Context: an optimization exercise on an open-source flow, tuned for small area, a short achievable clock period and few clock cycles. The choices shown serve that exercise and are no tape-out recipe.
Where RTL was checked, it was by simulation tests only, not by an equivalence proof against the original.
Not every run is shown, and edits may drop behaviour that the tests do not exercise.
No functional check of the RTL was part of run 2.
No activity file was given, so power comes from the tool's default toggle rates.

[flow/run.sh]
#!/bin/bash
# synth_recipe.tcl (not shown) runs the flow's synth.tcl, then flattens the netlist and writes it again
# the make line also repeats each setting of config.mk as NAME=value (left out here)
make -C /OpenROAD-flow-scripts/flow DESIGN_CONFIG=/design/flow/config.mk WORK_HOME=/design/flow/orfs CLKGATE_MAP_FILE= SYNTH_SCRIPT=/design/flow/synth_recipe.tcl finish
[flow/constraint.sdc]
create_clock -name core_clock -period 9.5 [get_ports {clk}]
set_input_delay 1.9000 -clock core_clock [delete_from_list [all_inputs] [get_ports {clk}]]
set_output_delay 1.9000 -clock core_clock [all_outputs]
set_load 0.01 [all_outputs]
[flow/config.mk]
export PLATFORM = sky130hd
export DESIGN_NAME = mips_core
export DESIGN_NICKNAME = mips_core
export VERILOG_FILES = /design/flow/design.v
export SDC_FILE = /design/flow/constraint.sdc
export NUM_CORES = 4
export LEC_CHECK = 0
export CAP_MARGIN = 20
export CORE_MARGIN = 2
export CORE_UTILIZATION = 40
export SLEW_MARGIN = 20
[flow/design.v]
module ALU(
	input wire[3:0] ALUOp,
	input wire[31:0] InputA,
	input wire[31:0] InputB,
	output wire[31:0] Output
	);
wire [31:0]ans0000;	 
wire [31:0]ans0001;	 
wire [31:0]ans0010;	 
wire [31:0]ans0011;	 
wire [31:0]ans0100;	 
wire [31:0]ans0101;  
wire [31:0]ans0110;  
wire [31:0]ans0111;  
wire [31:0]ans1000;  
wire [31:0]ans1001;  
wire [31:0]ans1010;  
wire [31:0]ans1011;  
wire [31:0]ans1100;  
wire [31:0]ans1101;  
wire [31:0]ans000;	 
wire [31:0]ans001;	 
wire [31:0]ans010;	 
wire [31:0]ans011;	 
wire [31:0]ans100;	 
wire [31:0]ans101;	 
wire [31:0]ans110;	 
wire [31:0]ans00;
wire [31:0]ans01;
wire [31:0]ans10;
wire [31:0]ans11;
wire [31:0]ans0;
wire [31:0]ans1;
assign ans0000 = 0;
assign ans0001 = InputA;
assign ans0010 = InputB;
assign ans0011 = InputA + InputB;
assign ans0100 = InputA & InputB;
assign ans0101 = InputA | InputB;
assign ans0110 = InputA ^ InputB;
assign ans0111 = ~(InputA | InputB);
assign ans1000 = InputA << InputB[4:0];
assign ans1001 = InputA >> InputB[4:0];
assign ans1010 = ($signed(InputA)) >>> InputB[4:0];
assign ans1011 = InputA[31] ? 32'b0:(InputA[30] ? 32'b1:(InputA[29] ? 32'b10:(InputA[28] ? 32'b11:(InputA[27] ? 32'b100:(InputA[26] ? 32'b101:(InputA[25] ? 32'b110:(InputA[24] ? 32'b111:(InputA[23] ? 32'b1000:(InputA[22] ? 32'b1001:(InputA[21] ? 32'b1010:(InputA[20] ? 32'b1011:(InputA[19] ? 32'b1100:(InputA[18] ? 32'b1101:(InputA[17] ? 32'b1110:(InputA[16] ? 32'b1111:(InputA[15] ? 32'b10000:(InputA[14] ? 32'b10001:(InputA[13] ? 32'b10010:(InputA[12] ? 32'b10011:(InputA[11] ? 32'b10100:(InputA[10] ? 32'b10101:(InputA[9] ? 32'b10110:(InputA[8] ? 32'b10111:(InputA[7] ? 32'b11000:(InputA[6] ? 32'b11001:(InputA[5] ? 32'b11010:(InputA[4] ? 32'b11011:(InputA[3] ? 32'b11100:(InputA[2] ? 32'b11101:(InputA[1] ? 32'b11110:(InputA[0] ? 32'b11111:32'b100000)))))))))))))))))))))))))))))));
assign ans1100 = (InputA==32'b0) ? 32'b1:32'b0 ;
assign ans1101 = {InputB[15:0],16'b0};
assign ans000 = ALUOp[0] ? ans0001:ans0000;
assign ans001 = ALUOp[0] ? ans0011:ans0010;
assign ans010 = ALUOp[0] ? ans0101:ans0100;
assign ans011 = ALUOp[0] ? ans0111:ans0110;
assign ans100 = ALUOp[0] ? ans1001:ans1000;
assign ans101 = ALUOp[0] ? ans1011:ans1010;
assign ans110 = ALUOp[0] ? ans1101:ans1100;
assign ans00 = ALUOp[1] ? ans001:ans000;
assign ans01 = ALUOp[1] ? ans011:ans010;
assign ans10 = ALUOp[1] ? ans101:ans100;
assign ans11 = ans110;
assign ans0 = ALUOp[2] ? ans01:ans00;
assign ans1 = ALUOp[2] ? ans11:ans10;
assign Output = ALUOp[3] ? ans1:ans0;
endmodule
`timescale 1ns / 1ps
module Adder32(
	input wire[31:0] InputA,
	input wire[31:0] InputB,
	output reg[31:0] Output
    );
always @(*) begin
	Output<=InputB+InputA;
end
endmodule
`timescale 1ns / 1ps
module BranchSelector(
	input wire[1:0] BranchType,
	input wire[1:0] JumpType,
	input wire[31:0] EXRegA,
	input wire[31:0] EXRegB,
	output reg [1:0]BranchSelect, 
	output reg BranchHappen
    );
reg ShouldBranch;
reg ShouldJump;
always @(*) begin
	case (BranchType)
		0:ShouldBranch=0;
		1:ShouldBranch=EXRegA==EXRegB?1:0;
		2:ShouldBranch=EXRegA!=EXRegB?1:0;
		3:ShouldBranch=((EXRegA[31] == 0) && (EXRegA != 0)) ?1:0;
	endcase
end
always @(*) begin
	if (JumpType==0)
		ShouldJump=0;
	else 
		ShouldJump=1;
end
always @(*) begin
	if(ShouldJump || ShouldBranch)
		BranchHappen=1;
	else
		BranchHappen=0;
end
always @(*) begin 
	if (!BranchHappen) begin
		BranchSelect=0;
	end
	else begin
		if(BranchType!=0)
			BranchSelect=1;
		else begin
			if (JumpType==1) begin
				BranchSelect=3;
			end
			else begin
				BranchSelect=2;
			end
		end
	end
end
endmodule
`timescale 1ns / 1ps
module Controller(
	input wire[31:0] Instruction,
	output reg[1:0] ExResultSelect,
	output reg RegWrite,
	output reg MemRead,
	output reg MemWrite,
	output reg[1:0] BranchType,
	output reg[1:0] JumpType,
	output reg[5:0] RegSrcA,
	output reg[5:0] RegSrcB,
	output reg[5:0] RegDest,
	output reg ALUSrc,
	output reg MemToReg,
	output reg[1:0] MemReadSelect,
	output reg MemWriteSelect,
	output reg IsMOVZ,
	output reg[3:0] ALUOp
	);
always@(*)begin
	{ExResultSelect,RegWrite,MemRead,MemWrite,BranchType[1:0],JumpType[1:0],RegSrcA[5:0],RegSrcB[5:0],RegDest[5:0],ALUSrc,MemToReg,MemReadSelect,MemWriteSelect,IsMOVZ,ALUOp[3:0]}=0;
	case (Instruction[31:26])
		6'b0:begin
			case (Instruction[5:0])
				6'b100001: 
				begin
					{ExResultSelect,RegWrite,MemRead,MemWrite,BranchType[1:0],JumpType[1:0],RegSrcA[5:0],RegSrcB[5:0],RegDest[5:0],ALUSrc,MemToReg,MemReadSelect,MemWriteSelect,IsMOVZ,ALUOp[3:0]}=
					{2'b0,1'b1,1'b0,1'b0,2'b0,2'b0, 1'b0,Instruction[25:21], 1'b0,Instruction[20:16], 1'b0,Instruction[15:11],1'b0,1'b0,2'b0,1'b0,1'b0,4'h3};
				end
				6'b100100: 
				begin
					{ExResultSelect,RegWrite,MemRead,MemWrite,BranchType[1:0],JumpType[1:0],RegSrcA[5:0],RegSrcB[5:0],RegDest[5:0],ALUSrc,MemToReg,MemReadSelect,MemWriteSelect,IsMOVZ,ALUOp[3:0]}=
					{2'b00,1'b1,1'b0,1'b0,2'b0,2'b0, 1'b0,Instruction[25:21], 1'b0,Instruction[20:16], 1'b0,Instruction[15:11],1'b0,1'b0,2'b0,1'b0,1'b0,4'h4};
				end
				6'b001000: 
				begin
					{ExResultSelect,RegWrite,MemRead,MemWrite,BranchType[1:0],JumpType[1:0],RegSrcA[5:0],RegSrcB[5:0],RegDest[5:0],ALUSrc,MemToReg,MemReadSelect,MemWriteSelect,IsMOVZ,ALUOp[3:0]}=
					{2'b00,1'b0,1'b0,1'b0,2'b0,2'b10, 1'b0,Instruction[25:21], 1'b0,Instruction[25:21], 1'b0,5'b0,1'b0,1'b0,2'b0,1'b0,1'b0,4'h0};
				end
				6'b100101: 
				begin
					{ExResultSelect,RegWrite,MemRead,MemWrite,BranchType[1:0],JumpType[1:0],RegSrcA[5:0],RegSrcB[5:0],RegDest[5:0],ALUSrc,MemToReg,MemReadSelect,MemWriteSelect,IsMOVZ,ALUOp[3:0]}=
					{2'b00,1'b1,1'b0,1'b0,2'b0,2'b0, 1'b0,Instruction[25:21], 1'b0,Instruction[20:16], 1'b0,Instruction[15:11],1'b0,1'b0,2'b0,1'b0,1'b0,4'h5};
				end
				6'b000000: 
				begin
					if(Instruction!=0)
                        begin
                            {ExResultSelect,RegWrite,MemRead,MemWrite,BranchType[1:0],JumpType[1:0],RegSrcA[5:0],RegSrcB[5:0],RegDest[5:0],ALUSrc,MemToReg,MemReadSelect,MemWriteSelect,IsMOVZ,ALUOp[3:0]}=
                            {2'b00,1'b1,1'b0,1'b0,2'b0,2'b0, 1'b0,Instruction[20:16], 1'b0,Instruction[20:16], 1'b0,Instruction[15:11],1'b1,1'b0,2'b0,1'b0,1'b0,4'h8};
                        end
                    else
                        begin
                            {ExResultSelect,RegWrite,MemRead,MemWrite,BranchType[1:0],JumpType[1:0],RegSrcA[5:0],RegSrcB[5:0],RegDest[5:0],ALUSrc,MemToReg,MemReadSelect,MemWriteSelect,IsMOVZ,ALUOp[3:0]}=
                            {2'b00,1'b0,1'b0,1'b0,2'b0,2'b0, 1'b0,5'b0, 1'b0,5'b0, 1'b0,5'b0,1'b0,1'b0,2'b0,1'b0,1'b0,4'h0};
                        end
				end
				6'b000010: 
				begin
					{ExResultSelect,RegWrite,MemRead,MemWrite,BranchType[1:0],JumpType[1:0],RegSrcA[5:0],RegSrcB[5:0],RegDest[5:0],ALUSrc,MemToReg,MemReadSelect,MemWriteSelect,IsMOVZ,ALUOp[3:0]}=
					{2'b00,1'b1,1'b0,1'b0,2'b0,2'b0, 1'b0,Instruction[20:16], 1'b0,Instruction[20:16], 1'b0,Instruction[15:11],1'b1,1'b0,2'b0,1'b0,1'b0,4'h9};
				end
				6'b100110: 
				begin
					{ExResultSelect,RegWrite,MemRead,MemWrite,BranchType[1:0],JumpType[1:0],RegSrcA[5:0],RegSrcB[5:0],RegDest[5:0],ALUSrc,MemToReg,MemReadSelect,MemWriteSelect,IsMOVZ,ALUOp[3:0]}=
					{2'b00,1'b1,1'b0,1'b0,2'b0,2'b0, 1'b0,Instruction[25:21], 1'b0,Instruction[20:16], 1'b0,Instruction[15:11],1'b0,1'b0,2'b0,1'b0,1'b0,4'h6};
				end
				6'b000011: 
				begin
					{ExResultSelect,RegWrite,MemRead,MemWrite,BranchType[1:0],JumpType[1:0],RegSrcA[5:0],RegSrcB[5:0],RegDest[5:0],ALUSrc,MemToReg,MemReadSelect,MemWriteSelect,IsMOVZ,ALUOp[3:0]}=
					{2'b00,1'b1,1'b0,1'b0,2'b0,2'b0, 1'b0,Instruction[20:16], 1'b0,Instruction[20:16], 1'b0,Instruction[15:11],1'b1,1'b0,2'b0,1'b0,1'b0,4'ha};
				end
				6'b100111: 
				begin
					{ExResultSelect,RegWrite,MemRead,MemWrite,BranchType[1:0],JumpType[1:0],RegSrcA[5:0],RegSrcB[5:0],RegDest[5:0],ALUSrc,MemToReg,MemReadSelect,MemWriteSelect,IsMOVZ,ALUOp[3:0]}=
					{2'b00,1'b1,1'b0,1'b0,2'b0,2'b0, 1'b0,Instruction[25:21], 1'b0,Instruction[20:16], 1'b0,Instruction[15:11],1'b0,1'b0,2'b0,1'b0,1'b0,4'h7};
				end
				6'b001010: 
				begin
					{ExResultSelect,RegWrite,MemRead,MemWrite,BranchType[1:0],JumpType[1:0],RegSrcA[5:0],RegSrcB[5:0],RegDest[5:0],ALUSrc,MemToReg,MemReadSelect,MemWriteSelect,IsMOVZ,ALUOp[3:0]}=
					{2'b10,1'b1,1'b0,1'b0,2'b0,2'b0, 1'b0,Instruction[20:16], 1'b0,Instruction[25:21], 1'b0,Instruction[15:11],1'b0,1'b0,2'b0,1'b0,1'b1,4'hc};
				end
			endcase
		end
		6'b001001 : 
		begin
			{ExResultSelect,RegWrite,MemRead,MemWrite,BranchType[1:0],JumpType[1:0],RegSrcA[5:0],RegSrcB[5:0],RegDest[5:0],ALUSrc,MemToReg,MemReadSelect,MemWriteSelect,IsMOVZ,ALUOp[3:0]}=
			{2'b00,1'b1,1'b0,1'b0,2'b0,2'b0, 1'b0,Instruction[25:21], 1'b0,Instruction[25:21], 1'b0,Instruction[20:16],1'b1,1'b0,2'b0,1'b0,1'b0,4'h3};
		end
		6'b001100 : 
		begin
			{ExResultSelect,RegWrite,MemRead,MemWrite,BranchType[1:0],JumpType[1:0],RegSrcA[5:0],RegSrcB[5:0],RegDest[5:0],ALUSrc,MemToReg,MemReadSelect,MemWriteSelect,IsMOVZ,ALUOp[3:0]}=
			{2'b00,1'b1,1'b0,1'b0,2'b0,2'b0, 1'b0,Instruction[25:21], 1'b0,Instruction[25:21], 1'b0,Instruction[20:16],1'b1,1'b0,2'b0,1'b0,1'b0,4'h4};
		end
		6'b000100 : 
		begin
			{ExResultSelect,RegWrite,MemRead,MemWrite,BranchType[1:0],JumpType[1:0],RegSrcA[5:0],RegSrcB[5:0],RegDest[5:0],ALUSrc,MemToReg,MemReadSelect,MemWriteSelect,IsMOVZ,ALUOp[3:0]}=
			{2'b00,1'b0,1'b0,1'b0,2'b1,2'b0, 1'b0,Instruction[25:21], 1'b0,Instruction[20:16], 1'b0,5'b0,1'b1,1'b0,2'b0,1'b0,1'b0,4'h0};
		end
		6'b000111 : 
		begin
			{ExResultSelect,RegWrite,MemRead,MemWrite,BranchType[1:0],JumpType[1:0],RegSrcA[5:0],RegSrcB[5:0],RegDest[5:0],ALUSrc,MemToReg,MemReadSelect,MemWriteSelect,IsMOVZ,ALUOp[3:0]}=
			{2'b00,1'b0,1'b0,1'b0,2'b11,2'b0, 1'b0,Instruction[25:21], 1'b0,Instruction[25:21], 1'b0,5'b0,1'b1,1'b0,2'b0,1'b0,1'b0,4'h0};
		end
		6'b000101 : 
		begin
			{ExResultSelect,RegWrite,MemRead,MemWrite,BranchType[1:0],JumpType[1:0],RegSrcA[5:0],RegSrcB[5:0],RegDest[5:0],ALUSrc,MemToReg,MemReadSelect,MemWriteSelect,IsMOVZ,ALUOp[3:0]}=
			{2'b00,1'b0,1'b0,1'b0,2'b10,2'b0, 1'b0,Instruction[25:21], 1'b0,Instruction[20:16], 1'b0,5'b0,1'b1,1'b0,2'b0,1'b0,1'b0,4'h0};
		end
		6'b000010 : 
		begin
			{ExResultSelect,RegWrite,MemRead,MemWrite,BranchType[1:0],JumpType[1:0],RegSrcA[5:0],RegSrcB[5:0],RegDest[5:0],ALUSrc,MemToReg,MemReadSelect,MemWriteSelect,IsMOVZ,ALUOp[3:0]}=
			{2'b00,1'b0,1'b0,1'b0,2'b0,2'b1, 1'b0,5'b0, 1'b0,5'b0, 1'b0,5'b0,1'b0,1'b0,2'b0,1'b0,1'b0,4'h0};
		end
		6'b000011 : 
		begin
			{ExResultSelect,RegWrite,MemRead,MemWrite,BranchType[1:0],JumpType[1:0],RegSrcA[5:0],RegSrcB[5:0],RegDest[5:0],ALUSrc,MemToReg,MemReadSelect,MemWriteSelect,IsMOVZ,ALUOp[3:0]}=
			{2'b11,1'b1,1'b0,1'b0,2'b0,2'b1, 1'b0,5'b0, 1'b0,5'b0, 1'b0,5'b11111,1'b0,1'b0,2'b0,1'b0,1'b0,4'h0};
		end
		6'b100000 : 
		begin
			{ExResultSelect,RegWrite,MemRead,MemWrite,BranchType[1:0],JumpType[1:0],RegSrcA[5:0],RegSrcB[5:0],RegDest[5:0],ALUSrc,MemToReg,MemReadSelect,MemWriteSelect,IsMOVZ,ALUOp[3:0]}=
			{2'b00,1'b1,1'b1,1'b0,2'b0,2'b0, 1'b0,Instruction[25:21], 1'b0,Instruction[25:21], 1'b0,Instruction[20:16],1'b1,1'b1,2'b1,1'b0,1'b0,4'h3};
		end
		6'b001111 : 
		begin
			{ExResultSelect,RegWrite,MemRead,MemWrite,BranchType[1:0],JumpType[1:0],RegSrcA[5:0],RegSrcB[5:0],RegDest[5:0],ALUSrc,MemToReg,MemReadSelect,MemWriteSelect,IsMOVZ,ALUOp[3:0]}=
			{2'b00,1'b1,1'b0,1'b0,2'b0,2'b0, 1'b0,5'b0, 1'b0,5'b0, 1'b0,Instruction[20:16],1'b1,1'b0,2'b0,1'b0,1'b0,4'hd};
		end
		6'b100011 : 
		begin
			{ExResultSelect,RegWrite,MemRead,MemWrite,BranchType[1:0],JumpType[1:0],RegSrcA[5:0],RegSrcB[5:0],RegDest[5:0],ALUSrc,MemToReg,MemReadSelect,MemWriteSelect,IsMOVZ,ALUOp[3:0]}=
			{2'b00,1'b1,1'b1,1'b0,2'b0,2'b0, 1'b0,Instruction[25:21], 1'b0,Instruction[25:21], 1'b0,Instruction[20:16],1'b1,1'b1,2'b0,1'b0,1'b0,4'h3};
		end
		6'b001101 : 
		begin
			{ExResultSelect,RegWrite,MemRead,MemWrite,BranchType[1:0],JumpType[1:0],RegSrcA[5:0],RegSrcB[5:0],RegDest[5:0],ALUSrc,MemToReg,MemReadSelect,MemWriteSelect,IsMOVZ,ALUOp[3:0]}=
			{2'b00,1'b1,1'b0,1'b0,2'b0,2'b0, 1'b0,Instruction[25:21], 1'b0,Instruction[25:21], 1'b0,Instruction[20:16],1'b1,1'b0,2'b0,1'b0,1'b0,4'h5};
		end
		6'b101000 : 
		begin
			{ExResultSelect,RegWrite,MemRead,MemWrite,BranchType[1:0],JumpType[1:0],RegSrcA[5:0],RegSrcB[5:0],RegDest[5:0],ALUSrc,MemToReg,MemReadSelect,MemWriteSelect,IsMOVZ,ALUOp[3:0]}=
			{2'b00,1'b0,1'b0,1'b1,2'b0,2'b0, 1'b0,Instruction[25:21], 1'b0,Instruction[20:16], 1'b0,5'b0,1'b1,1'b0,2'b0,1'b1,1'b0,4'h3};
		end
		6'b101011 : 
		begin
			{ExResultSelect,RegWrite,MemRead,MemWrite,BranchType[1:0],JumpType[1:0],RegSrcA[5:0],RegSrcB[5:0],RegDest[5:0],ALUSrc,MemToReg,MemReadSelect,MemWriteSelect,IsMOVZ,ALUOp[3:0]}=
			{2'b00,1'b0,1'b0,1'b1,2'b0,2'b0, 1'b0,Instruction[25:21], 1'b0,Instruction[20:16], 1'b0,5'b0,1'b1,1'b0,2'b0,1'b0,1'b0,4'h3};
		end
		6'b001110 : 
		begin
			{ExResultSelect,RegWrite,MemRead,MemWrite,BranchType[1:0],JumpType[1:0],RegSrcA[5:0],RegSrcB[5:0],RegDest[5:0],ALUSrc,MemToReg,MemReadSelect,MemWriteSelect,IsMOVZ,ALUOp[3:0]}=
			{2'b00,1'b1,1'b0,1'b0,2'b0,2'b0, 1'b0,Instruction[25:21], 1'b0,Instruction[25:21], 1'b0,Instruction[20:16],1'b1,1'b0,2'b0,1'b0,1'b0,4'h6};
		end
		6'b100100 : 
		begin
			{ExResultSelect,RegWrite,MemRead,MemWrite,BranchType[1:0],JumpType[1:0],RegSrcA[5:0],RegSrcB[5:0],RegDest[5:0],ALUSrc,MemToReg,MemReadSelect,MemWriteSelect,IsMOVZ,ALUOp[3:0]}=
			{2'b00,1'b1,1'b1,1'b0,2'b0,2'b0, 1'b0,Instruction[25:21], 1'b0,Instruction[25:21], 1'b0,Instruction[20:16],1'b1,1'b1,2'b10,1'b0,1'b0,4'h3};
		end
		6'b011100:begin
			case (Instruction[5:0])
				6'b100000: 
				begin
					{ExResultSelect,RegWrite,MemRead,MemWrite,BranchType[1:0],JumpType[1:0],RegSrcA[5:0],RegSrcB[5:0],RegDest[5:0],ALUSrc,MemToReg,MemReadSelect,MemWriteSelect,IsMOVZ,ALUOp[3:0]}=
			        {2'b00,1'b1,1'b0,1'b0,2'b0,2'b0, 1'b0,Instruction[25:21], 1'b0,Instruction[20:16], 1'b0,Instruction[15:11],1'b0,1'b0,2'b0,1'b0,1'b0,4'hb};
				end
			endcase
		end
		default:;
	endcase;
end
endmodule
`timescale 1ns / 1ps
module Extender(
	input [31:0]PC,
	input [31:0]Instruction,
	output reg[31:0]ExtendImm 
    );
function [31:0] ZeroExtend_5to32; 
   input [4:0]InImm;
   begin
		ZeroExtend_5to32={27'b000000000000000000000000000,InImm};
	end
endfunction
function [31:0] Extend_26to32; 
   input [25:0]InImm;
   input [31:0]PC;
   begin
		Extend_26to32={PC[31:28],InImm,2'b00};
	end
endfunction
function [31:0] ZeroExtend_16to32; 
   input [15:0]InImm;
	begin
		ZeroExtend_16to32={16'b0000000000000000,InImm};
	end
endfunction
function [31:0] SignExtend_16to32; 
   input [15:0]InImm;
	begin
		if (InImm[15]==0) begin
			SignExtend_16to32={16'b0000000000000000,InImm};
		end
		else begin
			SignExtend_16to32={16'b1111111111111111,InImm};
		end
	end
endfunction
function [31:0] ShiftLeft2_SignExtend_16to32; 
   input [15:0]InImm;
	begin
		if (InImm[15]==0) begin
			ShiftLeft2_SignExtend_16to32={14'b00000000000000,InImm,2'b00};
		end
		else begin
			ShiftLeft2_SignExtend_16to32={14'b11111111111111,InImm,2'b00};
		end
	end
endfunction
always @(*) begin
	case (Instruction[31:26])
		6'b000000:begin
			case (Instruction[5:0])
				6'b000000,6'b000010,6'b000011:ExtendImm<=ZeroExtend_5to32(Instruction[10:6]); 
				default:ExtendImm<=0;
			endcase
		end
		6'b000100,6'b000111,6'b000101:
		begin
			ExtendImm<=ShiftLeft2_SignExtend_16to32(Instruction[15:0]);
		end
		6'b001001,6'b100000,6'b100011,6'b101000,6'b101011,6'b100100:
		begin
			ExtendImm<=SignExtend_16to32(Instruction[15:0]);
		end
		6'b001100,6'b001111,6'b001101,6'b001110:
		begin
			ExtendImm<=ZeroExtend_16to32(Instruction[15:0]);
		end
		6'b000010,6'b000011 : 
		begin
			ExtendImm<=Extend_26to32(Instruction[25:0],PC[31:0]);
		end
		default:ExtendImm<=0;
	endcase;
end
endmodule
`timescale 1ns / 1ps
module ForwardUnit(
    input wire EXMEMRegWrite,
    input wire MEMWBRegWrite,
    input wire [5:0]EXMEMRegDest,
    input wire [5:0]MEMWBRegDest,
    input wire [5:0]IDEXRegSrcA,
    input wire [5:0]IDEXRegSrcB,
    output reg [1:0]ForwardA, 
    output reg [1:0]ForwardB
);
always @(*) begin
	ForwardA=0;
	ForwardB=0;
	if(EXMEMRegWrite && EXMEMRegDest!=0)begin
		if(EXMEMRegDest==IDEXRegSrcA)
			ForwardA=1;
		if(EXMEMRegDest==IDEXRegSrcB)
			ForwardB=1;
	end
	if(MEMWBRegWrite && MEMWBRegDest!=0)begin
		if(MEMWBRegDest==IDEXRegSrcA && ForwardA==0)
			ForwardA=2;
		if(MEMWBRegDest==IDEXRegSrcB && ForwardB==0)
			ForwardB=2;
	end
end
endmodule
`timescale 1ns / 1ps
module HazardUnit(
	input wire IDEXMemRead,
	input wire [5:0]IDEXRegDest,
	input wire [5:0]IDRegSrcA,
	input wire [5:0]IDRegSrcB,
	output reg HazardHappen
);
always @(*) begin
	HazardHappen<=IDEXMemRead && (IDEXRegDest==IDRegSrcA || IDEXRegDest==IDRegSrcB);
end
endmodule
`timescale 1ns / 1ps
module MOVZController(
    input wire[31:0] EXResult,
    input wire IsMOVZ,
    input wire OldRegWrite,
    output reg NewRegWrite
    );
always @(*) begin
    if(IsMOVZ)begin
        if (EXResult==0) begin
            NewRegWrite=0;
        end
        else begin
            NewRegWrite=OldRegWrite;
        end
    end
    else begin
        NewRegWrite=OldRegWrite;
    end
end
endmodule
`timescale 1ns / 1ps
module RegEXMEM(
    input wire clk,
    input wire rst,
    input wire clr,
    input wire writeEN,
    input wire[31:0] EXResultInput,
    input wire[5:0] RegDestInput,
    input wire[31:0] RegDataBInput,
    input wire MemReadInput,
    input wire MemWriteInput,
    input wire[1:0] BranchTypeInput,
    input wire[1:0] JumpTypeInput,
    input wire[1:0] MemReadSelectInput,
    input wire MemWriteSelectInput,
    input wire RegWriteInput,
    input wire MemToRegInput,
    output wire[31:0] EXResultOutput,
    output wire[5:0] RegDestOutput,
    output wire[31:0] RegDataBOutput,
    output wire MemReadOutput,
    output wire MemWriteOutput,
    output wire[1:0] BranchTypeOutput,
    output wire[1:0] JumpTypeOutput,
    output wire[1:0] MemReadSelectOutput,
    output wire MemWriteSelectOutput,
    output wire RegWriteOutput,
    output wire MemToRegOutput
    );
reg[31:0] EXResult;
reg[5:0] RegDest;
reg[31:0] RegDataB;
reg MemRead;
reg MemWrite;
reg[1:0] BranchType;
reg[1:0] JumpType;
reg[1:0] MemReadSelect;
reg MemWriteSelect;
reg RegWrite;
reg MemToReg;
assign EXResultOutput=EXResult;
assign RegDestOutput=RegDest;
assign RegDataBOutput=RegDataB;
assign MemReadOutput=MemRead;
assign MemWriteOutput=MemWrite;
assign BranchTypeOutput=BranchType;
assign JumpTypeOutput=JumpType;
assign MemReadSelectOutput=MemReadSelect;
assign MemWriteSelectOutput=MemWriteSelect;
assign RegWriteOutput=RegWrite;
assign MemToRegOutput=MemToReg;
always@(posedge clk or posedge rst) begin
    if (rst) begin
        EXResult<=0;
        RegDest<=0;
        RegDataB<=0;
        MemRead<=0;
        MemWrite<=0;
        BranchType<=0;
        JumpType<=0;
        MemReadSelect<=0;
        MemWriteSelect<=0;
        RegWrite<=0;
        MemToReg<=0;
    end else begin
        if (clr) begin
            EXResult<=0;
            RegDest<=0;
            RegDataB<=0;
            MemRead<=0;
            MemWrite<=0;
            BranchType<=0;
            JumpType<=0;
            MemReadSelect<=0;
            MemWriteSelect<=0;
            RegWrite<=0;
            MemToReg<=0;
        end else if (writeEN) begin
            EXResult<=EXResultInput;
            RegDest<=RegDestInput;
            RegDataB<=RegDataBInput;
            MemRead<=MemReadInput;
            MemWrite<=MemWriteInput;
            BranchType<=BranchTypeInput;
            JumpType<=JumpTypeInput;
            MemReadSelect<=MemReadSelectInput;
            MemWriteSelect<=MemWriteSelectInput;
            RegWrite<=RegWriteInput;
            MemToReg<=MemToRegInput;
        end
    end
end
endmodule
`timescale 1ns / 1ps
module RegIDEX(
    input wire clk,
    input wire rst,
    input wire clr,
    input wire writeEN,
    input wire[31:0] NPCInput,
    input wire[5:0] RegSrcAInput,
    input wire[5:0] RegSrcBInput,
    input wire[5:0] RegDestInput,
    input wire[31:0] RegDataAInput,
    input wire[31:0] RegDataBInput,
    input wire[31:0] ExtendImmInput,
    input wire[3:0] ALUOpInput,
    input wire ALUSrcInput,
    input wire[1:0] EXResultSelectInput,
    input wire MemReadInput,
    input wire MemWriteInput,
    input wire[1:0] BranchTypeInput,
    input wire[1:0] JumpTypeInput,
    input wire[1:0] MemReadSelectInput,
    input wire MemWriteSelectInput,
    input wire RegWriteInput,
    input wire MemToRegInput,
    input wire IsMOVZInput,
    output wire[31:0] NPCOutput,
    output wire[5:0] RegSrcAOutput,
    output wire[5:0] RegSrcBOutput,
    output wire[5:0] RegDestOutput,
    output wire[31:0] RegDataAOutput,
    output wire[31:0] RegDataBOutput,
    output wire[31:0] ExtendImmOutput,
    output wire[3:0] ALUOpOutput,
    output wire ALUSrcOutput,
    output wire[1:0] EXResultSelectOutput,
    output wire MemReadOutput,
    output wire MemWriteOutput,
    output wire[1:0] BranchTypeOutput,
    output wire[1:0] JumpTypeOutput,
    output wire[1:0] MemReadSelectOutput,
    output wire MemWriteSelectOutput,
    output wire RegWriteOutput,
    output wire MemToRegOutput,
    output wire IsMOVZOutput
    );
reg[31:0] NPC;
reg[5:0] RegSrcA;
reg[5:0] RegSrcB;
reg[5:0] RegDest;
reg[31:0] RegDataA;
reg[31:0] RegDataB;
reg[31:0] ExtendImm;
reg[3:0] ALUOp;
reg ALUSrc;
reg[1:0] EXResultSelect;
reg MemRead;
reg MemWrite;
reg[1:0] BranchType;
reg[1:0] JumpType;
reg[1:0] MemReadSelect;
reg MemWriteSelect;
reg RegWrite;
reg MemToReg;
reg IsMOVZ;
assign NPCOutput=NPC;
assign RegSrcAOutput=RegSrcA;
assign RegSrcBOutput=RegSrcB;
assign RegDestOutput=RegDest;
assign RegDataAOutput=RegDataA;
assign RegDataBOutput=RegDataB;
assign ExtendImmOutput=ExtendImm;
assign ALUOpOutput=ALUOp;
assign ALUSrcOutput=ALUSrc;
assign EXResultSelectOutput=EXResultSelect;
assign MemReadOutput=MemRead;
assign MemWriteOutput=MemWrite;
assign BranchTypeOutput=BranchType;
assign JumpTypeOutput=JumpType;
assign MemReadSelectOutput=MemReadSelect;
assign MemWriteSelectOutput=MemWriteSelect;
assign RegWriteOutput=RegWrite;
assign MemToRegOutput=MemToReg;
assign IsMOVZOutput=IsMOVZ;
always@(posedge clk or posedge rst) begin
    if (rst) begin
        NPC<=0;
        RegSrcA<=0;
        RegSrcB<=0;
        RegDest<=0;
        RegDataA<=0;
        RegDataB<=0;
        ExtendImm<=0;
        ALUOp<=0;
        ALUSrc<=0;
        EXResultSelect<=0;
        MemRead<=0;
        MemWrite<=0;
        BranchType<=0;
        JumpType<=0;
        MemReadSelect<=0;
        MemWriteSelect<=0;
        RegWrite<=0;
        MemToReg<=0;
        IsMOVZ<=0;
    end 
    else begin
        if (clr) begin
            NPC<=0;
            RegSrcA<=0;
            RegSrcB<=0;
            RegDest<=0;
            RegDataA<=0;
            RegDataB<=0;
            ExtendImm<=0;
            ALUOp<=0;
            ALUSrc<=0;
            EXResultSelect<=0;
            MemRead<=0;
            MemWrite<=0;
            BranchType<=0;
            JumpType<=0;
            MemReadSelect<=0;
            MemWriteSelect<=0;
            RegWrite<=0;
            MemToReg<=0;
            IsMOVZ<=0;
        end 
        else if (writeEN) begin
            NPC<=NPCInput;
            RegSrcA<=RegSrcAInput;
            RegSrcB<=RegSrcBInput;
            RegDest<=RegDestInput;
            RegDataA<=RegDataAInput;
            RegDataB<=RegDataBInput;
            ExtendImm<=ExtendImmInput;
            ALUOp<=ALUOpInput;
            ALUSrc<=ALUSrcInput;
            EXResultSelect<=EXResultSelectInput;
            MemRead<=MemReadInput;
            MemWrite<=MemWriteInput;
            BranchType<=BranchTypeInput;
            JumpType<=JumpTypeInput;
            MemReadSelect<=MemReadSelectInput;
            MemWriteSelect<=MemWriteSelectInput;
            RegWrite<=RegWriteInput;
            MemToReg<=MemToRegInput;
            IsMOVZ<=IsMOVZInput;
        end
    end
end
endmodule
`timescale 1ns / 1ps
module RegIFID(
    input wire clk,
    input wire rst,
    input wire clr,
    input wire writeEN,
    input wire[31:0] InstructionInput,
    input wire[31:0] NPCInput,
    output wire[31:0] InstructionOutput,
    output wire[31:0] NPCOutput
    );
reg[31:0] NPC;
reg[31:0] Instruction;
assign NPCOutput=NPC;
assign InstructionOutput=Instruction;
always@(posedge clk or posedge rst) begin
    if (rst) begin
        NPC <= 0;
        Instruction <= 0;
    end else begin
        if (clr) begin
            NPC <= 0;
            Instruction <= 0;
        end else if (writeEN) begin
            NPC <= NPCInput;
            Instruction <= InstructionInput;
        end
    end
end
endmodule
`timescale 1ns / 1ps
module RegMEMWB(
    input wire clk,
    input wire rst,
    input wire clr,
    input wire writeEN,
    input wire[31:0] MemReadDataInput,
    input wire[31:0] EXResultInput,
    input wire[5:0] RegDestInput,
    input wire RegWriteInput,
    input wire MemToRegInput,
    output wire[31:0] MemReadDataOutput,    
    output wire[31:0] EXResultOutput,
    output wire[5:0] RegDestOutput,
    output wire RegWriteOutput,
    output wire MemToRegOutput
    );
reg[31:0] MemReadData;
reg[31:0] EXResult;
reg[5:0] RegDest;
reg RegWrite;
reg MemToReg;
assign MemReadDataOutput=MemReadData;
assign EXResultOutput=EXResult;
assign RegDestOutput=RegDest;
assign RegWriteOutput=RegWrite;
assign MemToRegOutput=MemToReg;
always@(posedge clk or posedge rst) begin
    if (rst) begin
        MemReadData<=0;
        EXResult<=0;
        RegDest<=0;
        RegWrite<=0;
        MemToReg<=0;
    end else begin
        if (clr) begin
            MemReadData<=0;
            EXResult<=0;
            RegDest<=0;
            RegWrite<=0;
            MemToReg<=0;
        end else if (writeEN) begin
            MemReadData<=MemReadDataInput;
            EXResult<=EXResultInput;
            RegDest<=RegDestInput;
            RegWrite<=RegWriteInput;
            MemToReg<=MemToRegInput;
        end
    end
end
endmodule
`timescale 1ns / 1ps
module RegPC(
    input wire clk,
    input wire rst,
    input wire clr,
    input wire writeEN,
    input wire PCControl,
    input wire[31:0] ExceptionPC,
    input wire[31:0] PCInput,
    output wire[31:0] PCOutput
    );
reg[31:0] PC;
assign PCOutput=PC;
always@(posedge clk or posedge rst) begin    
    if (rst) begin
        PC <= 0;
    end else begin
        if (clr) begin
            if(PCControl) begin
                PC <= ExceptionPC;
            end
            else begin
                PC <= 0;
            end
        end else if (writeEN) begin
            PC <= PCInput;
        end
    end
end
endmodule
`timescale 1ns / 1ps
module RegisterFile(
    input wire clk,
    input wire [5:0]ReadRegA,
    input wire [5:0]ReadRegB,
    input wire [31:0]NPCInput,
    input wire [5:0]WriteReg,
    input wire [31:0]WriteData,
    input wire RegWrite,
    output reg [31:0]ReadDataA,
    output reg [31:0]ReadDataB
    );
reg [31:0] registers [0:31];
wire BypassA = RegWrite && WriteReg[5]==0 && WriteReg[4:0]!=0 && WriteReg==ReadRegA;
wire BypassB = RegWrite && WriteReg[5]==0 && WriteReg[4:0]!=0 && WriteReg==ReadRegB;
always @(*)begin
    if(BypassA)
        ReadDataA=WriteData;
    else if(ReadRegA[5]==0)
        ReadDataA=(ReadRegA[4:0]==0) ? 32'b0 : registers[ReadRegA[4:0]];
    else begin
        if(ReadRegA[4:0]==0)
            ReadDataA=NPCInput;
        else begin
            ReadDataA=0;
        end
    end
    if(BypassB)
        ReadDataB=WriteData;
    else if(ReadRegB[5]==0)
        ReadDataB=(ReadRegB[4:0]==0) ? 32'b0 : registers[ReadRegB[4:0]];
    else begin
        if(ReadRegB[4:0]==0)
            ReadDataB=NPCInput;
        else begin
            ReadDataB=0;
        end
    end
end
always@(posedge clk)begin
    if(RegWrite)
        if(WriteReg[5]==0)
            if(WriteReg[4:0]==0)
                ;
            else begin
                registers[WriteReg[4:0]]<=WriteData;
            end
        else begin
        end
    else
        ;
end
endmodule
`timescale 1ns / 1ps
module Selector32_2to1(
	input wire[31:0]InputA,
	input wire[31:0]InputB,
	input wire Control,
	output reg[31:0]Output
    );
always @(*) begin
	case (Control)
		0:Output<=InputA;
		1:Output<=InputB;
	endcase
end
endmodule
`timescale 1ns / 1ps
module Selector32_4to1(
	input wire[31:0]InputA,
	input wire[31:0]InputB,
	input wire[31:0]InputC,
	input wire[31:0]InputD,
	input wire[1:0]Control,
	output reg[31:0]Output
    );
always @(*) begin
	case (Control)
		0:Output<=InputA;
		1:Output<=InputB;
		2:Output<=InputC;
		3:Output<=InputD;
	endcase
end
endmodule
`timescale 1ns / 1ps
module StallUnit(
	input wire BranchHappen,
    input wire HazardHappen,
    output reg PCWriteEN,
    output reg PCClear,
    output reg IFIDWriteEN,
    output reg IFIDClear,
    output reg IDEXWriteEN,
    output reg IDEXClear,
    output reg EXMEMWriteEN,
    output reg EXMEMClear,
    output reg MEMWBWriteEN,
    output reg MEMWBClear,
    output reg BothBranchAndHazard
    );
always @(*) begin
	PCWriteEN=1;
	IFIDWriteEN=1;
	IDEXWriteEN=1;
	EXMEMWriteEN=1;
	MEMWBWriteEN=1;
	PCClear=0;
	IFIDClear=0;
	IDEXClear=0;
	EXMEMClear=0;
	MEMWBClear=0;
	BothBranchAndHazard=0;
	if(BranchHappen)begin
		if(HazardHappen)
			BothBranchAndHazard=1;
		else begin
			IFIDClear=1;
		end
	end
	else if(HazardHappen)begin
		IFIDWriteEN=0;
		IDEXClear=1;
		PCWriteEN=0;
	end
end
endmodule
`timescale 1ns / 1ps
module CPU(
    input wire clk,
    input wire rst,
    output wire[31:0] InstAddress,
    input wire[31:0] InstInput,
    output wire[31:0] MemAddress,
    input wire[31:0] MemReadData,
    output wire[31:0] MemWriteData,
    output wire MemReadEN,
    output wire MemWriteEN,
    output wire[1:0] MemReadSelect,
    output wire MemWriteSelect
    );
wire[31:0] PC;
wire[31:0] IFIDNPC;
wire[31:0] IFIDInstruction;
wire[31:0] IDEXNPC;
wire[5:0] IDEXRegSrcA;
wire[5:0] IDEXRegSrcB;
wire[5:0] IDEXRegDest;
wire[31:0] IDEXRegDataA;
wire[31:0] IDEXRegDataB;
wire[31:0] IDEXExtendImm;
wire[3:0] IDEXALUOp;
wire IDEXALUSrc;
wire[1:0] IDEXEXResultSelect;
wire IDEXMemRead;
wire IDEXMemWrite;
wire[1:0] IDEXBranchType;
wire[1:0] IDEXJumpType;
wire[1:0] IDEXMemReadSelect;
wire IDEXMemWriteSelect;
wire IDEXRegWrite;
wire IDEXMemToReg;
wire IDEXIsMOVZ;
wire[31:0] EXMEMEXResult;
wire[5:0] EXMEMRegDest;
wire[31:0] EXMEMRegDataB;
wire EXMEMMemRead;
wire EXMEMMemWrite;
wire[1:0] EXMEMBranchType;
wire[1:0] EXMEMJumpType;
wire[1:0] EXMEMMemReadSelect;
wire EXMEMMemWriteSelect;
wire EXMEMRegWrite;
wire EXMEMMemToReg;
wire[31:0] MEMWBMemReadData;
wire[31:0] MEMWBEXResult;
wire[5:0] MEMWBRegDest;
wire MEMWBRegWrite;
wire MEMWBMemToReg;
wire[31:0] NewPC;
wire PCclr;
wire PCwriteEN;
wire IFIDclr, IFIDwriteEN, IDEXclr, IDEXwriteEN;
wire EXMEMclr, EXMEMwriteEN, MEMWBclr, MEMWBwriteEN;
RegPC RegPC_c(
    .clk(clk),
    .rst(rst),
    .clr(PCclr),
    .writeEN(PCwriteEN),
    .PCControl(1'b0),
    .ExceptionPC(32'b0),
    .PCInput(NewPC),
    .PCOutput(PC)
);
assign InstAddress=PC;
wire[31:0] IFNPC;
Adder32 PCAdder(
    .InputA(PC),
    .InputB(32'd4),
    .Output(IFNPC)
);
RegIFID RegIFID_c(
    .clk(clk),
    .rst(rst),
    .clr(IFIDclr),
    .writeEN(IFIDwriteEN),
    .NPCInput(IFNPC),
    .InstructionInput(InstInput),
    .NPCOutput(IFIDNPC),
    .InstructionOutput(IFIDInstruction)
);
wire[31:0] IDExtendImm;
Extender Extender_c(
    .PC(IFNPC-4),
    .Instruction(IFIDInstruction),
    .ExtendImm(IDExtendImm)
);
wire[1:0] IDEXResultSelect;
wire IDRegWrite;
wire IDMemRead;
wire IDMemWrite;
wire[1:0] IDBranchType;
wire[1:0] IDJumpType;
wire[5:0] IDRegSrcA;
wire[5:0] IDRegSrcB;
wire[5:0] IDRegDest;
wire IDALUSrc;
wire IDMemToReg;
wire[1:0] IDMemReadSelect;
wire IDMemWriteSelect;
wire IDIsMOVZ;
wire[3:0] IDALUOp;
Controller Controller_c(
    .Instruction(IFIDInstruction),
    .ExResultSelect(IDEXResultSelect),
    .RegWrite(IDRegWrite),
    .MemRead(IDMemRead),
    .MemWrite(IDMemWrite),
    .BranchType(IDBranchType),
    .JumpType(IDJumpType),
    .RegSrcA(IDRegSrcA),
    .RegSrcB(IDRegSrcB),
    .RegDest(IDRegDest),
    .ALUSrc(IDALUSrc),
    .MemToReg(IDMemToReg),
    .MemReadSelect(IDMemReadSelect),
    .MemWriteSelect(IDMemWriteSelect),
    .IsMOVZ(IDIsMOVZ),
    .ALUOp(IDALUOp)
);
wire[31:0] IDRegDataA;
wire[31:0] IDRegDataB;
wire[31:0] WBWriteData;  
RegisterFile RegisterFile_c(
    .clk(clk),
    .ReadRegA(IDRegSrcA),
    .ReadRegB(IDRegSrcB),
    .NPCInput(IFIDNPC),
    .ReadDataA(IDRegDataA),
    .ReadDataB(IDRegDataB),
    .RegWrite(MEMWBRegWrite),
    .WriteReg(MEMWBRegDest),
    .WriteData(WBWriteData)
);
wire IDHazardHappen;
HazardUnit HazardUnit_c(
    .IDEXMemRead(IDEXMemRead),
    .IDEXRegDest(IDEXRegDest),
    .IDRegSrcA(IDRegSrcA),
    .IDRegSrcB(IDRegSrcB),
    .HazardHappen(IDHazardHappen)
);
RegIDEX RegIDEX_c(
    .clk(clk),
    .rst(rst),
    .clr(IDEXclr),
    .writeEN(IDEXwriteEN),
    .NPCInput(IFIDNPC),
    .RegSrcAInput(IDRegSrcA),
    .RegSrcBInput(IDRegSrcB),
    .RegDestInput(IDRegDest),
    .RegDataAInput(IDRegDataA),
    .RegDataBInput(IDRegDataB),
    .ExtendImmInput(IDExtendImm),
    .ALUOpInput(IDALUOp),
    .ALUSrcInput(IDALUSrc),
    .EXResultSelectInput(IDEXResultSelect),
    .MemReadInput(IDMemRead),
    .MemWriteInput(IDMemWrite),
    .BranchTypeInput(IDBranchType),
    .JumpTypeInput(IDJumpType),
    .MemReadSelectInput(IDMemReadSelect),
    .MemWriteSelectInput(IDMemWriteSelect),
    .RegWriteInput(IDRegWrite),
    .MemToRegInput(IDMemToReg),
    .IsMOVZInput(IDIsMOVZ),
    .NPCOutput(IDEXNPC),
    .RegSrcAOutput(IDEXRegSrcA),
    .RegSrcBOutput(IDEXRegSrcB),
    .RegDestOutput(IDEXRegDest),
    .RegDataAOutput(IDEXRegDataA),
    .RegDataBOutput(IDEXRegDataB),
    .ExtendImmOutput(IDEXExtendImm),
    .ALUOpOutput(IDEXALUOp),
    .ALUSrcOutput(IDEXALUSrc),
    .EXResultSelectOutput(IDEXEXResultSelect),
    .MemReadOutput(IDEXMemRead),
    .MemWriteOutput(IDEXMemWrite),
    .BranchTypeOutput(IDEXBranchType),
    .JumpTypeOutput(IDEXJumpType),
    .MemReadSelectOutput(IDEXMemReadSelect),
    .MemWriteSelectOutput(IDEXMemWriteSelect),
    .RegWriteOutput(IDEXRegWrite),
    .MemToRegOutput(IDEXMemToReg),
    .IsMOVZOutput(IDEXIsMOVZ)
);
wire[1:0] EXForwardA;
wire[1:0] EXForwardB;
ForwardUnit ForwardUnit_c(
    .EXMEMRegWrite(EXMEMRegWrite),
    .MEMWBRegWrite(MEMWBRegWrite),
    .EXMEMRegDest(EXMEMRegDest),
    .MEMWBRegDest(MEMWBRegDest),
    .IDEXRegSrcA(IDEXRegSrcA),
    .IDEXRegSrcB(IDEXRegSrcB),
    .ForwardA(EXForwardA),
    .ForwardB(EXForwardB)
);
wire[31:0] EXRegA;
wire[31:0] EXRegB;
Selector32_4to1 EXRegASelector(
    .InputA(IDEXRegDataA),
    .InputB(EXMEMEXResult),
    .InputC(WBWriteData),
    .InputD(32'b0),
    .Control(EXForwardA),
    .Output(EXRegA)
);
Selector32_4to1 EXRegBSelector(
    .InputA(IDEXRegDataB),
    .InputB(EXMEMEXResult),
    .InputC(WBWriteData),
    .InputD(32'b0),
    .Control(EXForwardB),
    .Output(EXRegB)
);
wire[31:0] EXInputB;
Selector32_2to1 EXInputBSelector(
    .InputA(EXRegB),
    .InputB(IDEXExtendImm),
    .Control(IDEXALUSrc),
    .Output(EXInputB)
);
wire[31:0] EXOutput;
ALU ALU_c(
    .ALUOp(IDEXALUOp),
    .InputA(EXRegA),
    .InputB(EXInputB),
    .Output(EXOutput)
);
wire[31:0] EXEXResult;
Selector32_4to1 EXEXResultSelector(
    .InputA(EXOutput),
    .InputB(32'b0),
    .InputC(EXInputB),
    .InputD(IDEXNPC+4),
    .Control(IDEXEXResultSelect),
    .Output(EXEXResult)
);
wire EXRegWrite;
MOVZController MOVZController_c(
    .EXResult(EXOutput),
    .IsMOVZ(IDEXIsMOVZ),
    .OldRegWrite(IDEXRegWrite),
    .NewRegWrite(EXRegWrite)
);
wire[31:0] EXBranchPC;
Adder32 BranchPCAdder(
    .InputA(IDEXNPC),
    .InputB(IDEXExtendImm),
    .Output(EXBranchPC)
);
wire[1:0] EXBranchSelect;
wire EXBranchHappen;
BranchSelector BranchSelector_c(
    .BranchType(IDEXBranchType),
    .JumpType(IDEXJumpType),
    .EXRegA(EXRegA),
    .EXRegB(EXRegB),
    .BranchSelect(EXBranchSelect),
    .BranchHappen(EXBranchHappen)
);
Selector32_4to1 NewPCSelector(
    .InputA(IFNPC),
    .InputB(EXBranchPC),
    .InputC(EXRegA),
    .InputD(IDEXExtendImm),
    .Control(EXBranchSelect),
    .Output(NewPC)
);
RegEXMEM RegEXMEM_c(
    .clk(clk),
    .rst(rst),
    .clr(EXMEMclr),
    .writeEN(EXMEMwriteEN),
    .EXResultInput(EXEXResult),
    .RegDestInput(IDEXRegDest),
    .RegDataBInput(EXRegB),
    .MemReadInput(IDEXMemRead),
    .MemWriteInput(IDEXMemWrite),
    .BranchTypeInput(IDEXBranchType),
    .JumpTypeInput(IDEXJumpType),
    .MemReadSelectInput(IDEXMemReadSelect),
    .MemWriteSelectInput(IDEXMemWriteSelect),
    .RegWriteInput(EXRegWrite),
    .MemToRegInput(IDEXMemToReg),
    .EXResultOutput(EXMEMEXResult),
    .RegDestOutput(EXMEMRegDest),
    .RegDataBOutput(EXMEMRegDataB),
    .MemReadOutput(EXMEMMemRead),
    .MemWriteOutput(EXMEMMemWrite),
    .BranchTypeOutput(EXMEMBranchType),
    .JumpTypeOutput(EXMEMJumpType),
    .MemReadSelectOutput(EXMEMMemReadSelect),
    .MemWriteSelectOutput(EXMEMMemWriteSelect),
    .RegWriteOutput(EXMEMRegWrite),
    .MemToRegOutput(EXMEMMemToReg)
);
assign MemAddress=EXMEMEXResult;
assign MemWriteData=EXMEMRegDataB;
assign MemReadEN=EXMEMMemRead;
assign MemWriteEN=EXMEMMemWrite;
assign MemReadSelect=EXMEMMemReadSelect;
assign MemWriteSelect=EXMEMMemWriteSelect;
RegMEMWB RegMEMWB_c(
    .clk(clk),
    .rst(rst),
    .clr(MEMWBclr),
    .writeEN(MEMWBwriteEN),
    .MemReadDataInput(MemReadData),
    .EXResultInput(EXMEMEXResult),
    .RegDestInput(EXMEMRegDest),
    .RegWriteInput(EXMEMRegWrite),
    .MemToRegInput(EXMEMMemToReg),
    .MemReadDataOutput(MEMWBMemReadData),
    .EXResultOutput(MEMWBEXResult),
    .RegDestOutput(MEMWBRegDest),
    .RegWriteOutput(MEMWBRegWrite),
    .MemToRegOutput(MEMWBMemToReg)
);
Selector32_2to1 WBWriteDataSelector(
    .InputA(MEMWBEXResult),
    .InputB(MEMWBMemReadData),
    .Control(MEMWBMemToReg),
    .Output(WBWriteData)
);
StallUnit StallUnit_c(
    .BranchHappen(EXBranchHappen),
    .HazardHappen(IDHazardHappen),
    .PCWriteEN(PCwriteEN),
    .PCClear(PCclr),
    .IFIDWriteEN(IFIDwriteEN),
    .IFIDClear(IFIDclr),
    .IDEXWriteEN(IDEXwriteEN),
    .IDEXClear(IDEXclr),
    .EXMEMWriteEN(EXMEMwriteEN),
    .EXMEMClear(EXMEMclr),
    .MEMWBWriteEN(MEMWBwriteEN),
    .MEMWBClear(MEMWBclr)
);
endmodule
`timescale 1ns / 1ps
module mips_core(
    input wire clk,
    input wire rst,
    output wire[31:0] imem_addr,
    input wire[31:0] imem_rdata,
    output wire[31:0] dmem_addr,
    input wire[31:0] dmem_rdata,
    output reg[31:0] dmem_wdata,
    output reg[3:0] dmem_we
    );
wire[31:0] MemAddress;
wire[31:0] MemWriteData;
wire MemReadEN;
wire MemWriteEN;
wire[1:0] MemReadSelect;
wire MemWriteSelect;
reg[31:0] MemReadData;
CPU CPU_c(
    .clk(clk),
    .rst(rst),
    .InstAddress(imem_addr),
    .InstInput(imem_rdata),
    .MemAddress(MemAddress),
    .MemReadData(MemReadData),
    .MemWriteData(MemWriteData),
    .MemReadEN(MemReadEN),
    .MemWriteEN(MemWriteEN),
    .MemReadSelect(MemReadSelect),
    .MemWriteSelect(MemWriteSelect)
);
assign dmem_addr=MemAddress;
reg[7:0] ReadByte;
always @(*) begin
    case (MemAddress[1:0])
        0:ReadByte=dmem_rdata[7:0];
        1:ReadByte=dmem_rdata[15:8];
        2:ReadByte=dmem_rdata[23:16];
        default:ReadByte=dmem_rdata[31:24];
    endcase
    if (MemReadSelect==0)
        MemReadData=dmem_rdata;
    else if (MemReadSelect[0])
        MemReadData={{24{ReadByte[7]}},ReadByte};
    else
        MemReadData={24'b0,ReadByte};
end
always @(*) begin
    if (MemWriteSelect) begin
        case (MemAddress[1:0])
            0:begin dmem_wdata={24'h0,MemWriteData[7:0]}; dmem_we=4'b0001; end
            1:begin dmem_wdata={16'h0,MemWriteData[7:0],8'h0}; dmem_we=4'b0010; end
            2:begin dmem_wdata={8'h0,MemWriteData[7:0],16'h0}; dmem_we=4'b0100; end
            default:begin dmem_wdata={MemWriteData[7:0],24'h0}; dmem_we=4'b1000; end
        endcase
    end else begin
        dmem_wdata=MemWriteData;
        dmem_we=4'b1111;
    end
    if (!MemWriteEN)
        dmem_we=4'b0000;
end
endmodule
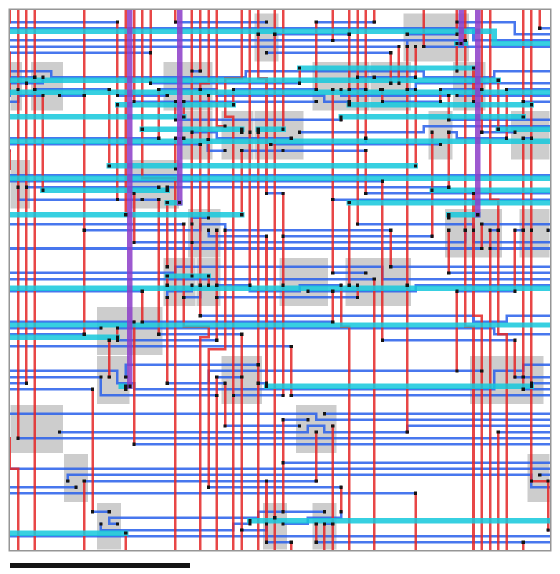
Fig. 1. Close-up of the layout (run 1).
The bar under the picture is 10 um long. Window x 325 to 355, y 98 to 128 um. Cells in grey, sequential cells in the stronger grey; small squares are vias.
| colour | layer |
|---|---|
| blue | metal 1 |
| cyan | metal 3 |
| purple | metal 4 |
| red | metal 2 |
cells with their middle in the window: 31
sequential cells in the window: 0

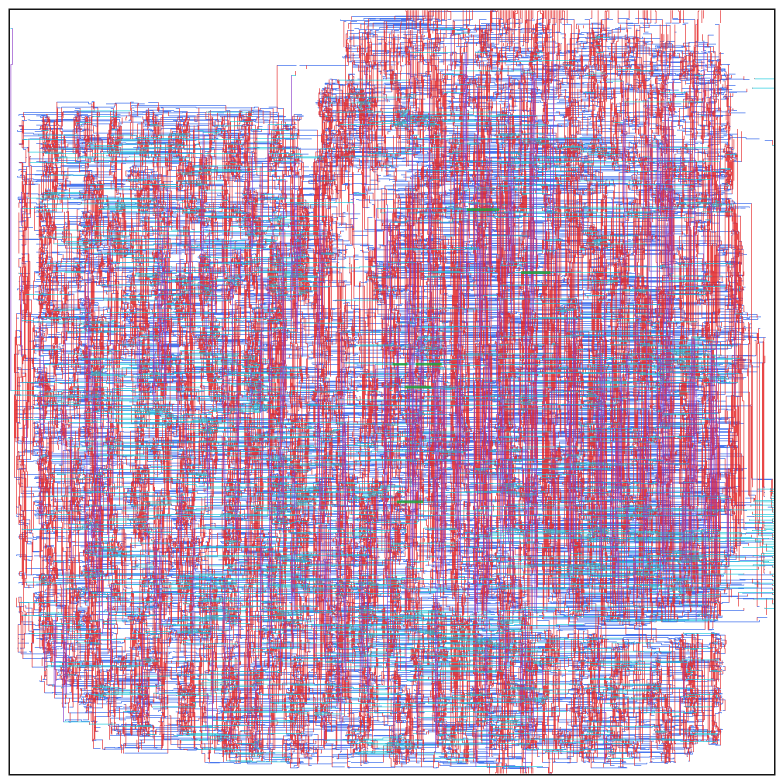
Fig. 2. Routed metal, one colour a layer (run 1).
| colour | layer | wire length |
|---|---|---|
| purple | metal 4 | 26.7 mm |
| red | metal 2 | 167 mm |
| blue | metal 1 | 150 mm |
| green | metal 5 | 81.9 um |
| cyan | metal 3 | 37.7 mm |
Routed WL: 381000 um
gr usage total: 0.361
routed vias: 74008
Avg WL per Cell: 33.2 um

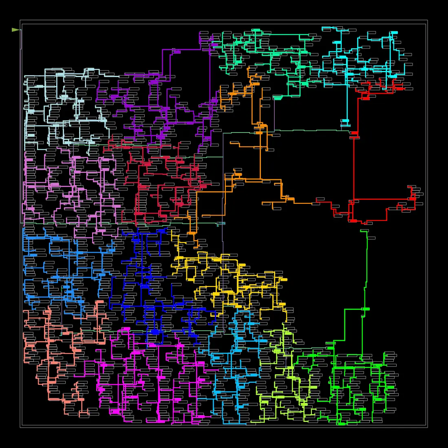
Fig. 3. CTS result over the die (run 1).
clk sinks: 1427
flip-flop and latch count: 1427
total CTS buffers: 160
H-tree Lvls: 4

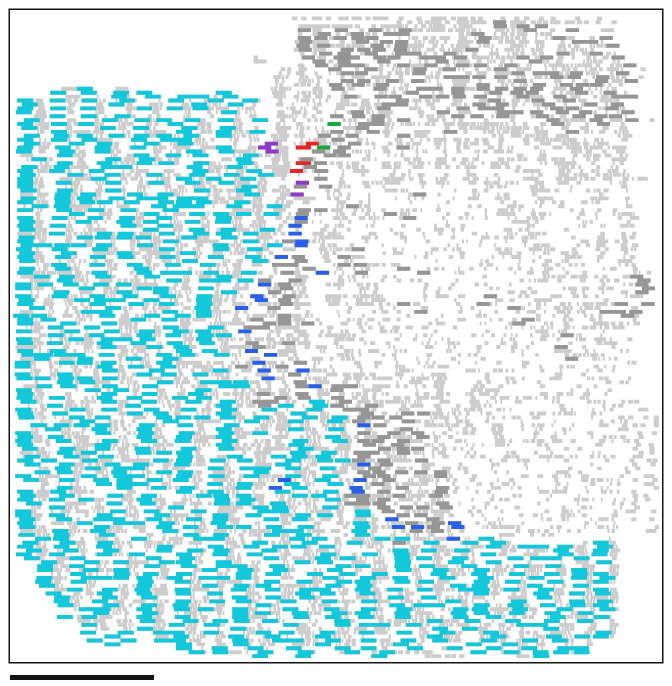
Fig. 4. Sequential cells grouped by signal name (run 1).
The bar under the picture is 100 um long. Other sequential cells in the stronger grey, the rest of the logic in the fainter grey.
| colour | signal | placed flops |
|---|---|---|
| purple | CPU_c.RegIDEX_c.RegDest | 5 |
| blue | CPU_c.RegIDEX_c.RegDataB | 32 |
| cyan | CPU_c.RegisterFile_c.registers | 1024 |
| red | CPU_c.RegIDEX_c.ALUOp | 4 |
| green | CPU_c.RegIDEX_c.BranchType | 2 |
Seq area share: 0.449
Seq power: 8.74 mW

run 1: path summary, 6_finish.rpt:
kind / endpoint / slack [ps] / depth (start not counted)
max in group asynchronous: CPU_c.RegIDEX_c.EXResultSelect[0]$_DFF_PP0_ / 6250 / 4
worst min-delay path: CPU_c.RegEXMEM_c.MemWrite$_DFF_PP0_ / 370 / 0
worst max register to register: CPU_c.RegEXMEM_c.RegWrite$_DFF_PP0_ / 880 / 23
worst max-delay path: CPU_c.RegEXMEM_c.RegWrite$_DFF_PP0_ / 880 / 23
worst min register to register: CPU_c.RegEXMEM_c.MemWrite$_DFF_PP0_ / 370 / 0
min in group asynchronous: CPU_c.RegEXMEM_c.EXResult[2]$_DFF_PP0_ / 1640 / 3
run 1: worst max-delay path, stage by stage, from the launching register on:
cell and delay, ps:
dfrtp_1 540, or3_1 660, o31ai_4 440, or4_1 420
nand2_1 440, buf_4 330, o221ai_1 630, o21a_1 260
inv_1 100, ha_1 240, a211oi_1 470, nor2_1 220
xor2_1 190, o211a_1 220, o31ai_1 440, buf_4 240
o311ai_1 110, a211oi_1 250, a31oi_1 80, a22oi_1 260
nor4b_1 740, nand4_1 340, nor4_1 610, a41oi_1 200
run 1: layer usage:
layer	vias to the layer above	global-route usage	wire length, um
met3	1071	0.0712	37700
met5	-	0	81
met2	4623	0.548	167000
met4	12	0.215	26700
met1	36590	0.478	150000
li1	31712	-	-
run 1: logic make-up after synthesis:
group                      Yosys count  share of synthesized area
AOI/OAI and AO/OA                 1750                      0.158
muxes                              180                     0.0233
xor gates and xnor gates           233                     0.0255
and+or+nand+nor                   4256                      0.229
adders and majority gates          100                     0.0157
buffers and inverters              875                     0.0435
other                                1                  0.0000464
DFF                               1427                      0.506
run 1: area by class of cell:
cell class	count	share of cell area
flip-flops and latches	1427	0.449
well taps	2656	0.0365
repair buffers	401	0.0415
clock buffers	205	0.0470
multi-input cells	6551	0.406
clock inverters	89	0.0127
inverters	154	0.00640
diodes	9	0.000248
run 1: power breakdown:
| group | total (mW) | internal, mW | switching [mW] |
|---|---|---|---|
| combinational | 13.7 | 3.92 | 9.75 |
| clock | 6.46 | 3.67 | 2.79 |
| sequential | 8.74 | 7.78 | 0.966 |
| total | 28.9 | 15.4 | 13.5 |
==> flow_summary.toml, run 1 <==
[status]
status = "finished clean"

[synthesis]
yosysWarnings = 17
yosys.area.top_type = "edfxtp_1"
ys_seq_area_frac = 0.506
synthArstFlopShare = 0.282
ys.flop_type = "edfxtp_1"
synthTopCellsByArea = "edfxtp_1, dfrtp_1, nand2_1"
synth_most_common_cell = "nand2_1"
syn_area_um2 = 80700
postSynthCellCount = 8822
synth_cell_type_count = 105
ys_ff_latch = 1427
synth_top_area_share = 0.381
synthTopCellsByCount = "nand2_1, edfxtp_1, nand3_1"

[sta]
fin_ws_ps = 875
report.final.setup_viol = 0
slew_headroom = 0.197
tightest_slew_ps = 1200
clock_skew_ps = 70.7
maxSlewViolCount = 0
tns_ps = 0
hold_viol = 0
finalCriticalPeriod_ps = 8620
rsz0062_at_grt = "false"
max_freq_ghz = 0.116

[worst_setup_path]
arrival_ps = 9300
cp.required_ps = 10170
end_kind = "flip-flop"
criticalPathCategory = "reg2reg"
worstReg2RegStart = "CPU_c.RegMEMWB_c.RegDest[2]$_DFF_PP0_"
startpoint_type = "flip-flop"
crit_fanout = 17
startpoint = "CPU_c.RegMEMWB_c.RegDest[2]$_DFF_PP0_"

[placed_design]
io_buffers = 165
dp_hpwl_um = 249000
place_area_um2 = 85400
place_congestion = 1.09
placed_cells = 11188

[layout]
regArea_um2 = 40800
finalNetCount = 8861
final_cell_mix = "nand2_1, edfxtp_1, nand3_1"
layout_commonest_cell = "nand2_1"
drive_above_1_share = 0.0759
fin_util = 0.454
largest_reg_flops = 1024
fill_cells = 18895
multi_input_area_um2 = 36900
final_cell_area_um2 = 90900
layout.cells.non_filler = 11492

[floorplan]
die_width_um = 453
start_util = 0.403
fp-row-count = 164
coreArea_um2 = 200000
die_h_um = 453

[cts]
cts_tree = "built"
post_cts_buffers = 0
cts_resized = 0
clk_latency_ps = 850

[global_route]
grt_first_pass_wirelength_um = 531000
grt_max_degree = 169

[drt]
drt-initial-drc-count = 10842
viasPerCell = 6.44
dr.pass1.iters = 9

[hold_path]
min_from = "CPU_c.RegIDEX_c.MemWrite$_DFF_PP0_"
hp-class = "reg2reg"

[power]
finalPower_mw = 28.9

[job]
max_cap_viol_count = 0
Testbench counts for the RTL of run 1, summed over its fixed seeds: cycles 79,232.
Fig. 5: run 1, cell classes on the final placement
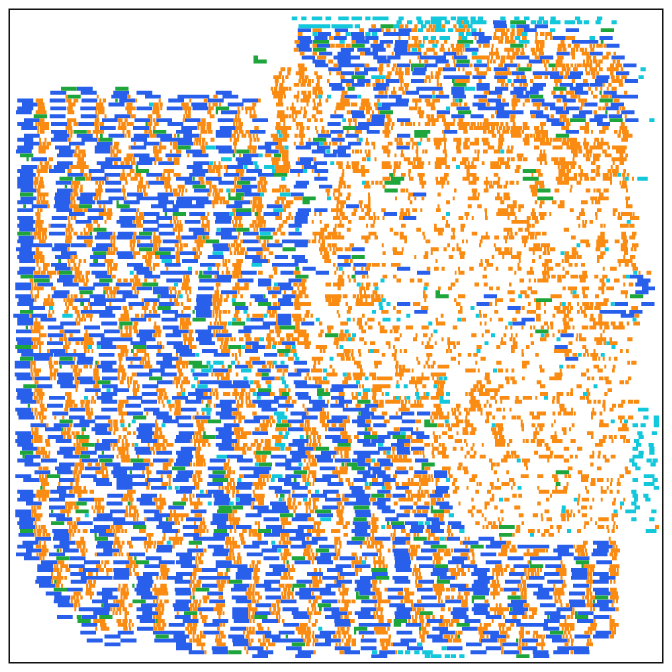

## Run 2: files that changed since run 1, shown whole
==> flow/design.v <==
`timescale 1ns / 1ps
module mips_core(
    input wire clk,
    input wire rst,
    output wire[31:0] imem_addr,
    input wire[31:0] imem_rdata,
    output wire[31:0] dmem_addr,
    input wire[31:0] dmem_rdata,
    output wire[31:0] dmem_wdata,
    output wire[3:0] dmem_we
    );
reg [11:0] pc;               
reg        e_we;             
reg [4:0]  e_rd;
reg        e_movz;
reg        e_add, e_and, e_or, e_xor, e_nor, e_passb, e_sh, e_clz;
reg        e_passa, e_link, e_load;
reg        e_sll, e_sra;
reg        e_lw, e_lb;
reg        e_store, e_sb;
reg        e_beq, e_bne, e_bgtz, e_jimm, e_jr;
reg [11:0] e_imm;            
reg [31:0] a;                
reg [31:0] b;                
reg [31:0] s;                
reg [3:0]  st_we;
reg [31:2] st_addr;
reg [31:0] st_data;
wire [31:0] rf [0:31];
assign rf[0] = 32'b0;
wire [31:0] sum = a + b;
function [31:0] rev32(input [31:0] x);
    integer k;
    for (k = 0; k < 32; k = k + 1) rev32[k] = x[31-k];
endfunction
wire [4:0]  shamt = e_imm[10:6];
wire [31:0] sh_in = e_sll ? rev32(b) : b;
wire [63:0] sh_ext = {{32{e_sra & b[31]}}, sh_in} >> shamt;
wire [31:0] sh_r = sh_ext[31:0];
wire [31:0] sh_out = e_sll ? rev32(sh_r) : sh_r;
wire [15:0] z1; wire [15:0] c1;
wire [7:0]  z2; wire [15:0] c2;
wire [3:0]  z3; wire [11:0] c3;
wire [1:0]  z4; wire [7:0]  c4;
wire        z5; wire [4:0]  c5;
genvar g;
generate
    for (g = 0; g < 16; g = g + 1) begin : clz1
        assign z1[g] = ~a[2*g+1] & ~a[2*g];
        assign c1[g] = ~a[2*g+1];
    end
    for (g = 0; g < 8; g = g + 1) begin : clz2
        assign z2[g] = z1[2*g+1] & z1[2*g];
        assign c2[2*g+1:2*g] = z1[2*g+1] ? {1'b1, c1[2*g]} : {1'b0, c1[2*g+1]};
    end
    for (g = 0; g < 4; g = g + 1) begin : clz3
        assign z3[g] = z2[2*g+1] & z2[2*g];
        assign c3[3*g+2:3*g] = z2[2*g+1] ? {1'b1, c2[4*g+1:4*g]} : {1'b0, c2[4*g+3:4*g+2]};
    end
    for (g = 0; g < 2; g = g + 1) begin : clz4
        assign z4[g] = z3[2*g+1] & z3[2*g];
        assign c4[4*g+3:4*g] = z3[2*g+1] ? {1'b1, c3[6*g+2:6*g]} : {1'b0, c3[6*g+5:6*g+3]};
    end
endgenerate
assign z5 = z4[1] & z4[0];
assign c5 = z4[1] ? {1'b1, c4[3:0]} : {1'b0, c4[7:4]};
wire [5:0] clz = z5 ? 6'd32 : {1'b0, c5};
wire [12:0] pc_inc = {1'b0, pc} + 13'd1;
wire [31:0] alu =
      ({32{e_add}}   & sum)
    | ({32{e_and}}   & (a & b))
    | ({32{e_or}}    & (a | b))
    | ({32{e_xor}}   & (a ^ b))
    | ({32{e_nor}}   & ~(a | b))
    | ({32{e_passb}} & b)
    | ({32{e_passa}} & a)
    | ({32{e_sh}}    & sh_out)
    | ({32{e_clz}}   & {26'b0, clz})
    | ({32{e_link}}  & {17'b0, pc_inc, 2'b00});
reg [7:0] ld_byte;
always @(*) begin
    case (sum[1:0])
        2'd0: ld_byte = dmem_rdata[7:0];
        2'd1: ld_byte = dmem_rdata[15:8];
        2'd2: ld_byte = dmem_rdata[23:16];
        default: ld_byte = dmem_rdata[31:24];
    endcase
end
wire [31:0] ld = e_lw ? dmem_rdata : {{24{e_lb & ld_byte[7]}}, ld_byte};
wire [31:0] wb = e_load ? ld : alu;
wire hold = e_load & (|st_we);
wire wen = e_we & ~hold & ~(e_movz & (|b));
assign dmem_addr = {st_addr[31:12], (|st_we) ? {st_addr[11:2], 2'b00} : sum[11:0]};
assign dmem_wdata = st_data;
assign dmem_we = st_we;
wire [3:0] st_we_next = ~e_store ? 4'b0000 :
                        ~e_sb ? 4'b1111 : (4'b0001 << sum[1:0]);
wire eq = (a == b);
wire taken = (e_beq & eq) | (e_bne & ~eq) | (e_bgtz & ~a[31] & (|a))
           | e_jimm | e_jr;
wire [11:0] target = e_jimm ? e_imm : e_jr ? a[13:2] : (pc + e_imm);
wire [11:0] pc_next = hold ? pc : taken ? target : pc_inc[11:0];
assign imem_addr = {18'b0, pc, 2'b00};
wire [31:0] ins = imem_rdata;
wire [5:0]  op = ins[31:26];
wire [5:0]  fn = ins[5:0];
wire [4:0]  rs = ins[25:21];
wire [4:0]  rt = ins[20:16];
wire [4:0]  rd = ins[15:11];
wire isr     = (op == 6'h00);
wire d_addu  = isr & (fn == 6'h21);
wire d_and   = isr & (fn == 6'h24);
wire d_or    = isr & (fn == 6'h25);
wire d_xor   = isr & (fn == 6'h26);
wire d_nor   = isr & (fn == 6'h27);
wire d_sll   = isr & (fn == 6'h00);
wire d_srl   = isr & (fn == 6'h02);
wire d_sra   = isr & (fn == 6'h03);
wire d_jr    = isr & (fn == 6'h08);
wire d_movz  = isr & (fn == 6'h0A);
wire d_clz   = (op == 6'h1C) & (fn == 6'h20);
wire d_addiu = (op == 6'h09);
wire d_andi  = (op == 6'h0C);
wire d_ori   = (op == 6'h0D);
wire d_xori  = (op == 6'h0E);
wire d_lui   = (op == 6'h0F);
wire d_lw    = (op == 6'h23);
wire d_lb    = (op == 6'h20);
wire d_lbu   = (op == 6'h24);
wire d_sw    = (op == 6'h2B);
wire d_sb    = (op == 6'h28);
wire d_beq   = (op == 6'h04);
wire d_bne   = (op == 6'h05);
wire d_bgtz  = (op == 6'h07);
wire d_j     = (op == 6'h02);
wire d_jal   = (op == 6'h03);
wire d_shift = d_sll | d_srl | d_sra;
wire d_load  = d_lw | d_lb | d_lbu;
wire d_store = d_sw | d_sb;
wire d_wr_rd = d_addu | d_and | d_or | d_xor | d_nor | d_shift | d_movz | d_clz;
wire d_wr_rt = d_addiu | d_andi | d_ori | d_xori | d_lui | d_load;
wire [4:0] d_dst = d_jal ? 5'd31 : d_wr_rd ? rd : rt;
wire d_we = (d_wr_rd | d_wr_rt | d_jal) & (d_dst != 5'd0);
wire d_sext = d_addiu | d_load | d_store;
wire d_zext = d_andi | d_ori | d_xori;
wire [31:0] d_imm = d_lui  ? {ins[15:0], 16'b0} :
                    d_zext ? {16'b0, ins[15:0]} :
                             {{16{ins[15]}}, ins[15:0]};
wire d_useimm = d_sext | d_zext | d_lui;
wire [31:0] sel_rs = 32'd1 << rs;
wire [31:0] sel_rt = 32'd1 << rt;
reg  [31:0] rf_rs, rf_rt;
integer i;
always @(*) begin
    rf_rs = 32'b0;
    rf_rt = 32'b0;
    for (i = 1; i < 32; i = i + 1) begin
        rf_rs = rf_rs | ({32{sel_rs[i]}} & rf[i]);
        rf_rt = rf_rt | ({32{sel_rt[i]}} & rf[i]);
    end
end
wire [31:0] rsv = (wen && e_rd == rs) ? wb : rf_rs;
wire [31:0] rtv = (wen && e_rd == rt) ? wb : rf_rt;
always @(posedge clk) begin
    st_addr <= sum[31:2];
    st_data <= e_sb ? {4{s[7:0]}} : s;
end
always @(posedge clk) if (~hold) begin
    a <= rsv;
    b <= d_useimm ? d_imm : rtv;
    s <= rtv;
    e_rd <= d_dst;
    e_imm <= ins[11:0];
    e_lw <= d_lw;
    e_lb <= d_lb;
    e_sb <= d_sb;
    e_sll <= d_sll;
    e_sra <= d_sra;
end
generate
    for (g = 1; g < 32; g = g + 1) begin : gpr
        reg [31:0] q;
        always @(posedge clk)
            if (wen && e_rd == g) q <= wb;
        assign rf[g] = q;
    end
endgenerate
always @(posedge clk or posedge rst) begin
    if (rst) begin
        pc <= 12'd0;
        st_we <= 4'b0000;
        e_we <= 1'b0;
        e_movz <= 1'b0;
        {e_add, e_and, e_or, e_xor, e_nor, e_passb, e_sh, e_clz} <= 8'b0;
        {e_passa, e_link, e_load} <= 3'b0;
        {e_store, e_beq, e_bne, e_bgtz, e_jimm, e_jr} <= 6'b0;
    end else if (hold) begin
        pc <= pc;
        st_we <= 4'b0000;
    end else begin
        pc <= pc_next;
        st_we <= st_we_next;
        e_we <= d_we;
        e_movz <= d_movz;
        e_add <= d_addu | d_addiu;
        e_and <= d_and | d_andi;
        e_or <= d_or | d_ori;
        e_xor <= d_xor | d_xori;
        e_nor <= d_nor;
        e_passb <= d_lui;
        e_sh <= d_shift;
        e_clz <= d_clz;
        e_passa <= d_movz;
        e_link <= d_jal;
        e_load <= d_load;
        e_store <= d_store;
        e_beq <= d_beq;
        e_bne <= d_bne;
        e_bgtz <= d_bgtz;
        e_jimm <= d_j | d_jal;
        e_jr <= d_jr;
    end
end
endmodule
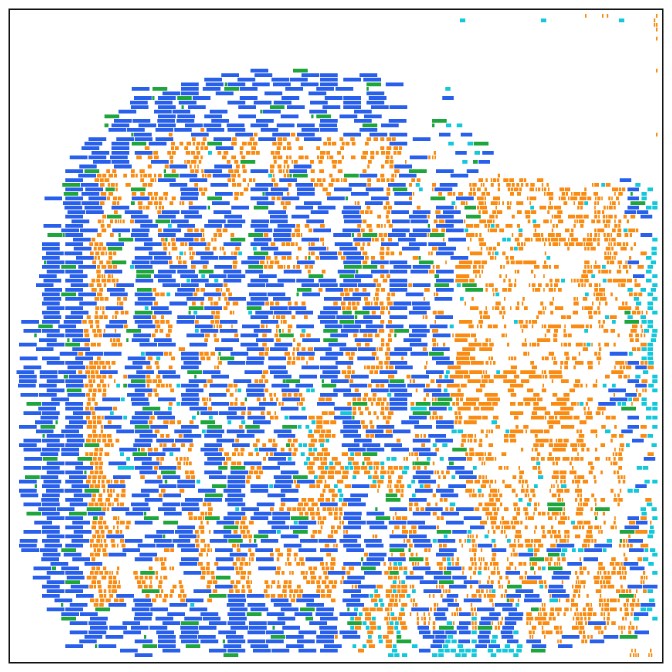
Fig. 6. Cell classes on the final placement (run 2).
| colour | class | cells |
|---|---|---|
| green | clock drivers and dummy loads | 235 |
| orange | combinational and other logic | 3082 |
| cyan | other buffers and delay cells | 338 |
| blue | flops | 1206 |
Seq area share: 0.522
post-route cell area: 67900 um^2
FP Rows: 141

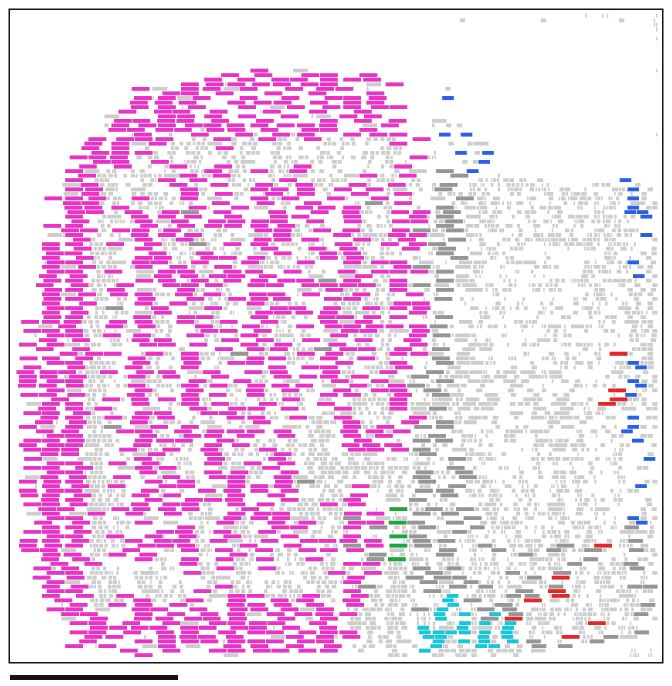
Fig. 7. Sequential cells grouped by signal name (run 2).
The bar under the picture is 100 um long. Other sequential cells in the stronger grey, the rest of the logic in the fainter grey.
Register Area: 35400 um^2
Final Util: 0.461
Seq power: 6.37 mW

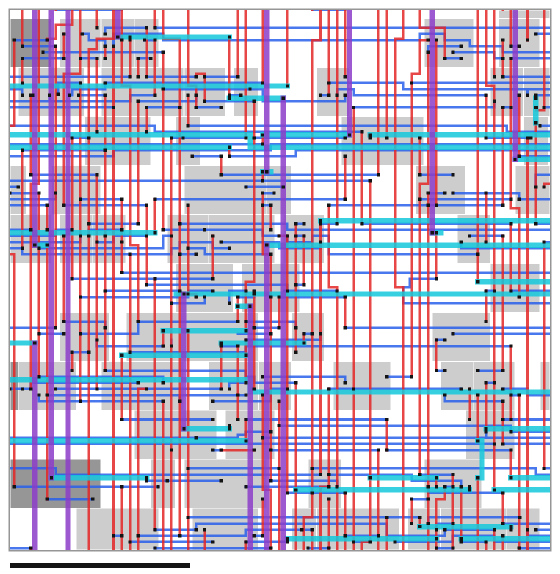
Fig. 8. Close-up of the layout (run 2).
The bar under the picture is 10 um long. Window x 276 to 306, y 82 to 112 um. Cells in grey, sequential cells in the stronger grey; small squares are vias.
| colour | layer |
|---|---|
| purple | metal 4 |
| blue | metal 1 |
| red | metal 2 |
| cyan | metal 3 |
sequential cells in the window: 0
cells with their middle in the window: 57
most frequent: a21oi_1 (8), inv_1 (8), ha_1 (7)

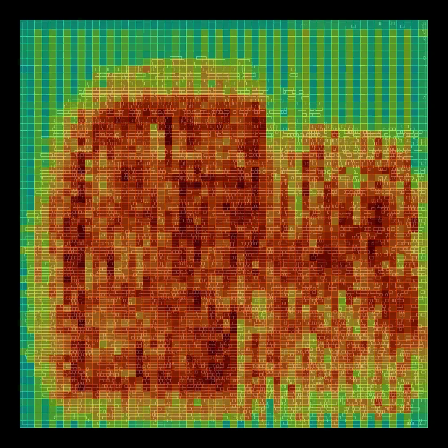
Fig. 9. Track usage over the die (run 2).
Avg WL per Cell: 43.9 um
met3 Track Usage GR: 0.174

==> run 2 against run 1 <==
Compared with the run above: clock skew decreased by 19 ps; maximum frequency increased by 30%; flip-flop and latch count decreased by 221; utilization increased by 0.74 points; sequential power decreased by 27%; routed wire length decreased by 22%; critical path type is now reg2out; critical endpoint is now dmem_addr[9].
==> flow_summary.toml, run 2 <==
[status]
status = "finished clean"

[global_route]
grt.total_usage = 0.385

[layout]
largest_reg_flops = 992
fill_cells = 13077
drive_above_1_share = 0.133
finalNetCount = 4902
final_cell_mix = "edfxtp_1, a22oi_1, nand2_1"
layout.cells.non_filler = 6806

[synthesis]
synth_compound_area_frac = 0.203
synth_most_common_cell = "edfxtp_1"
synthTopCellsByCount = "edfxtp_1, a22oi_1, clkbuf_1"
yosysWarnings = 1
postSynthCellCount = 4687
synth_mux_area_frac = 0.0457
yosys.area.top_type = "edfxtp_1"
ys.flop_type = "edfxtp_1"
synth_xor_xnor_area_share = 0.00845
ys_seq_area_frac = 0.600
yosys.area_share.simple = 0.0849

[worst_setup_path]
end_kind = "output pin"
cp.required_ps = 7600
startpoint_type = "flip-flop"
arrival_ps = 4750
max_stage_delay_ps = 670
crit_slowest_cell = "edfxtp_1"
worstPathCellList = "inv_1, ha_1, a211oi_1, o21ai_0, a21boi_0, xnor2_1, mux2_2, clkdlybuf4s50_1"
criticalPathCategory = "reg2out"

[hold_path]
hp-class = "reg2reg"

[floorplan]
coreArea_um2 = 147000
die_h_um = 388

[cts]
htreeDepth = 4
post_cts_buffers = 0
cts_resized = 0
cts_tree = "built"
clk_latency_ps = 790
cts_made_buffers = 130

[drt]
viasPerCell = 7.59
vias = 51657
wirelength_um = 299000
dr.pass1.iters = 14

[placed_design]
place_congestion = 0.996
io_buffers = 145
dp_hpwl_um = 177000
placed_cells = 6551

[power]
power_frac_seq = 0.448
power_leader = "sequential cells"
finalPower_mw = 14.2
p_sw_frac = 0.294
powerClk_mw = 5.27
intPower_mw = 10.0
p_switching_mw = 4.19

[sta]
tightest_slew_ps = 1250
rsz0062_at_grt = "false"
hold_viol = 0
maxSlewViolCount = 0
finalCriticalPeriod_ps = 6650
slew_headroom = 0.159
max_freq_ghz = 0.150
clock_skew_ps = 52.0

[job]
max_cap_viol_count = 0
[run 2: changes by cell type in the layout (fill, tap and decap cells not counted), sizes merged, moves of 107 or more]
cell and change:
o21ai -169, a22oi +609, xnor2 -121, nor2 -153, a221oi +107, dfrtp -369, nand3 -704, nand2 -2236
and3 -190, a311oi -390
[run 2: final cells by class]
cell class              instances  share of cell area
multi-input cells            2950               0.326
inverters                     132             0.00737
clock inverters                73              0.0133
clock buffers                 162              0.0514
diodes                         15            0.000553
well taps                    1930              0.0356
flip-flops and latches       1206               0.522
repair buffers                338              0.0436
[run 2: stage by stage]
stage	hold slack (ps)	worst slack, ps
2_1_floorplan	348	4290
3_3_place_gp	371	3340
3_5_place_dp	372	3370
4_1_cts	389	3080
5_1_grt	399	2830
6_report	394	2850
[run 2: cell families after synthesis]
| group | count (synthesis) |
|---|---|
| xor gates and xnor gates | 57 |
| buffers and inverters | 550 |
| and+or+nand+nor | 1010 |
| DFF | 1206 |
| muxes | 187 |
| adders and majority gates | 78 |
| other | 1 |
| AOI/OAI and AO/OA | 1598 |
[run 2: critical path: cells and delay by family, from the launching register on]
kind | cells | cell delay [ps]
muxes | 1 | 240
xor gates and xnor gates | 1 | 470
AOI/OAI and AO/OA | 3 | 1180
DFF | 1 | 670
adders and majority gates | 1 | 640
buffers and inverters | 2 | 770
[run 2: routing by layer]
metal | part of all wire | vias to the layer above | wire length (um) | GRT usage
li1 | - | 19283 | - | -
met1 | 0.34 | 25094 | 100000 | 0.467
met2 | 0.41 | 5652 | 122000 | 0.553
met3 | 0.17 | 1606 | 50300 | 0.174
met4 | 0.087 | 22 | 26000 | 0.246
met5 | 0.0012 | - | 345 | 0.0118
[run 2: path summary, 6_finish.rpt]
path / startpoint / to / slack [ps] / depth (start not counted)
hold reg to reg: s[0]$_DFFE_PN_ / st_data[0]$_DFF_P_ / 390 / 0
setup reg to reg: b[1]$_DFFE_PN_ / b[31]$_DFFE_PN_ / 3780 / 12
setup / recovery: b[1]$_DFFE_PN_ / dmem_addr[9] / 2850 / 8
min in group asynchronous: rst / st_we[2]$_DFF_PP0_ / 1570 / 3
max in group asynchronous: rst / e_load$_DFFE_PP0N_ / 7570 / 3
hold / removal: s[0]$_DFFE_PN_ / st_data[0]$_DFF_P_ / 390 / 0
Fig. 10: run 2, CTS result over the die
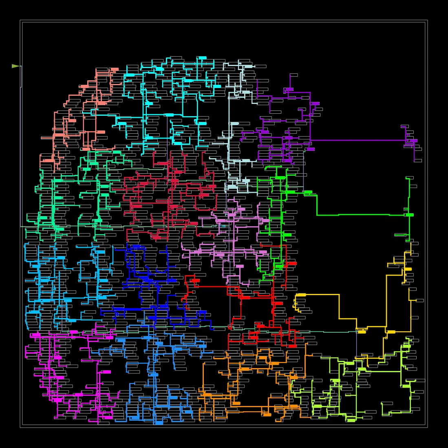

--- run 3 (diff from run 2) ---
--- a/flow/design.v
+++ b/flow/design.v
@@ -24,9 +24,5 @@
 reg [31:0] b;                
 reg [31:0] s;                
-reg [3:0]  st_we;
-reg [31:2] st_addr;
-reg [31:0] st_data;
-wire [31:0] rf [0:31];
-assign rf[0] = 32'b0;
+reg [31:0] rf [1:31];
 wire [31:0] sum = a + b;
 function [31:0] rev32(input [31:0] x);
@@ -89,16 +85,14 @@
 wire [31:0] ld = e_lw ? dmem_rdata : {{24{e_lb & ld_byte[7]}}, ld_byte};
 wire [31:0] wb = e_load ? ld : alu;
-wire hold = e_load & (|st_we);
-wire wen = e_we & ~hold & ~(e_movz & (|b));
-assign dmem_addr = {st_addr[31:12], (|st_we) ? {st_addr[11:2], 2'b00} : sum[11:0]};
-assign dmem_wdata = st_data;
-assign dmem_we = st_we;
-wire [3:0] st_we_next = ~e_store ? 4'b0000 :
-                        ~e_sb ? 4'b1111 : (4'b0001 << sum[1:0]);
+wire        wen = e_we & ~(e_movz & (|b));
+assign dmem_addr = sum;
+assign dmem_wdata = e_sb ? {4{s[7:0]}} : s;
+assign dmem_we = ~e_store ? 4'b0000 :
+                 ~e_sb ? 4'b1111 : (4'b0001 << sum[1:0]);
 wire eq = (a == b);
 wire taken = (e_beq & eq) | (e_bne & ~eq) | (e_bgtz & ~a[31] & (|a))
            | e_jimm | e_jr;
 wire [11:0] target = e_jimm ? e_imm : e_jr ? a[13:2] : (pc + e_imm);
-wire [11:0] pc_next = hold ? pc : taken ? target : pc_inc[11:0];
+wire [11:0] pc_next = taken ? target : pc_inc[11:0];
 assign imem_addr = {18'b0, pc, 2'b00};
 wire [31:0] ins = imem_rdata;
@@ -148,23 +142,9 @@
                              {{16{ins[15]}}, ins[15:0]};
 wire d_useimm = d_sext | d_zext | d_lui;
-wire [31:0] sel_rs = 32'd1 << rs;
-wire [31:0] sel_rt = 32'd1 << rt;
-reg  [31:0] rf_rs, rf_rt;
-integer i;
-always @(*) begin
-    rf_rs = 32'b0;
-    rf_rt = 32'b0;
-    for (i = 1; i < 32; i = i + 1) begin
-        rf_rs = rf_rs | ({32{sel_rs[i]}} & rf[i]);
-        rf_rt = rf_rt | ({32{sel_rt[i]}} & rf[i]);
-    end
-end
+wire [31:0] rf_rs = (rs == 5'd0) ? 32'b0 : rf[rs];
+wire [31:0] rf_rt = (rt == 5'd0) ? 32'b0 : rf[rt];
 wire [31:0] rsv = (wen && e_rd == rs) ? wb : rf_rs;
 wire [31:0] rtv = (wen && e_rd == rt) ? wb : rf_rt;
 always @(posedge clk) begin
-    st_addr <= sum[31:2];
-    st_data <= e_sb ? {4{s[7:0]}} : s;
-end
-always @(posedge clk) if (~hold) begin
     a <= rsv;
     b <= d_useimm ? d_imm : rtv;
@@ -177,17 +157,9 @@
     e_sll <= d_sll;
     e_sra <= d_sra;
+    if (wen) rf[e_rd] <= wb;
 end
-generate
-    for (g = 1; g < 32; g = g + 1) begin : gpr
-        reg [31:0] q;
-        always @(posedge clk)
-            if (wen && e_rd == g) q <= wb;
-        assign rf[g] = q;
-    end
-endgenerate
 always @(posedge clk or posedge rst) begin
     if (rst) begin
         pc <= 12'd0;
-        st_we <= 4'b0000;
         e_we <= 1'b0;
         e_movz <= 1'b0;
@@ -195,10 +167,6 @@
         {e_passa, e_link, e_load} <= 3'b0;
         {e_store, e_beq, e_bne, e_bgtz, e_jimm, e_jr} <= 6'b0;
-    end else if (hold) begin
-        pc <= pc;
-        st_we <= 4'b0000;
     end else begin
         pc <= pc_next;
-        st_we <= st_we_next;
         e_we <= d_we;
         e_movz <= d_movz;
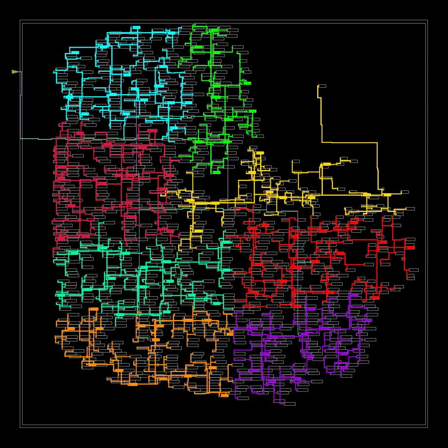
Fig. 11. CTS result over the die (run 3).
flip-flop and latch count: 1140
Clock Root Buffer: clkbuf_16
clk sinks: 1140
H-tree Lvls: 3
total CTS buffers: 118

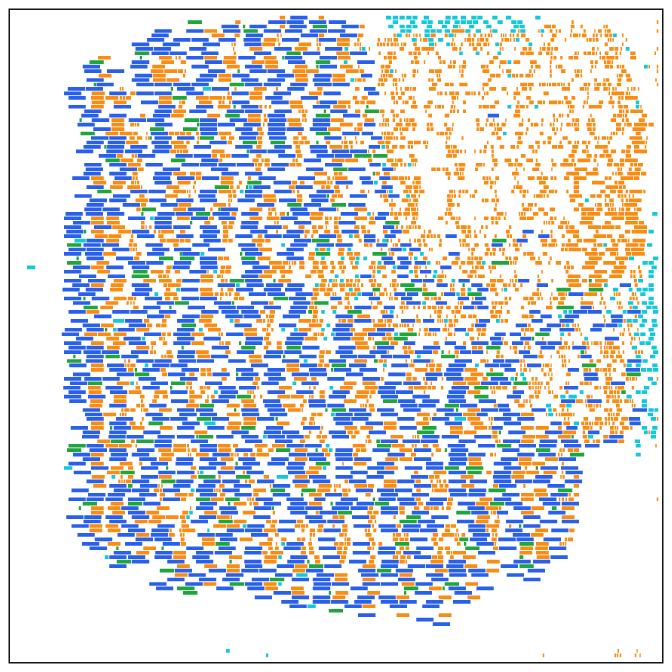
Fig. 12. Cell classes on the final placement (run 3).
| colour | class | cells |
|---|---|---|
| cyan | other buffers and delay cells | 282 |
| orange | combinational and other logic | 2909 |
| green | clock drivers and dummy loads | 222 |
| blue | flops | 1140 |
FP Rows: 144
Seq area share: 0.473
Core Area: 154000 um^2

==> run 3 against run 2 <==
Compared with the run above: critical path type unchanged; flip-flop and latch count down 66; design area up 2.6%; count of clock-buffer cells in the layout down 6; highest routed layer unchanged; still clean on timing, DRC and antenna; die area up 4.9%; largest power group unchanged; routed wire length down 20%.
==> flow_summary.toml, run 3 <==
[status]
status = "finished clean"

[power]
powerDensity_nw_per_um2 = 192
leakagePower_nw = 23.7
finalPower_mw = 13.4
vdd_drop_max_mv = 0.160

[sta]
maxSlewViolCount = 0
tightest_slew_ps = 1210
finalCriticalPeriod_ps = 6660
report.final.setup_viol = 0
hold_ws_ps = 569
finalCritPeriodShare = 0.701
tns_ps = 0
clock_skew_ps = 62.8
hold_viol = 0
max_freq_ghz = 0.150
fin_ws_ps = 2840
rsz0062_at_grt = "false"
slew_headroom = 0.190

[global_route]
antenna_found_initial = 5
grt.total_usage = 0.298
overflow = 0
grt_first_pass_wirelength_um = 333000
grt_pass1_vias = 42751

[cts]
cts_hold_buf = 0
cts_resized = 0
clk_latency_ps = 760
cts_tree = "built"
post_cts_buffers = 0
path_clk_slew_ps = 60
max-clock-path-buffers = 3

[worst_setup_path]
crit_slowest_cell = "dfxtp_1"
crit_fanout = 13
crit_family = "compound AO/OA/AOI/OAI gates"
startpoint = "b[9]$_DFF_P_"
startpoint_type = "flip-flop"
cp_num_cells = 9
criticalPathCategory = "reg2out"
end_kind = "output pin"
r2r-end = "rf[16][3]$_DFFE_PP_"
cp.required_ps = 7600
worstReg2RegStart = "e_imm[6]$_DFF_P_"
r2r_cells = 9
r2r_slack_ps = 3940
worstPathCellList = "inv_1, ha_1, nand2_1, nor4_1, a21oi_1, o211ai_1, a311oi_1, a211oi_1, clkdlybuf4s50_1"
worst_setup_path_endpoint = "dmem_addr[29]"
arrival_ps = 4760
path_buf_inv = 2
max_stage_delay_ps = 770

[drt]
wl_per_cell_um = 36.3
dr.pass1.iters = 8
viasPerCell = 6.78
wirelength_um = 240000
drt-initial-drc-count = 6215
antenna_left = 0
vias = 44725
post-route-drc-count = 0

[synthesis]
yosys.area.top_type = "edfxtp_1"
synth_compound_area_frac = 0.108
synthTopCellsByCount = "edfxtp_1, mux4_2, mux2i_1"
ys_seq_area_frac = 0.531
yosysWarnings = 1
synth_most_common_cell = "edfxtp_1"
synth_cell_type_count = 94
yosys.area_share.simple = 0.0535
postSynthCellCount = 4433
synth_fa_ha_area_frac = 0.0159
avgSynthCellArea_um2 = 14.0
synth_mux_area_frac = 0.246
synthTopCellsByArea = "edfxtp_1, mux4_2, mux2i_1"
ys.flop_type = "edfxtp_1"
synth_top_area_share = 0.481
syn_area_um2 = 62000
synth_top_family_by_area = "multiplexers"
synth_xor_xnor_area_share = 0.00777

[floorplan]
die_width_um = 398
die_h_um = 398
start_util = 0.402
die_area_um2 = 158000

[placed_design]
post-place-ws_ps = 3760
io_buffers = 145
place_congestion = 1.02
dp_hpwl_um = 154000

[layout]
drive_above_1_share = 0.208
layout_commonest_cell = "edfxtp_1"
final_cell_mix = "edfxtp_1, mux4_2, mux2i_1"
finalNetCount = 4595
largest_reg_flops = 992
syn_to_final_growth_pct = 12.4

[job]
max_cap_viol_count = 0

[hold_path]
hp-class = "reg2reg"
min_from = "e_imm[2]$_DFF_P_"
Testbench counts for the RTL of run 3, summed over its fixed seeds: cycles 68,347.
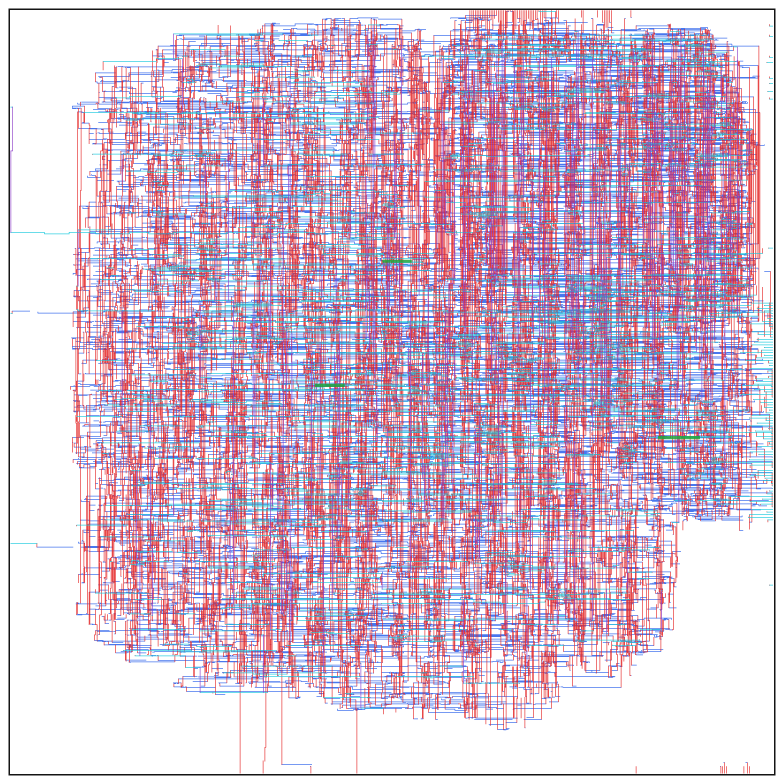
Fig. 13. Routed metal, one colour a layer (run 3).
| colour | layer | wire length |
|---|---|---|
| blue | metal 1 | 92.6 mm |
| green | metal 5 | 47.8 um |
| cyan | metal 3 | 25.9 mm |
| purple | metal 4 | 13600 um |
| red | metal 2 | 108 mm |

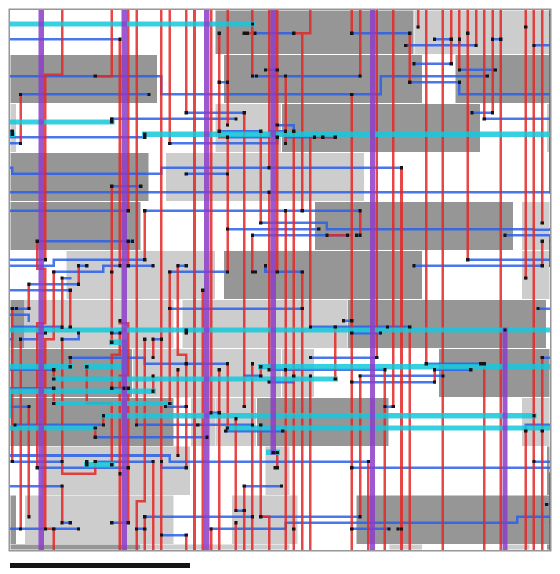
Fig. 14. Close-up of the layout (run 3).
The bar under the picture is 10 um long. Window x 283 to 313, y 84 to 114 um. Cells in grey, sequential cells in the stronger grey; small squares are vias.

==> run 3: worst min-delay path by stage <==
stage / end / slack [ps] / depth (start not counted)
floorplan: pc[3]$_DFF_PP0_ / 520 / 2
global placement: pc[11]$_DFF_PP0_ / 540 / 2
detailed placement: pc[11]$_DFF_PP0_ / 550 / 2
CTS: pc[11]$_DFF_PP0_ / 570 / 2
global route: pc[11]$_DFF_PP0_ / 610 / 2
finish: pc[2]$_DFF_PP0_ / 570 / 2
==> run 3: layer usage <==
metal  global-route usage  up-vias  wire [um]
li1                     -    17965          -
met1                0.406    23157      92600
met2                0.454     3002     108000
met3               0.0627      595      25900
met4                0.146        6      13600
met5                    0        -         47
==> run 3: cells by family (layout without fill, tap and decap cells) <==
kind of cell / count (synthesis) / count (layout)
buffers and inverters: 550 / 651
AND/OR/NAND/NOR: 728 / 728
flip-flops: 1140 / 1140
adder cells (fa/ha/maj): 78 / 78
AO/OA/AOI/OAI: 981 / 981
multiplexers: 900 / 900
other: 1 / 23
XOR/XNOR: 55 / 55
==> run 3: through the flow <==
stage          std cells  utilization  cell area, um^2
4_1_cts             6597        0.452            69700
3_3_place_gp        6373        0.426            65700
6_report            6600        0.452            69700
3_5_place_dp        6375        0.427            65700
5_1_grt             6597        0.452            69700
2_1_floorplan       4452            -            62100
==> run 3: power by group <==
| part | total (mW) | internal, mW | switching (mW) |
|---|---|---|---|
| combinational | 2.84 | 1.08 | 1.76 |
| clock | 4.74 | 2.74 | 2.00 |
| sequential | 5.78 | 5.57 | 0.207 |
==> run 3: cell type report <==
class                           instances  area (um^2)
Sequential cell                      1140        32900
Inverter                              147          554
Clock buffer                          156         3190
Clock inverter                         66          736
Timing Repair Buffer                  282         2560
Multi-Input combinational cell       2762        27100
Tap cell                             2044         2560
Antenna cell                            3         7.51
Fill cell                           13590        84400
==> run 3: tightest hold or removal path, cell delays in order, from the launching register on <==
cell     delay [ps]
dfxtp_1         310
o21ai_0         140
mux2i_1          70
Fig. 15: run 3, track usage over the die
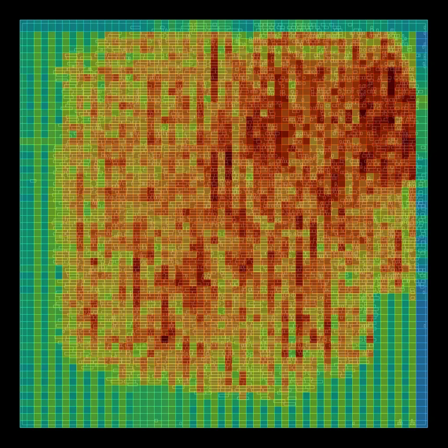

--- run 4 (changed files replaced; the others as in run 3) ---
==> flow/design.v <==
`timescale 1ns / 1ps
module mips_core(
    input wire clk,
    input wire rst,
    output wire[31:0] imem_addr,
    input wire[31:0] imem_rdata,
    output wire[31:0] dmem_addr,
    input wire[31:0] dmem_rdata,
    output wire[31:0] dmem_wdata,
    output wire[3:0] dmem_we
    );
reg [11:0] pc;               
reg        e_we;             
reg [4:0]  e_rd;
reg        e_movz;
reg        e_add, e_clz, e_load;
reg [3:0]  e_lut;            
reg        e_srl, e_sll, e_sra;
reg        e_lw, e_lb;
reg        e_store, e_sb;
reg        e_beq, e_bne, e_bgtz, e_jimm, e_jr;
reg [11:0] e_imm;            
reg [31:0] a;                
reg [31:0] b;                
reg [31:0] s;                
reg [3:0]  st_we;
reg [31:2] st_addr;
reg [31:0] st_data;
wire [31:0] rf [0:31];
assign rf[0] = 32'b0;
integer i;
wire [31:0] sum = a + b;
function [31:0] rev32(input [31:0] x);
    integer k;
    for (k = 0; k < 32; k = k + 1) rev32[k] = x[31-k];
endfunction
wire [4:0]  shamt = e_imm[10:6];
wire        sh_f = e_sra & b[31];
wire [31:0] sh0 = e_sll ? rev32(b) : b;
wire [31:0] sh1 = shamt[0] ? {{1{sh_f}},  sh0[31:1]}  : sh0;
wire [31:0] sh2 = shamt[1] ? {{2{sh_f}},  sh1[31:2]}  : sh1;
wire [31:0] sh3 = shamt[2] ? {{4{sh_f}},  sh2[31:4]}  : sh2;
wire [31:0] sh4 = shamt[3] ? {{8{sh_f}},  sh3[31:8]}  : sh3;
wire [31:0] sh_r = shamt[4] ? {{16{sh_f}}, sh4[31:16]} : sh4;
wire [15:0] z1; wire [15:0] c1;
wire [7:0]  z2; wire [15:0] c2;
wire [3:0]  z3; wire [11:0] c3;
wire [1:0]  z4; wire [7:0]  c4;
wire        z5; wire [4:0]  c5;
genvar g;
generate
    for (g = 0; g < 16; g = g + 1) begin : clz1
        assign z1[g] = ~a[2*g+1] & ~a[2*g];
        assign c1[g] = ~a[2*g+1];
    end
    for (g = 0; g < 8; g = g + 1) begin : clz2
        assign z2[g] = z1[2*g+1] & z1[2*g];
        assign c2[2*g+1:2*g] = z1[2*g+1] ? {1'b1, c1[2*g]} : {1'b0, c1[2*g+1]};
    end
    for (g = 0; g < 4; g = g + 1) begin : clz3
        assign z3[g] = z2[2*g+1] & z2[2*g];
        assign c3[3*g+2:3*g] = z2[2*g+1] ? {1'b1, c2[4*g+1:4*g]} : {1'b0, c2[4*g+3:4*g+2]};
    end
    for (g = 0; g < 2; g = g + 1) begin : clz4
        assign z4[g] = z3[2*g+1] & z3[2*g];
        assign c4[4*g+3:4*g] = z3[2*g+1] ? {1'b1, c3[6*g+2:6*g]} : {1'b0, c3[6*g+5:6*g+3]};
    end
endgenerate
assign z5 = z4[1] & z4[0];
assign c5 = z4[1] ? {1'b1, c4[3:0]} : {1'b0, c4[7:4]};
wire [5:0] clz = z5 ? 6'd32 : {1'b0, c5};
reg [31:0] lg;
always @(*)
    for (i = 0; i < 32; i = i + 1) lg[i] = e_lut[{a[i], b[i]}];
wire [12:0] pc_inc = {1'b0, pc} + 13'd1;
wire [31:0] alu =
      ({32{e_add}}   & sum)
    | lg
    | ({32{e_srl | e_sra}} & sh_r)
    | ({32{e_sll}}   & rev32(sh_r))
    | ({32{e_clz}}   & {26'b0, clz});
reg [7:0] ld_byte;
wire st_hit = (st_addr[11:2] == sum[11:2]);
wire [3:0] fwd = st_we & {4{st_hit}};
wire [31:0] mem_word = {fwd[3] ? st_data[31:24] : dmem_rdata[31:24],
                        fwd[2] ? st_data[23:16] : dmem_rdata[23:16],
                        fwd[1] ? st_data[15:8]  : dmem_rdata[15:8],
                        fwd[0] ? st_data[7:0]   : dmem_rdata[7:0]};
always @(*) begin
    case (sum[1:0])
        2'd0: ld_byte = mem_word[7:0];
        2'd1: ld_byte = mem_word[15:8];
        2'd2: ld_byte = mem_word[23:16];
        default: ld_byte = mem_word[31:24];
    endcase
end
wire [31:0] ld = e_lw ? mem_word : {{24{e_lb & ld_byte[7]}}, ld_byte};
wire [31:0] wb = e_load ? ld : alu;
wire wen = e_we & ~(e_movz & (|b));
assign dmem_addr = {st_addr[31:12], e_load ? sum[11:0] : {st_addr[11:2], 2'b00}};
assign dmem_wdata = st_data;
assign dmem_we = e_load ? 4'b0000 : st_we;
wire [3:0] st_we_next = ~e_store ? 4'b0000 :
                        ~e_sb ? 4'b1111 : (4'b0001 << sum[1:0]);
wire eq = (a == b);
wire taken = (e_beq & eq) | (e_bne & ~eq) | (e_bgtz & ~a[31] & (|a))
           | e_jimm | e_jr;
wire [11:0] target = e_jimm ? e_imm : e_jr ? a[13:2] : (pc + e_imm);
wire [11:0] pc_next = taken ? target : pc_inc[11:0];
assign imem_addr = {18'b0, pc, 2'b00};
wire [31:0] ins = imem_rdata;
wire [5:0]  op = ins[31:26];
wire [5:0]  fn = ins[5:0];
wire [4:0]  rs = ins[25:21];
wire [4:0]  rt = ins[20:16];
wire [4:0]  rd = ins[15:11];
wire isr     = (op == 6'h00);
wire d_addu  = isr & (fn == 6'h21);
wire d_and   = isr & (fn == 6'h24);
wire d_or    = isr & (fn == 6'h25);
wire d_xor   = isr & (fn == 6'h26);
wire d_nor   = isr & (fn == 6'h27);
wire d_sll   = isr & (fn == 6'h00);
wire d_srl   = isr & (fn == 6'h02);
wire d_sra   = isr & (fn == 6'h03);
wire d_jr    = isr & (fn == 6'h08);
wire d_movz  = isr & (fn == 6'h0A);
wire d_clz   = (op == 6'h1C) & (fn == 6'h20);
wire d_addiu = (op == 6'h09);
wire d_andi  = (op == 6'h0C);
wire d_ori   = (op == 6'h0D);
wire d_xori  = (op == 6'h0E);
wire d_lui   = (op == 6'h0F);
wire d_lw    = (op == 6'h23);
wire d_lb    = (op == 6'h20);
wire d_lbu   = (op == 6'h24);
wire d_sw    = (op == 6'h2B);
wire d_sb    = (op == 6'h28);
wire d_beq   = (op == 6'h04);
wire d_bne   = (op == 6'h05);
wire d_bgtz  = (op == 6'h07);
wire d_j     = (op == 6'h02);
wire d_jal   = (op == 6'h03);
wire d_shift = d_sll | d_srl | d_sra;
wire d_load  = d_lw | d_lb | d_lbu;
wire d_store = d_sw | d_sb;
wire d_wr_rd = d_addu | d_and | d_or | d_xor | d_nor | d_shift | d_movz | d_clz;
wire d_wr_rt = d_addiu | d_andi | d_ori | d_xori | d_lui | d_load;
wire [4:0] d_dst = d_jal ? 5'd31 : d_wr_rd ? rd : rt;
wire d_we = (d_wr_rd | d_wr_rt | d_jal) & (d_dst != 5'd0);
wire d_sext = d_addiu | d_load | d_store;
wire d_zext = d_andi | d_ori | d_xori;
wire [12:0] d_link = {1'b0, pc} + 13'd2;
wire [31:0] d_imm = d_jal  ? {17'b0, d_link, 2'b00} :
                    d_lui  ? {ins[15:0], 16'b0} :
                    d_zext ? {16'b0, ins[15:0]} :
                             {{16{ins[15]}}, ins[15:0]};
wire d_useimm = d_sext | d_zext | d_lui | d_jal;
wire [3:0] d_lut = (d_and | d_andi) ? 4'b1000 :
                   (d_or | d_ori)   ? 4'b1110 :
                   (d_xor | d_xori) ? 4'b0110 :
                   d_nor            ? 4'b0001 :
                   d_movz           ? 4'b1100 :
                   (d_lui | d_jal)  ? 4'b1010 : 4'b0000;
wire [31:0] sel_rs = 32'd1 << rs;
wire [31:0] sel_rt = 32'd1 << rt;
reg  [31:0] rf_rs, rf_rt;
always @(*) begin
    rf_rs = 32'b0;
    rf_rt = 32'b0;
    for (i = 1; i < 32; i = i + 1) begin
        rf_rs = rf_rs | ({32{sel_rs[i]}} & rf[i]);
        rf_rt = rf_rt | ({32{sel_rt[i]}} & rf[i]);
    end
end
wire [31:0] rsv = (wen && e_rd == rs) ? wb : rf_rs;
wire [31:0] rtv = (wen && e_rd == rt) ? wb : rf_rt;
always @(posedge clk) if (e_store) begin
    st_addr <= sum[31:2];
    st_data <= e_sb ? {4{s[7:0]}} : s;
end
always @(posedge clk) begin
    a <= rsv;
    b <= d_useimm ? d_imm : rtv;
    s <= rtv;
    e_rd <= d_dst;
    e_imm <= ins[11:0];
    e_lw <= d_lw;
    e_lb <= d_lb;
    e_sb <= d_sb;
    e_sll <= d_sll;
    e_srl <= d_srl;
    e_sra <= d_sra;
end
generate
    for (g = 1; g < 32; g = g + 1) begin : gpr
        reg [31:0] q;
        always @(posedge clk)
            if (wen && e_rd == g) q <= wb;
        assign rf[g] = q;
    end
endgenerate
always @(posedge clk or posedge rst) begin
    if (rst) begin
        pc <= 12'd0;
        st_we <= 4'b0000;
        e_we <= 1'b0;
        e_movz <= 1'b0;
        {e_add, e_clz, e_load} <= 3'b0;
        e_lut <= 4'b0000;
        {e_store, e_beq, e_bne, e_bgtz, e_jimm, e_jr} <= 6'b0;
    end else begin
        pc <= pc_next;
        if (e_store | ~e_load) st_we <= st_we_next;
        e_we <= d_we;
        e_movz <= d_movz;
        e_add <= d_addu | d_addiu;
        e_lut <= d_lut;
        e_clz <= d_clz;
        e_load <= d_load;
        e_store <= d_store;
        e_beq <= d_beq;
        e_bne <= d_bne;
        e_bgtz <= d_bgtz;
        e_jimm <= d_j | d_jal;
        e_jr <= d_jr;
    end
end
endmodule
==> flow/config.mk <==
export PLATFORM = sky130hd
export DESIGN_NAME = mips_core
export DESIGN_NICKNAME = mips_core
export VERILOG_FILES = /design/flow/design.v
export SDC_FILE = /design/flow/constraint.sdc
export NUM_CORES = 4
export LEC_CHECK = 0
export ABC_CLOCK_PERIOD_IN_PS = 4000
export CAP_MARGIN = 20
export CORE_MARGIN = 2
export CORE_UTILIZATION = 35
export PLACE_DENSITY = 0.5
export SETUP_SLACK_MARGIN = 5
export SLEW_MARGIN = 20
export TNS_END_PERCENT = 5
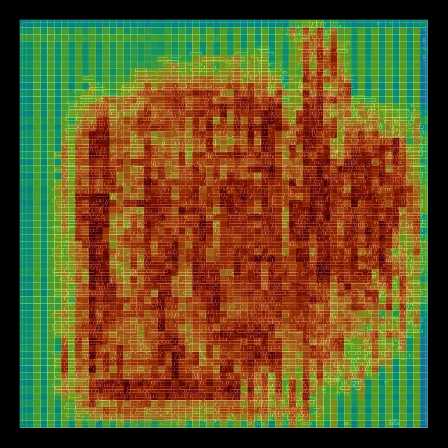
Fig. 16. Track usage over the die (run 4).
met3 Track Usage GR: 0.139
Avg WL per Cell: 45.2 um
gr usage total: 0.361
M1 GR Usage: 0.434

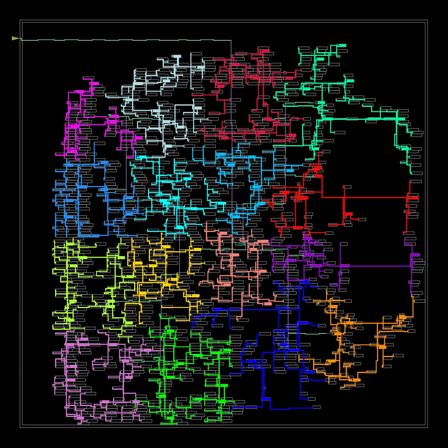
Fig. 17. CTS result over the die (run 4).
clk sinks: 1204
total CTS buffers: 135
H-tree Lvls: 4

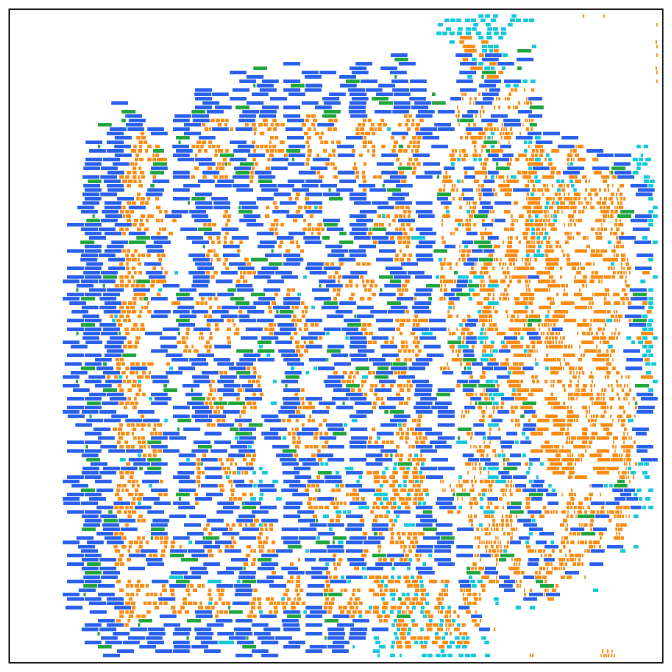
Fig. 18. Cell classes on the final placement (run 4).
| colour | class | cells |
|---|---|---|
| green | clock drivers and dummy loads | 246 |
| cyan | other buffers and delay cells | 445 |
| orange | combinational and other logic | 2844 |
| blue | flops | 1204 |

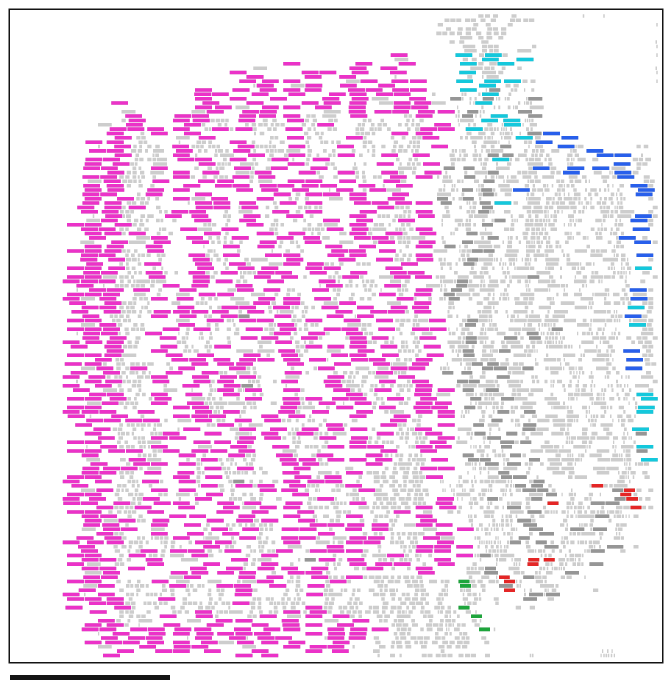
Fig. 19. Sequential cells grouped by signal name (run 4).
The bar under the picture is 100 um long. Other sequential cells in the stronger grey, the rest of the logic in the fainter grey.
| colour | signal | placed flops |
|---|---|---|
| red | e_imm | 12 |
| magenta | gpr.q | 992 |
| blue | st_addr | 30 |
| green | e_rd | 5 |
| cyan | st_data | 32 |
Seq area share: 0.508
Final Util: 0.423
Seq power: 6.21 mW
Register Area: 34900 um^2

==> run 4 against run 3 <==
Compared with the run above: area after synthesis fell by 8.0%; first-iteration DRC count rose by 68%; critical path type is now reg2reg; largest power group unchanged; register-to-register slack better by 570 ps; worst setup slack gained 1700 ps; critical path depth is 6 higher; via count is 12% higher; clock skew fell by 22 ps.
==> flow_summary.toml, run 4 <==
[status]
status = "finished clean"

[drt]
drt-initial-drc-count = 10463
post-route-drc-count = 0
antenna_left = 0
wirelength_um = 313000
viasPerCell = 7.23

[synthesis]
synth_top_area_share = 0.555
yosys.area_share.simple = 0.0831
synth_mux_area_frac = 0.0519
synth_top_family_by_area = "compound AO/OA/AOI/OAI gates"
ys_seq_area_frac = 0.610
synth_most_common_cell = "edfxtp_1"
ys.flop_type = "edfxtp_1"
synth_compound_area_frac = 0.199
avgSynthCellArea_um2 = 13.0
synth_xor_xnor_area_share = 0.0122
synthTopCellsByArea = "edfxtp_1, a22oi_1, dfxtp_1"

[worst_setup_path]
crit_family = "compound AO/OA/AOI/OAI gates"
path_buf_inv = 4
crit_slowest_cell = "o311ai_2"
cp_num_cells = 15
crit_fanout = 16
worst_setup_path_endpoint = "gpr[17].q[31]$_DFFE_PP_"
startpoint = "a[1]$_DFF_P_"
cp.required_ps = 9960

[placed_design]
dp_hpwl_um = 181000
place_congestion = 0.995
place_area_um2 = 61900

[sta]
hold_ws_ps = 450
tightest_slew_ps = 1210
maxSlewViolCount = 0
clock_skew_ps = 40.5
fin_ws_ps = 4510
tns_ps = 0
report.final.setup_viol = 0
slew_headroom = 0.192
hold_viol = 0
finalCriticalPeriod_ps = 4990

[global_route]
overflow = 0
antenna_found_initial = 14

[hold_path]
hp-class = "reg2reg"

[power]
powerDensity_nw_per_um2 = 206
vdd_drop_max_mv = 0.118

[layout]
syn_to_final_growth_pct = 20.4
drive_above_1_share = 0.192
finalNetCount = 4742
largest_reg_flops = 992

[floorplan]
coreArea_um2 = 162000
start_util = 0.352
die_area_um2 = 166000

[cts]
clk_latency_ps = 820
max-clock-path-buffers = 3
cts_root_buf = "clkbuf_16"
Testbench counts for the RTL of run 4, summed over its fixed seeds: cycles 68,379.
-- run 4: cell count changes in the layout (fill, tap and decap cells not counted), sizes merged, moves of 53 or more --
cell	change
mux4	-414
a221oi	+140
inv	-64
edfxtp	+62
o211ai	-53
buf	+152
nand4	+108
a21oi	-124
a22o	+188
nand3	+77
a22oi	+472
mux2i	-276
-- run 4: routing by layer --
metal,GRT usage,routed length (um)
met2,0.531,130000
met1,0.434,105000
met5,0,212
met3,0.139,47800
met4,0.252,29100
-- run 4: timing repair --
item,in CTS,in global routing
hold buffers,0,0
buffers inserted,58,51
gates cloned,7,6
endpoints found under the setup margin,1105,1062
resized for setup,151,137
pin swaps,43,31
-- run 4: metrics by stage --
step                total power [mW]   util
finish                          14.2  0.423
global route                    14.5  0.423
CTS                             14.0  0.416
detailed placement              8.46  0.382
global placement                8.46  0.381
floorplan                       7.44      -
-- run 4: cell families after synthesis --
family	count (synthesis)
other	1
AOI/OAI and AO/OA	1481
and+or+nand+nor	943
xor gates and xnor gates	74
muxes	194
DFF	1204
buffers and inverters	449
adders and majority gates	46
-- run 4: worst min path at each step --
stage	startpoint	to	slack, ps	cells after the start
floorplan	s[6]$_DFF_P_	st_data[6]$_DFFE_PP_	410	0
global placement	s[2]$_DFF_P_	st_data[2]$_DFFE_PP_	430	0
detailed placement	s[2]$_DFF_P_	st_data[2]$_DFFE_PP_	420	0
CTS	s[2]$_DFF_P_	st_data[2]$_DFFE_PP_	450	0
global route	s[2]$_DFF_P_	st_data[2]$_DFFE_PP_	460	0
finish	s[2]$_DFF_P_	st_data[2]$_DFFE_PP_	450	0
-- run 4: area by class of cell --
cell class	count	area, um^2
repair inverters	5	35.0
fillers	14925	93600
multi-input cells	2762	22100
repair buffers	445	4100
clock inverters	77	838
clock buffers	169	3650
well taps	2175	2720
diodes	12	30.0
inverters	77	304
flip-flops and latches	1204	34900
-- run 4: power breakdown --
part	total, mW	switching [mW]	internal [mW]
Sequential	6.21	0.264	5.94
Clock	5.41	2.34	3.06
Combinational	2.55	1.60	0.950
Fig. 20: run 4, close-up of the layout
The bar under the picture is 10 um long. Window x 291 to 321, y 87 to 117 um. Cells in grey, sequential cells in the stronger grey; small squares are vias.
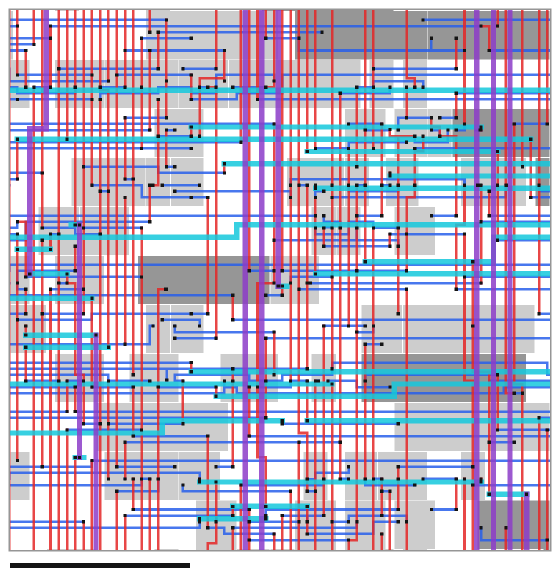

--- run 5 (diff from run 4) ---
--- a/flow/design.v
+++ b/flow/design.v
@@ -81,5 +81,10 @@
     | ({32{e_clz}}   & {26'b0, clz});
 reg [7:0] ld_byte;
-wire st_hit = (st_addr[11:2] == sum[11:2]);
+wire [11:0] hk = {st_addr[11:2], 2'b00};
+wire [11:0] hx = a[11:0] ^ b[11:0];
+wire [11:0] hc = (a[11:0] & b[11:0]) | (hx & ~hk);    
+wire        hc1 = (a[1] & b[1]) | (hx[1] & a[0] & b[0]);
+wire [11:2] hm = hx[11:2] ^ hk[11:2] ^ {hc[10:2], hc1};
+wire st_hit = ~(|hm);
 wire [3:0] fwd = st_we & {4{st_hit}};
 wire [31:0] mem_word = {fwd[3] ? st_data[31:24] : dmem_rdata[31:24],
--- a/flow/config.mk
+++ b/flow/config.mk
@@ -10,4 +10,5 @@
 export CORE_MARGIN = 2
 export CORE_UTILIZATION = 35
+export CTS_BUF_LIST = sky130_fd_sc_hd__clkbuf_4 sky130_fd_sc_hd__clkbuf_8
 export PLACE_DENSITY = 0.5
 export SETUP_SLACK_MARGIN = 5
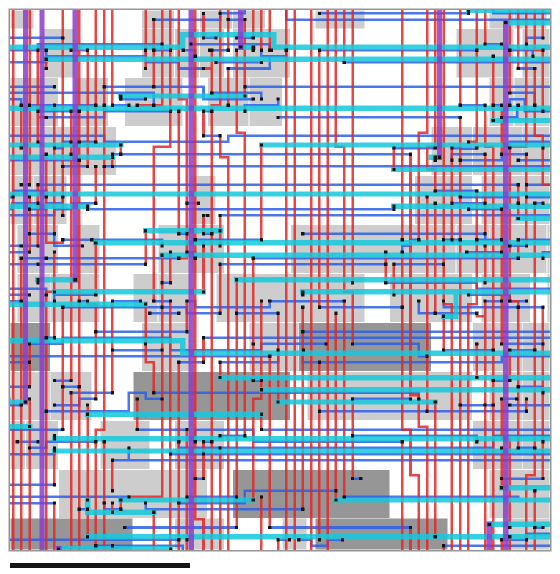
Fig. 21. Close-up of the layout (run 5).
The bar under the picture is 10 um long. Window x 294 to 324, y 88 to 118 um. Cells in grey, sequential cells in the stronger grey; small squares are vias.
| colour | layer |
|---|---|
| purple | metal 4 |
| cyan | metal 3 |
| red | metal 2 |
| blue | metal 1 |
sequential cells in the window: 5
cells with their middle in the window: 60
netlist names of flops here include: b (2), s (2)

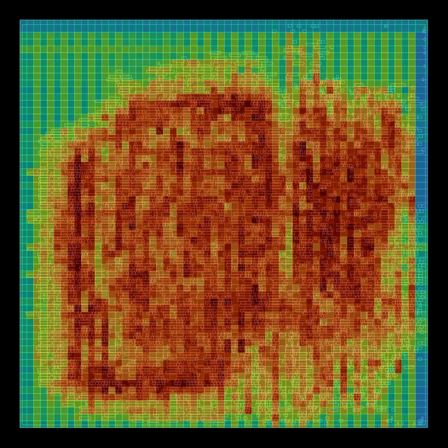
Fig. 22. Track usage over the die (run 5).
M1 GR Usage: 0.452
gr usage total: 0.375
Avg WL per Cell: 45.4 um

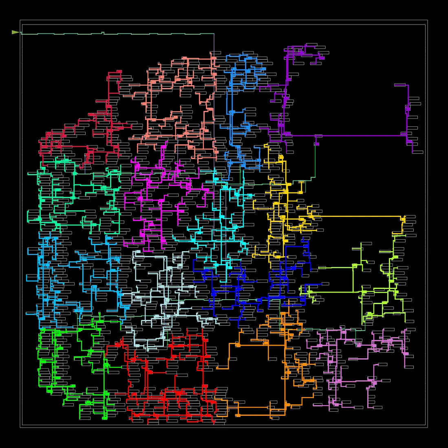
Fig. 23. CTS result over the die (run 5).
total CTS buffers: 199
Clock Root Buffer: clkbuf_8
flip-flop and latch count: 1204

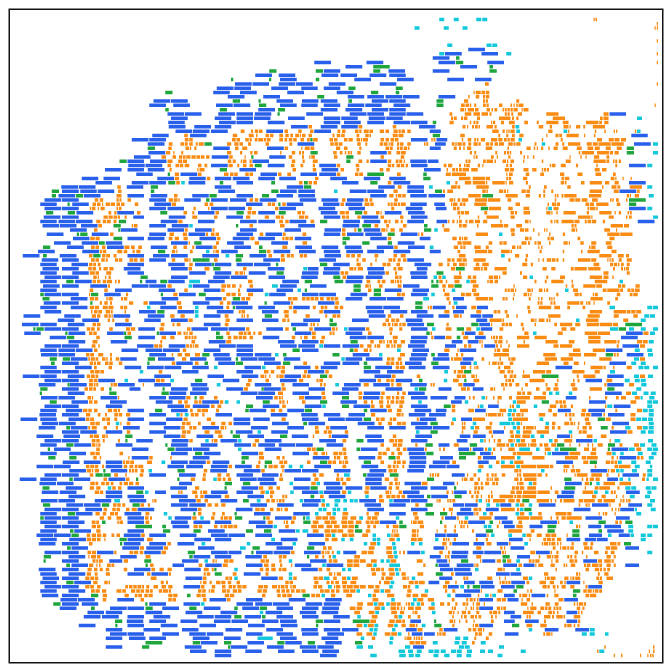
Fig. 24. Cell classes on the final placement (run 5).
Final Util: 0.417
post-route cell area: 69000 um^2
FP Rows: 149
Core Area: 165000 um^2
Seq area share: 0.506

==> run 5 against run 4 <==
Compared with the run above: register-to-register slack improved by 30 ps; flip-flop and latch count unchanged; via count rose by 5.6%; area after synthesis up 2.5%; largest cell class unchanged; still clean; total power is 2.3% lower; critical path type is now reg2out; routed wire length up 5.2%; critical path depth decreased by 7; critical endpoint is now dmem_addr[11]; maximum frequency decreased by 2.6%; global-route usage is 1.4 points higher; cell count rose by 4.6%; highest routed layer unchanged.
==> flow_summary.toml, run 5 <==
[status]
status = "finished clean"

[worst_setup_path]
criticalPathCategory = "reg2out"
cp_num_cells = 8
crit_family = "compound AO/OA/AOI/OAI gates"
path_buf_inv = 1
crit_fanout = 4
max_stage_delay_ps = 360
cp.required_ps = 7600
crit_slowest_cell = "dfxtp_4"

[synthesis]
synth_top_area_share = 0.542
ys.flop_type = "edfxtp_1"
synth_most_common_cell = "edfxtp_1"
avgSynthCellArea_um2 = 12.6
synthTopCellsByArea = "edfxtp_1, a22oi_1, dfxtp_1"
ys_seq_area_frac = 0.596
yosysWarnings = 1

[drt]
drt-initial-drc-count = 10680
antenna_left = 0
wirelength_um = 329000
viasPerCell = 7.30
post-route-drc-count = 0

[power]
pwr-share-clk = 0.357
powerClk_mw = 4.93
intPower_mw = 9.52
pg_comb_mw = 2.66
p_switching_mw = 4.32
power_frac_seq = 0.451
vdd_drop_max_mv = 0.145
p_sw_frac = 0.312
p_comb_frac = 0.193
powerDensity_nw_per_um2 = 200
power_leader = "sequential cells"
seq_power_mw = 6.24

[sta]
clock_skew_ps = 65.2
report.final.setup_viol = 0
maxSlewViolCount = 0
hold_viol = 0
finalCritPeriodShare = 0.539
slew_headroom = 0.125
tns_ps = 0
finalCriticalPeriod_ps = 5120

[cts]
cts_hold_buf = 0
cts.sinks = 1204
max-clock-path-buffers = 3
htreeDepth = 4
path_clk_slew_ps = 60
clk_latency_ps = 960

[placed_design]
dp_hpwl_um = 193000
place_congestion = 1.00
placed_cells = 6762

[layout]
drive_above_1_share = 0.203
largest_reg_flops = 992
syn_to_final_growth_pct = 18.1
finalNetCount = 4995
fill_cells = 15306

[hold_path]
min_to = "st_data[4]$_DFFE_PP_"
min_from = "s[4]$_DFF_P_"
hp-class = "reg2reg"
holdPathStages = 0

[global_route]
overflow = 0
antenna_found_initial = 25

[floorplan]
start_util = 0.353
die_area_um2 = 170000
Testbench counts for the RTL of run 5, summed over its fixed seeds: cycles 68,379.
-- run 5: cell count changes in the layout (fill, tap and decap cells not counted), sizes merged, moves of 23 or more --
cell	previous run	this run
a22o	195	123
nor3	42	83
nand2	154	231
clkbuf	179	264
a22oi	518	666
a221oi	216	127
clkinv	50	73
-- run 5: cell type report --
type,instances,area [um^2],share of cell area
inverter,77,298,0.00431
clock inverter,100,885,0.0128
timing repair buffer,421,3620,0.0525
clock buffer,264,3320,0.0481
antenna,16,40.0,0.000580
sequential,1204,34900,0.506
timing repair inverter,1,5.00,0.0000725
multi-input combinational,2970,23200,0.336
tap,2189,2740,0.0397
-- run 5: cell families (layout without fill, tap and decap cells) --
group                      Yosys count  after routing  synth area share
adders and majority gates           55             55            0.0132
buffers and inverters              466            863            0.0315
AOI/OAI and AO/OA                 1546           1546             0.200
and+or+nand+nor                   1063           1064            0.0904
xor gates and xnor gates            73             73            0.0112
DFF                               1204           1204             0.596
other                                1             36         0.0000642
muxes                              212            212            0.0579
-- run 5: metal layers --
layer | global-route usage | routed length [um]
met1 | 0.452 | 112000
met4 | 0.256 | 29600
met5 | 0.00254 | 241
met3 | 0.148 | 49800
met2 | 0.552 | 137000
-- run 5: stage by stage --
step           hold slack, ps  power [mW]  instance area [um^2]  worst slack, ps
2_1_floorplan             408        7.55                 58500             4410
4_1_cts                   437        13.7                 68700             4330
3_5_place_dp              419        8.65                 63300             3060
5_1_grt                   459        14.2                 69000             4340
3_3_place_gp              419        8.65                 63300             3140
6_report                  436        13.8                 69000             4380
-- run 5: worst max-delay path by stage --
stage / from / endpoint / slack (ps)
2_1_floorplan: b[9]$_DFF_P_ / gpr[2].q[0]$_DFFE_PP_ / 4410
3_5_place_dp: b[10]$_DFF_P_ / b[31]$_DFF_P_ / 3060
6_report: b[1]$_DFF_P_ / dmem_addr[11] / 4380
5_1_grt: a[0]$_DFF_P_ / dmem_addr[10] / 4340
4_1_cts: a[0]$_DFF_P_ / dmem_addr[1] / 4330
3_3_place_gp: b[10]$_DFF_P_ / b[31]$_DFF_P_ / 3140
-- run 5: repair_timing --
action | in CTS | in global routing
endpoints found under the hold margin | 0 | 0
pin swaps | 32 | 21
resized for setup | 166 | 51
setup endpoints to repair | 1160 | 969
setup buffers | 79 | 19
cloned | 1 | 1
Fig. 25: run 5, sequential cells grouped by signal name
The bar under the picture is 100 um long. Other sequential cells in the stronger grey, the rest of the logic in the fainter grey.
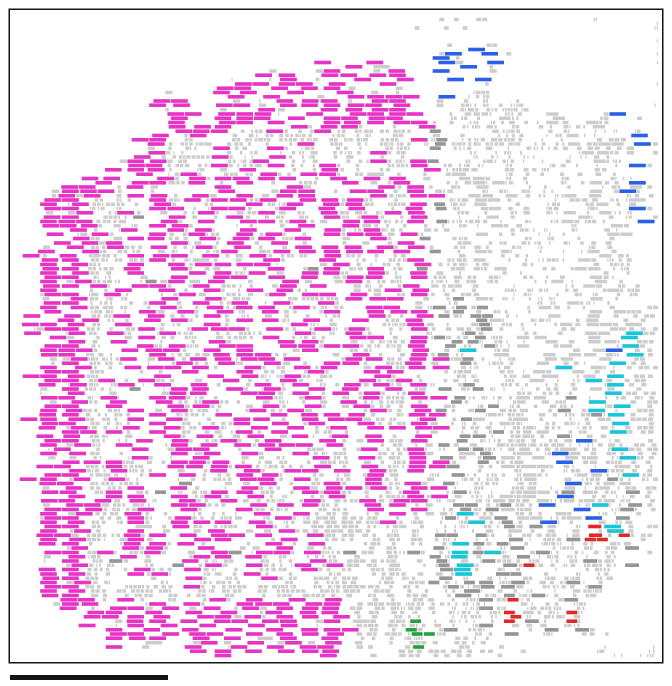

--- run 6 (diff from run 5) ---
--- a/flow/config.mk
+++ b/flow/config.mk
@@ -10,7 +10,6 @@
 export CORE_MARGIN = 2
 export CORE_UTILIZATION = 35
-export CTS_BUF_LIST = sky130_fd_sc_hd__clkbuf_4 sky130_fd_sc_hd__clkbuf_8
 export PLACE_DENSITY = 0.5
 export SETUP_SLACK_MARGIN = 5
 export SLEW_MARGIN = 20
-export TNS_END_PERCENT = 5
+export TNS_END_PERCENT = 25
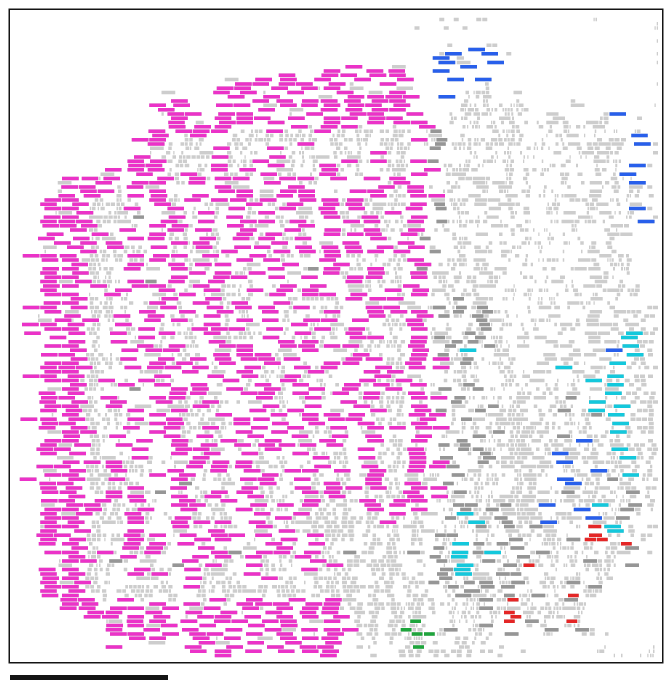
Fig. 26. Sequential cells grouped by signal name (run 6).
The bar under the picture is 100 um long. Other sequential cells in the stronger grey, the rest of the logic in the fainter grey.
| colour | signal | placed flops |
|---|---|---|
| magenta | gpr.q | 992 |
| red | e_imm | 12 |
| blue | st_addr | 30 |
| green | e_rd | 5 |
| cyan | st_data | 32 |
not coloured: 133
Final Util: 0.424
Register Area: 34900 um^2
Seq area share: 0.498

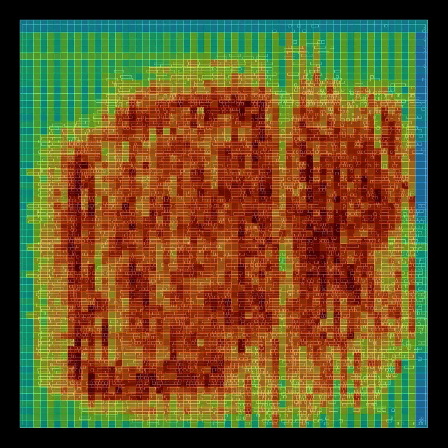
Fig. 27. Track usage over the die (run 6).
grt met2 use: 0.551
gr busiest metal: met2

==> run 6 against run 5 <==
Compared with the run above: synthesized cell count did not move; first-iteration DRC count rose by 1.8%; via count rose by 0.45%; highest routed layer unchanged; cell count fell by 1.1%; critical path type unchanged; sequential power barely moved; still clean on timing, DRC and antenna; combinational power rose by 3%; maximum frequency rose by 2.0%; flip-flop and latch count did not move; global-route usage rose by 0.077 points; count of clock-buffer cells in the layout fell by 96.
==> flow_summary.toml, run 6 <==
[status]
status = "finished clean"

[synthesis]
avgSynthCellArea_um2 = 12.6
yosysWarnings = 1
ys_seq_area_frac = 0.596
synth_most_common_cell = "edfxtp_1"
ys.flop_type = "edfxtp_1"
synth_top_area_share = 0.542

[sta]
report.final.setup_viol = 0
hold_viol = 0
fin_ws_ps = 4470
maxSlewViolCount = 0
slew_headroom = 0.184
finalCritPeriodShare = 0.529
clock_skew_ps = 80.3
tns_ps = 0
finalCriticalPeriod_ps = 5030

[floorplan]
fp-row-count = 149
coreArea_um2 = 165000
die_area_um2 = 170000

[layout]
drive_above_1_share = 0.195
finalNetCount = 4961
syn_to_final_growth_pct = 20.1
largest_reg_flops = 992

[global_route]
gr-usage-met1 = 0.456
overflow = 0

[power]
p_comb_frac = 0.187
p_switching_mw = 4.42
intPower_mw = 10.2
powerDensity_nw_per_um2 = 208
power_frac_seq = 0.426
pwr-share-clk = 0.387

[hold_path]
hp-class = "reg2reg"
min_from = "s[5]$_DFF_P_"

[drt]
drt-met1-wl_um = 113000
wl_met3_um = 50100
antenna_left = 0
viasPerCell = 7.41
top_layer_used = "met5"
drt-initial-drc-count = 10871

[cts]
htreeDepth = 4
cts.sinks = 1204
cts_made_buffers = 136
max-clock-path-buffers = 3
path_clk_slew_ps = 50

[worst_setup_path]
crit_fanout = 4
crit_slowest_cell = "dfxtp_4"
path_buf_inv = 1

[placed_design]
dp_hpwl_um = 193000
placed_cells = 6762
place_area_um2 = 63300
place_congestion = 1.00
post-place-ws_ps = 3060
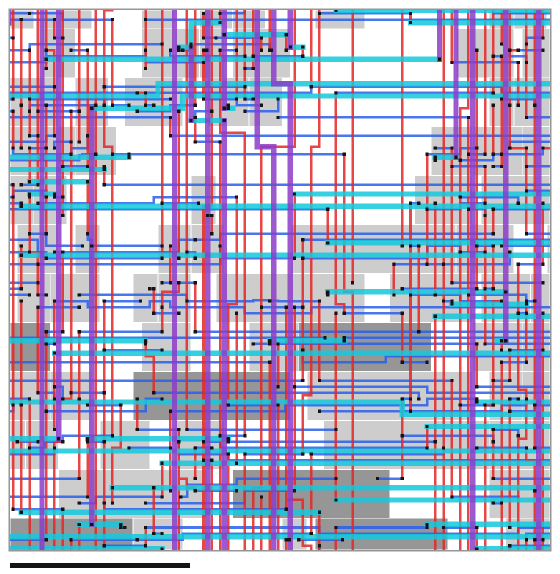
Fig. 28. Close-up of the layout (run 6).
The bar under the picture is 10 um long. Window x 294 to 324, y 88 to 118 um. Cells in grey, sequential cells in the stronger grey; small squares are vias.
| colour | layer |
|---|---|
| blue | metal 1 |
| cyan | metal 3 |
| purple | metal 4 |
| red | metal 2 |
most frequent: buf_4 (8)
sequential cells in the window: 5
netlist names of flops here include: b (2), s (2)
cells with their middle in the window: 61

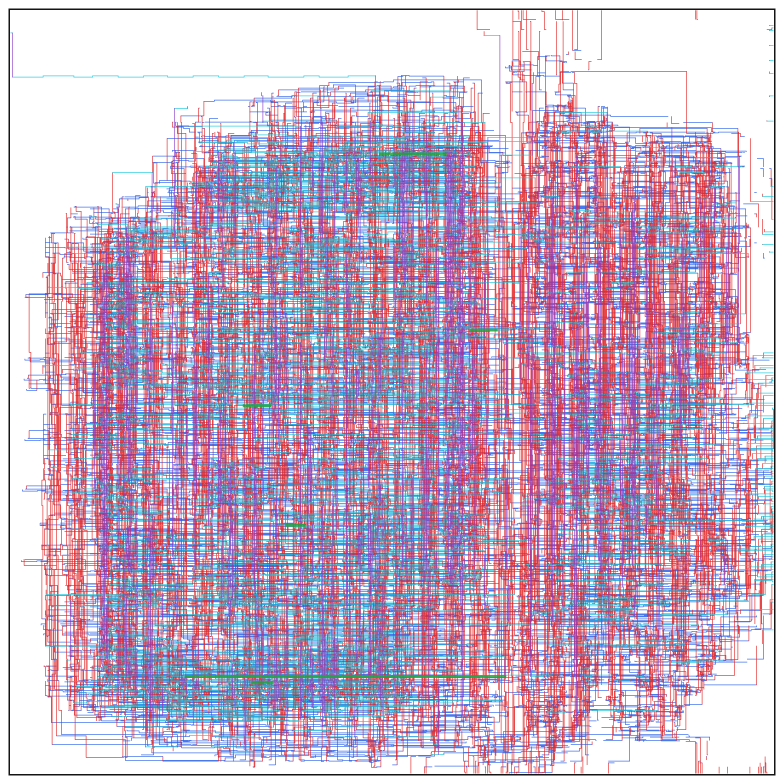
Fig. 29. Routed metal, one colour a layer (run 6).
Avg WL per Cell: 46.3 um
routed vias: 53095
Routed WL: 332000 um
gr usage total: 0.376

[run 6: cell types whose count changed in the layout (fill, tap and decap cells not counted), sizes merged, moves of 4 or more]
cell,delta
clkbuf,-91
buf,+24
clkinv,-24
bufinv,+8
clkdlybuf4s50,-8
diode,+4
dlymetal6s2s,+4
[run 6: logic make-up (layout without fill, tap and decap cells)]
family | Yosys count | count (layout) | synth area share
multiplexers | 212 | 212 | 0.0579
buffers and inverters | 466 | 779 | 0.0315
adder cells (fa/ha/maj) | 55 | 55 | 0.0132
flip-flops | 1204 | 1204 | 0.596
AO/OA/AOI/OAI | 1546 | 1548 | 0.200
XOR/XNOR | 73 | 73 | 0.0112
AND/OR/NAND/NOR | 1063 | 1064 | 0.0904
other | 1 | 40 | 0.0000642
[run 6: timing repair]
item	in CTS	in global routing
cloned	1	4
setup endpoints to repair	1161	457
resized for setup	206	82
setup buffers	90	32
pin swaps	41	24
hold buffers	0	0
[run 6: layout make-up]
cell class              instances  area, um^2
clock buffers                 168        3600
well taps                    2189        2740
multi-input cells            2972       23400
flip-flops and latches       1204       34900
repair buffers                448        3990
inverters                      77         303
repair inverters                1        5.00
diodes                         20        50.0
fillers                     15096       95200
clock inverters                85        1150
[run 6: power by group through the flow]
stage | combinational [mW] | sequential (mW) | clock [mW]
global route | 2.81 | 6.24 | 5.87
global placement | 2.28 | 6.37 | 0
detailed placement | 2.28 | 6.37 | 0
floorplan | 1.38 | 6.17 | 0
CTS | 2.53 | 6.22 | 5.65
finish | 2.73 | 6.23 | 5.66
[run 6: through the flow]
| step | util | total power [mW] | hold WS [ps] |
|---|---|---|---|
| 6_report | 0.424 | 14.6 | 437 |
| 5_1_grt | 0.424 | 14.9 | 460 |
| 4_1_cts | 0.420 | 14.4 | 431 |
| 3_5_place_dp | 0.383 | 8.65 | 419 |
| 3_3_place_gp | 0.383 | 8.65 | 419 |
| 2_1_floorplan | - | 7.55 | 408 |
[run 6: final timing paths]
check                                               to  slack, ps  depth (start not counted)
worst min-delay path              st_data[5]$_DFFE_PP_        440                          0
worst min register to register    st_data[5]$_DFFE_PP_        440                          0
min in group asynchronous              pc[4]$_DFF_PP0_       1530                          3
worst max register to register  gpr[31].q[6]$_DFFE_PP_       4780                          8
max in group asynchronous            e_store$_DFF_PP0_       7600                          3
worst max-delay path                     dmem_addr[11]       4470                          8
Fig. 30: run 6, CTS result over the die
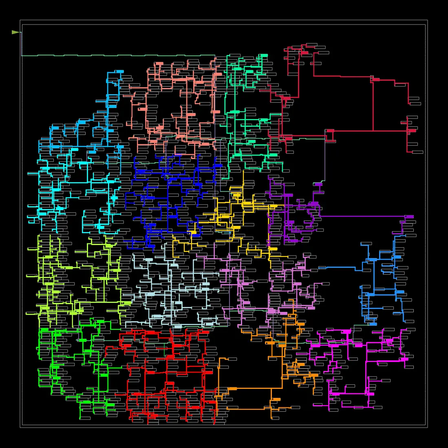

--- run 7 (diff from run 6) ---
--- a/flow/design.v
+++ b/flow/design.v
@@ -19,5 +19,6 @@
 reg        e_lw, e_lb;
 reg        e_store, e_sb;
-reg        e_beq, e_bne, e_bgtz, e_jimm, e_jr;
+reg        e_beq, e_bne, e_bgtz, e_jimm, e_jr, e_jal;
+reg [11:0] la;               
 reg [11:0] e_imm;            
 reg [31:0] a;                
@@ -81,10 +82,5 @@
     | ({32{e_clz}}   & {26'b0, clz});
 reg [7:0] ld_byte;
-wire [11:0] hk = {st_addr[11:2], 2'b00};
-wire [11:0] hx = a[11:0] ^ b[11:0];
-wire [11:0] hc = (a[11:0] & b[11:0]) | (hx & ~hk);    
-wire        hc1 = (a[1] & b[1]) | (hx[1] & a[0] & b[0]);
-wire [11:2] hm = hx[11:2] ^ hk[11:2] ^ {hc[10:2], hc1};
-wire st_hit = ~(|hm);
+wire st_hit = (la[11:2] == st_addr[11:2]);
 wire [3:0] fwd = st_we & {4{st_hit}};
 wire [31:0] mem_word = {fwd[3] ? st_data[31:24] : dmem_rdata[31:24],
@@ -93,5 +89,5 @@
                         fwd[0] ? st_data[7:0]   : dmem_rdata[7:0]};
 always @(*) begin
-    case (sum[1:0])
+    case (la[1:0])
         2'd0: ld_byte = mem_word[7:0];
         2'd1: ld_byte = mem_word[15:8];
@@ -103,5 +99,5 @@
 wire [31:0] wb = e_load ? ld : alu;
 wire wen = e_we & ~(e_movz & (|b));
-assign dmem_addr = {st_addr[31:12], e_load ? sum[11:0] : {st_addr[11:2], 2'b00}};
+assign dmem_addr = {st_addr[31:12], e_load ? la : {st_addr[11:2], 2'b00}};
 assign dmem_wdata = st_data;
 assign dmem_we = e_load ? 4'b0000 : st_we;
@@ -181,4 +177,6 @@
 wire [31:0] rsv = (wen && e_rd == rs) ? wb : rf_rs;
 wire [31:0] rtv = (wen && e_rd == rt) ? wb : rf_rt;
+wire [11:0] d_base = (e_jal && rs == 5'd31) ? b[11:0] : rf_rs[11:0];
+wire d_hold = d_load & wen & (e_rd == rs) & ~e_jal;
 always @(posedge clk) if (e_store) begin
     st_addr <= sum[31:2];
@@ -188,4 +186,5 @@
     a <= rsv;
     b <= d_useimm ? d_imm : rtv;
+    la <= d_base + d_imm[11:0];
     s <= rtv;
     e_rd <= d_dst;
@@ -214,5 +213,12 @@
         {e_add, e_clz, e_load} <= 3'b0;
         e_lut <= 4'b0000;
-        {e_store, e_beq, e_bne, e_bgtz, e_jimm, e_jr} <= 6'b0;
+        {e_store, e_beq, e_bne, e_bgtz, e_jimm, e_jr, e_jal} <= 7'b0;
+    end else if (d_hold) begin
+        if (e_store | ~e_load) st_we <= st_we_next;
+        e_we <= 1'b0;
+        e_movz <= 1'b0;
+        {e_add, e_clz, e_load} <= 3'b0;
+        e_lut <= 4'b0000;
+        {e_store, e_beq, e_bne, e_bgtz, e_jimm, e_jr, e_jal} <= 7'b0;
     end else begin
         pc <= pc_next;
@@ -230,4 +236,5 @@
         e_jimm <= d_j | d_jal;
         e_jr <= d_jr;
+        e_jal <= d_jal;
     end
 end
--- a/flow/config.mk
+++ b/flow/config.mk
@@ -13,3 +13,3 @@
 export SETUP_SLACK_MARGIN = 5
 export SLEW_MARGIN = 20
-export TNS_END_PERCENT = 25
+export TNS_END_PERCENT = 100
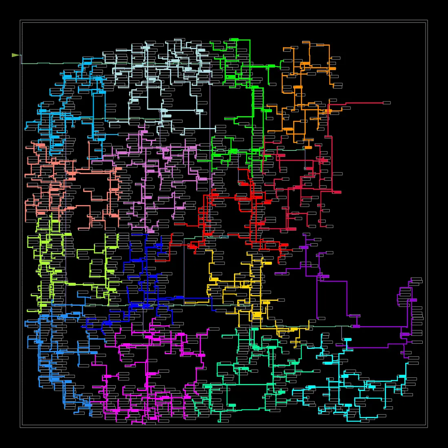
Fig. 31. CTS result over the die (run 7).
total CTS buffers: 138
Clock Root Buffer: clkbuf_16
flip-flop and latch count: 1217
clk sinks: 1217

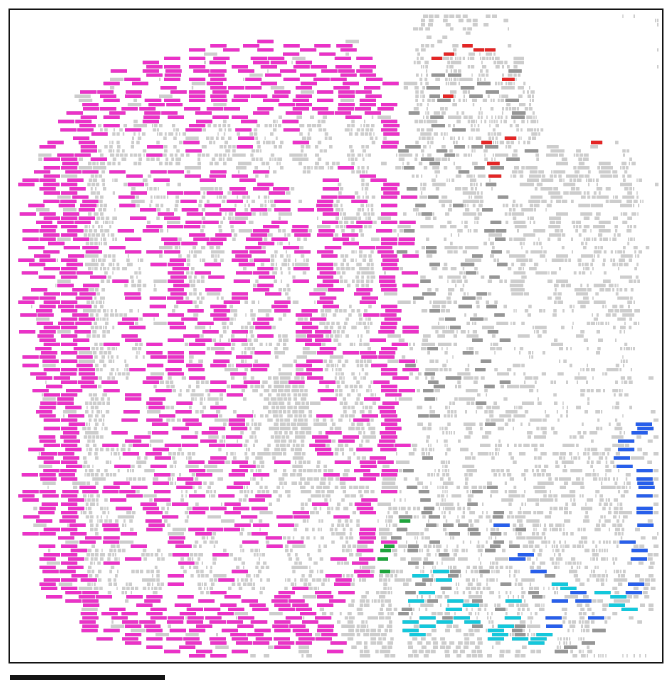
Fig. 32. Sequential cells grouped by signal name (run 7).
The bar under the picture is 100 um long. Other sequential cells in the stronger grey, the rest of the logic in the fainter grey.
| colour | signal | placed flops |
|---|---|---|
| cyan | st_data | 32 |
| blue | st_addr | 30 |
| magenta | gpr.q | 992 |
| red | e_imm | 12 |
| green | e_rd | 5 |
not coloured: 146
Final Util: 0.421
Register Area: 35100 um^2
Seq area share: 0.480
Seq power: 6.36 mW

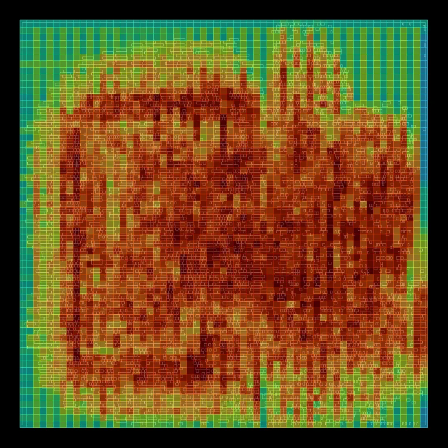
Fig. 33. Track usage over the die (run 7).
gr usage total: 0.398
grt met2 use: 0.599
met3 Track Usage GR: 0.137

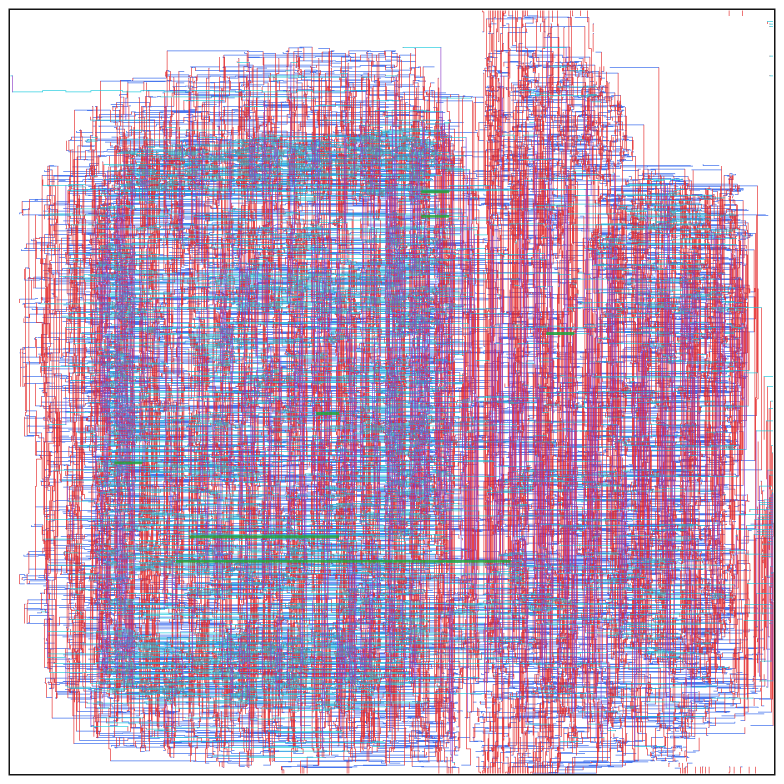
Fig. 34. Routed metal, one colour a layer (run 7).
| colour | layer | wire length |
|---|---|---|
| blue | metal 1 | 124 mm |
| cyan | metal 3 | 48.5 mm |
| red | metal 2 | 158 mm |
| green | metal 5 | 330 um |
| purple | metal 4 | 38.2 mm |

==> run 7 against run 6 <==
Compared with the run above: sequential share of layout area is 1.8 points lower; non-clock buffer count rose by 96; utilization fell by 0.31 points; maximum frequency is 5.8% higher; sequential power increased by 2%; routed wire length rose by 11%; clock skew decreased by 37 ps; flip-flop and latch count increased by 13; design area up 4.2%; largest power group unchanged.
==> flow_summary.toml, run 7 <==
[drt]
wirelength_um = 369000
vias = 55949
wl_met3_um = 48500
drt-initial-drc-count = 10482
viasPerCell = 7.20
drt-met1-wl_um = 124000
top_layer_used = "met5"
dr.pass1.iters = 13

[worst_setup_path]
crit_fanout = 24
criticalPathCategory = "in2reg"
path_buf_inv = 5
crit_slowest_cell = "buf_6"

[layout]
syn_to_final_growth_pct = 19.8
fill_cells = 16216
drive_above_1_share = 0.194
finalNetCount = 5436
multi_input_area_um2 = 25100
largest_reg_flops = 992

[sta]
finalCriticalPeriod_ps = 4750
hold_ws_ps = 433
fin_ws_ps = 4750
report.final.setup_viol = 0
finalCritPeriodShare = 0.500
hold_viol = 0
tns_ps = 0
slew_headroom = 0.216
max_freq_ghz = 0.211
clock_skew_ps = 42.9
maxSlewViolCount = 0

[hold_path]
min_from = "s[1]$_DFF_P_"
hp-class = "reg2reg"

[synthesis]
synth_top_area_share = 0.519
ys.flop_type = "edfxtp_1"
synth_most_common_cell = "edfxtp_1"
ys_seq_area_frac = 0.575
synthTopCellsByArea = "edfxtp_1, a22oi_1, dfxtp_1"
avgSynthCellArea_um2 = 12.1
yosysWarnings = 1

[placed_design]
post-place-ws_ps = 2520

[floorplan]
die_area_um2 = 178000
fp-row-count = 153
coreArea_um2 = 174000

[cts]
htreeDepth = 4
path_clk_slew_ps = 70

[power]
powerDensity_nw_per_um2 = 201

[global_route]
overflow = 0

[status]
status = "finished clean"
Testbench counts for the RTL of run 7, summed over its fixed seeds: cycles 68,489.
## run 7: final timing paths
kind	endpoint	slack, ps	depth (start not counted)
setup / recovery	la[10]$_DFF_P_	4750	16
hold / removal	st_data[1]$_DFFE_PP_	430	0
setup reg to reg	a[9]$_DFF_P_	4890	8
hold reg to reg	st_data[1]$_DFFE_PP_	430	0
max in group asynchronous	e_load$_DFF_PP0_	7390	3
min in group asynchronous	e_jimm$_DFF_PP0_	1590	3
## run 7: cells by family (layout without fill, tap and decap cells)
| group | after synthesis | in the layout | share of synthesized area |
|---|---|---|---|
| AOI/OAI and AO/OA | 1585 | 1589 | 0.195 |
| and+or+nand+nor | 1336 | 1338 | 0.108 |
| DFF | 1217 | 1217 | 0.575 |
| buffers and inverters | 512 | 872 | 0.0372 |
| muxes | 250 | 250 | 0.0631 |
| xor gates and xnor gates | 74 | 74 | 0.0106 |
| adders and majority gates | 58 | 58 | 0.0123 |
| other | 1 | 43 | 0.0000614 |
## run 7: per-stage QoR
stage	util	total power, mW	instance area (um^2)	cells
after floorplan	-	7.74	61400	5052
after global placement	0.382	9.08	66300	7330
after detailed placement	0.382	9.07	66300	7332
after CTS	0.417	14.5	72300	7695
after global routing	0.421	15.0	73100	7749
final	0.421	14.7	73100	7766
## run 7: metal layers
metal / vias up / global-route usage
li1: 20933 / -
met1: 27555 / 0.460
met2: 5616 / 0.599
met3: 1831 / 0.137
met4: 14 / 0.317
met5: - / 0.00860
## run 7: worst reg2reg max path: cells and delay by family (launching register included)
family,cells,cell delay [ps]
muxes,1,290
AOI/OAI and AO/OA,5,2680
adders and majority gates,1,470
DFF,1,730
xor gates and xnor gates,1,410
## run 7: where the power goes
part	internal (mW)	switching [mW]	total, mW	leakage (nW)
Sequential	6.01	0.343	6.36	11.2
Clock	3.10	2.39	5.49	2.19
Combinational	0.969	1.89	2.86	11.7
Total	10.1	4.62	14.7	25.1
## run 7: layout make-up
class / count / area share
clock buffers: 173 / 0.0500
clock inverters: 73 / 0.0124
multi-input cells: 3329 / 0.343
diodes: 23 / 0.000787
flip-flops and latches: 1217 / 0.480
well taps: 2325 / 0.0398
inverters: 82 / 0.00428
repair buffers: 544 / 0.0693
## run 7: timing repair
item                       CTS  global route
setup endpoints to repair  664           356
pin swaps                   43            31
resized for setup          149            66
cloned                       3             3
setup buffers              114            42
hold buffers                 0             0
Fig. 35: run 7, close-up of the layout
The bar under the picture is 10 um long. Window x 301 to 331, y 90 to 120 um. Cells in grey, sequential cells in the stronger grey; small squares are vias.
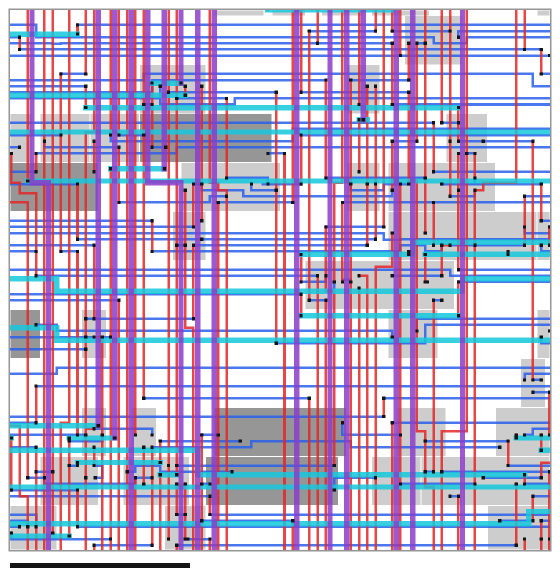

--- run 8 (diff from run 7) ---
--- a/flow/config.mk
+++ b/flow/config.mk
@@ -13,3 +13,3 @@
 export SETUP_SLACK_MARGIN = 5
 export SLEW_MARGIN = 20
-export TNS_END_PERCENT = 100
+export TNS_END_PERCENT = 25
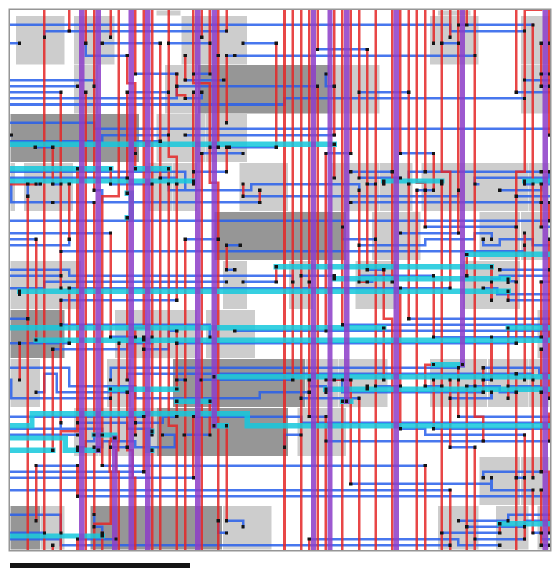
Fig. 36. Close-up of the layout (run 8).
The bar under the picture is 10 um long. Window x 301 to 331, y 90 to 120 um. Cells in grey, sequential cells in the stronger grey; small squares are vias.
| colour | layer |
|---|---|
| cyan | metal 3 |
| purple | metal 4 |
| blue | metal 1 |
| red | metal 2 |
netlist names of flops here include: b (5), s (1)
most frequent: buf_4 (9), dfxtp_1 (6), nor2_1 (5)
cells with their middle in the window: 49
sequential cells in the window: 6

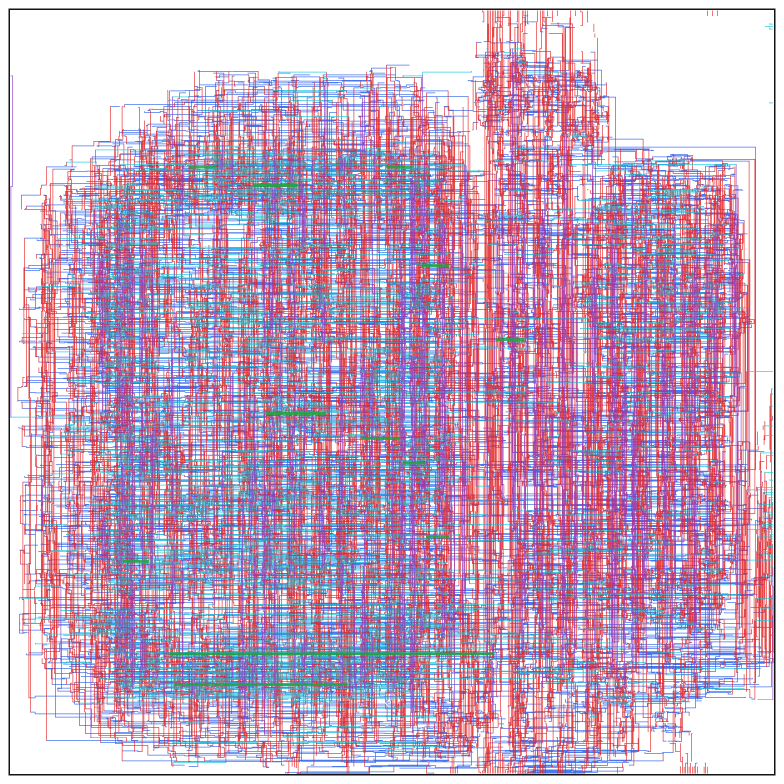
Fig. 37. Routed metal, one colour a layer (run 8).
| colour | layer | wire length |
|---|---|---|
| cyan | metal 3 | 47.4 mm |
| purple | metal 4 | 36.3 mm |
| red | metal 2 | 153 mm |
| green | metal 5 | 433 um |
| blue | metal 1 | 123 mm |

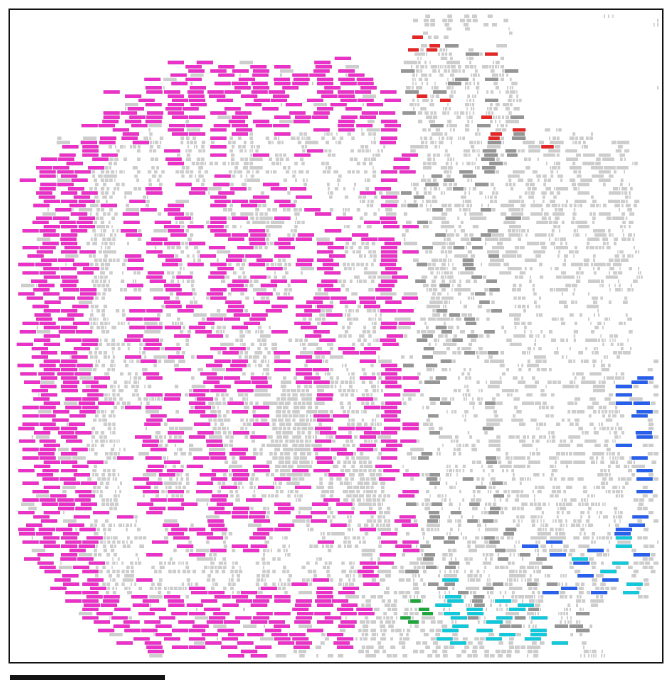
Fig. 38. Sequential cells grouped by signal name (run 8).
The bar under the picture is 100 um long. Other sequential cells in the stronger grey, the rest of the logic in the fainter grey.
Final Util: 0.420
Seq area share: 0.482
Seq power: 6.35 mW

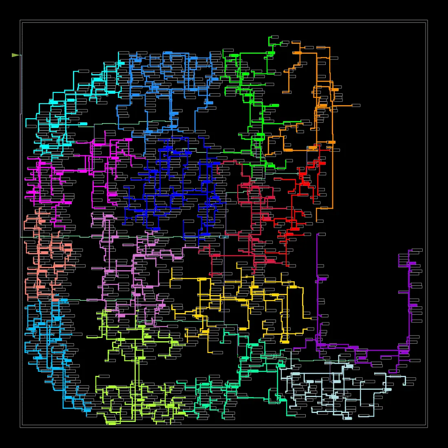
Fig. 39. CTS result over the die (run 8).

==> run 8 against run 7 <==
Compared with the run above: combinational power is 1% lower; utilization down 0.16 points; first-iteration DRC count up 7.6%; area after synthesis unchanged; count of clock-buffer cells in the layout decreased by 1; critical path depth shrank 1; synthesized cell count did not move; via count is 0.70% lower; total power decreased by 0.19%; design area fell by 0.38%; register-to-register slack got worse by 110 ps; global-route usage is 0.79 points lower; critical endpoint unchanged.
==> flow_summary.toml, run 8 <==
[status]
status = "finished clean"

[sta]
finalCriticalPeriod_ps = 4870
hold_ws_ps = 444
maxSlewViolCount = 0
hold_viol = 0
tightest_slew_ps = 1270
fin_ws_ps = 4630
slew_headroom = 0.147
finalCritPeriodShare = 0.513
clock_skew_ps = 71.8
tns_ps = 0
report.final.setup_viol = 0
max_freq_ghz = 0.205

[worst_setup_path]
r2r-end = "b[5]$_DFF_P_"
path_buf_inv = 3
r2r_cells = 10
criticalPathCategory = "in2reg"
end_kind = "flip-flop"
crit_fanout = 19
startpoint_type = "input pin"
max_stage_delay_ps = 520
r2r_slack_ps = 4780
crit_slowest_cell = "a2111oi_1"

[layout]
final_cell_mix = "edfxtp_1, a22oi_1, nand2_1"
syn_to_final_growth_pct = 19.4
fill_cells = 16187
largest_reg_flops = 992
drive_above_1_share = 0.191
layout_commonest_cell = "edfxtp_1"
layout.cells.non_filler = 7735
finalNetCount = 5403
final_cell_area_um2 = 72800

[placed_design]
place_area_um2 = 66200
post-place-ws_ps = 2450
dp_hpwl_um = 230000
placed_cells = 7320

[drt]
post-route-drc-count = 0
wirelength_um = 361000
vias = 55557
dr.pass1.iters = 14
viasPerCell = 7.18
drt-initial-drc-count = 11278
wl_per_cell_um = 46.6

[cts]
max-clock-path-buffers = 3
htreeDepth = 4
cts_hold_buf = 0
cts.sinks = 1217
cts_made_buffers = 138
path_clk_slew_ps = 60
cts_root_buf = "clkbuf_16"
cts_tree = "built"

[power]
powerDensity_nw_per_um2 = 201
finalPower_mw = 14.7
leakagePower_nw = 25.0

[global_route]
grt_pass1_vias = 51740
overflow = 0
grt.total_usage = 0.390
antenna_found_initial = 27

[synthesis]
ys_seq_area_frac = 0.575
avgSynthCellArea_um2 = 12.1
yosys.area.top_type = "edfxtp_1"
synthTopCellsByCount = "edfxtp_1, a22oi_1, nand2_1"
yosysWarnings = 1
synthTopCellsByArea = "edfxtp_1, a22oi_1, dfxtp_1"
ys.flop_type = "edfxtp_1"
synth_top_area_share = 0.519
postSynthCellCount = 5033
synth_cell_type_count = 105
ys_ff_latch = 1217
syn_area_um2 = 61000
synth_most_common_cell = "edfxtp_1"

[floorplan]
die_area_um2 = 178000
fp-row-count = 153
coreArea_um2 = 174000
num_io_pins = 166

[hold_path]
hp-class = "reg2reg"
holdPathStages = 0
min_from = "s[2]$_DFF_P_"
min_to = "st_data[2]$_DFFE_PP_"
==> run 8: cell counts after synthesis <==
Identical to the previous run, type by type.
==> run 8: layout make-up <==
cell class	count	area, um^2	share of cell area
Sequential cell	1217	35100	0.482
Multi-Input combinational cell	3326	25100	0.344
Timing Repair Buffer	514	4800	0.0659
Clock buffer	172	3680	0.0506
Tap cell	2325	2910	0.0399
Clock inverter	80	923	0.0127
Inverter	82	313	0.00429
Antenna cell	19	47.5	0.000653
==> run 8: what timing repair did <==
action | CTS | global route
gates resized for setup | 137 | 82
pin swaps | 40 | 38
buffers inserted | 100 | 38
endpoints found under the setup margin | 610 | 117
gates cloned | 3 | 3
==> run 8: layer usage <==
metal | wire [um] | vias to the layer above | GRT usage
met4 | 36300 | 24 | 0.304
met3 | 47400 | 1760 | 0.138
met1 | 123000 | 27490 | 0.462
met2 | 153000 | 5415 | 0.576
met5 | 433 | - | 0
li1 | - | 20868 | -
==> run 8: cells by family after synthesis <==
family | count (synthesis) | share of synthesized area
flip-flops | 1217 | 0.575
AND/OR/NAND/NOR | 1336 | 0.108
buffers and inverters | 512 | 0.0372
other | 1 | 0.0000614
XOR/XNOR | 74 | 0.0106
multiplexers | 250 | 0.0631
adder cells (fa/ha/maj) | 58 | 0.0123
AO/OA/AOI/OAI | 1585 | 0.195
==> run 8: how the worst max path moves through the flow <==
stage,end,slack [ps],cells past startpoint
6_report,la[10]$_DFF_P_,4630,15
2_1_floorplan,gpr[2].q[0]$_DFFE_PP_,4320,7
4_1_cts,la[10]$_DFF_P_,4700,20
5_1_grt,la[10]$_DFF_P_,4580,15
3_3_place_gp,la[10]$_DFF_P_,2470,18
3_5_place_dp,la[10]$_DFF_P_,2450,18
==> run 8: report_power, final <==
part / total [mW] / leakage, nW / switching (mW) / internal, mW
Sequential: 6.35 / 11.2 / 0.332 / 6.01
Clock: 5.50 / 2.22 / 2.40 / 3.10
Combinational: 2.82 / 11.5 / 1.86 / 0.958
Fig. 40: run 8, track usage over the die
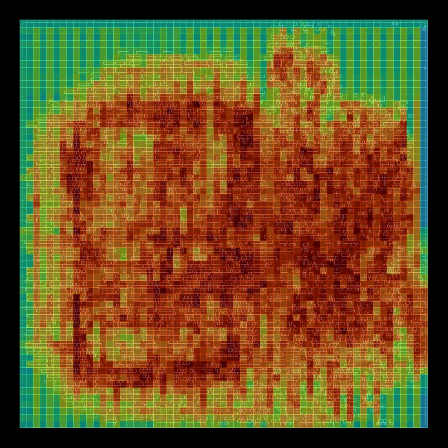

--- run 9 (diff from run 8) ---
--- a/flow/design.v
+++ b/flow/design.v
@@ -104,6 +104,6 @@
 wire [3:0] st_we_next = ~e_store ? 4'b0000 :
                         ~e_sb ? 4'b1111 : (4'b0001 << sum[1:0]);
-wire eq = (a == b);
-wire taken = (e_beq & eq) | (e_bne & ~eq) | (e_bgtz & ~a[31] & (|a))
+wire lg_nz = |lg;
+wire taken = (e_beq & ~lg_nz) | (e_bne & lg_nz) | (e_bgtz & ~a[31] & lg_nz)
            | e_jimm | e_jr;
 wire [11:0] target = e_jimm ? e_imm : e_jr ? a[13:2] : (pc + e_imm);
@@ -160,7 +160,7 @@
 wire [3:0] d_lut = (d_and | d_andi) ? 4'b1000 :
                    (d_or | d_ori)   ? 4'b1110 :
-                   (d_xor | d_xori) ? 4'b0110 :
+                   (d_xor | d_xori | d_beq | d_bne) ? 4'b0110 :
                    d_nor            ? 4'b0001 :
-                   d_movz           ? 4'b1100 :
+                   (d_movz | d_bgtz) ? 4'b1100 :
                    (d_lui | d_jal)  ? 4'b1010 : 4'b0000;
 wire [31:0] sel_rs = 32'd1 << rs;
--- a/flow/config.mk
+++ b/flow/config.mk
@@ -10,6 +10,8 @@
 export CORE_MARGIN = 2
 export CORE_UTILIZATION = 35
+export CTS_CLUSTER_DIAMETER = 80
+export CTS_CLUSTER_SIZE = 24
 export PLACE_DENSITY = 0.5
 export SETUP_SLACK_MARGIN = 5
 export SLEW_MARGIN = 20
-export TNS_END_PERCENT = 25
+export TNS_END_PERCENT = 100
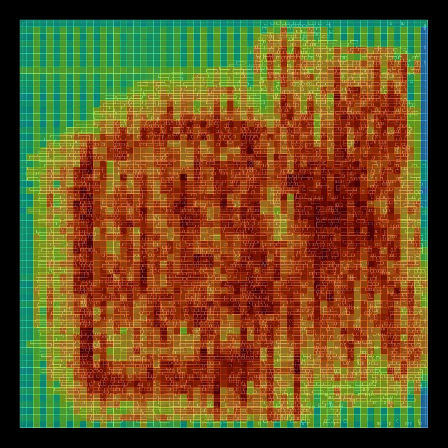
Fig. 41. Track usage over the die (run 9).
grt met2 use: 0.567
Final Util: 0.410

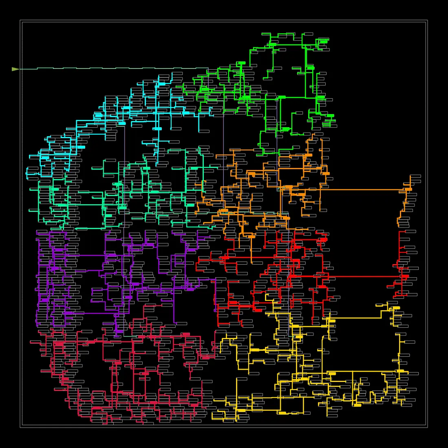
Fig. 42. CTS result over the die (run 9).
H-tree Lvls: 3
total CTS buffers: 80

==> run 9 against run 8 <==
Compared with the run above: total power down 10%; critical endpoint is now la[11]$_DFF_P_; maximum frequency up 1.4%; largest power group unchanged; cell count down 1.9%; non-clock buffer count down 2; synthesized cell count down 0.46%; clock power down 28%.
==> flow_summary.toml, run 9 <==
[synthesis]
ys.flop_type = "edfxtp_1"
yosysWarnings = 1
ys_seq_area_frac = 0.576
synth_cell_type_count = 89
synthTopCellsByArea = "edfxtp_1, a22oi_1, dfxtp_1"
synthTopCellsByCount = "edfxtp_1, a22oi_1, nand2_1"
avgSynthCellArea_um2 = 12.2
synth_top_area_share = 0.520
postSynthCellCount = 5010
synth_most_common_cell = "edfxtp_1"
yosys.area.top_type = "edfxtp_1"

[drt]
viasPerCell = 7.22

[sta]
clock_skew_ps = 70.5
finalCriticalPeriod_ps = 4800
slew_headroom = 0.208
tns_ps = 0
maxSlewViolCount = 0
hold_viol = 0
report.final.setup_viol = 0
tightest_slew_ps = 1180
max_freq_ghz = 0.208

[floorplan]
coreArea_um2 = 173000
num_io_pins = 166
fp-row-count = 153
die_area_um2 = 177000

[cts]
cts_root_buf = "clkbuf_16"
cts_hold_buf = 0
path_clk_slew_ps = 90
max-clock-path-buffers = 3
cts_tree = "built"

[status]
status = "finished clean"

[hold_path]
min_to = "st_data[5]$_DFFE_PP_"
min_from = "s[5]$_DFF_P_"
holdPathStages = 0

[worst_setup_path]
crit_slowest_cell = "or4_4"
crit_fanout = 10
r2r_cells = 9
r2r_slack_ps = 4980
criticalPathCategory = "in2reg"
end_kind = "flip-flop"
startpoint_type = "input pin"
max_stage_delay_ps = 650
r2r-end = "gpr[26].q[3]$_DFFE_PP_"

[layout]
syn_to_final_growth_pct = 16.8
fill_cells = 16272
largest_reg_flops = 992
drive_above_1_share = 0.179
final_cell_mix = "edfxtp_1, a22oi_1, nand2_1"

[global_route]
grt_pass1_vias = 51033
overflow = 0

[power]
leakagePower_nw = 24.2

[placed_design]
dp_hpwl_um = 225000
Testbench counts for the RTL of run 9, summed over its fixed seeds: cycles 68,489.
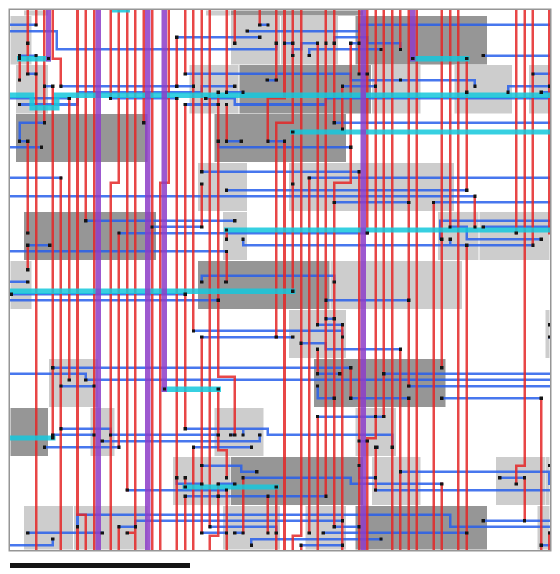
Fig. 43. Close-up of the layout (run 9).
The bar under the picture is 10 um long. Window x 301 to 331, y 90 to 120 um. Cells in grey, sequential cells in the stronger grey; small squares are vias.

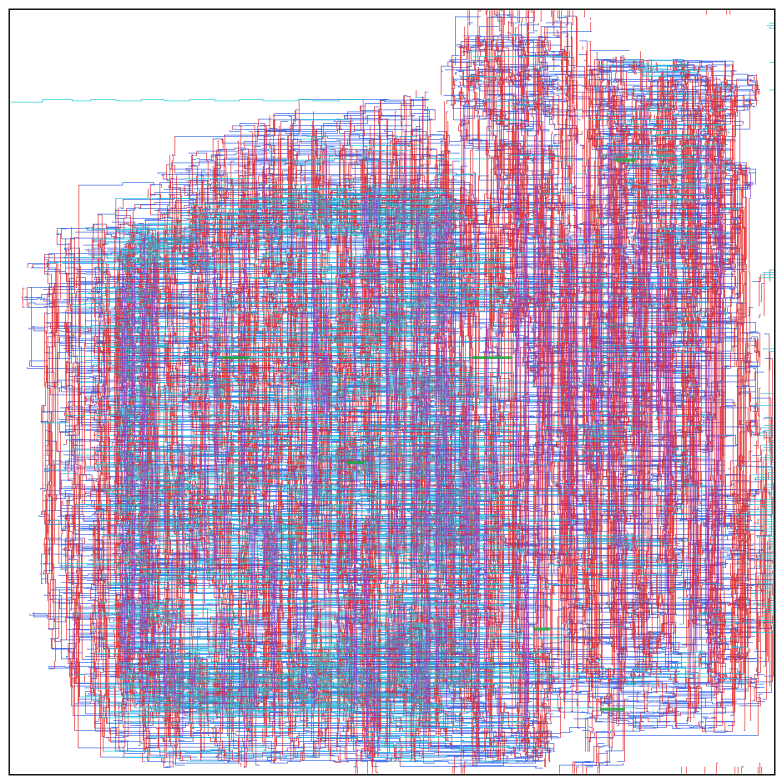
Fig. 44. Routed metal, one colour a layer (run 9).
| colour | layer | wire length |
|---|---|---|
| red | metal 2 | 149 mm |
| cyan | metal 3 | 50.5 mm |
| blue | metal 1 | 121 mm |
| purple | metal 4 | 34.2 mm |
| green | metal 5 | 70.8 um |
routed vias: 54778
Routed WL: 355000 um
gr usage total: 0.384
Avg WL per Cell: 46.8 um

run 9: how the worst max path moves through the flow:
stage                                       end  slack, ps
after detailed placement         la[10]$_DFF_P_       2440
after global routing             la[11]$_DFF_P_       4610
after global placement           la[10]$_DFF_P_       2460
after CTS                        la[10]$_DFF_P_       4830
final                            la[11]$_DFF_P_       4700
after floorplan           gpr[2].q[0]$_DFFE_PP_       4440
run 9: critical path: cells and delay by family:
family / cells / cell delay, ps
fa+ha+maj: 1 / 260
mux: 1 / 320
buf+inv: 2 / 270
compound gates: 6 / 1010
xor+xnor: 1 / 130
simple gates: 7 / 1540
run 9: repair_timing:
item / 4_1_cts / 5_1_grt
endpoints found under the setup margin: 806 / 337
pin swaps: 73 / 27
cloned: 7 / 5
resized for setup: 233 / 46
endpoints found under the hold margin: 0 / 0
setup buffers: 124 / 9
run 9: area by class of cell:
cell class / instances / area, um^2 / share of cell area
clock inverters: 50 / 737 / 0.0104
repair inverters: 4 / 30.0 / 0.000422
flip-flops and latches: 1217 / 35100 / 0.494
inverters: 87 / 345 / 0.00486
clock buffers: 89 / 2090 / 0.0294
well taps: 2325 / 2910 / 0.0409
multi-input cells: 3291 / 24900 / 0.351
diodes: 12 / 30.0 / 0.000422
repair buffers: 512 / 4920 / 0.0693
run 9: kinds of logic after synthesis:
kind of cell	Yosys count	synth area share
AOI/OAI and AO/OA	1575	0.192
xor gates and xnor gates	74	0.0106
adders and majority gates	58	0.0123
buffers and inverters	523	0.0362
DFF	1217	0.576
muxes	269	0.0668
other	1	0.0000616
and+or+nand+nor	1293	0.106
run 9: where the power goes:
part | internal [mW] | switching, mW | leakage [nW]
sequential | 6.04 | 0.340 | 11.2
clock | 1.77 | 2.17 | 1.36
combinational | 0.982 | 1.84 | 11.6
total | 8.79 | 4.36 | 24.2
run 9: routing by layer:
metal,vias up,GRT usage,routed length [um]
li1,20551,-,-
met1,26997,0.463,121000
met2,5543,0.567,149000
met3,1675,0.138,50500
met4,12,0.276,34200
met5,-,0,70
run 9: per-stage QoR:
step / cell area, um^2 / setup WS [ps] / hold slack (ps) / instances
detailed placement: 66100 / 2440 / 417 / 7291
floorplan: 61400 / 4440 / 408 / 5029
global placement: 66000 / 2460 / 422 / 7288
global route: 71100 / 4610 / 446 / 7578
CTS: 70800 / 4830 / 434 / 7561
finish: 71100 / 4700 / 435 / 7587
Fig. 45: run 9, cell classes on the final placement
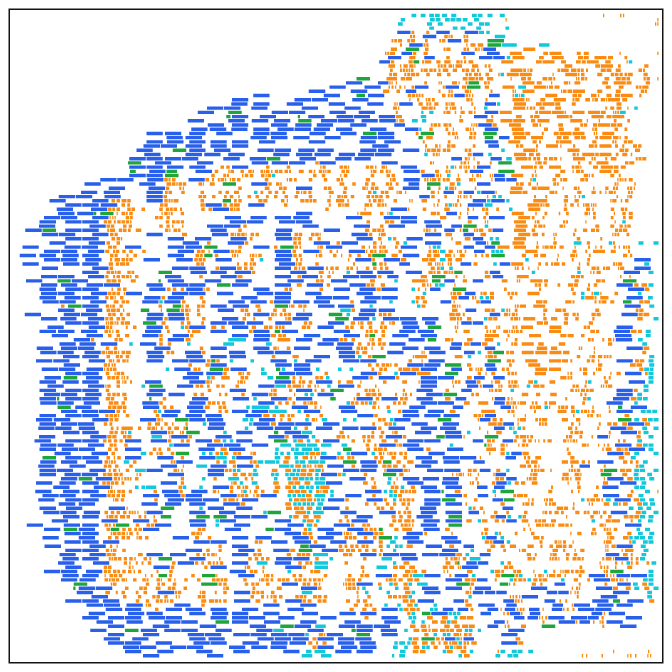

--- run 10 (diff from run 9) ---
--- a/flow/design.v
+++ b/flow/design.v
@@ -177,6 +177,5 @@
 wire [31:0] rsv = (wen && e_rd == rs) ? wb : rf_rs;
 wire [31:0] rtv = (wen && e_rd == rt) ? wb : rf_rt;
-wire [11:0] d_base = (e_jal && rs == 5'd31) ? b[11:0] : rf_rs[11:0];
-wire d_hold = d_load & wen & (e_rd == rs) & ~e_jal;
+wire d_hold = d_load & wen & (e_rd == rs);
 always @(posedge clk) if (e_store) begin
     st_addr <= sum[31:2];
@@ -186,8 +185,8 @@
     a <= rsv;
     b <= d_useimm ? d_imm : rtv;
-    la <= d_base + d_imm[11:0];
+    la <= rf_rs[11:0] + d_imm[11:0];
     s <= rtv;
     e_rd <= d_dst;
-    e_imm <= ins[11:0];
+    e_imm <= (d_hold & e_jal) ? e_imm : ins[11:0];
     e_lw <= d_lw;
     e_lb <= d_lb;
@@ -220,5 +219,6 @@
         {e_add, e_clz, e_load} <= 3'b0;
         e_lut <= 4'b0000;
-        {e_store, e_beq, e_bne, e_bgtz, e_jimm, e_jr, e_jal} <= 7'b0;
+        {e_store, e_beq, e_bne, e_bgtz, e_jr, e_jal} <= 6'b0;
+        e_jimm <= e_jal;
     end else begin
         pc <= pc_next;
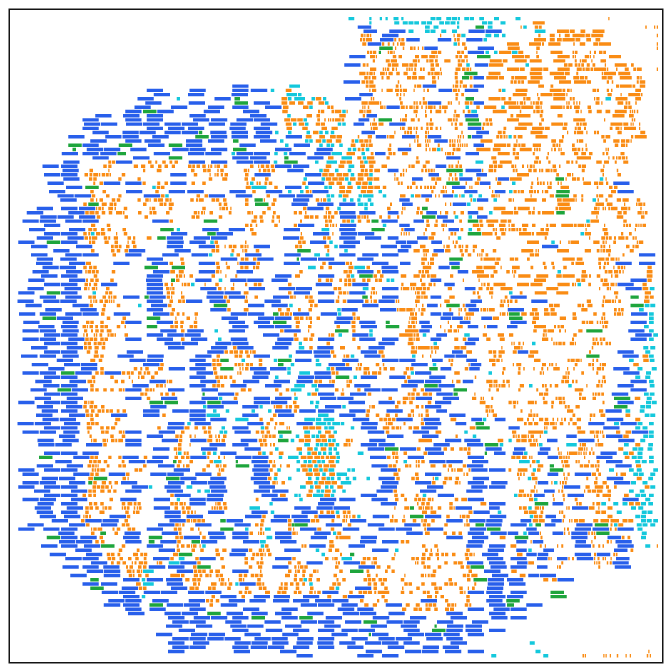
Fig. 46. Cell classes on the final placement (run 10).
| colour | class | cells |
|---|---|---|
| green | clock drivers and dummy loads | 146 |
| orange | combinational and other logic | 3359 |
| blue | flops | 1217 |
| cyan | other buffers and delay cells | 493 |

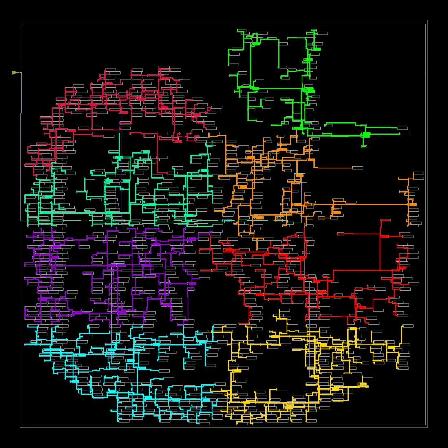
Fig. 47. CTS result over the die (run 10).
total CTS buffers: 84

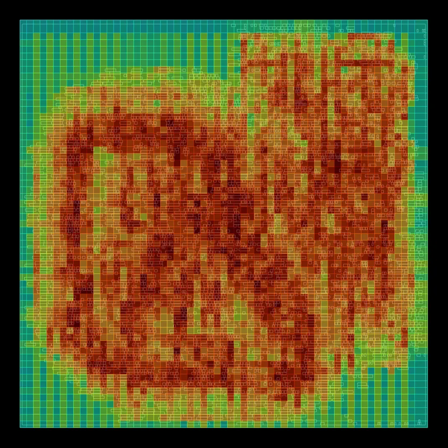
Fig. 48. Track usage over the die (run 10).
grt met2 use: 0.575
met3 Track Usage GR: 0.132
Final Util: 0.411
Avg WL per Cell: 46.4 um
gr usage total: 0.385

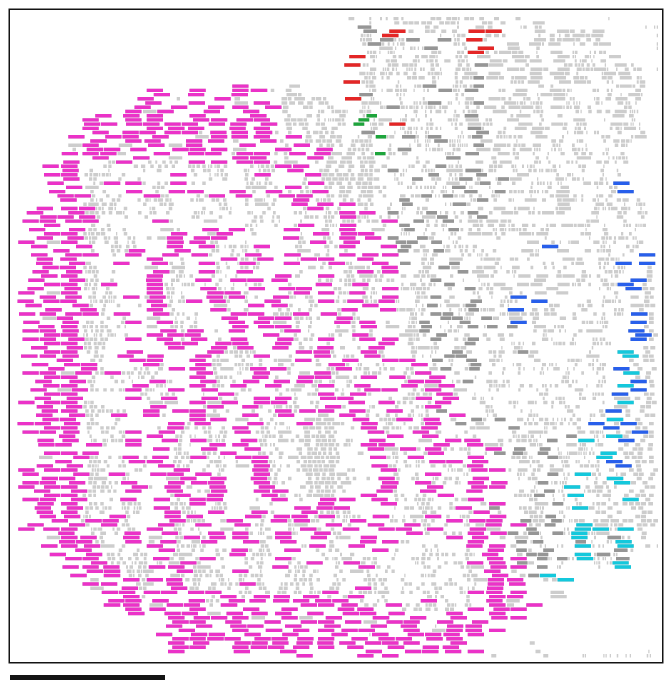
Fig. 49. Sequential cells grouped by signal name (run 10).
The bar under the picture is 100 um long. Other sequential cells in the stronger grey, the rest of the logic in the fainter grey.
| colour | signal | placed flops |
|---|---|---|
| green | e_rd | 5 |
| red | e_imm | 12 |
| blue | st_addr | 30 |
| cyan | st_data | 32 |
| magenta | gpr.q | 992 |

==> run 10 against run 9 <==
Compared with the run above: hold slack better by 4.3 ps; critical endpoint unchanged; still clean; design area shrank 0.65%; sequential power about the same; non-clock buffer count shrank 19; routed wire length down 1.4%; clock power increased by 4%.
==> flow_summary.toml, run 10 <==
[worst_setup_path]
worstReg2RegStart = "la[9]$_DFF_P_"
criticalPathCategory = "in2reg"
cp.required_ps = 10140
crit_fanout = 16
r2r_cells = 9
r2r-end = "a[27]$_DFF_P_"
arrival_ps = 5160
startpoint_type = "input pin"
end_kind = "flip-flop"
r2r_slack_ps = 4980

[synthesis]
yosysWarnings = 1
avgSynthCellArea_um2 = 12.2
ys_ff_latch = 1217
syn_area_um2 = 60700
synth_most_common_cell = "edfxtp_1"
yosys.area.top_type = "edfxtp_1"
synthArstFlopShare = 0.0263
synth_cell_type_count = 104
ys.flop_type = "edfxtp_1"
synth-edff-count = 1066
synthTopCellsByArea = "edfxtp_1, a22oi_1, dfxtp_1"
synth_top_area_share = 0.528
postSynthCellCount = 4968
synthTopCellsByCount = "edfxtp_1, a22oi_1, nand2_1"
ys_seq_area_frac = 0.580

[global_route]
antenna_found_initial = 31
grt_pass1_vias = 50237
grt_max_degree = 70
grt_first_pass_wirelength_um = 460000
overflow = 0

[placed_design]
place_congestion = 0.997
placed_cells = 7228
io_buffers = 145
dp_hpwl_um = 222000
post-place-ws_ps = 2370

[floorplan]
num_io_pins = 166
fp-row-count = 152
start_util = 0.353
die_h_um = 420
coreArea_um2 = 172000
die_area_um2 = 177000
die_width_um = 420

[layout]
finalNetCount = 5279
layout.cells.non_filler = 7541
drive_above_1_share = 0.178
layout_commonest_cell = "edfxtp_1"
fill_cells = 16137
syn_to_final_growth_pct = 16.4
final_cell_mix = "edfxtp_1, a22oi_1, nand2_1"
largest_reg_flops = 992
regArea_um2 = 35200
multi_input_area_um2 = 24600

[sta]
slew_headroom = 0.159
rsz0062_at_grt = "true"
tightest_slew_ps = 1260
fin_ws_ps = 4980
clock_skew_ps = 68.6
report.final.setup_viol = 0
hold_viol = 0
tns_ps = 0
finalCriticalPeriod_ps = 4520
max_freq_ghz = 0.221
maxSlewViolCount = 0
hold_ws_ps = 439
finalCritPeriodShare = 0.476

[cts]
cts_root_buf = "clkbuf_16"
clk_latency_ps = 760
htreeDepth = 3
cts_tree = "built"
cts.sinks = 1217
cts_hold_buf = 0
path_clk_slew_ps = 90
max-clock-path-buffers = 3

[power]
p_comb_frac = 0.203
powerClk_mw = 4.09
pg_comb_mw = 2.68
vdd_drop_max_mv = 0.162
p_switching_mw = 4.32
power_frac_seq = 0.487
seq_power_mw = 6.41
pwr-share-clk = 0.310
power_leader = "sequential cells"
p_sw_frac = 0.328
powerDensity_nw_per_um2 = 187
intPower_mw = 8.85
leakagePower_nw = 23.8

[hold_path]
min_from = "s[5]$_DFF_P_"
min_to = "st_data[5]$_DFFE_PP_"
hp-class = "reg2reg"
holdPathStages = 0

[drt]
antenna_left = 0
viasPerCell = 7.19
drt-initial-drc-count = 10889
wirelength_um = 350000
post-route-drc-count = 0
vias = 54185
dr.pass1.iters = 10

[status]
status = "finished clean"

[job]
max_cap_viol_count = 0
Testbench counts for the RTL of run 10, summed over its fixed seeds: cycles 68,489.
run 10: cell type report:
class,count,share of cell area
diodes,16,0.000567
clock buffers,94,0.0316
clock inverters,52,0.0102
inverters,85,0.00468
multi-input cells,3271,0.349
flip-flops and latches,1217,0.499
well taps,2310,0.0409
repair buffers,493,0.0642
repair inverters,3,0.000319
run 10: what timing repair did:
item / 4_1_cts / 5_1_grt
gates cloned: 5 / 4
buffers inserted: 111 / 31
resized for setup: 124 / 93
pin swaps: 45 / 32
setup endpoints to repair: 705 / 346
run 10: worst max-delay path by stage:
stage,start,endpoint,slack [ps],cells after the start
finish,imem_rdata[25],la[11]$_DFF_P_,4980,15
CTS,imem_rdata[28],la[11]$_DFF_P_,4880,16
global route,imem_rdata[22],la[11]$_DFF_P_,4850,18
floorplan,b[24]$_DFF_P_,gpr[2].q[0]$_DFFE_PP_,4390,7
global placement,imem_rdata[23],la[11]$_DFF_P_,2320,17
detailed placement,imem_rdata[23],la[11]$_DFF_P_,2370,17
run 10: logic make-up (layout without fill, tap and decap cells):
group / count (synthesis) / in the layout / share of synthesized area
flops: 1217 / 1217 / 0.580
compound gates: 1555 / 1556 / 0.190
simple gates: 1317 / 1320 / 0.106
buf+inv: 503 / 727 / 0.0358
other cells: 1 / 36 / 0.0000618
xor+xnor: 73 / 73 / 0.0105
mux: 244 / 244 / 0.0652
fa+ha+maj: 58 / 58 / 0.0123
run 10: metal layers:
layer | vias to the layer above | wire [um] | GRT usage
met4 | 24 | 31500 | 0.266
met1 | 26902 | 122000 | 0.468
li1 | 20453 | - | -
met3 | 1581 | 47300 | 0.132
met2 | 5225 | 149000 | 0.575
met5 | - | 179 | 0
run 10: through the flow:
| step | power (mW) | cell area [um^2] | util |
|---|---|---|---|
| 2_1_floorplan | 7.80 | 61100 | - |
| 3_3_place_gp | 9.01 | 65700 | 0.382 |
| 3_5_place_dp | 9.00 | 65700 | 0.382 |
| 4_1_cts | 13.0 | 70000 | 0.407 |
| 5_1_grt | 13.5 | 70600 | 0.411 |
| 6_report | 13.2 | 70600 | 0.411 |
run 10: worst max-delay path, stage by stage:
cell and delay [ps]:
clkbuf_4 190, or3b_4 480, nor2_4 180, buf_12 140, buf_4 430, a22oi_1 170
nand2_1 80, nor3_1 50, nand2_1 300, ha_1 350, and2_1 180, o21ai_0 190
o31ai_2 120, o41ai_2 250, xnor2_1 120
Fig. 50: run 10, routed metal, one colour a layer
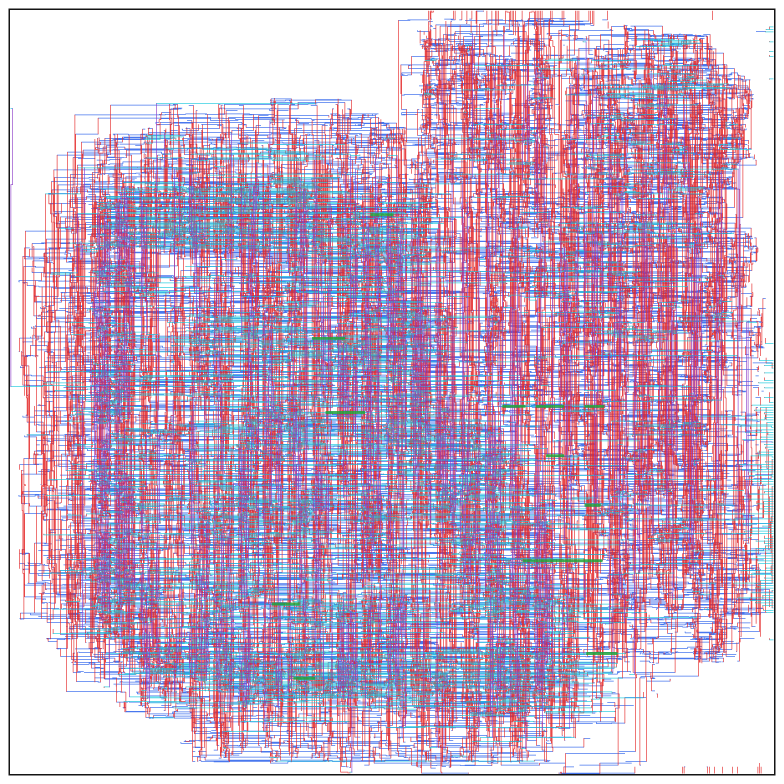

--- run 11 (diff from run 10) ---
--- a/flow/config.mk
+++ b/flow/config.mk
@@ -9,8 +9,8 @@
 export CAP_MARGIN = 20
 export CORE_MARGIN = 2
-export CORE_UTILIZATION = 35
+export CORE_UTILIZATION = 40
 export CTS_CLUSTER_DIAMETER = 80
 export CTS_CLUSTER_SIZE = 24
-export PLACE_DENSITY = 0.5
+export PLACE_DENSITY = 0.55
 export SETUP_SLACK_MARGIN = 5
 export SLEW_MARGIN = 20
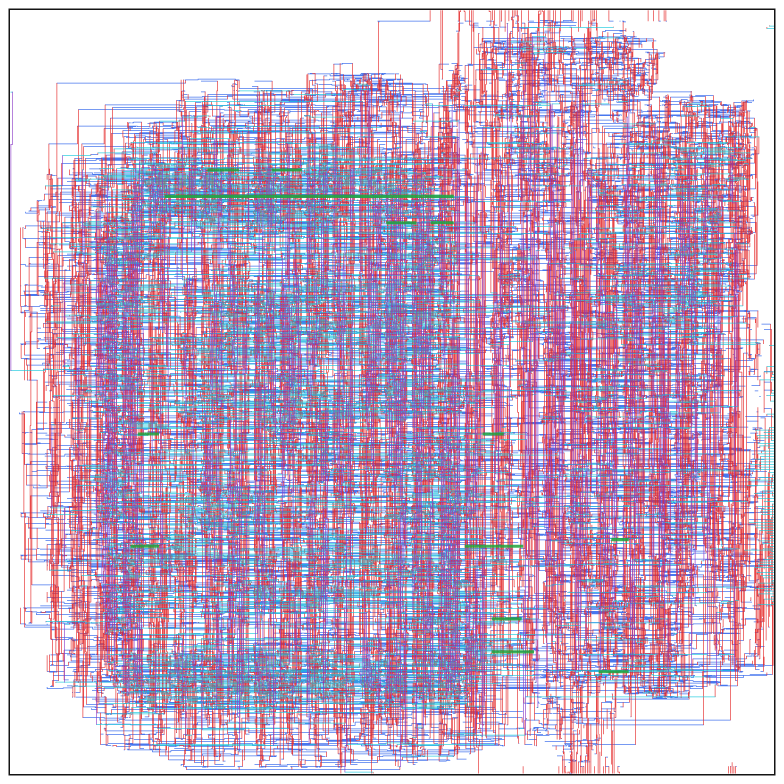
Fig. 51. Routed metal, one colour a layer (run 11).
Avg WL per Cell: 46.0 um
Routed WL: 332000 um

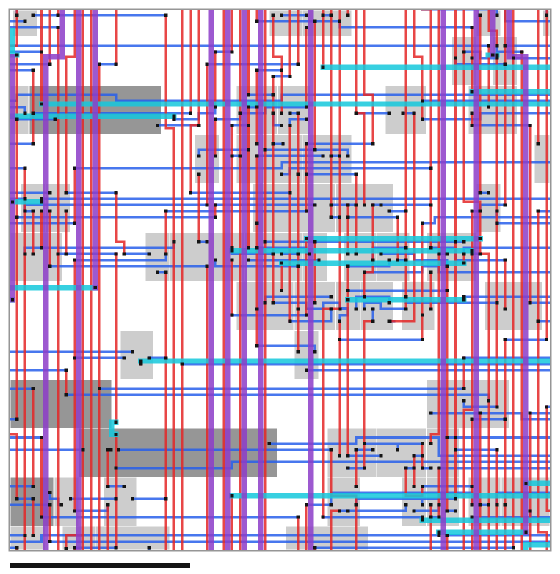
Fig. 52. Close-up of the layout (run 11).
The bar under the picture is 10 um long. Window x 280 to 310, y 83 to 113 um. Cells in grey, sequential cells in the stronger grey; small squares are vias.
| colour | layer |
|---|---|
| blue | metal 1 |
| purple | metal 4 |
| red | metal 2 |
| cyan | metal 3 |
cells with their middle in the window: 49
sequential cells in the window: 3
most frequent: nand2_1 (8), nor2_1 (5), o21ai_0 (5)
netlist names of flops here include: b (2), st_data (1)

==> run 11 against run 10 <==
Compared with the run above: cell count fell by 4.2%; largest cell class unchanged; critical path type unchanged; global-route usage rose by 2.9 points; critical endpoint unchanged; clock power fell by 9.8%; sequential power barely moved; total power fell by 2.8%.
==> flow_summary.toml, run 11 <==
[status]
status = "finished clean"

[power]
leakagePower_nw = 23.6
vdd_drop_max_mv = 0.151

[worst_setup_path]
worst_setup_path_endpoint = "la[11]$_DFF_P_"
cp.required_ps = 10110
worstReg2RegStart = "b[27]$_DFF_P_"
path_buf_inv = 2
r2r-end = "s[28]$_DFF_P_"
crit_fanout = 21
crit_slowest_cell = "buf_4"
startpoint = "imem_rdata[25]"
crit_family = "simple AND/OR/NAND/NOR gates"
startpoint_type = "input pin"
r2r_cells = 9
arrival_ps = 5400
cp_num_cells = 14
end_kind = "flip-flop"
max_stage_delay_ps = 540
cp_common_cell = "nand2_1"

[synthesis]
synth_most_common_cell = "edfxtp_1"
synth_compound_area_frac = 0.190
synth_top_family_by_area = "compound AO/OA/AOI/OAI gates"
synth_cell_type_count = 104
synth_xor_xnor_area_share = 0.0105
yosys.area.top_type = "edfxtp_1"
ys.flop_type = "edfxtp_1"
avgSynthCellArea_um2 = 12.2
yosys.area_share.simple = 0.106
postSynthCellCount = 4968
yosysWarnings = 1
syn_area_um2 = 60700
synth_mux_area_frac = 0.0652
synth_fa_ha_area_frac = 0.0123
ys_ff_latch = 1217
synth_top_area_share = 0.528

[placed_design]
place_area_um2 = 65300
dp_hpwl_um = 205000
io_buffers = 145

[global_route]
grt_pass1_vias = 50563
overflow = 0
antenna_found_initial = 24
grt_first_pass_wirelength_um = 442000

[sta]
hold_viol = 0
slew_headroom = 0.137
max_freq_ghz = 0.209
clock_skew_ps = 63.2
finalCriticalPeriod_ps = 4790
rsz0062_at_grt = "true"
tns_ps = 0
finalCritPeriodShare = 0.504
report.final.setup_viol = 0

[cts]
cts_tree = "built"
max-clock-path-buffers = 3
htreeDepth = 3
cts_hold_buf = 0
cts.sinks = 1217
cts_root_buf = "clkbuf_16"
clk_latency_ps = 750
path_clk_slew_ps = 90

[layout]
layout_commonest_cell = "edfxtp_1"
syn_to_final_growth_pct = 15.1
drive_above_1_share = 0.173
final_cell_mix = "edfxtp_1, a22oi_1, nand2_1"
fill_cells = 13523

[drt]
post-route-drc-count = 0
wl_met3_um = 49400
viasPerCell = 7.47
wl_met2_um = 138000
top_layer_used = "met5"
drt-initial-drc-count = 11164
vias = 53983

[floorplan]
start_util = 0.404
die_width_um = 393
die_h_um = 393
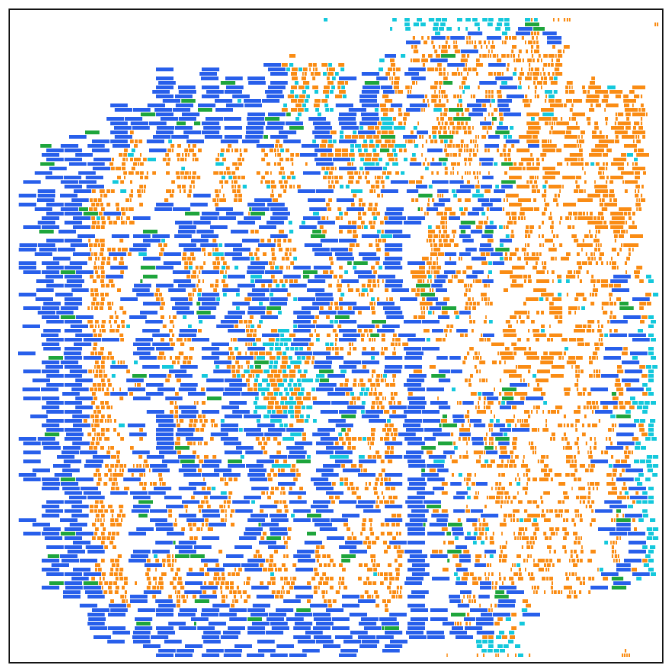
Fig. 53. Cell classes on the final placement (run 11).
| colour | class | cells |
|---|---|---|
| blue | flops | 1217 |
| green | clock drivers and dummy loads | 126 |
| cyan | other buffers and delay cells | 493 |
| orange | combinational and other logic | 3356 |
Final Util: 0.465
FP Rows: 142
post-route cell area: 69800 um^2

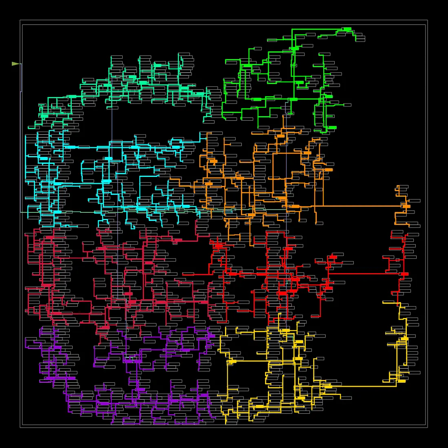
Fig. 54. CTS result over the die (run 11).
total CTS buffers: 77

run 11: cell counts after synthesis:
Identical to the previous run, type by type.
run 11: layout make-up:
cell class | count | area (um^2) | area share
well taps | 2016 | 2520 | 0.0361
multi-input cells | 3269 | 24600 | 0.353
inverters | 85 | 334 | 0.00478
flip-flops and latches | 1217 | 35200 | 0.504
diodes | 20 | 50.0 | 0.000717
clock buffers | 85 | 2000 | 0.0286
clock inverters | 41 | 548 | 0.00785
repair inverters | 2 | 12.5 | 0.000179
repair buffers | 493 | 4540 | 0.0650
run 11: metrics by stage:
step	power, mW	setup slack (ps)	hold WS (ps)	utilization	cells
final	12.8	4710	439	0.465	7228
after global routing	13.1	4730	455	0.464	7212
after CTS	12.6	4810	443	0.462	7190
after detailed placement	8.99	2670	419	0.434	6935
after global placement	9.00	2720	421	0.434	6935
after floorplan	7.80	4390	408	-	4987
run 11: how the worst min path moves through the flow:
stage / start / end / slack [ps] / cells past startpoint
3_5_place_dp: s[3]$_DFF_P_ / st_data[3]$_DFFE_PP_ / 420 / 0
5_1_grt: s[3]$_DFF_P_ / st_data[3]$_DFFE_PP_ / 460 / 0
6_report: s[3]$_DFF_P_ / st_data[3]$_DFFE_PP_ / 440 / 0
3_3_place_gp: s[3]$_DFF_P_ / st_data[3]$_DFFE_PP_ / 420 / 0
2_1_floorplan: s[6]$_DFF_P_ / st_data[6]$_DFFE_PP_ / 410 / 0
4_1_cts: s[3]$_DFF_P_ / st_data[3]$_DFFE_PP_ / 440 / 0
run 11: where the power goes:
group | switching, mW | internal (mW) | total (mW)
registers | 0.361 | 6.04 | 6.41
logic | 1.76 | 0.941 | 2.70
clock network | 2.06 | 1.63 | 3.69
run 11: metal layers:
metal	GRT usage	vias to the layer above
li1	-	20405
met1	0.485	26180
met5	0.00708	-
met2	0.607	5528
met4	0.326	26
met3	0.164	1844
run 11: timing repair:
item,CTS,global route
gates cloned,4,2
buffers inserted,125,16
pin swaps,43,22
setup endpoints to repair,634,325
gates resized for setup,115,91
run 11: cell families (layout without fill, tap and decap cells):
logic type / after synthesis / in the layout
AO/OA/AOI/OAI: 1555 / 1556
flip-flops: 1217 / 1217
multiplexers: 244 / 244
XOR/XNOR: 73 / 73
adder cells (fa/ha/maj): 58 / 58
buffers and inverters: 503 / 706
other: 1 / 40
AND/OR/NAND/NOR: 1317 / 1318
Fig. 55: run 11, track usage over the die
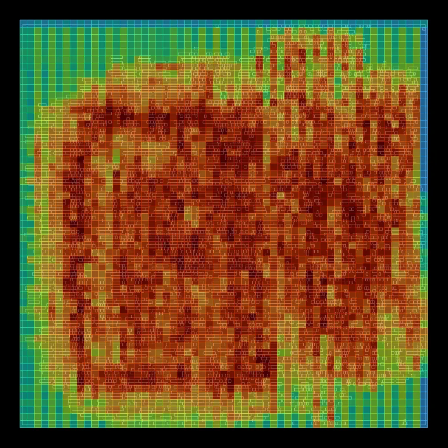

--- run 12 (diff from run 11) ---
--- a/flow/design.v
+++ b/flow/design.v
@@ -19,6 +19,5 @@
 reg        e_lw, e_lb;
 reg        e_store, e_sb;
-reg        e_beq, e_bne, e_bgtz, e_jimm, e_jr, e_jal;
-reg [11:0] la;               
+reg        e_beq, e_bne, e_bgtz, e_jimm, e_jr;
 reg [11:0] e_imm;            
 reg [31:0] a;                
@@ -82,5 +81,5 @@
     | ({32{e_clz}}   & {26'b0, clz});
 reg [7:0] ld_byte;
-wire st_hit = (la[11:2] == st_addr[11:2]);
+wire st_hit = (st_addr[11:2] == sum[11:2]);
 wire [3:0] fwd = st_we & {4{st_hit}};
 wire [31:0] mem_word = {fwd[3] ? st_data[31:24] : dmem_rdata[31:24],
@@ -89,5 +88,5 @@
                         fwd[0] ? st_data[7:0]   : dmem_rdata[7:0]};
 always @(*) begin
-    case (la[1:0])
+    case (sum[1:0])
         2'd0: ld_byte = mem_word[7:0];
         2'd1: ld_byte = mem_word[15:8];
@@ -99,5 +98,5 @@
 wire [31:0] wb = e_load ? ld : alu;
 wire wen = e_we & ~(e_movz & (|b));
-assign dmem_addr = {st_addr[31:12], e_load ? la : {st_addr[11:2], 2'b00}};
+assign dmem_addr = {st_addr[31:12], e_load ? sum[11:0] : {st_addr[11:2], 2'b00}};
 assign dmem_wdata = st_data;
 assign dmem_we = e_load ? 4'b0000 : st_we;
@@ -177,5 +176,4 @@
 wire [31:0] rsv = (wen && e_rd == rs) ? wb : rf_rs;
 wire [31:0] rtv = (wen && e_rd == rt) ? wb : rf_rt;
-wire d_hold = d_load & wen & (e_rd == rs);
 always @(posedge clk) if (e_store) begin
     st_addr <= sum[31:2];
@@ -185,8 +183,7 @@
     a <= rsv;
     b <= d_useimm ? d_imm : rtv;
-    la <= rf_rs[11:0] + d_imm[11:0];
     s <= rtv;
     e_rd <= d_dst;
-    e_imm <= (d_hold & e_jal) ? e_imm : ins[11:0];
+    e_imm <= ins[11:0];
     e_lw <= d_lw;
     e_lb <= d_lb;
@@ -212,13 +209,5 @@
         {e_add, e_clz, e_load} <= 3'b0;
         e_lut <= 4'b0000;
-        {e_store, e_beq, e_bne, e_bgtz, e_jimm, e_jr, e_jal} <= 7'b0;
-    end else if (d_hold) begin
-        if (e_store | ~e_load) st_we <= st_we_next;
-        e_we <= 1'b0;
-        e_movz <= 1'b0;
-        {e_add, e_clz, e_load} <= 3'b0;
-        e_lut <= 4'b0000;
-        {e_store, e_beq, e_bne, e_bgtz, e_jr, e_jal} <= 6'b0;
-        e_jimm <= e_jal;
+        {e_store, e_beq, e_bne, e_bgtz, e_jimm, e_jr} <= 6'b0;
     end else begin
         pc <= pc_next;
@@ -236,5 +225,4 @@
         e_jimm <= d_j | d_jal;
         e_jr <= d_jr;
-        e_jal <= d_jal;
     end
 end
--- a/flow/config.mk
+++ b/flow/config.mk
@@ -9,9 +9,9 @@
 export CAP_MARGIN = 20
 export CORE_MARGIN = 2
-export CORE_UTILIZATION = 40
+export CORE_UTILIZATION = 35
 export CTS_CLUSTER_DIAMETER = 80
 export CTS_CLUSTER_SIZE = 24
-export PLACE_DENSITY = 0.55
+export PLACE_DENSITY = 0.5
 export SETUP_SLACK_MARGIN = 5
 export SLEW_MARGIN = 20
-export TNS_END_PERCENT = 100
+export TNS_END_PERCENT = 5
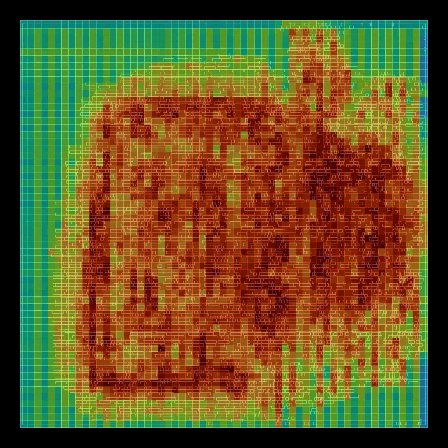
Fig. 56. Track usage over the die (run 12).
Avg WL per Cell: 46.1 um
Final Util: 0.411
gr usage total: 0.368
met3 Track Usage GR: 0.160

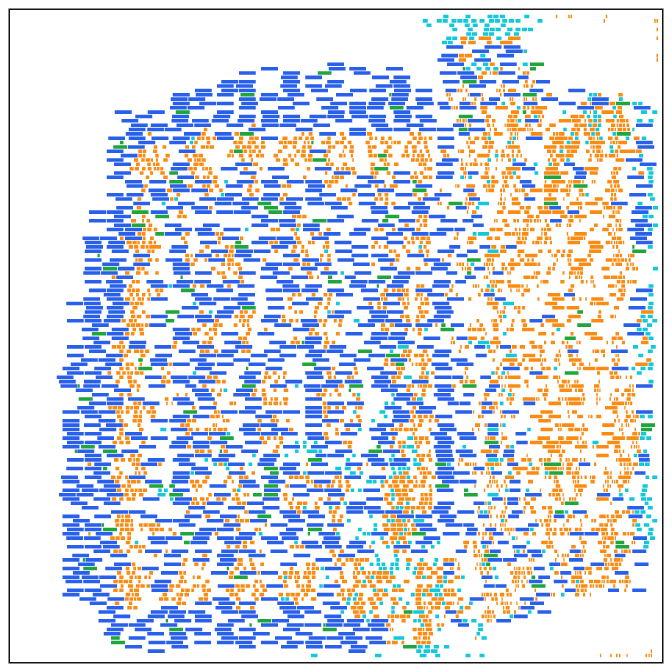
Fig. 57. Cell classes on the final placement (run 12).
Seq area share: 0.522
post-route cell area: 66700 um^2
Core Area: 162000 um^2
FP Rows: 148

==> run 12 against run 11 <==
Compared with the run above: worst setup slack got worse by 340 ps; via count decreased by 7.6%; total power decreased by 1.3%; die area increased by 7.5%; count of clock-buffer cells in the layout increased by 11.
==> flow_summary.toml, run 12 <==
[sta]
finalCriticalPeriod_ps = 5130
clock_skew_ps = 63.6
tns_ps = 0
report.final.setup_viol = 0
finalCritPeriodShare = 0.540
slew_headroom = 0.0527
max_freq_ghz = 0.195
rsz0062_at_grt = "true"
tightest_slew_ps = 1410
hold_viol = 0

[placed_design]
place_congestion = 1.08
dp_hpwl_um = 192000
io_buffers = 145

[cts]
cts_hold_buf = 0
htreeDepth = 3
cts_made_buffers = 76
path_clk_slew_ps = 100
max-clock-path-buffers = 3
clk_latency_ps = 750
cts_tree = "built"
cts.sinks = 1204
cts_root_buf = "clkbuf_16"

[synthesis]
syn_area_um2 = 57100
postSynthCellCount = 4429
synth_cell_type_count = 101
ys_ff_latch = 1204
yosysWarnings = 1
avgSynthCellArea_um2 = 12.9
yosys.area.top_type = "edfxtp_1"
synth_most_common_cell = "edfxtp_1"
synth_top_area_share = 0.554
ys.flop_type = "edfxtp_1"

[global_route]
busiest_layer = "met2"
grt_first_pass_wirelength_um = 419000
overflow = 0
antenna_found_initial = 23
grt_pass1_vias = 47139
gr-usage-met1 = 0.429
use_met2 = 0.535

[floorplan]
die_width_um = 408
start_util = 0.352
num_io_pins = 166

[power]
vdd_drop_max_mv = 0.148
leakagePower_nw = 21.8
finalPower_mw = 12.6

[status]
status = "finished clean"

[drt]
drt-met1-wl_um = 107000
drt-initial-drc-count = 9959
top_layer_used = "met5"
viasPerCell = 7.25
vias = 49869
wl_met3_um = 47300
post-route-drc-count = 0
wl_met2_um = 132000
wirelength_um = 317000

[hold_path]
hp-class = "reg2reg"

[worst_setup_path]
cp.required_ps = 10030
crit_fanout = 18
end_kind = "flip-flop"
startpoint_type = "input pin"
arrival_ps = 5650

[layout]
drive_above_1_share = 0.178
layout_commonest_cell = "edfxtp_1"
syn_to_final_growth_pct = 16.8
final_cell_mix = "edfxtp_1, a22oi_1, buf_4"
Testbench counts for the RTL of run 12, summed over its fixed seeds: cycles 68,379.
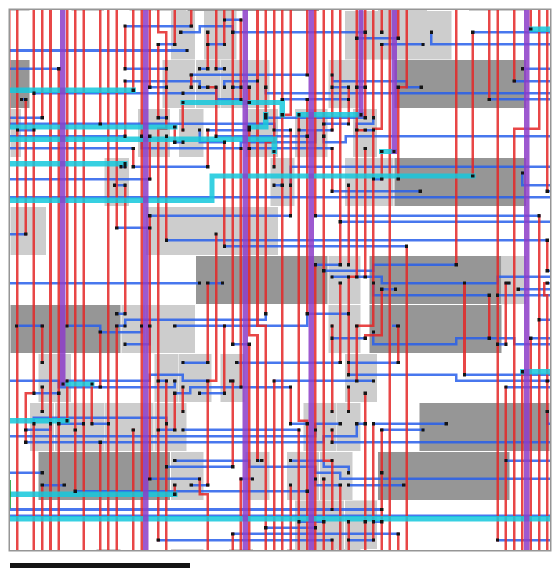
Fig. 58. Close-up of the layout (run 12).
The bar under the picture is 10 um long. Window x 291 to 321, y 87 to 117 um. Cells in grey, sequential cells in the stronger grey; small squares are vias.
| colour | layer |
|---|---|
| blue | metal 1 |
| purple | metal 4 |
| green | metal 5 |
| red | metal 2 |
| cyan | metal 3 |
netlist names of flops here include: b (4), s (4)
cells with their middle in the window: 48
most frequent: a21oi_1 (11), dfxtp_1 (9), nor2_1 (8)
sequential cells in the window: 9

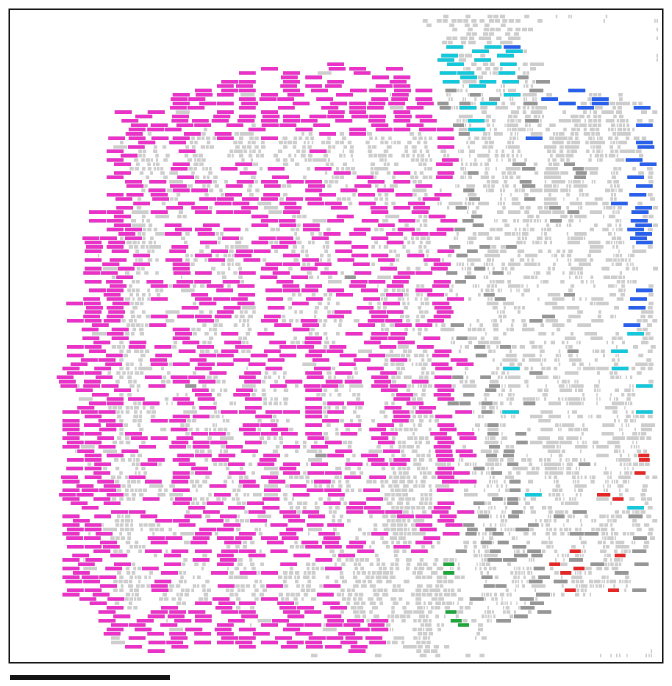
Fig. 59. Sequential cells grouped by signal name (run 12).
The bar under the picture is 100 um long. Other sequential cells in the stronger grey, the rest of the logic in the fainter grey.
| colour | signal | placed flops |
|---|---|---|
| green | e_rd | 5 |
| red | e_imm | 12 |
| cyan | st_data | 32 |
| magenta | gpr.q | 992 |
| blue | st_addr | 30 |
Seq power: 6.25 mW
Register Area: 34900 um^2

-- run 12: cell type report --
class / count / area, um^2
Antenna cell: 20 / 50.0
Clock buffer: 96 / 2040
Clock inverter: 41 / 548
Fill cell: 15079 / 95700
Inverter: 89 / 414
Multi-Input combinational cell: 2787 / 22000
Sequential cell: 1204 / 34900
Tap cell: 2175 / 2720
Timing Repair Buffer: 448 / 3990
Timing Repair inverter: 19 / 140
-- run 12: critical path, stage by stage --
cell and delay [ps]:
clkdlybuf4s50_1 640, nand2b_2 480, nor2_4 60, buf_4 290
buf_4 390, a22o_1 290, a221oi_1 320, nand4_1 160
nor3_1 770, o22ai_1 280
-- run 12: final timing paths --
| kind | from | end | slack [ps] | cells past startpoint |
|---|---|---|---|---|
| max in group asynchronous | rst | st_we[0]$_DFFE_PP0P_ | 7430 | 3 |
| worst max-delay path | imem_rdata[21] | a[7]$_DFF_P_ | 4370 | 10 |
| min in group asynchronous | rst | e_we$_DFF_PP0_ | 1590 | 3 |
| worst min register to register | s[2]$_DFF_P_ | st_data[2]$_DFFE_PP_ | 440 | 0 |
| worst max register to register | b[13]$_DFF_P_ | a[21]$_DFF_P_ | 4380 | 9 |
| worst min-delay path | s[2]$_DFF_P_ | st_data[2]$_DFFE_PP_ | 440 | 0 |
-- run 12: through the flow --
stage          hold slack (ps)  cells  setup slack [ps]  area [um^2]
3_3_place_gp               420   6570              3250        61800
5_1_grt                    445   6860              4460        66700
2_1_floorplan              408   4448              4560        57200
6_report                   443   6879              4370        66700
4_1_cts                    430   6802              4700        66000
3_5_place_dp               421   6570              3200        61800
-- run 12: cells by family (layout without fill, tap and decap cells) --
group	count (synthesis)	count (layout)	share of synthesized area
muxes	166	166	0.0471
adders and majority gates	46	46	0.0103
and+or+nand+nor	972	973	0.0844
other	1	40	0.0000656
DFF	1204	1204	0.609
xor gates and xnor gates	73	73	0.0122
buffers and inverters	459	693	0.0333
AOI/OAI and AO/OA	1508	1509	0.203
-- run 12: timing repair --
item / CTS / global route
gates resized for setup: 193 / 64
pin swaps: 33 / 26
endpoints found under the setup margin: 1174 / 1314
cloned: 17 / 4
buffers inserted: 78 / 51
-- run 12: report_power, final --
group / switching (mW) / internal [mW]
Sequential: 0.281 / 5.97
Combinational: 1.69 / 0.949
Clock: 2.09 / 1.66
Fig. 60: run 12, CTS result over the die
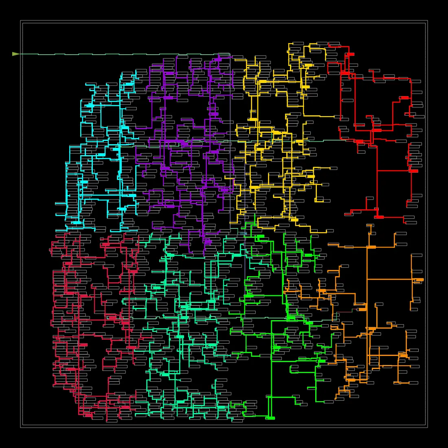

--- run 13 (diff from run 12) ---
--- a/flow/config.mk
+++ b/flow/config.mk
@@ -15,3 +15,3 @@
 export SETUP_SLACK_MARGIN = 5
 export SLEW_MARGIN = 20
-export TNS_END_PERCENT = 5
+export TNS_END_PERCENT = 100
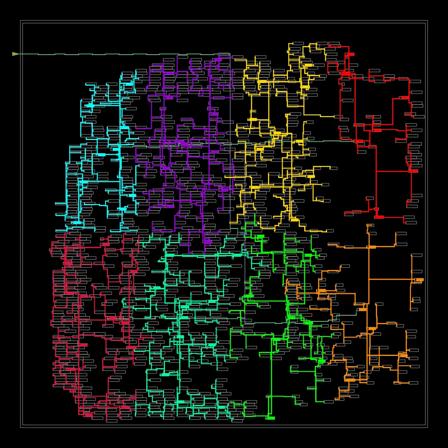
Fig. 61. CTS result over the die (run 13).
total CTS buffers: 76
flip-flop and latch count: 1204
clk sinks: 1204

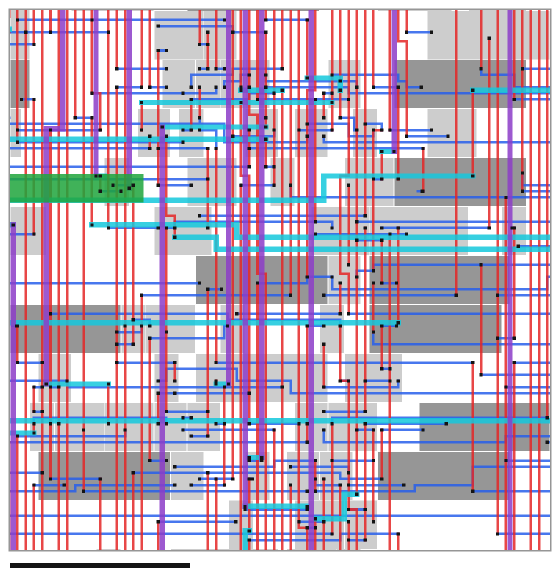
Fig. 62. Close-up of the layout (run 13).
The bar under the picture is 10 um long. Window x 291 to 321, y 87 to 117 um. Cells in grey, sequential cells in the stronger grey; small squares are vias.
| colour | layer |
|---|---|
| blue | metal 1 |
| cyan | metal 3 |
| red | metal 2 |
| purple | metal 4 |
| green | metal 5 |
most frequent: a21oi_1 (10)
cells with their middle in the window: 55
netlist names of flops here include: b (4), s (4)
sequential cells in the window: 9

==> run 13 against run 12 <==
Compared with the run above: count of clock-buffer cells in the layout did not move; non-clock buffer count is 110 higher; sequential power about the same; via count grew 2.1%; still clean on timing, DRC and antenna; flip-flop and latch count did not move; area after synthesis stayed put; hold slack lost 5.2 ps; critical path depth unchanged; routed wire length grew 2.3%; combinational power increased by 9.1%; total power rose by 2.0%; register-to-register slack better by 350 ps.
==> flow_summary.toml, run 13 <==
[status]
status = "finished clean"

[power]
powerDensity_nw_per_um2 = 188
finalPower_mw = 12.9
seq_power_mw = 6.25
powerClk_mw = 3.75
pwr-share-clk = 0.291
leakagePower_nw = 22.6
power_frac_seq = 0.485
pg_comb_mw = 2.88
p_switching_mw = 4.17
p_comb_frac = 0.224
vdd_drop_max_mv = 0.149
intPower_mw = 8.72
power_leader = "sequential cells"
p_sw_frac = 0.324

[floorplan]
die_area_um2 = 166000
start_util = 0.352
num_io_pins = 166
fp-row-count = 148
die_width_um = 408
coreArea_um2 = 162000

[worst_setup_path]
startpoint_type = "flip-flop"
arrival_ps = 2890
crit_fanout = 4
end_kind = "output pin"
cp.required_ps = 7600
criticalPathCategory = "reg2out"

[synthesis]
synth_top_area_share = 0.554
synth_mux_area_frac = 0.0471
synthArstFlopShare = 0.0257
synthTopCellsByCount = "edfxtp_1, a22oi_1, nor2_1"
ys.flop_type = "edfxtp_1"
yosysWarnings = 1
yosys.area_share.simple = 0.0844
yosys.area.top_type = "edfxtp_1"
syn_area_um2 = 57100
avgSynthCellArea_um2 = 12.9
synth_most_common_cell = "edfxtp_1"
synth_xor_xnor_area_share = 0.0122
synth_compound_area_frac = 0.203
ys_ff_latch = 1204
postSynthCellCount = 4429
synthTopCellsByArea = "edfxtp_1, a22oi_1, dfxtp_1"
synth-edff-count = 1054
synth_cell_type_count = 101
synth_fa_ha_area_frac = 0.0103
synth_top_family_by_area = "compound AO/OA/AOI/OAI gates"
ys_seq_area_frac = 0.609

[layout]
layout.cells.non_filler = 7006
largest_reg_flops = 992
layout_commonest_cell = "edfxtp_1"
multi_input_area_um2 = 22600
finalNetCount = 4871
syn_to_final_growth_pct = 20.2
drive_above_1_share = 0.215
final_cell_area_um2 = 68700
regArea_um2 = 34900
final_cell_mix = "edfxtp_1, a22oi_1, buf_4"
fill_cells = 14941

[sta]
tightest_slew_ps = 1260
tns_ps = 0
report.final.setup_viol = 0
maxSlewViolCount = 0
rsz0062_at_grt = "true"
finalCriticalPeriod_ps = 4790
hold_viol = 0
fin_ws_ps = 4710
finalCritPeriodShare = 0.504
slew_headroom = 0.157
clock_skew_ps = 61.1
hold_ws_ps = 438
max_freq_ghz = 0.209

[cts]
cts_tree = "built"
clk_latency_ps = 750
cts_hold_buf = 0
max-clock-path-buffers = 3
htreeDepth = 3
cts_root_buf = "clkbuf_16"
path_clk_slew_ps = 100

[placed_design]
place_area_um2 = 61800
post-place-ws_ps = 3200
io_buffers = 145
placed_cells = 6570
place_congestion = 1.08
dp_hpwl_um = 192000

[drt]
post-route-drc-count = 0
dr.pass1.iters = 13
drt-initial-drc-count = 10429
viasPerCell = 7.27

[global_route]
antenna_found_initial = 19
grt_pass1_vias = 47734
grt_first_pass_wirelength_um = 424000
overflow = 0
grt.total_usage = 0.373
grt_max_degree = 64

[hold_path]
hp-class = "reg2reg"

[job]
max_cap_viol_count = 0
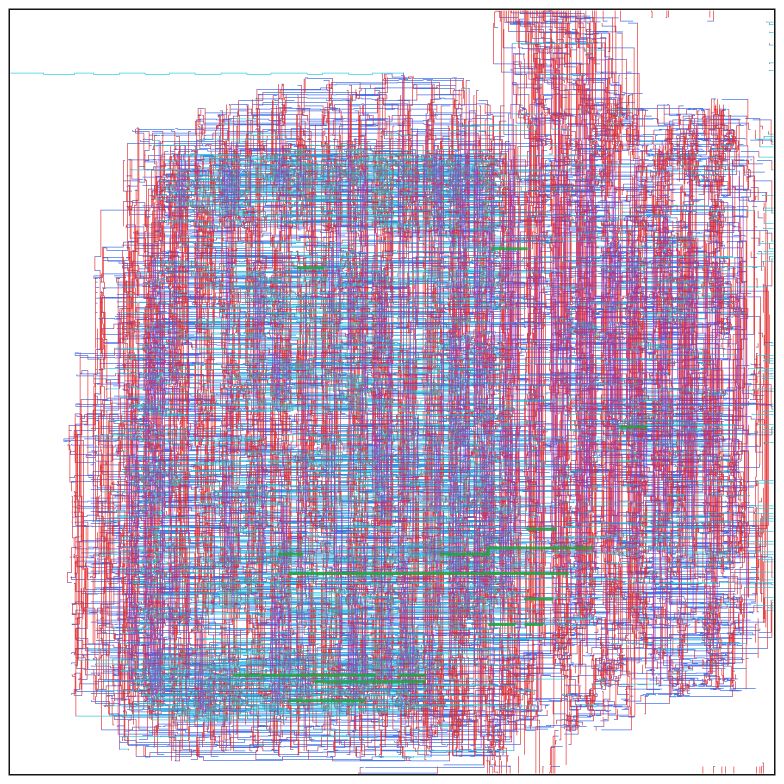
Fig. 63. Routed metal, one colour a layer (run 13).
| colour | layer | wire length |
|---|---|---|
| cyan | metal 3 | 49.6 mm |
| purple | metal 4 | 32.5 mm |
| blue | metal 1 | 108 mm |
| green | metal 5 | 522 um |
| red | metal 2 | 134 mm |
routed vias: 50906
Avg WL per Cell: 46.3 um
Routed WL: 324000 um

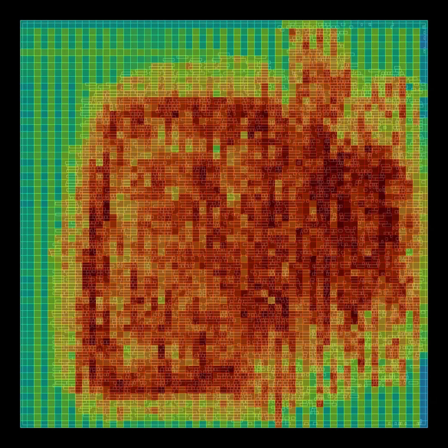
Fig. 64. Track usage over the die (run 13).
Final Util: 0.423
met3 Track Usage GR: 0.161
grt met2 use: 0.542

-- run 13: cell types whose count changed in the layout (fill, tap and decap cells not counted), moves of 6 or more --
| cell | change |
|---|---|
| mux2_2 | -6 |
| mux2_4 | +6 |
| diode_2 | -7 |
| a21oi_1 | -16 |
| a21oi_2 | +9 |
| a21oi_4 | +7 |
| o21ai_2 | +6 |
| buf_6 | +35 |
| buf_12 | +18 |
| buf_4 | +58 |
| clkinvlp_4 | +22 |
| o21ai_0 | -8 |
-- run 13: area by class of cell --
cell class / count / share of cell area
clock buffer: 96 / 0.0297
timing repair inverter: 39 / 0.00426
timing repair buffer: 558 / 0.0755
multi-input combinational: 2791 / 0.329
antenna: 13 / 0.000474
clock inverter: 41 / 0.00798
sequential: 1204 / 0.508
inverter: 89 / 0.00610
tap: 2175 / 0.0396
-- run 13: logic make-up (layout without fill, tap and decap cells) --
group / Yosys count / after routing
buffers and inverters: 459 / 823
multiplexers: 166 / 166
adder cells (fa/ha/maj): 46 / 46
flip-flops: 1204 / 1204
AND/OR/NAND/NOR: 972 / 975
other: 1 / 33
XOR/XNOR: 73 / 73
AO/OA/AOI/OAI: 1508 / 1511
-- run 13: routing by layer --
| layer | GRT usage | up-vias | wire (um) |
|---|---|---|---|
| met1 | 0.434 | 25018 | 108000 |
| met2 | 0.542 | 5329 | 134000 |
| li1 | - | 18883 | - |
| met5 | 0.00172 | - | 522 |
| met4 | 0.285 | 28 | 32500 |
| met3 | 0.161 | 1648 | 49600 |
-- run 13: repair_timing --
item | in CTS | in global routing
endpoints found under the setup margin | 1174 | 1354
gates cloned | 25 | 23
gates resized for setup | 290 | 174
pin swaps | 62 | 57
buffers inserted | 143 | 95
-- run 13: worst paths after layout --
path,from,cells past startpoint,end,slack (ps)
max,b[0]$_DFF_P_,10,dmem_addr[7],4710
min,s[2]$_DFF_P_,0,st_data[2]$_DFFE_PP_,440
max reg2reg,a[1]$_DFF_P_,17,gpr[30].q[26]$_DFFE_PP_,4730
min reg2reg,s[2]$_DFF_P_,0,st_data[2]$_DFFE_PP_,440
max in group asynchronous,rst,3,st_we[0]$_DFFE_PP0P_,7450
min in group asynchronous,rst,3,e_we$_DFF_PP0_,1590
-- run 13: critical path, stage by stage (launching register included) --
cell and delay (ps):
dfxtp_4 400, ha_4 180, buf_4 130, a211o_1 320, a31oi_4 240, buf_6 140
buf_6 90, a21oi_4 60, xor2_2 200, mux2_4 270, buf_6 120

==> layout pictures side by side <==
Cell classes on the final placement.
panel A
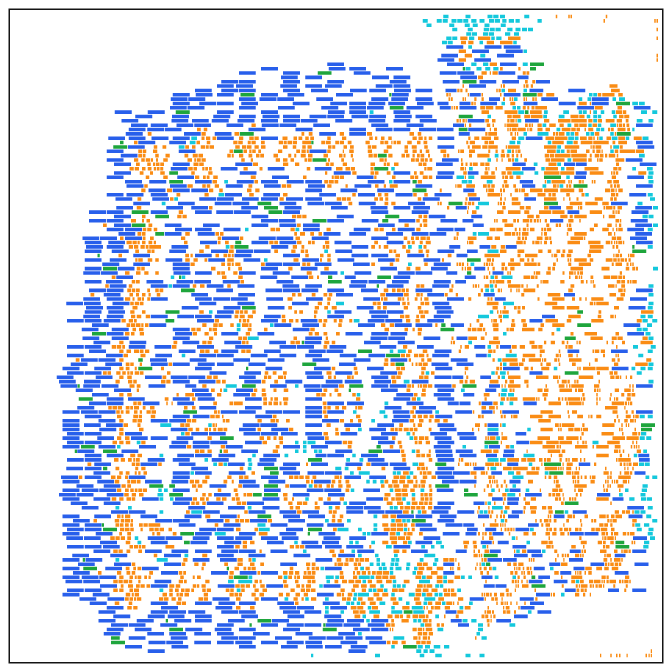
panel B
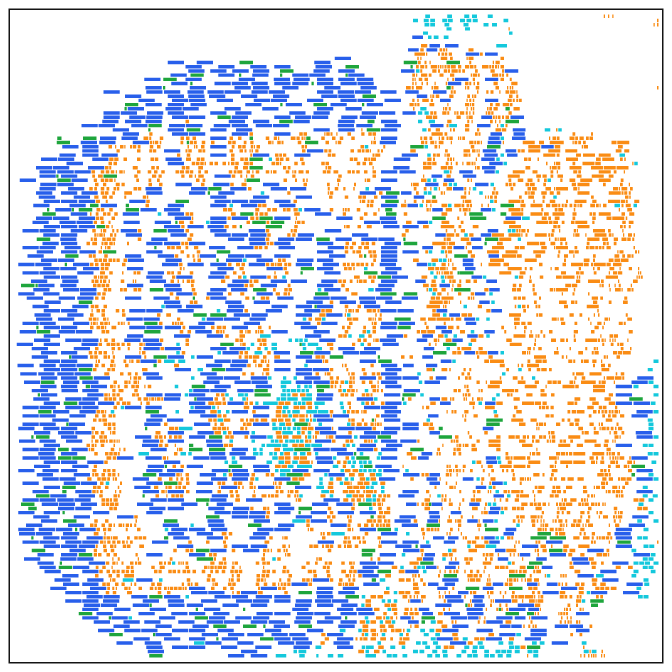
run 8: panel B
run 13: panel A

Key to panel A:
| colour | class | cells |
|---|---|---|
| cyan | other buffers and delay cells | 558 |
| green | clock drivers and dummy loads | 137 |
| orange | combinational and other logic | 2919 |
| blue | flops | 1204 |

## re-timing with driven ports
The results above use ideal ports. As a check the final layouts listed here were re-extracted and re-timed, cells and wires unchanged.
Step 1 (the two cells are an assumption about what drives the block):
set clk [get_ports {clk}]
set_driving_cell -lib_cell sky130_fd_sc_hd__clkbuf_16 $clk
set_driving_cell -lib_cell sky130_fd_sc_hd__buf_2 [delete_from_list [all_inputs] $clk]
Step 2 also shifts input and output timing later by t, the mid clock arrival at the registers, as if the neighbouring blocks saw the same clock.
Three values: ideal, step 1, step 2; two values: the first two.
run | t (ns) | setup slack, ns | worst register clock-pin slew, ns | worst data-port slew with drivers (ns)
run 1 | 0.909 | 0.875 / 0.875 / 0.875 | 0.07 / 0.07 | 0.12
run 2 | 0.837 | 2.851 / 2.776 / 3.051 | 0.07 / 0.07 | 0.21
run 3 | 0.806 | 2.844 / 2.769 / 3.575 | 0.09 / 0.09 | 0.10
run 4 | 0.881 | 4.507 / 4.507 / 3.922 | 0.07 / 0.07 | 0.11
run 5 | 1.015 | 4.376 / 4.291 / 3.453 | 0.08 / 0.08 | 0.08
run 6 | 0.874 | 4.474 / 4.391 / 3.951 | 0.07 / 0.07 | 0.08
run 7 | 0.895 | 4.750 / 4.782 / 3.887 | 0.07 / 0.07 | 0.12
run 8 | 0.878 | 4.628 / 4.543 / 3.665 | 0.08 / 0.08 | 0.18
run 9 | 0.799 | 4.696 / 4.651 / 3.852 | 0.10 / 0.10 | 0.18
run 10 | 0.809 | 4.975 / 4.924 / 4.115 | 0.10 / 0.10 | 0.12
run 11 | 0.787 | 4.708 / 4.642 / 3.855 | 0.10 / 0.10 | 0.22
run 12 | 0.805 | 4.371 / 4.376 / 3.623 | 0.11 / 0.11 | 0.05
run 13 | 0.803 | 4.713 / 4.630 / 4.020 | 0.11 / 0.11 | 0.06
After both steps every run listed still meets setup and hold. For run 8, which loses most, drivers alone change the setup slack by -0.085 ns; drivers and shift together by -0.963 ns.
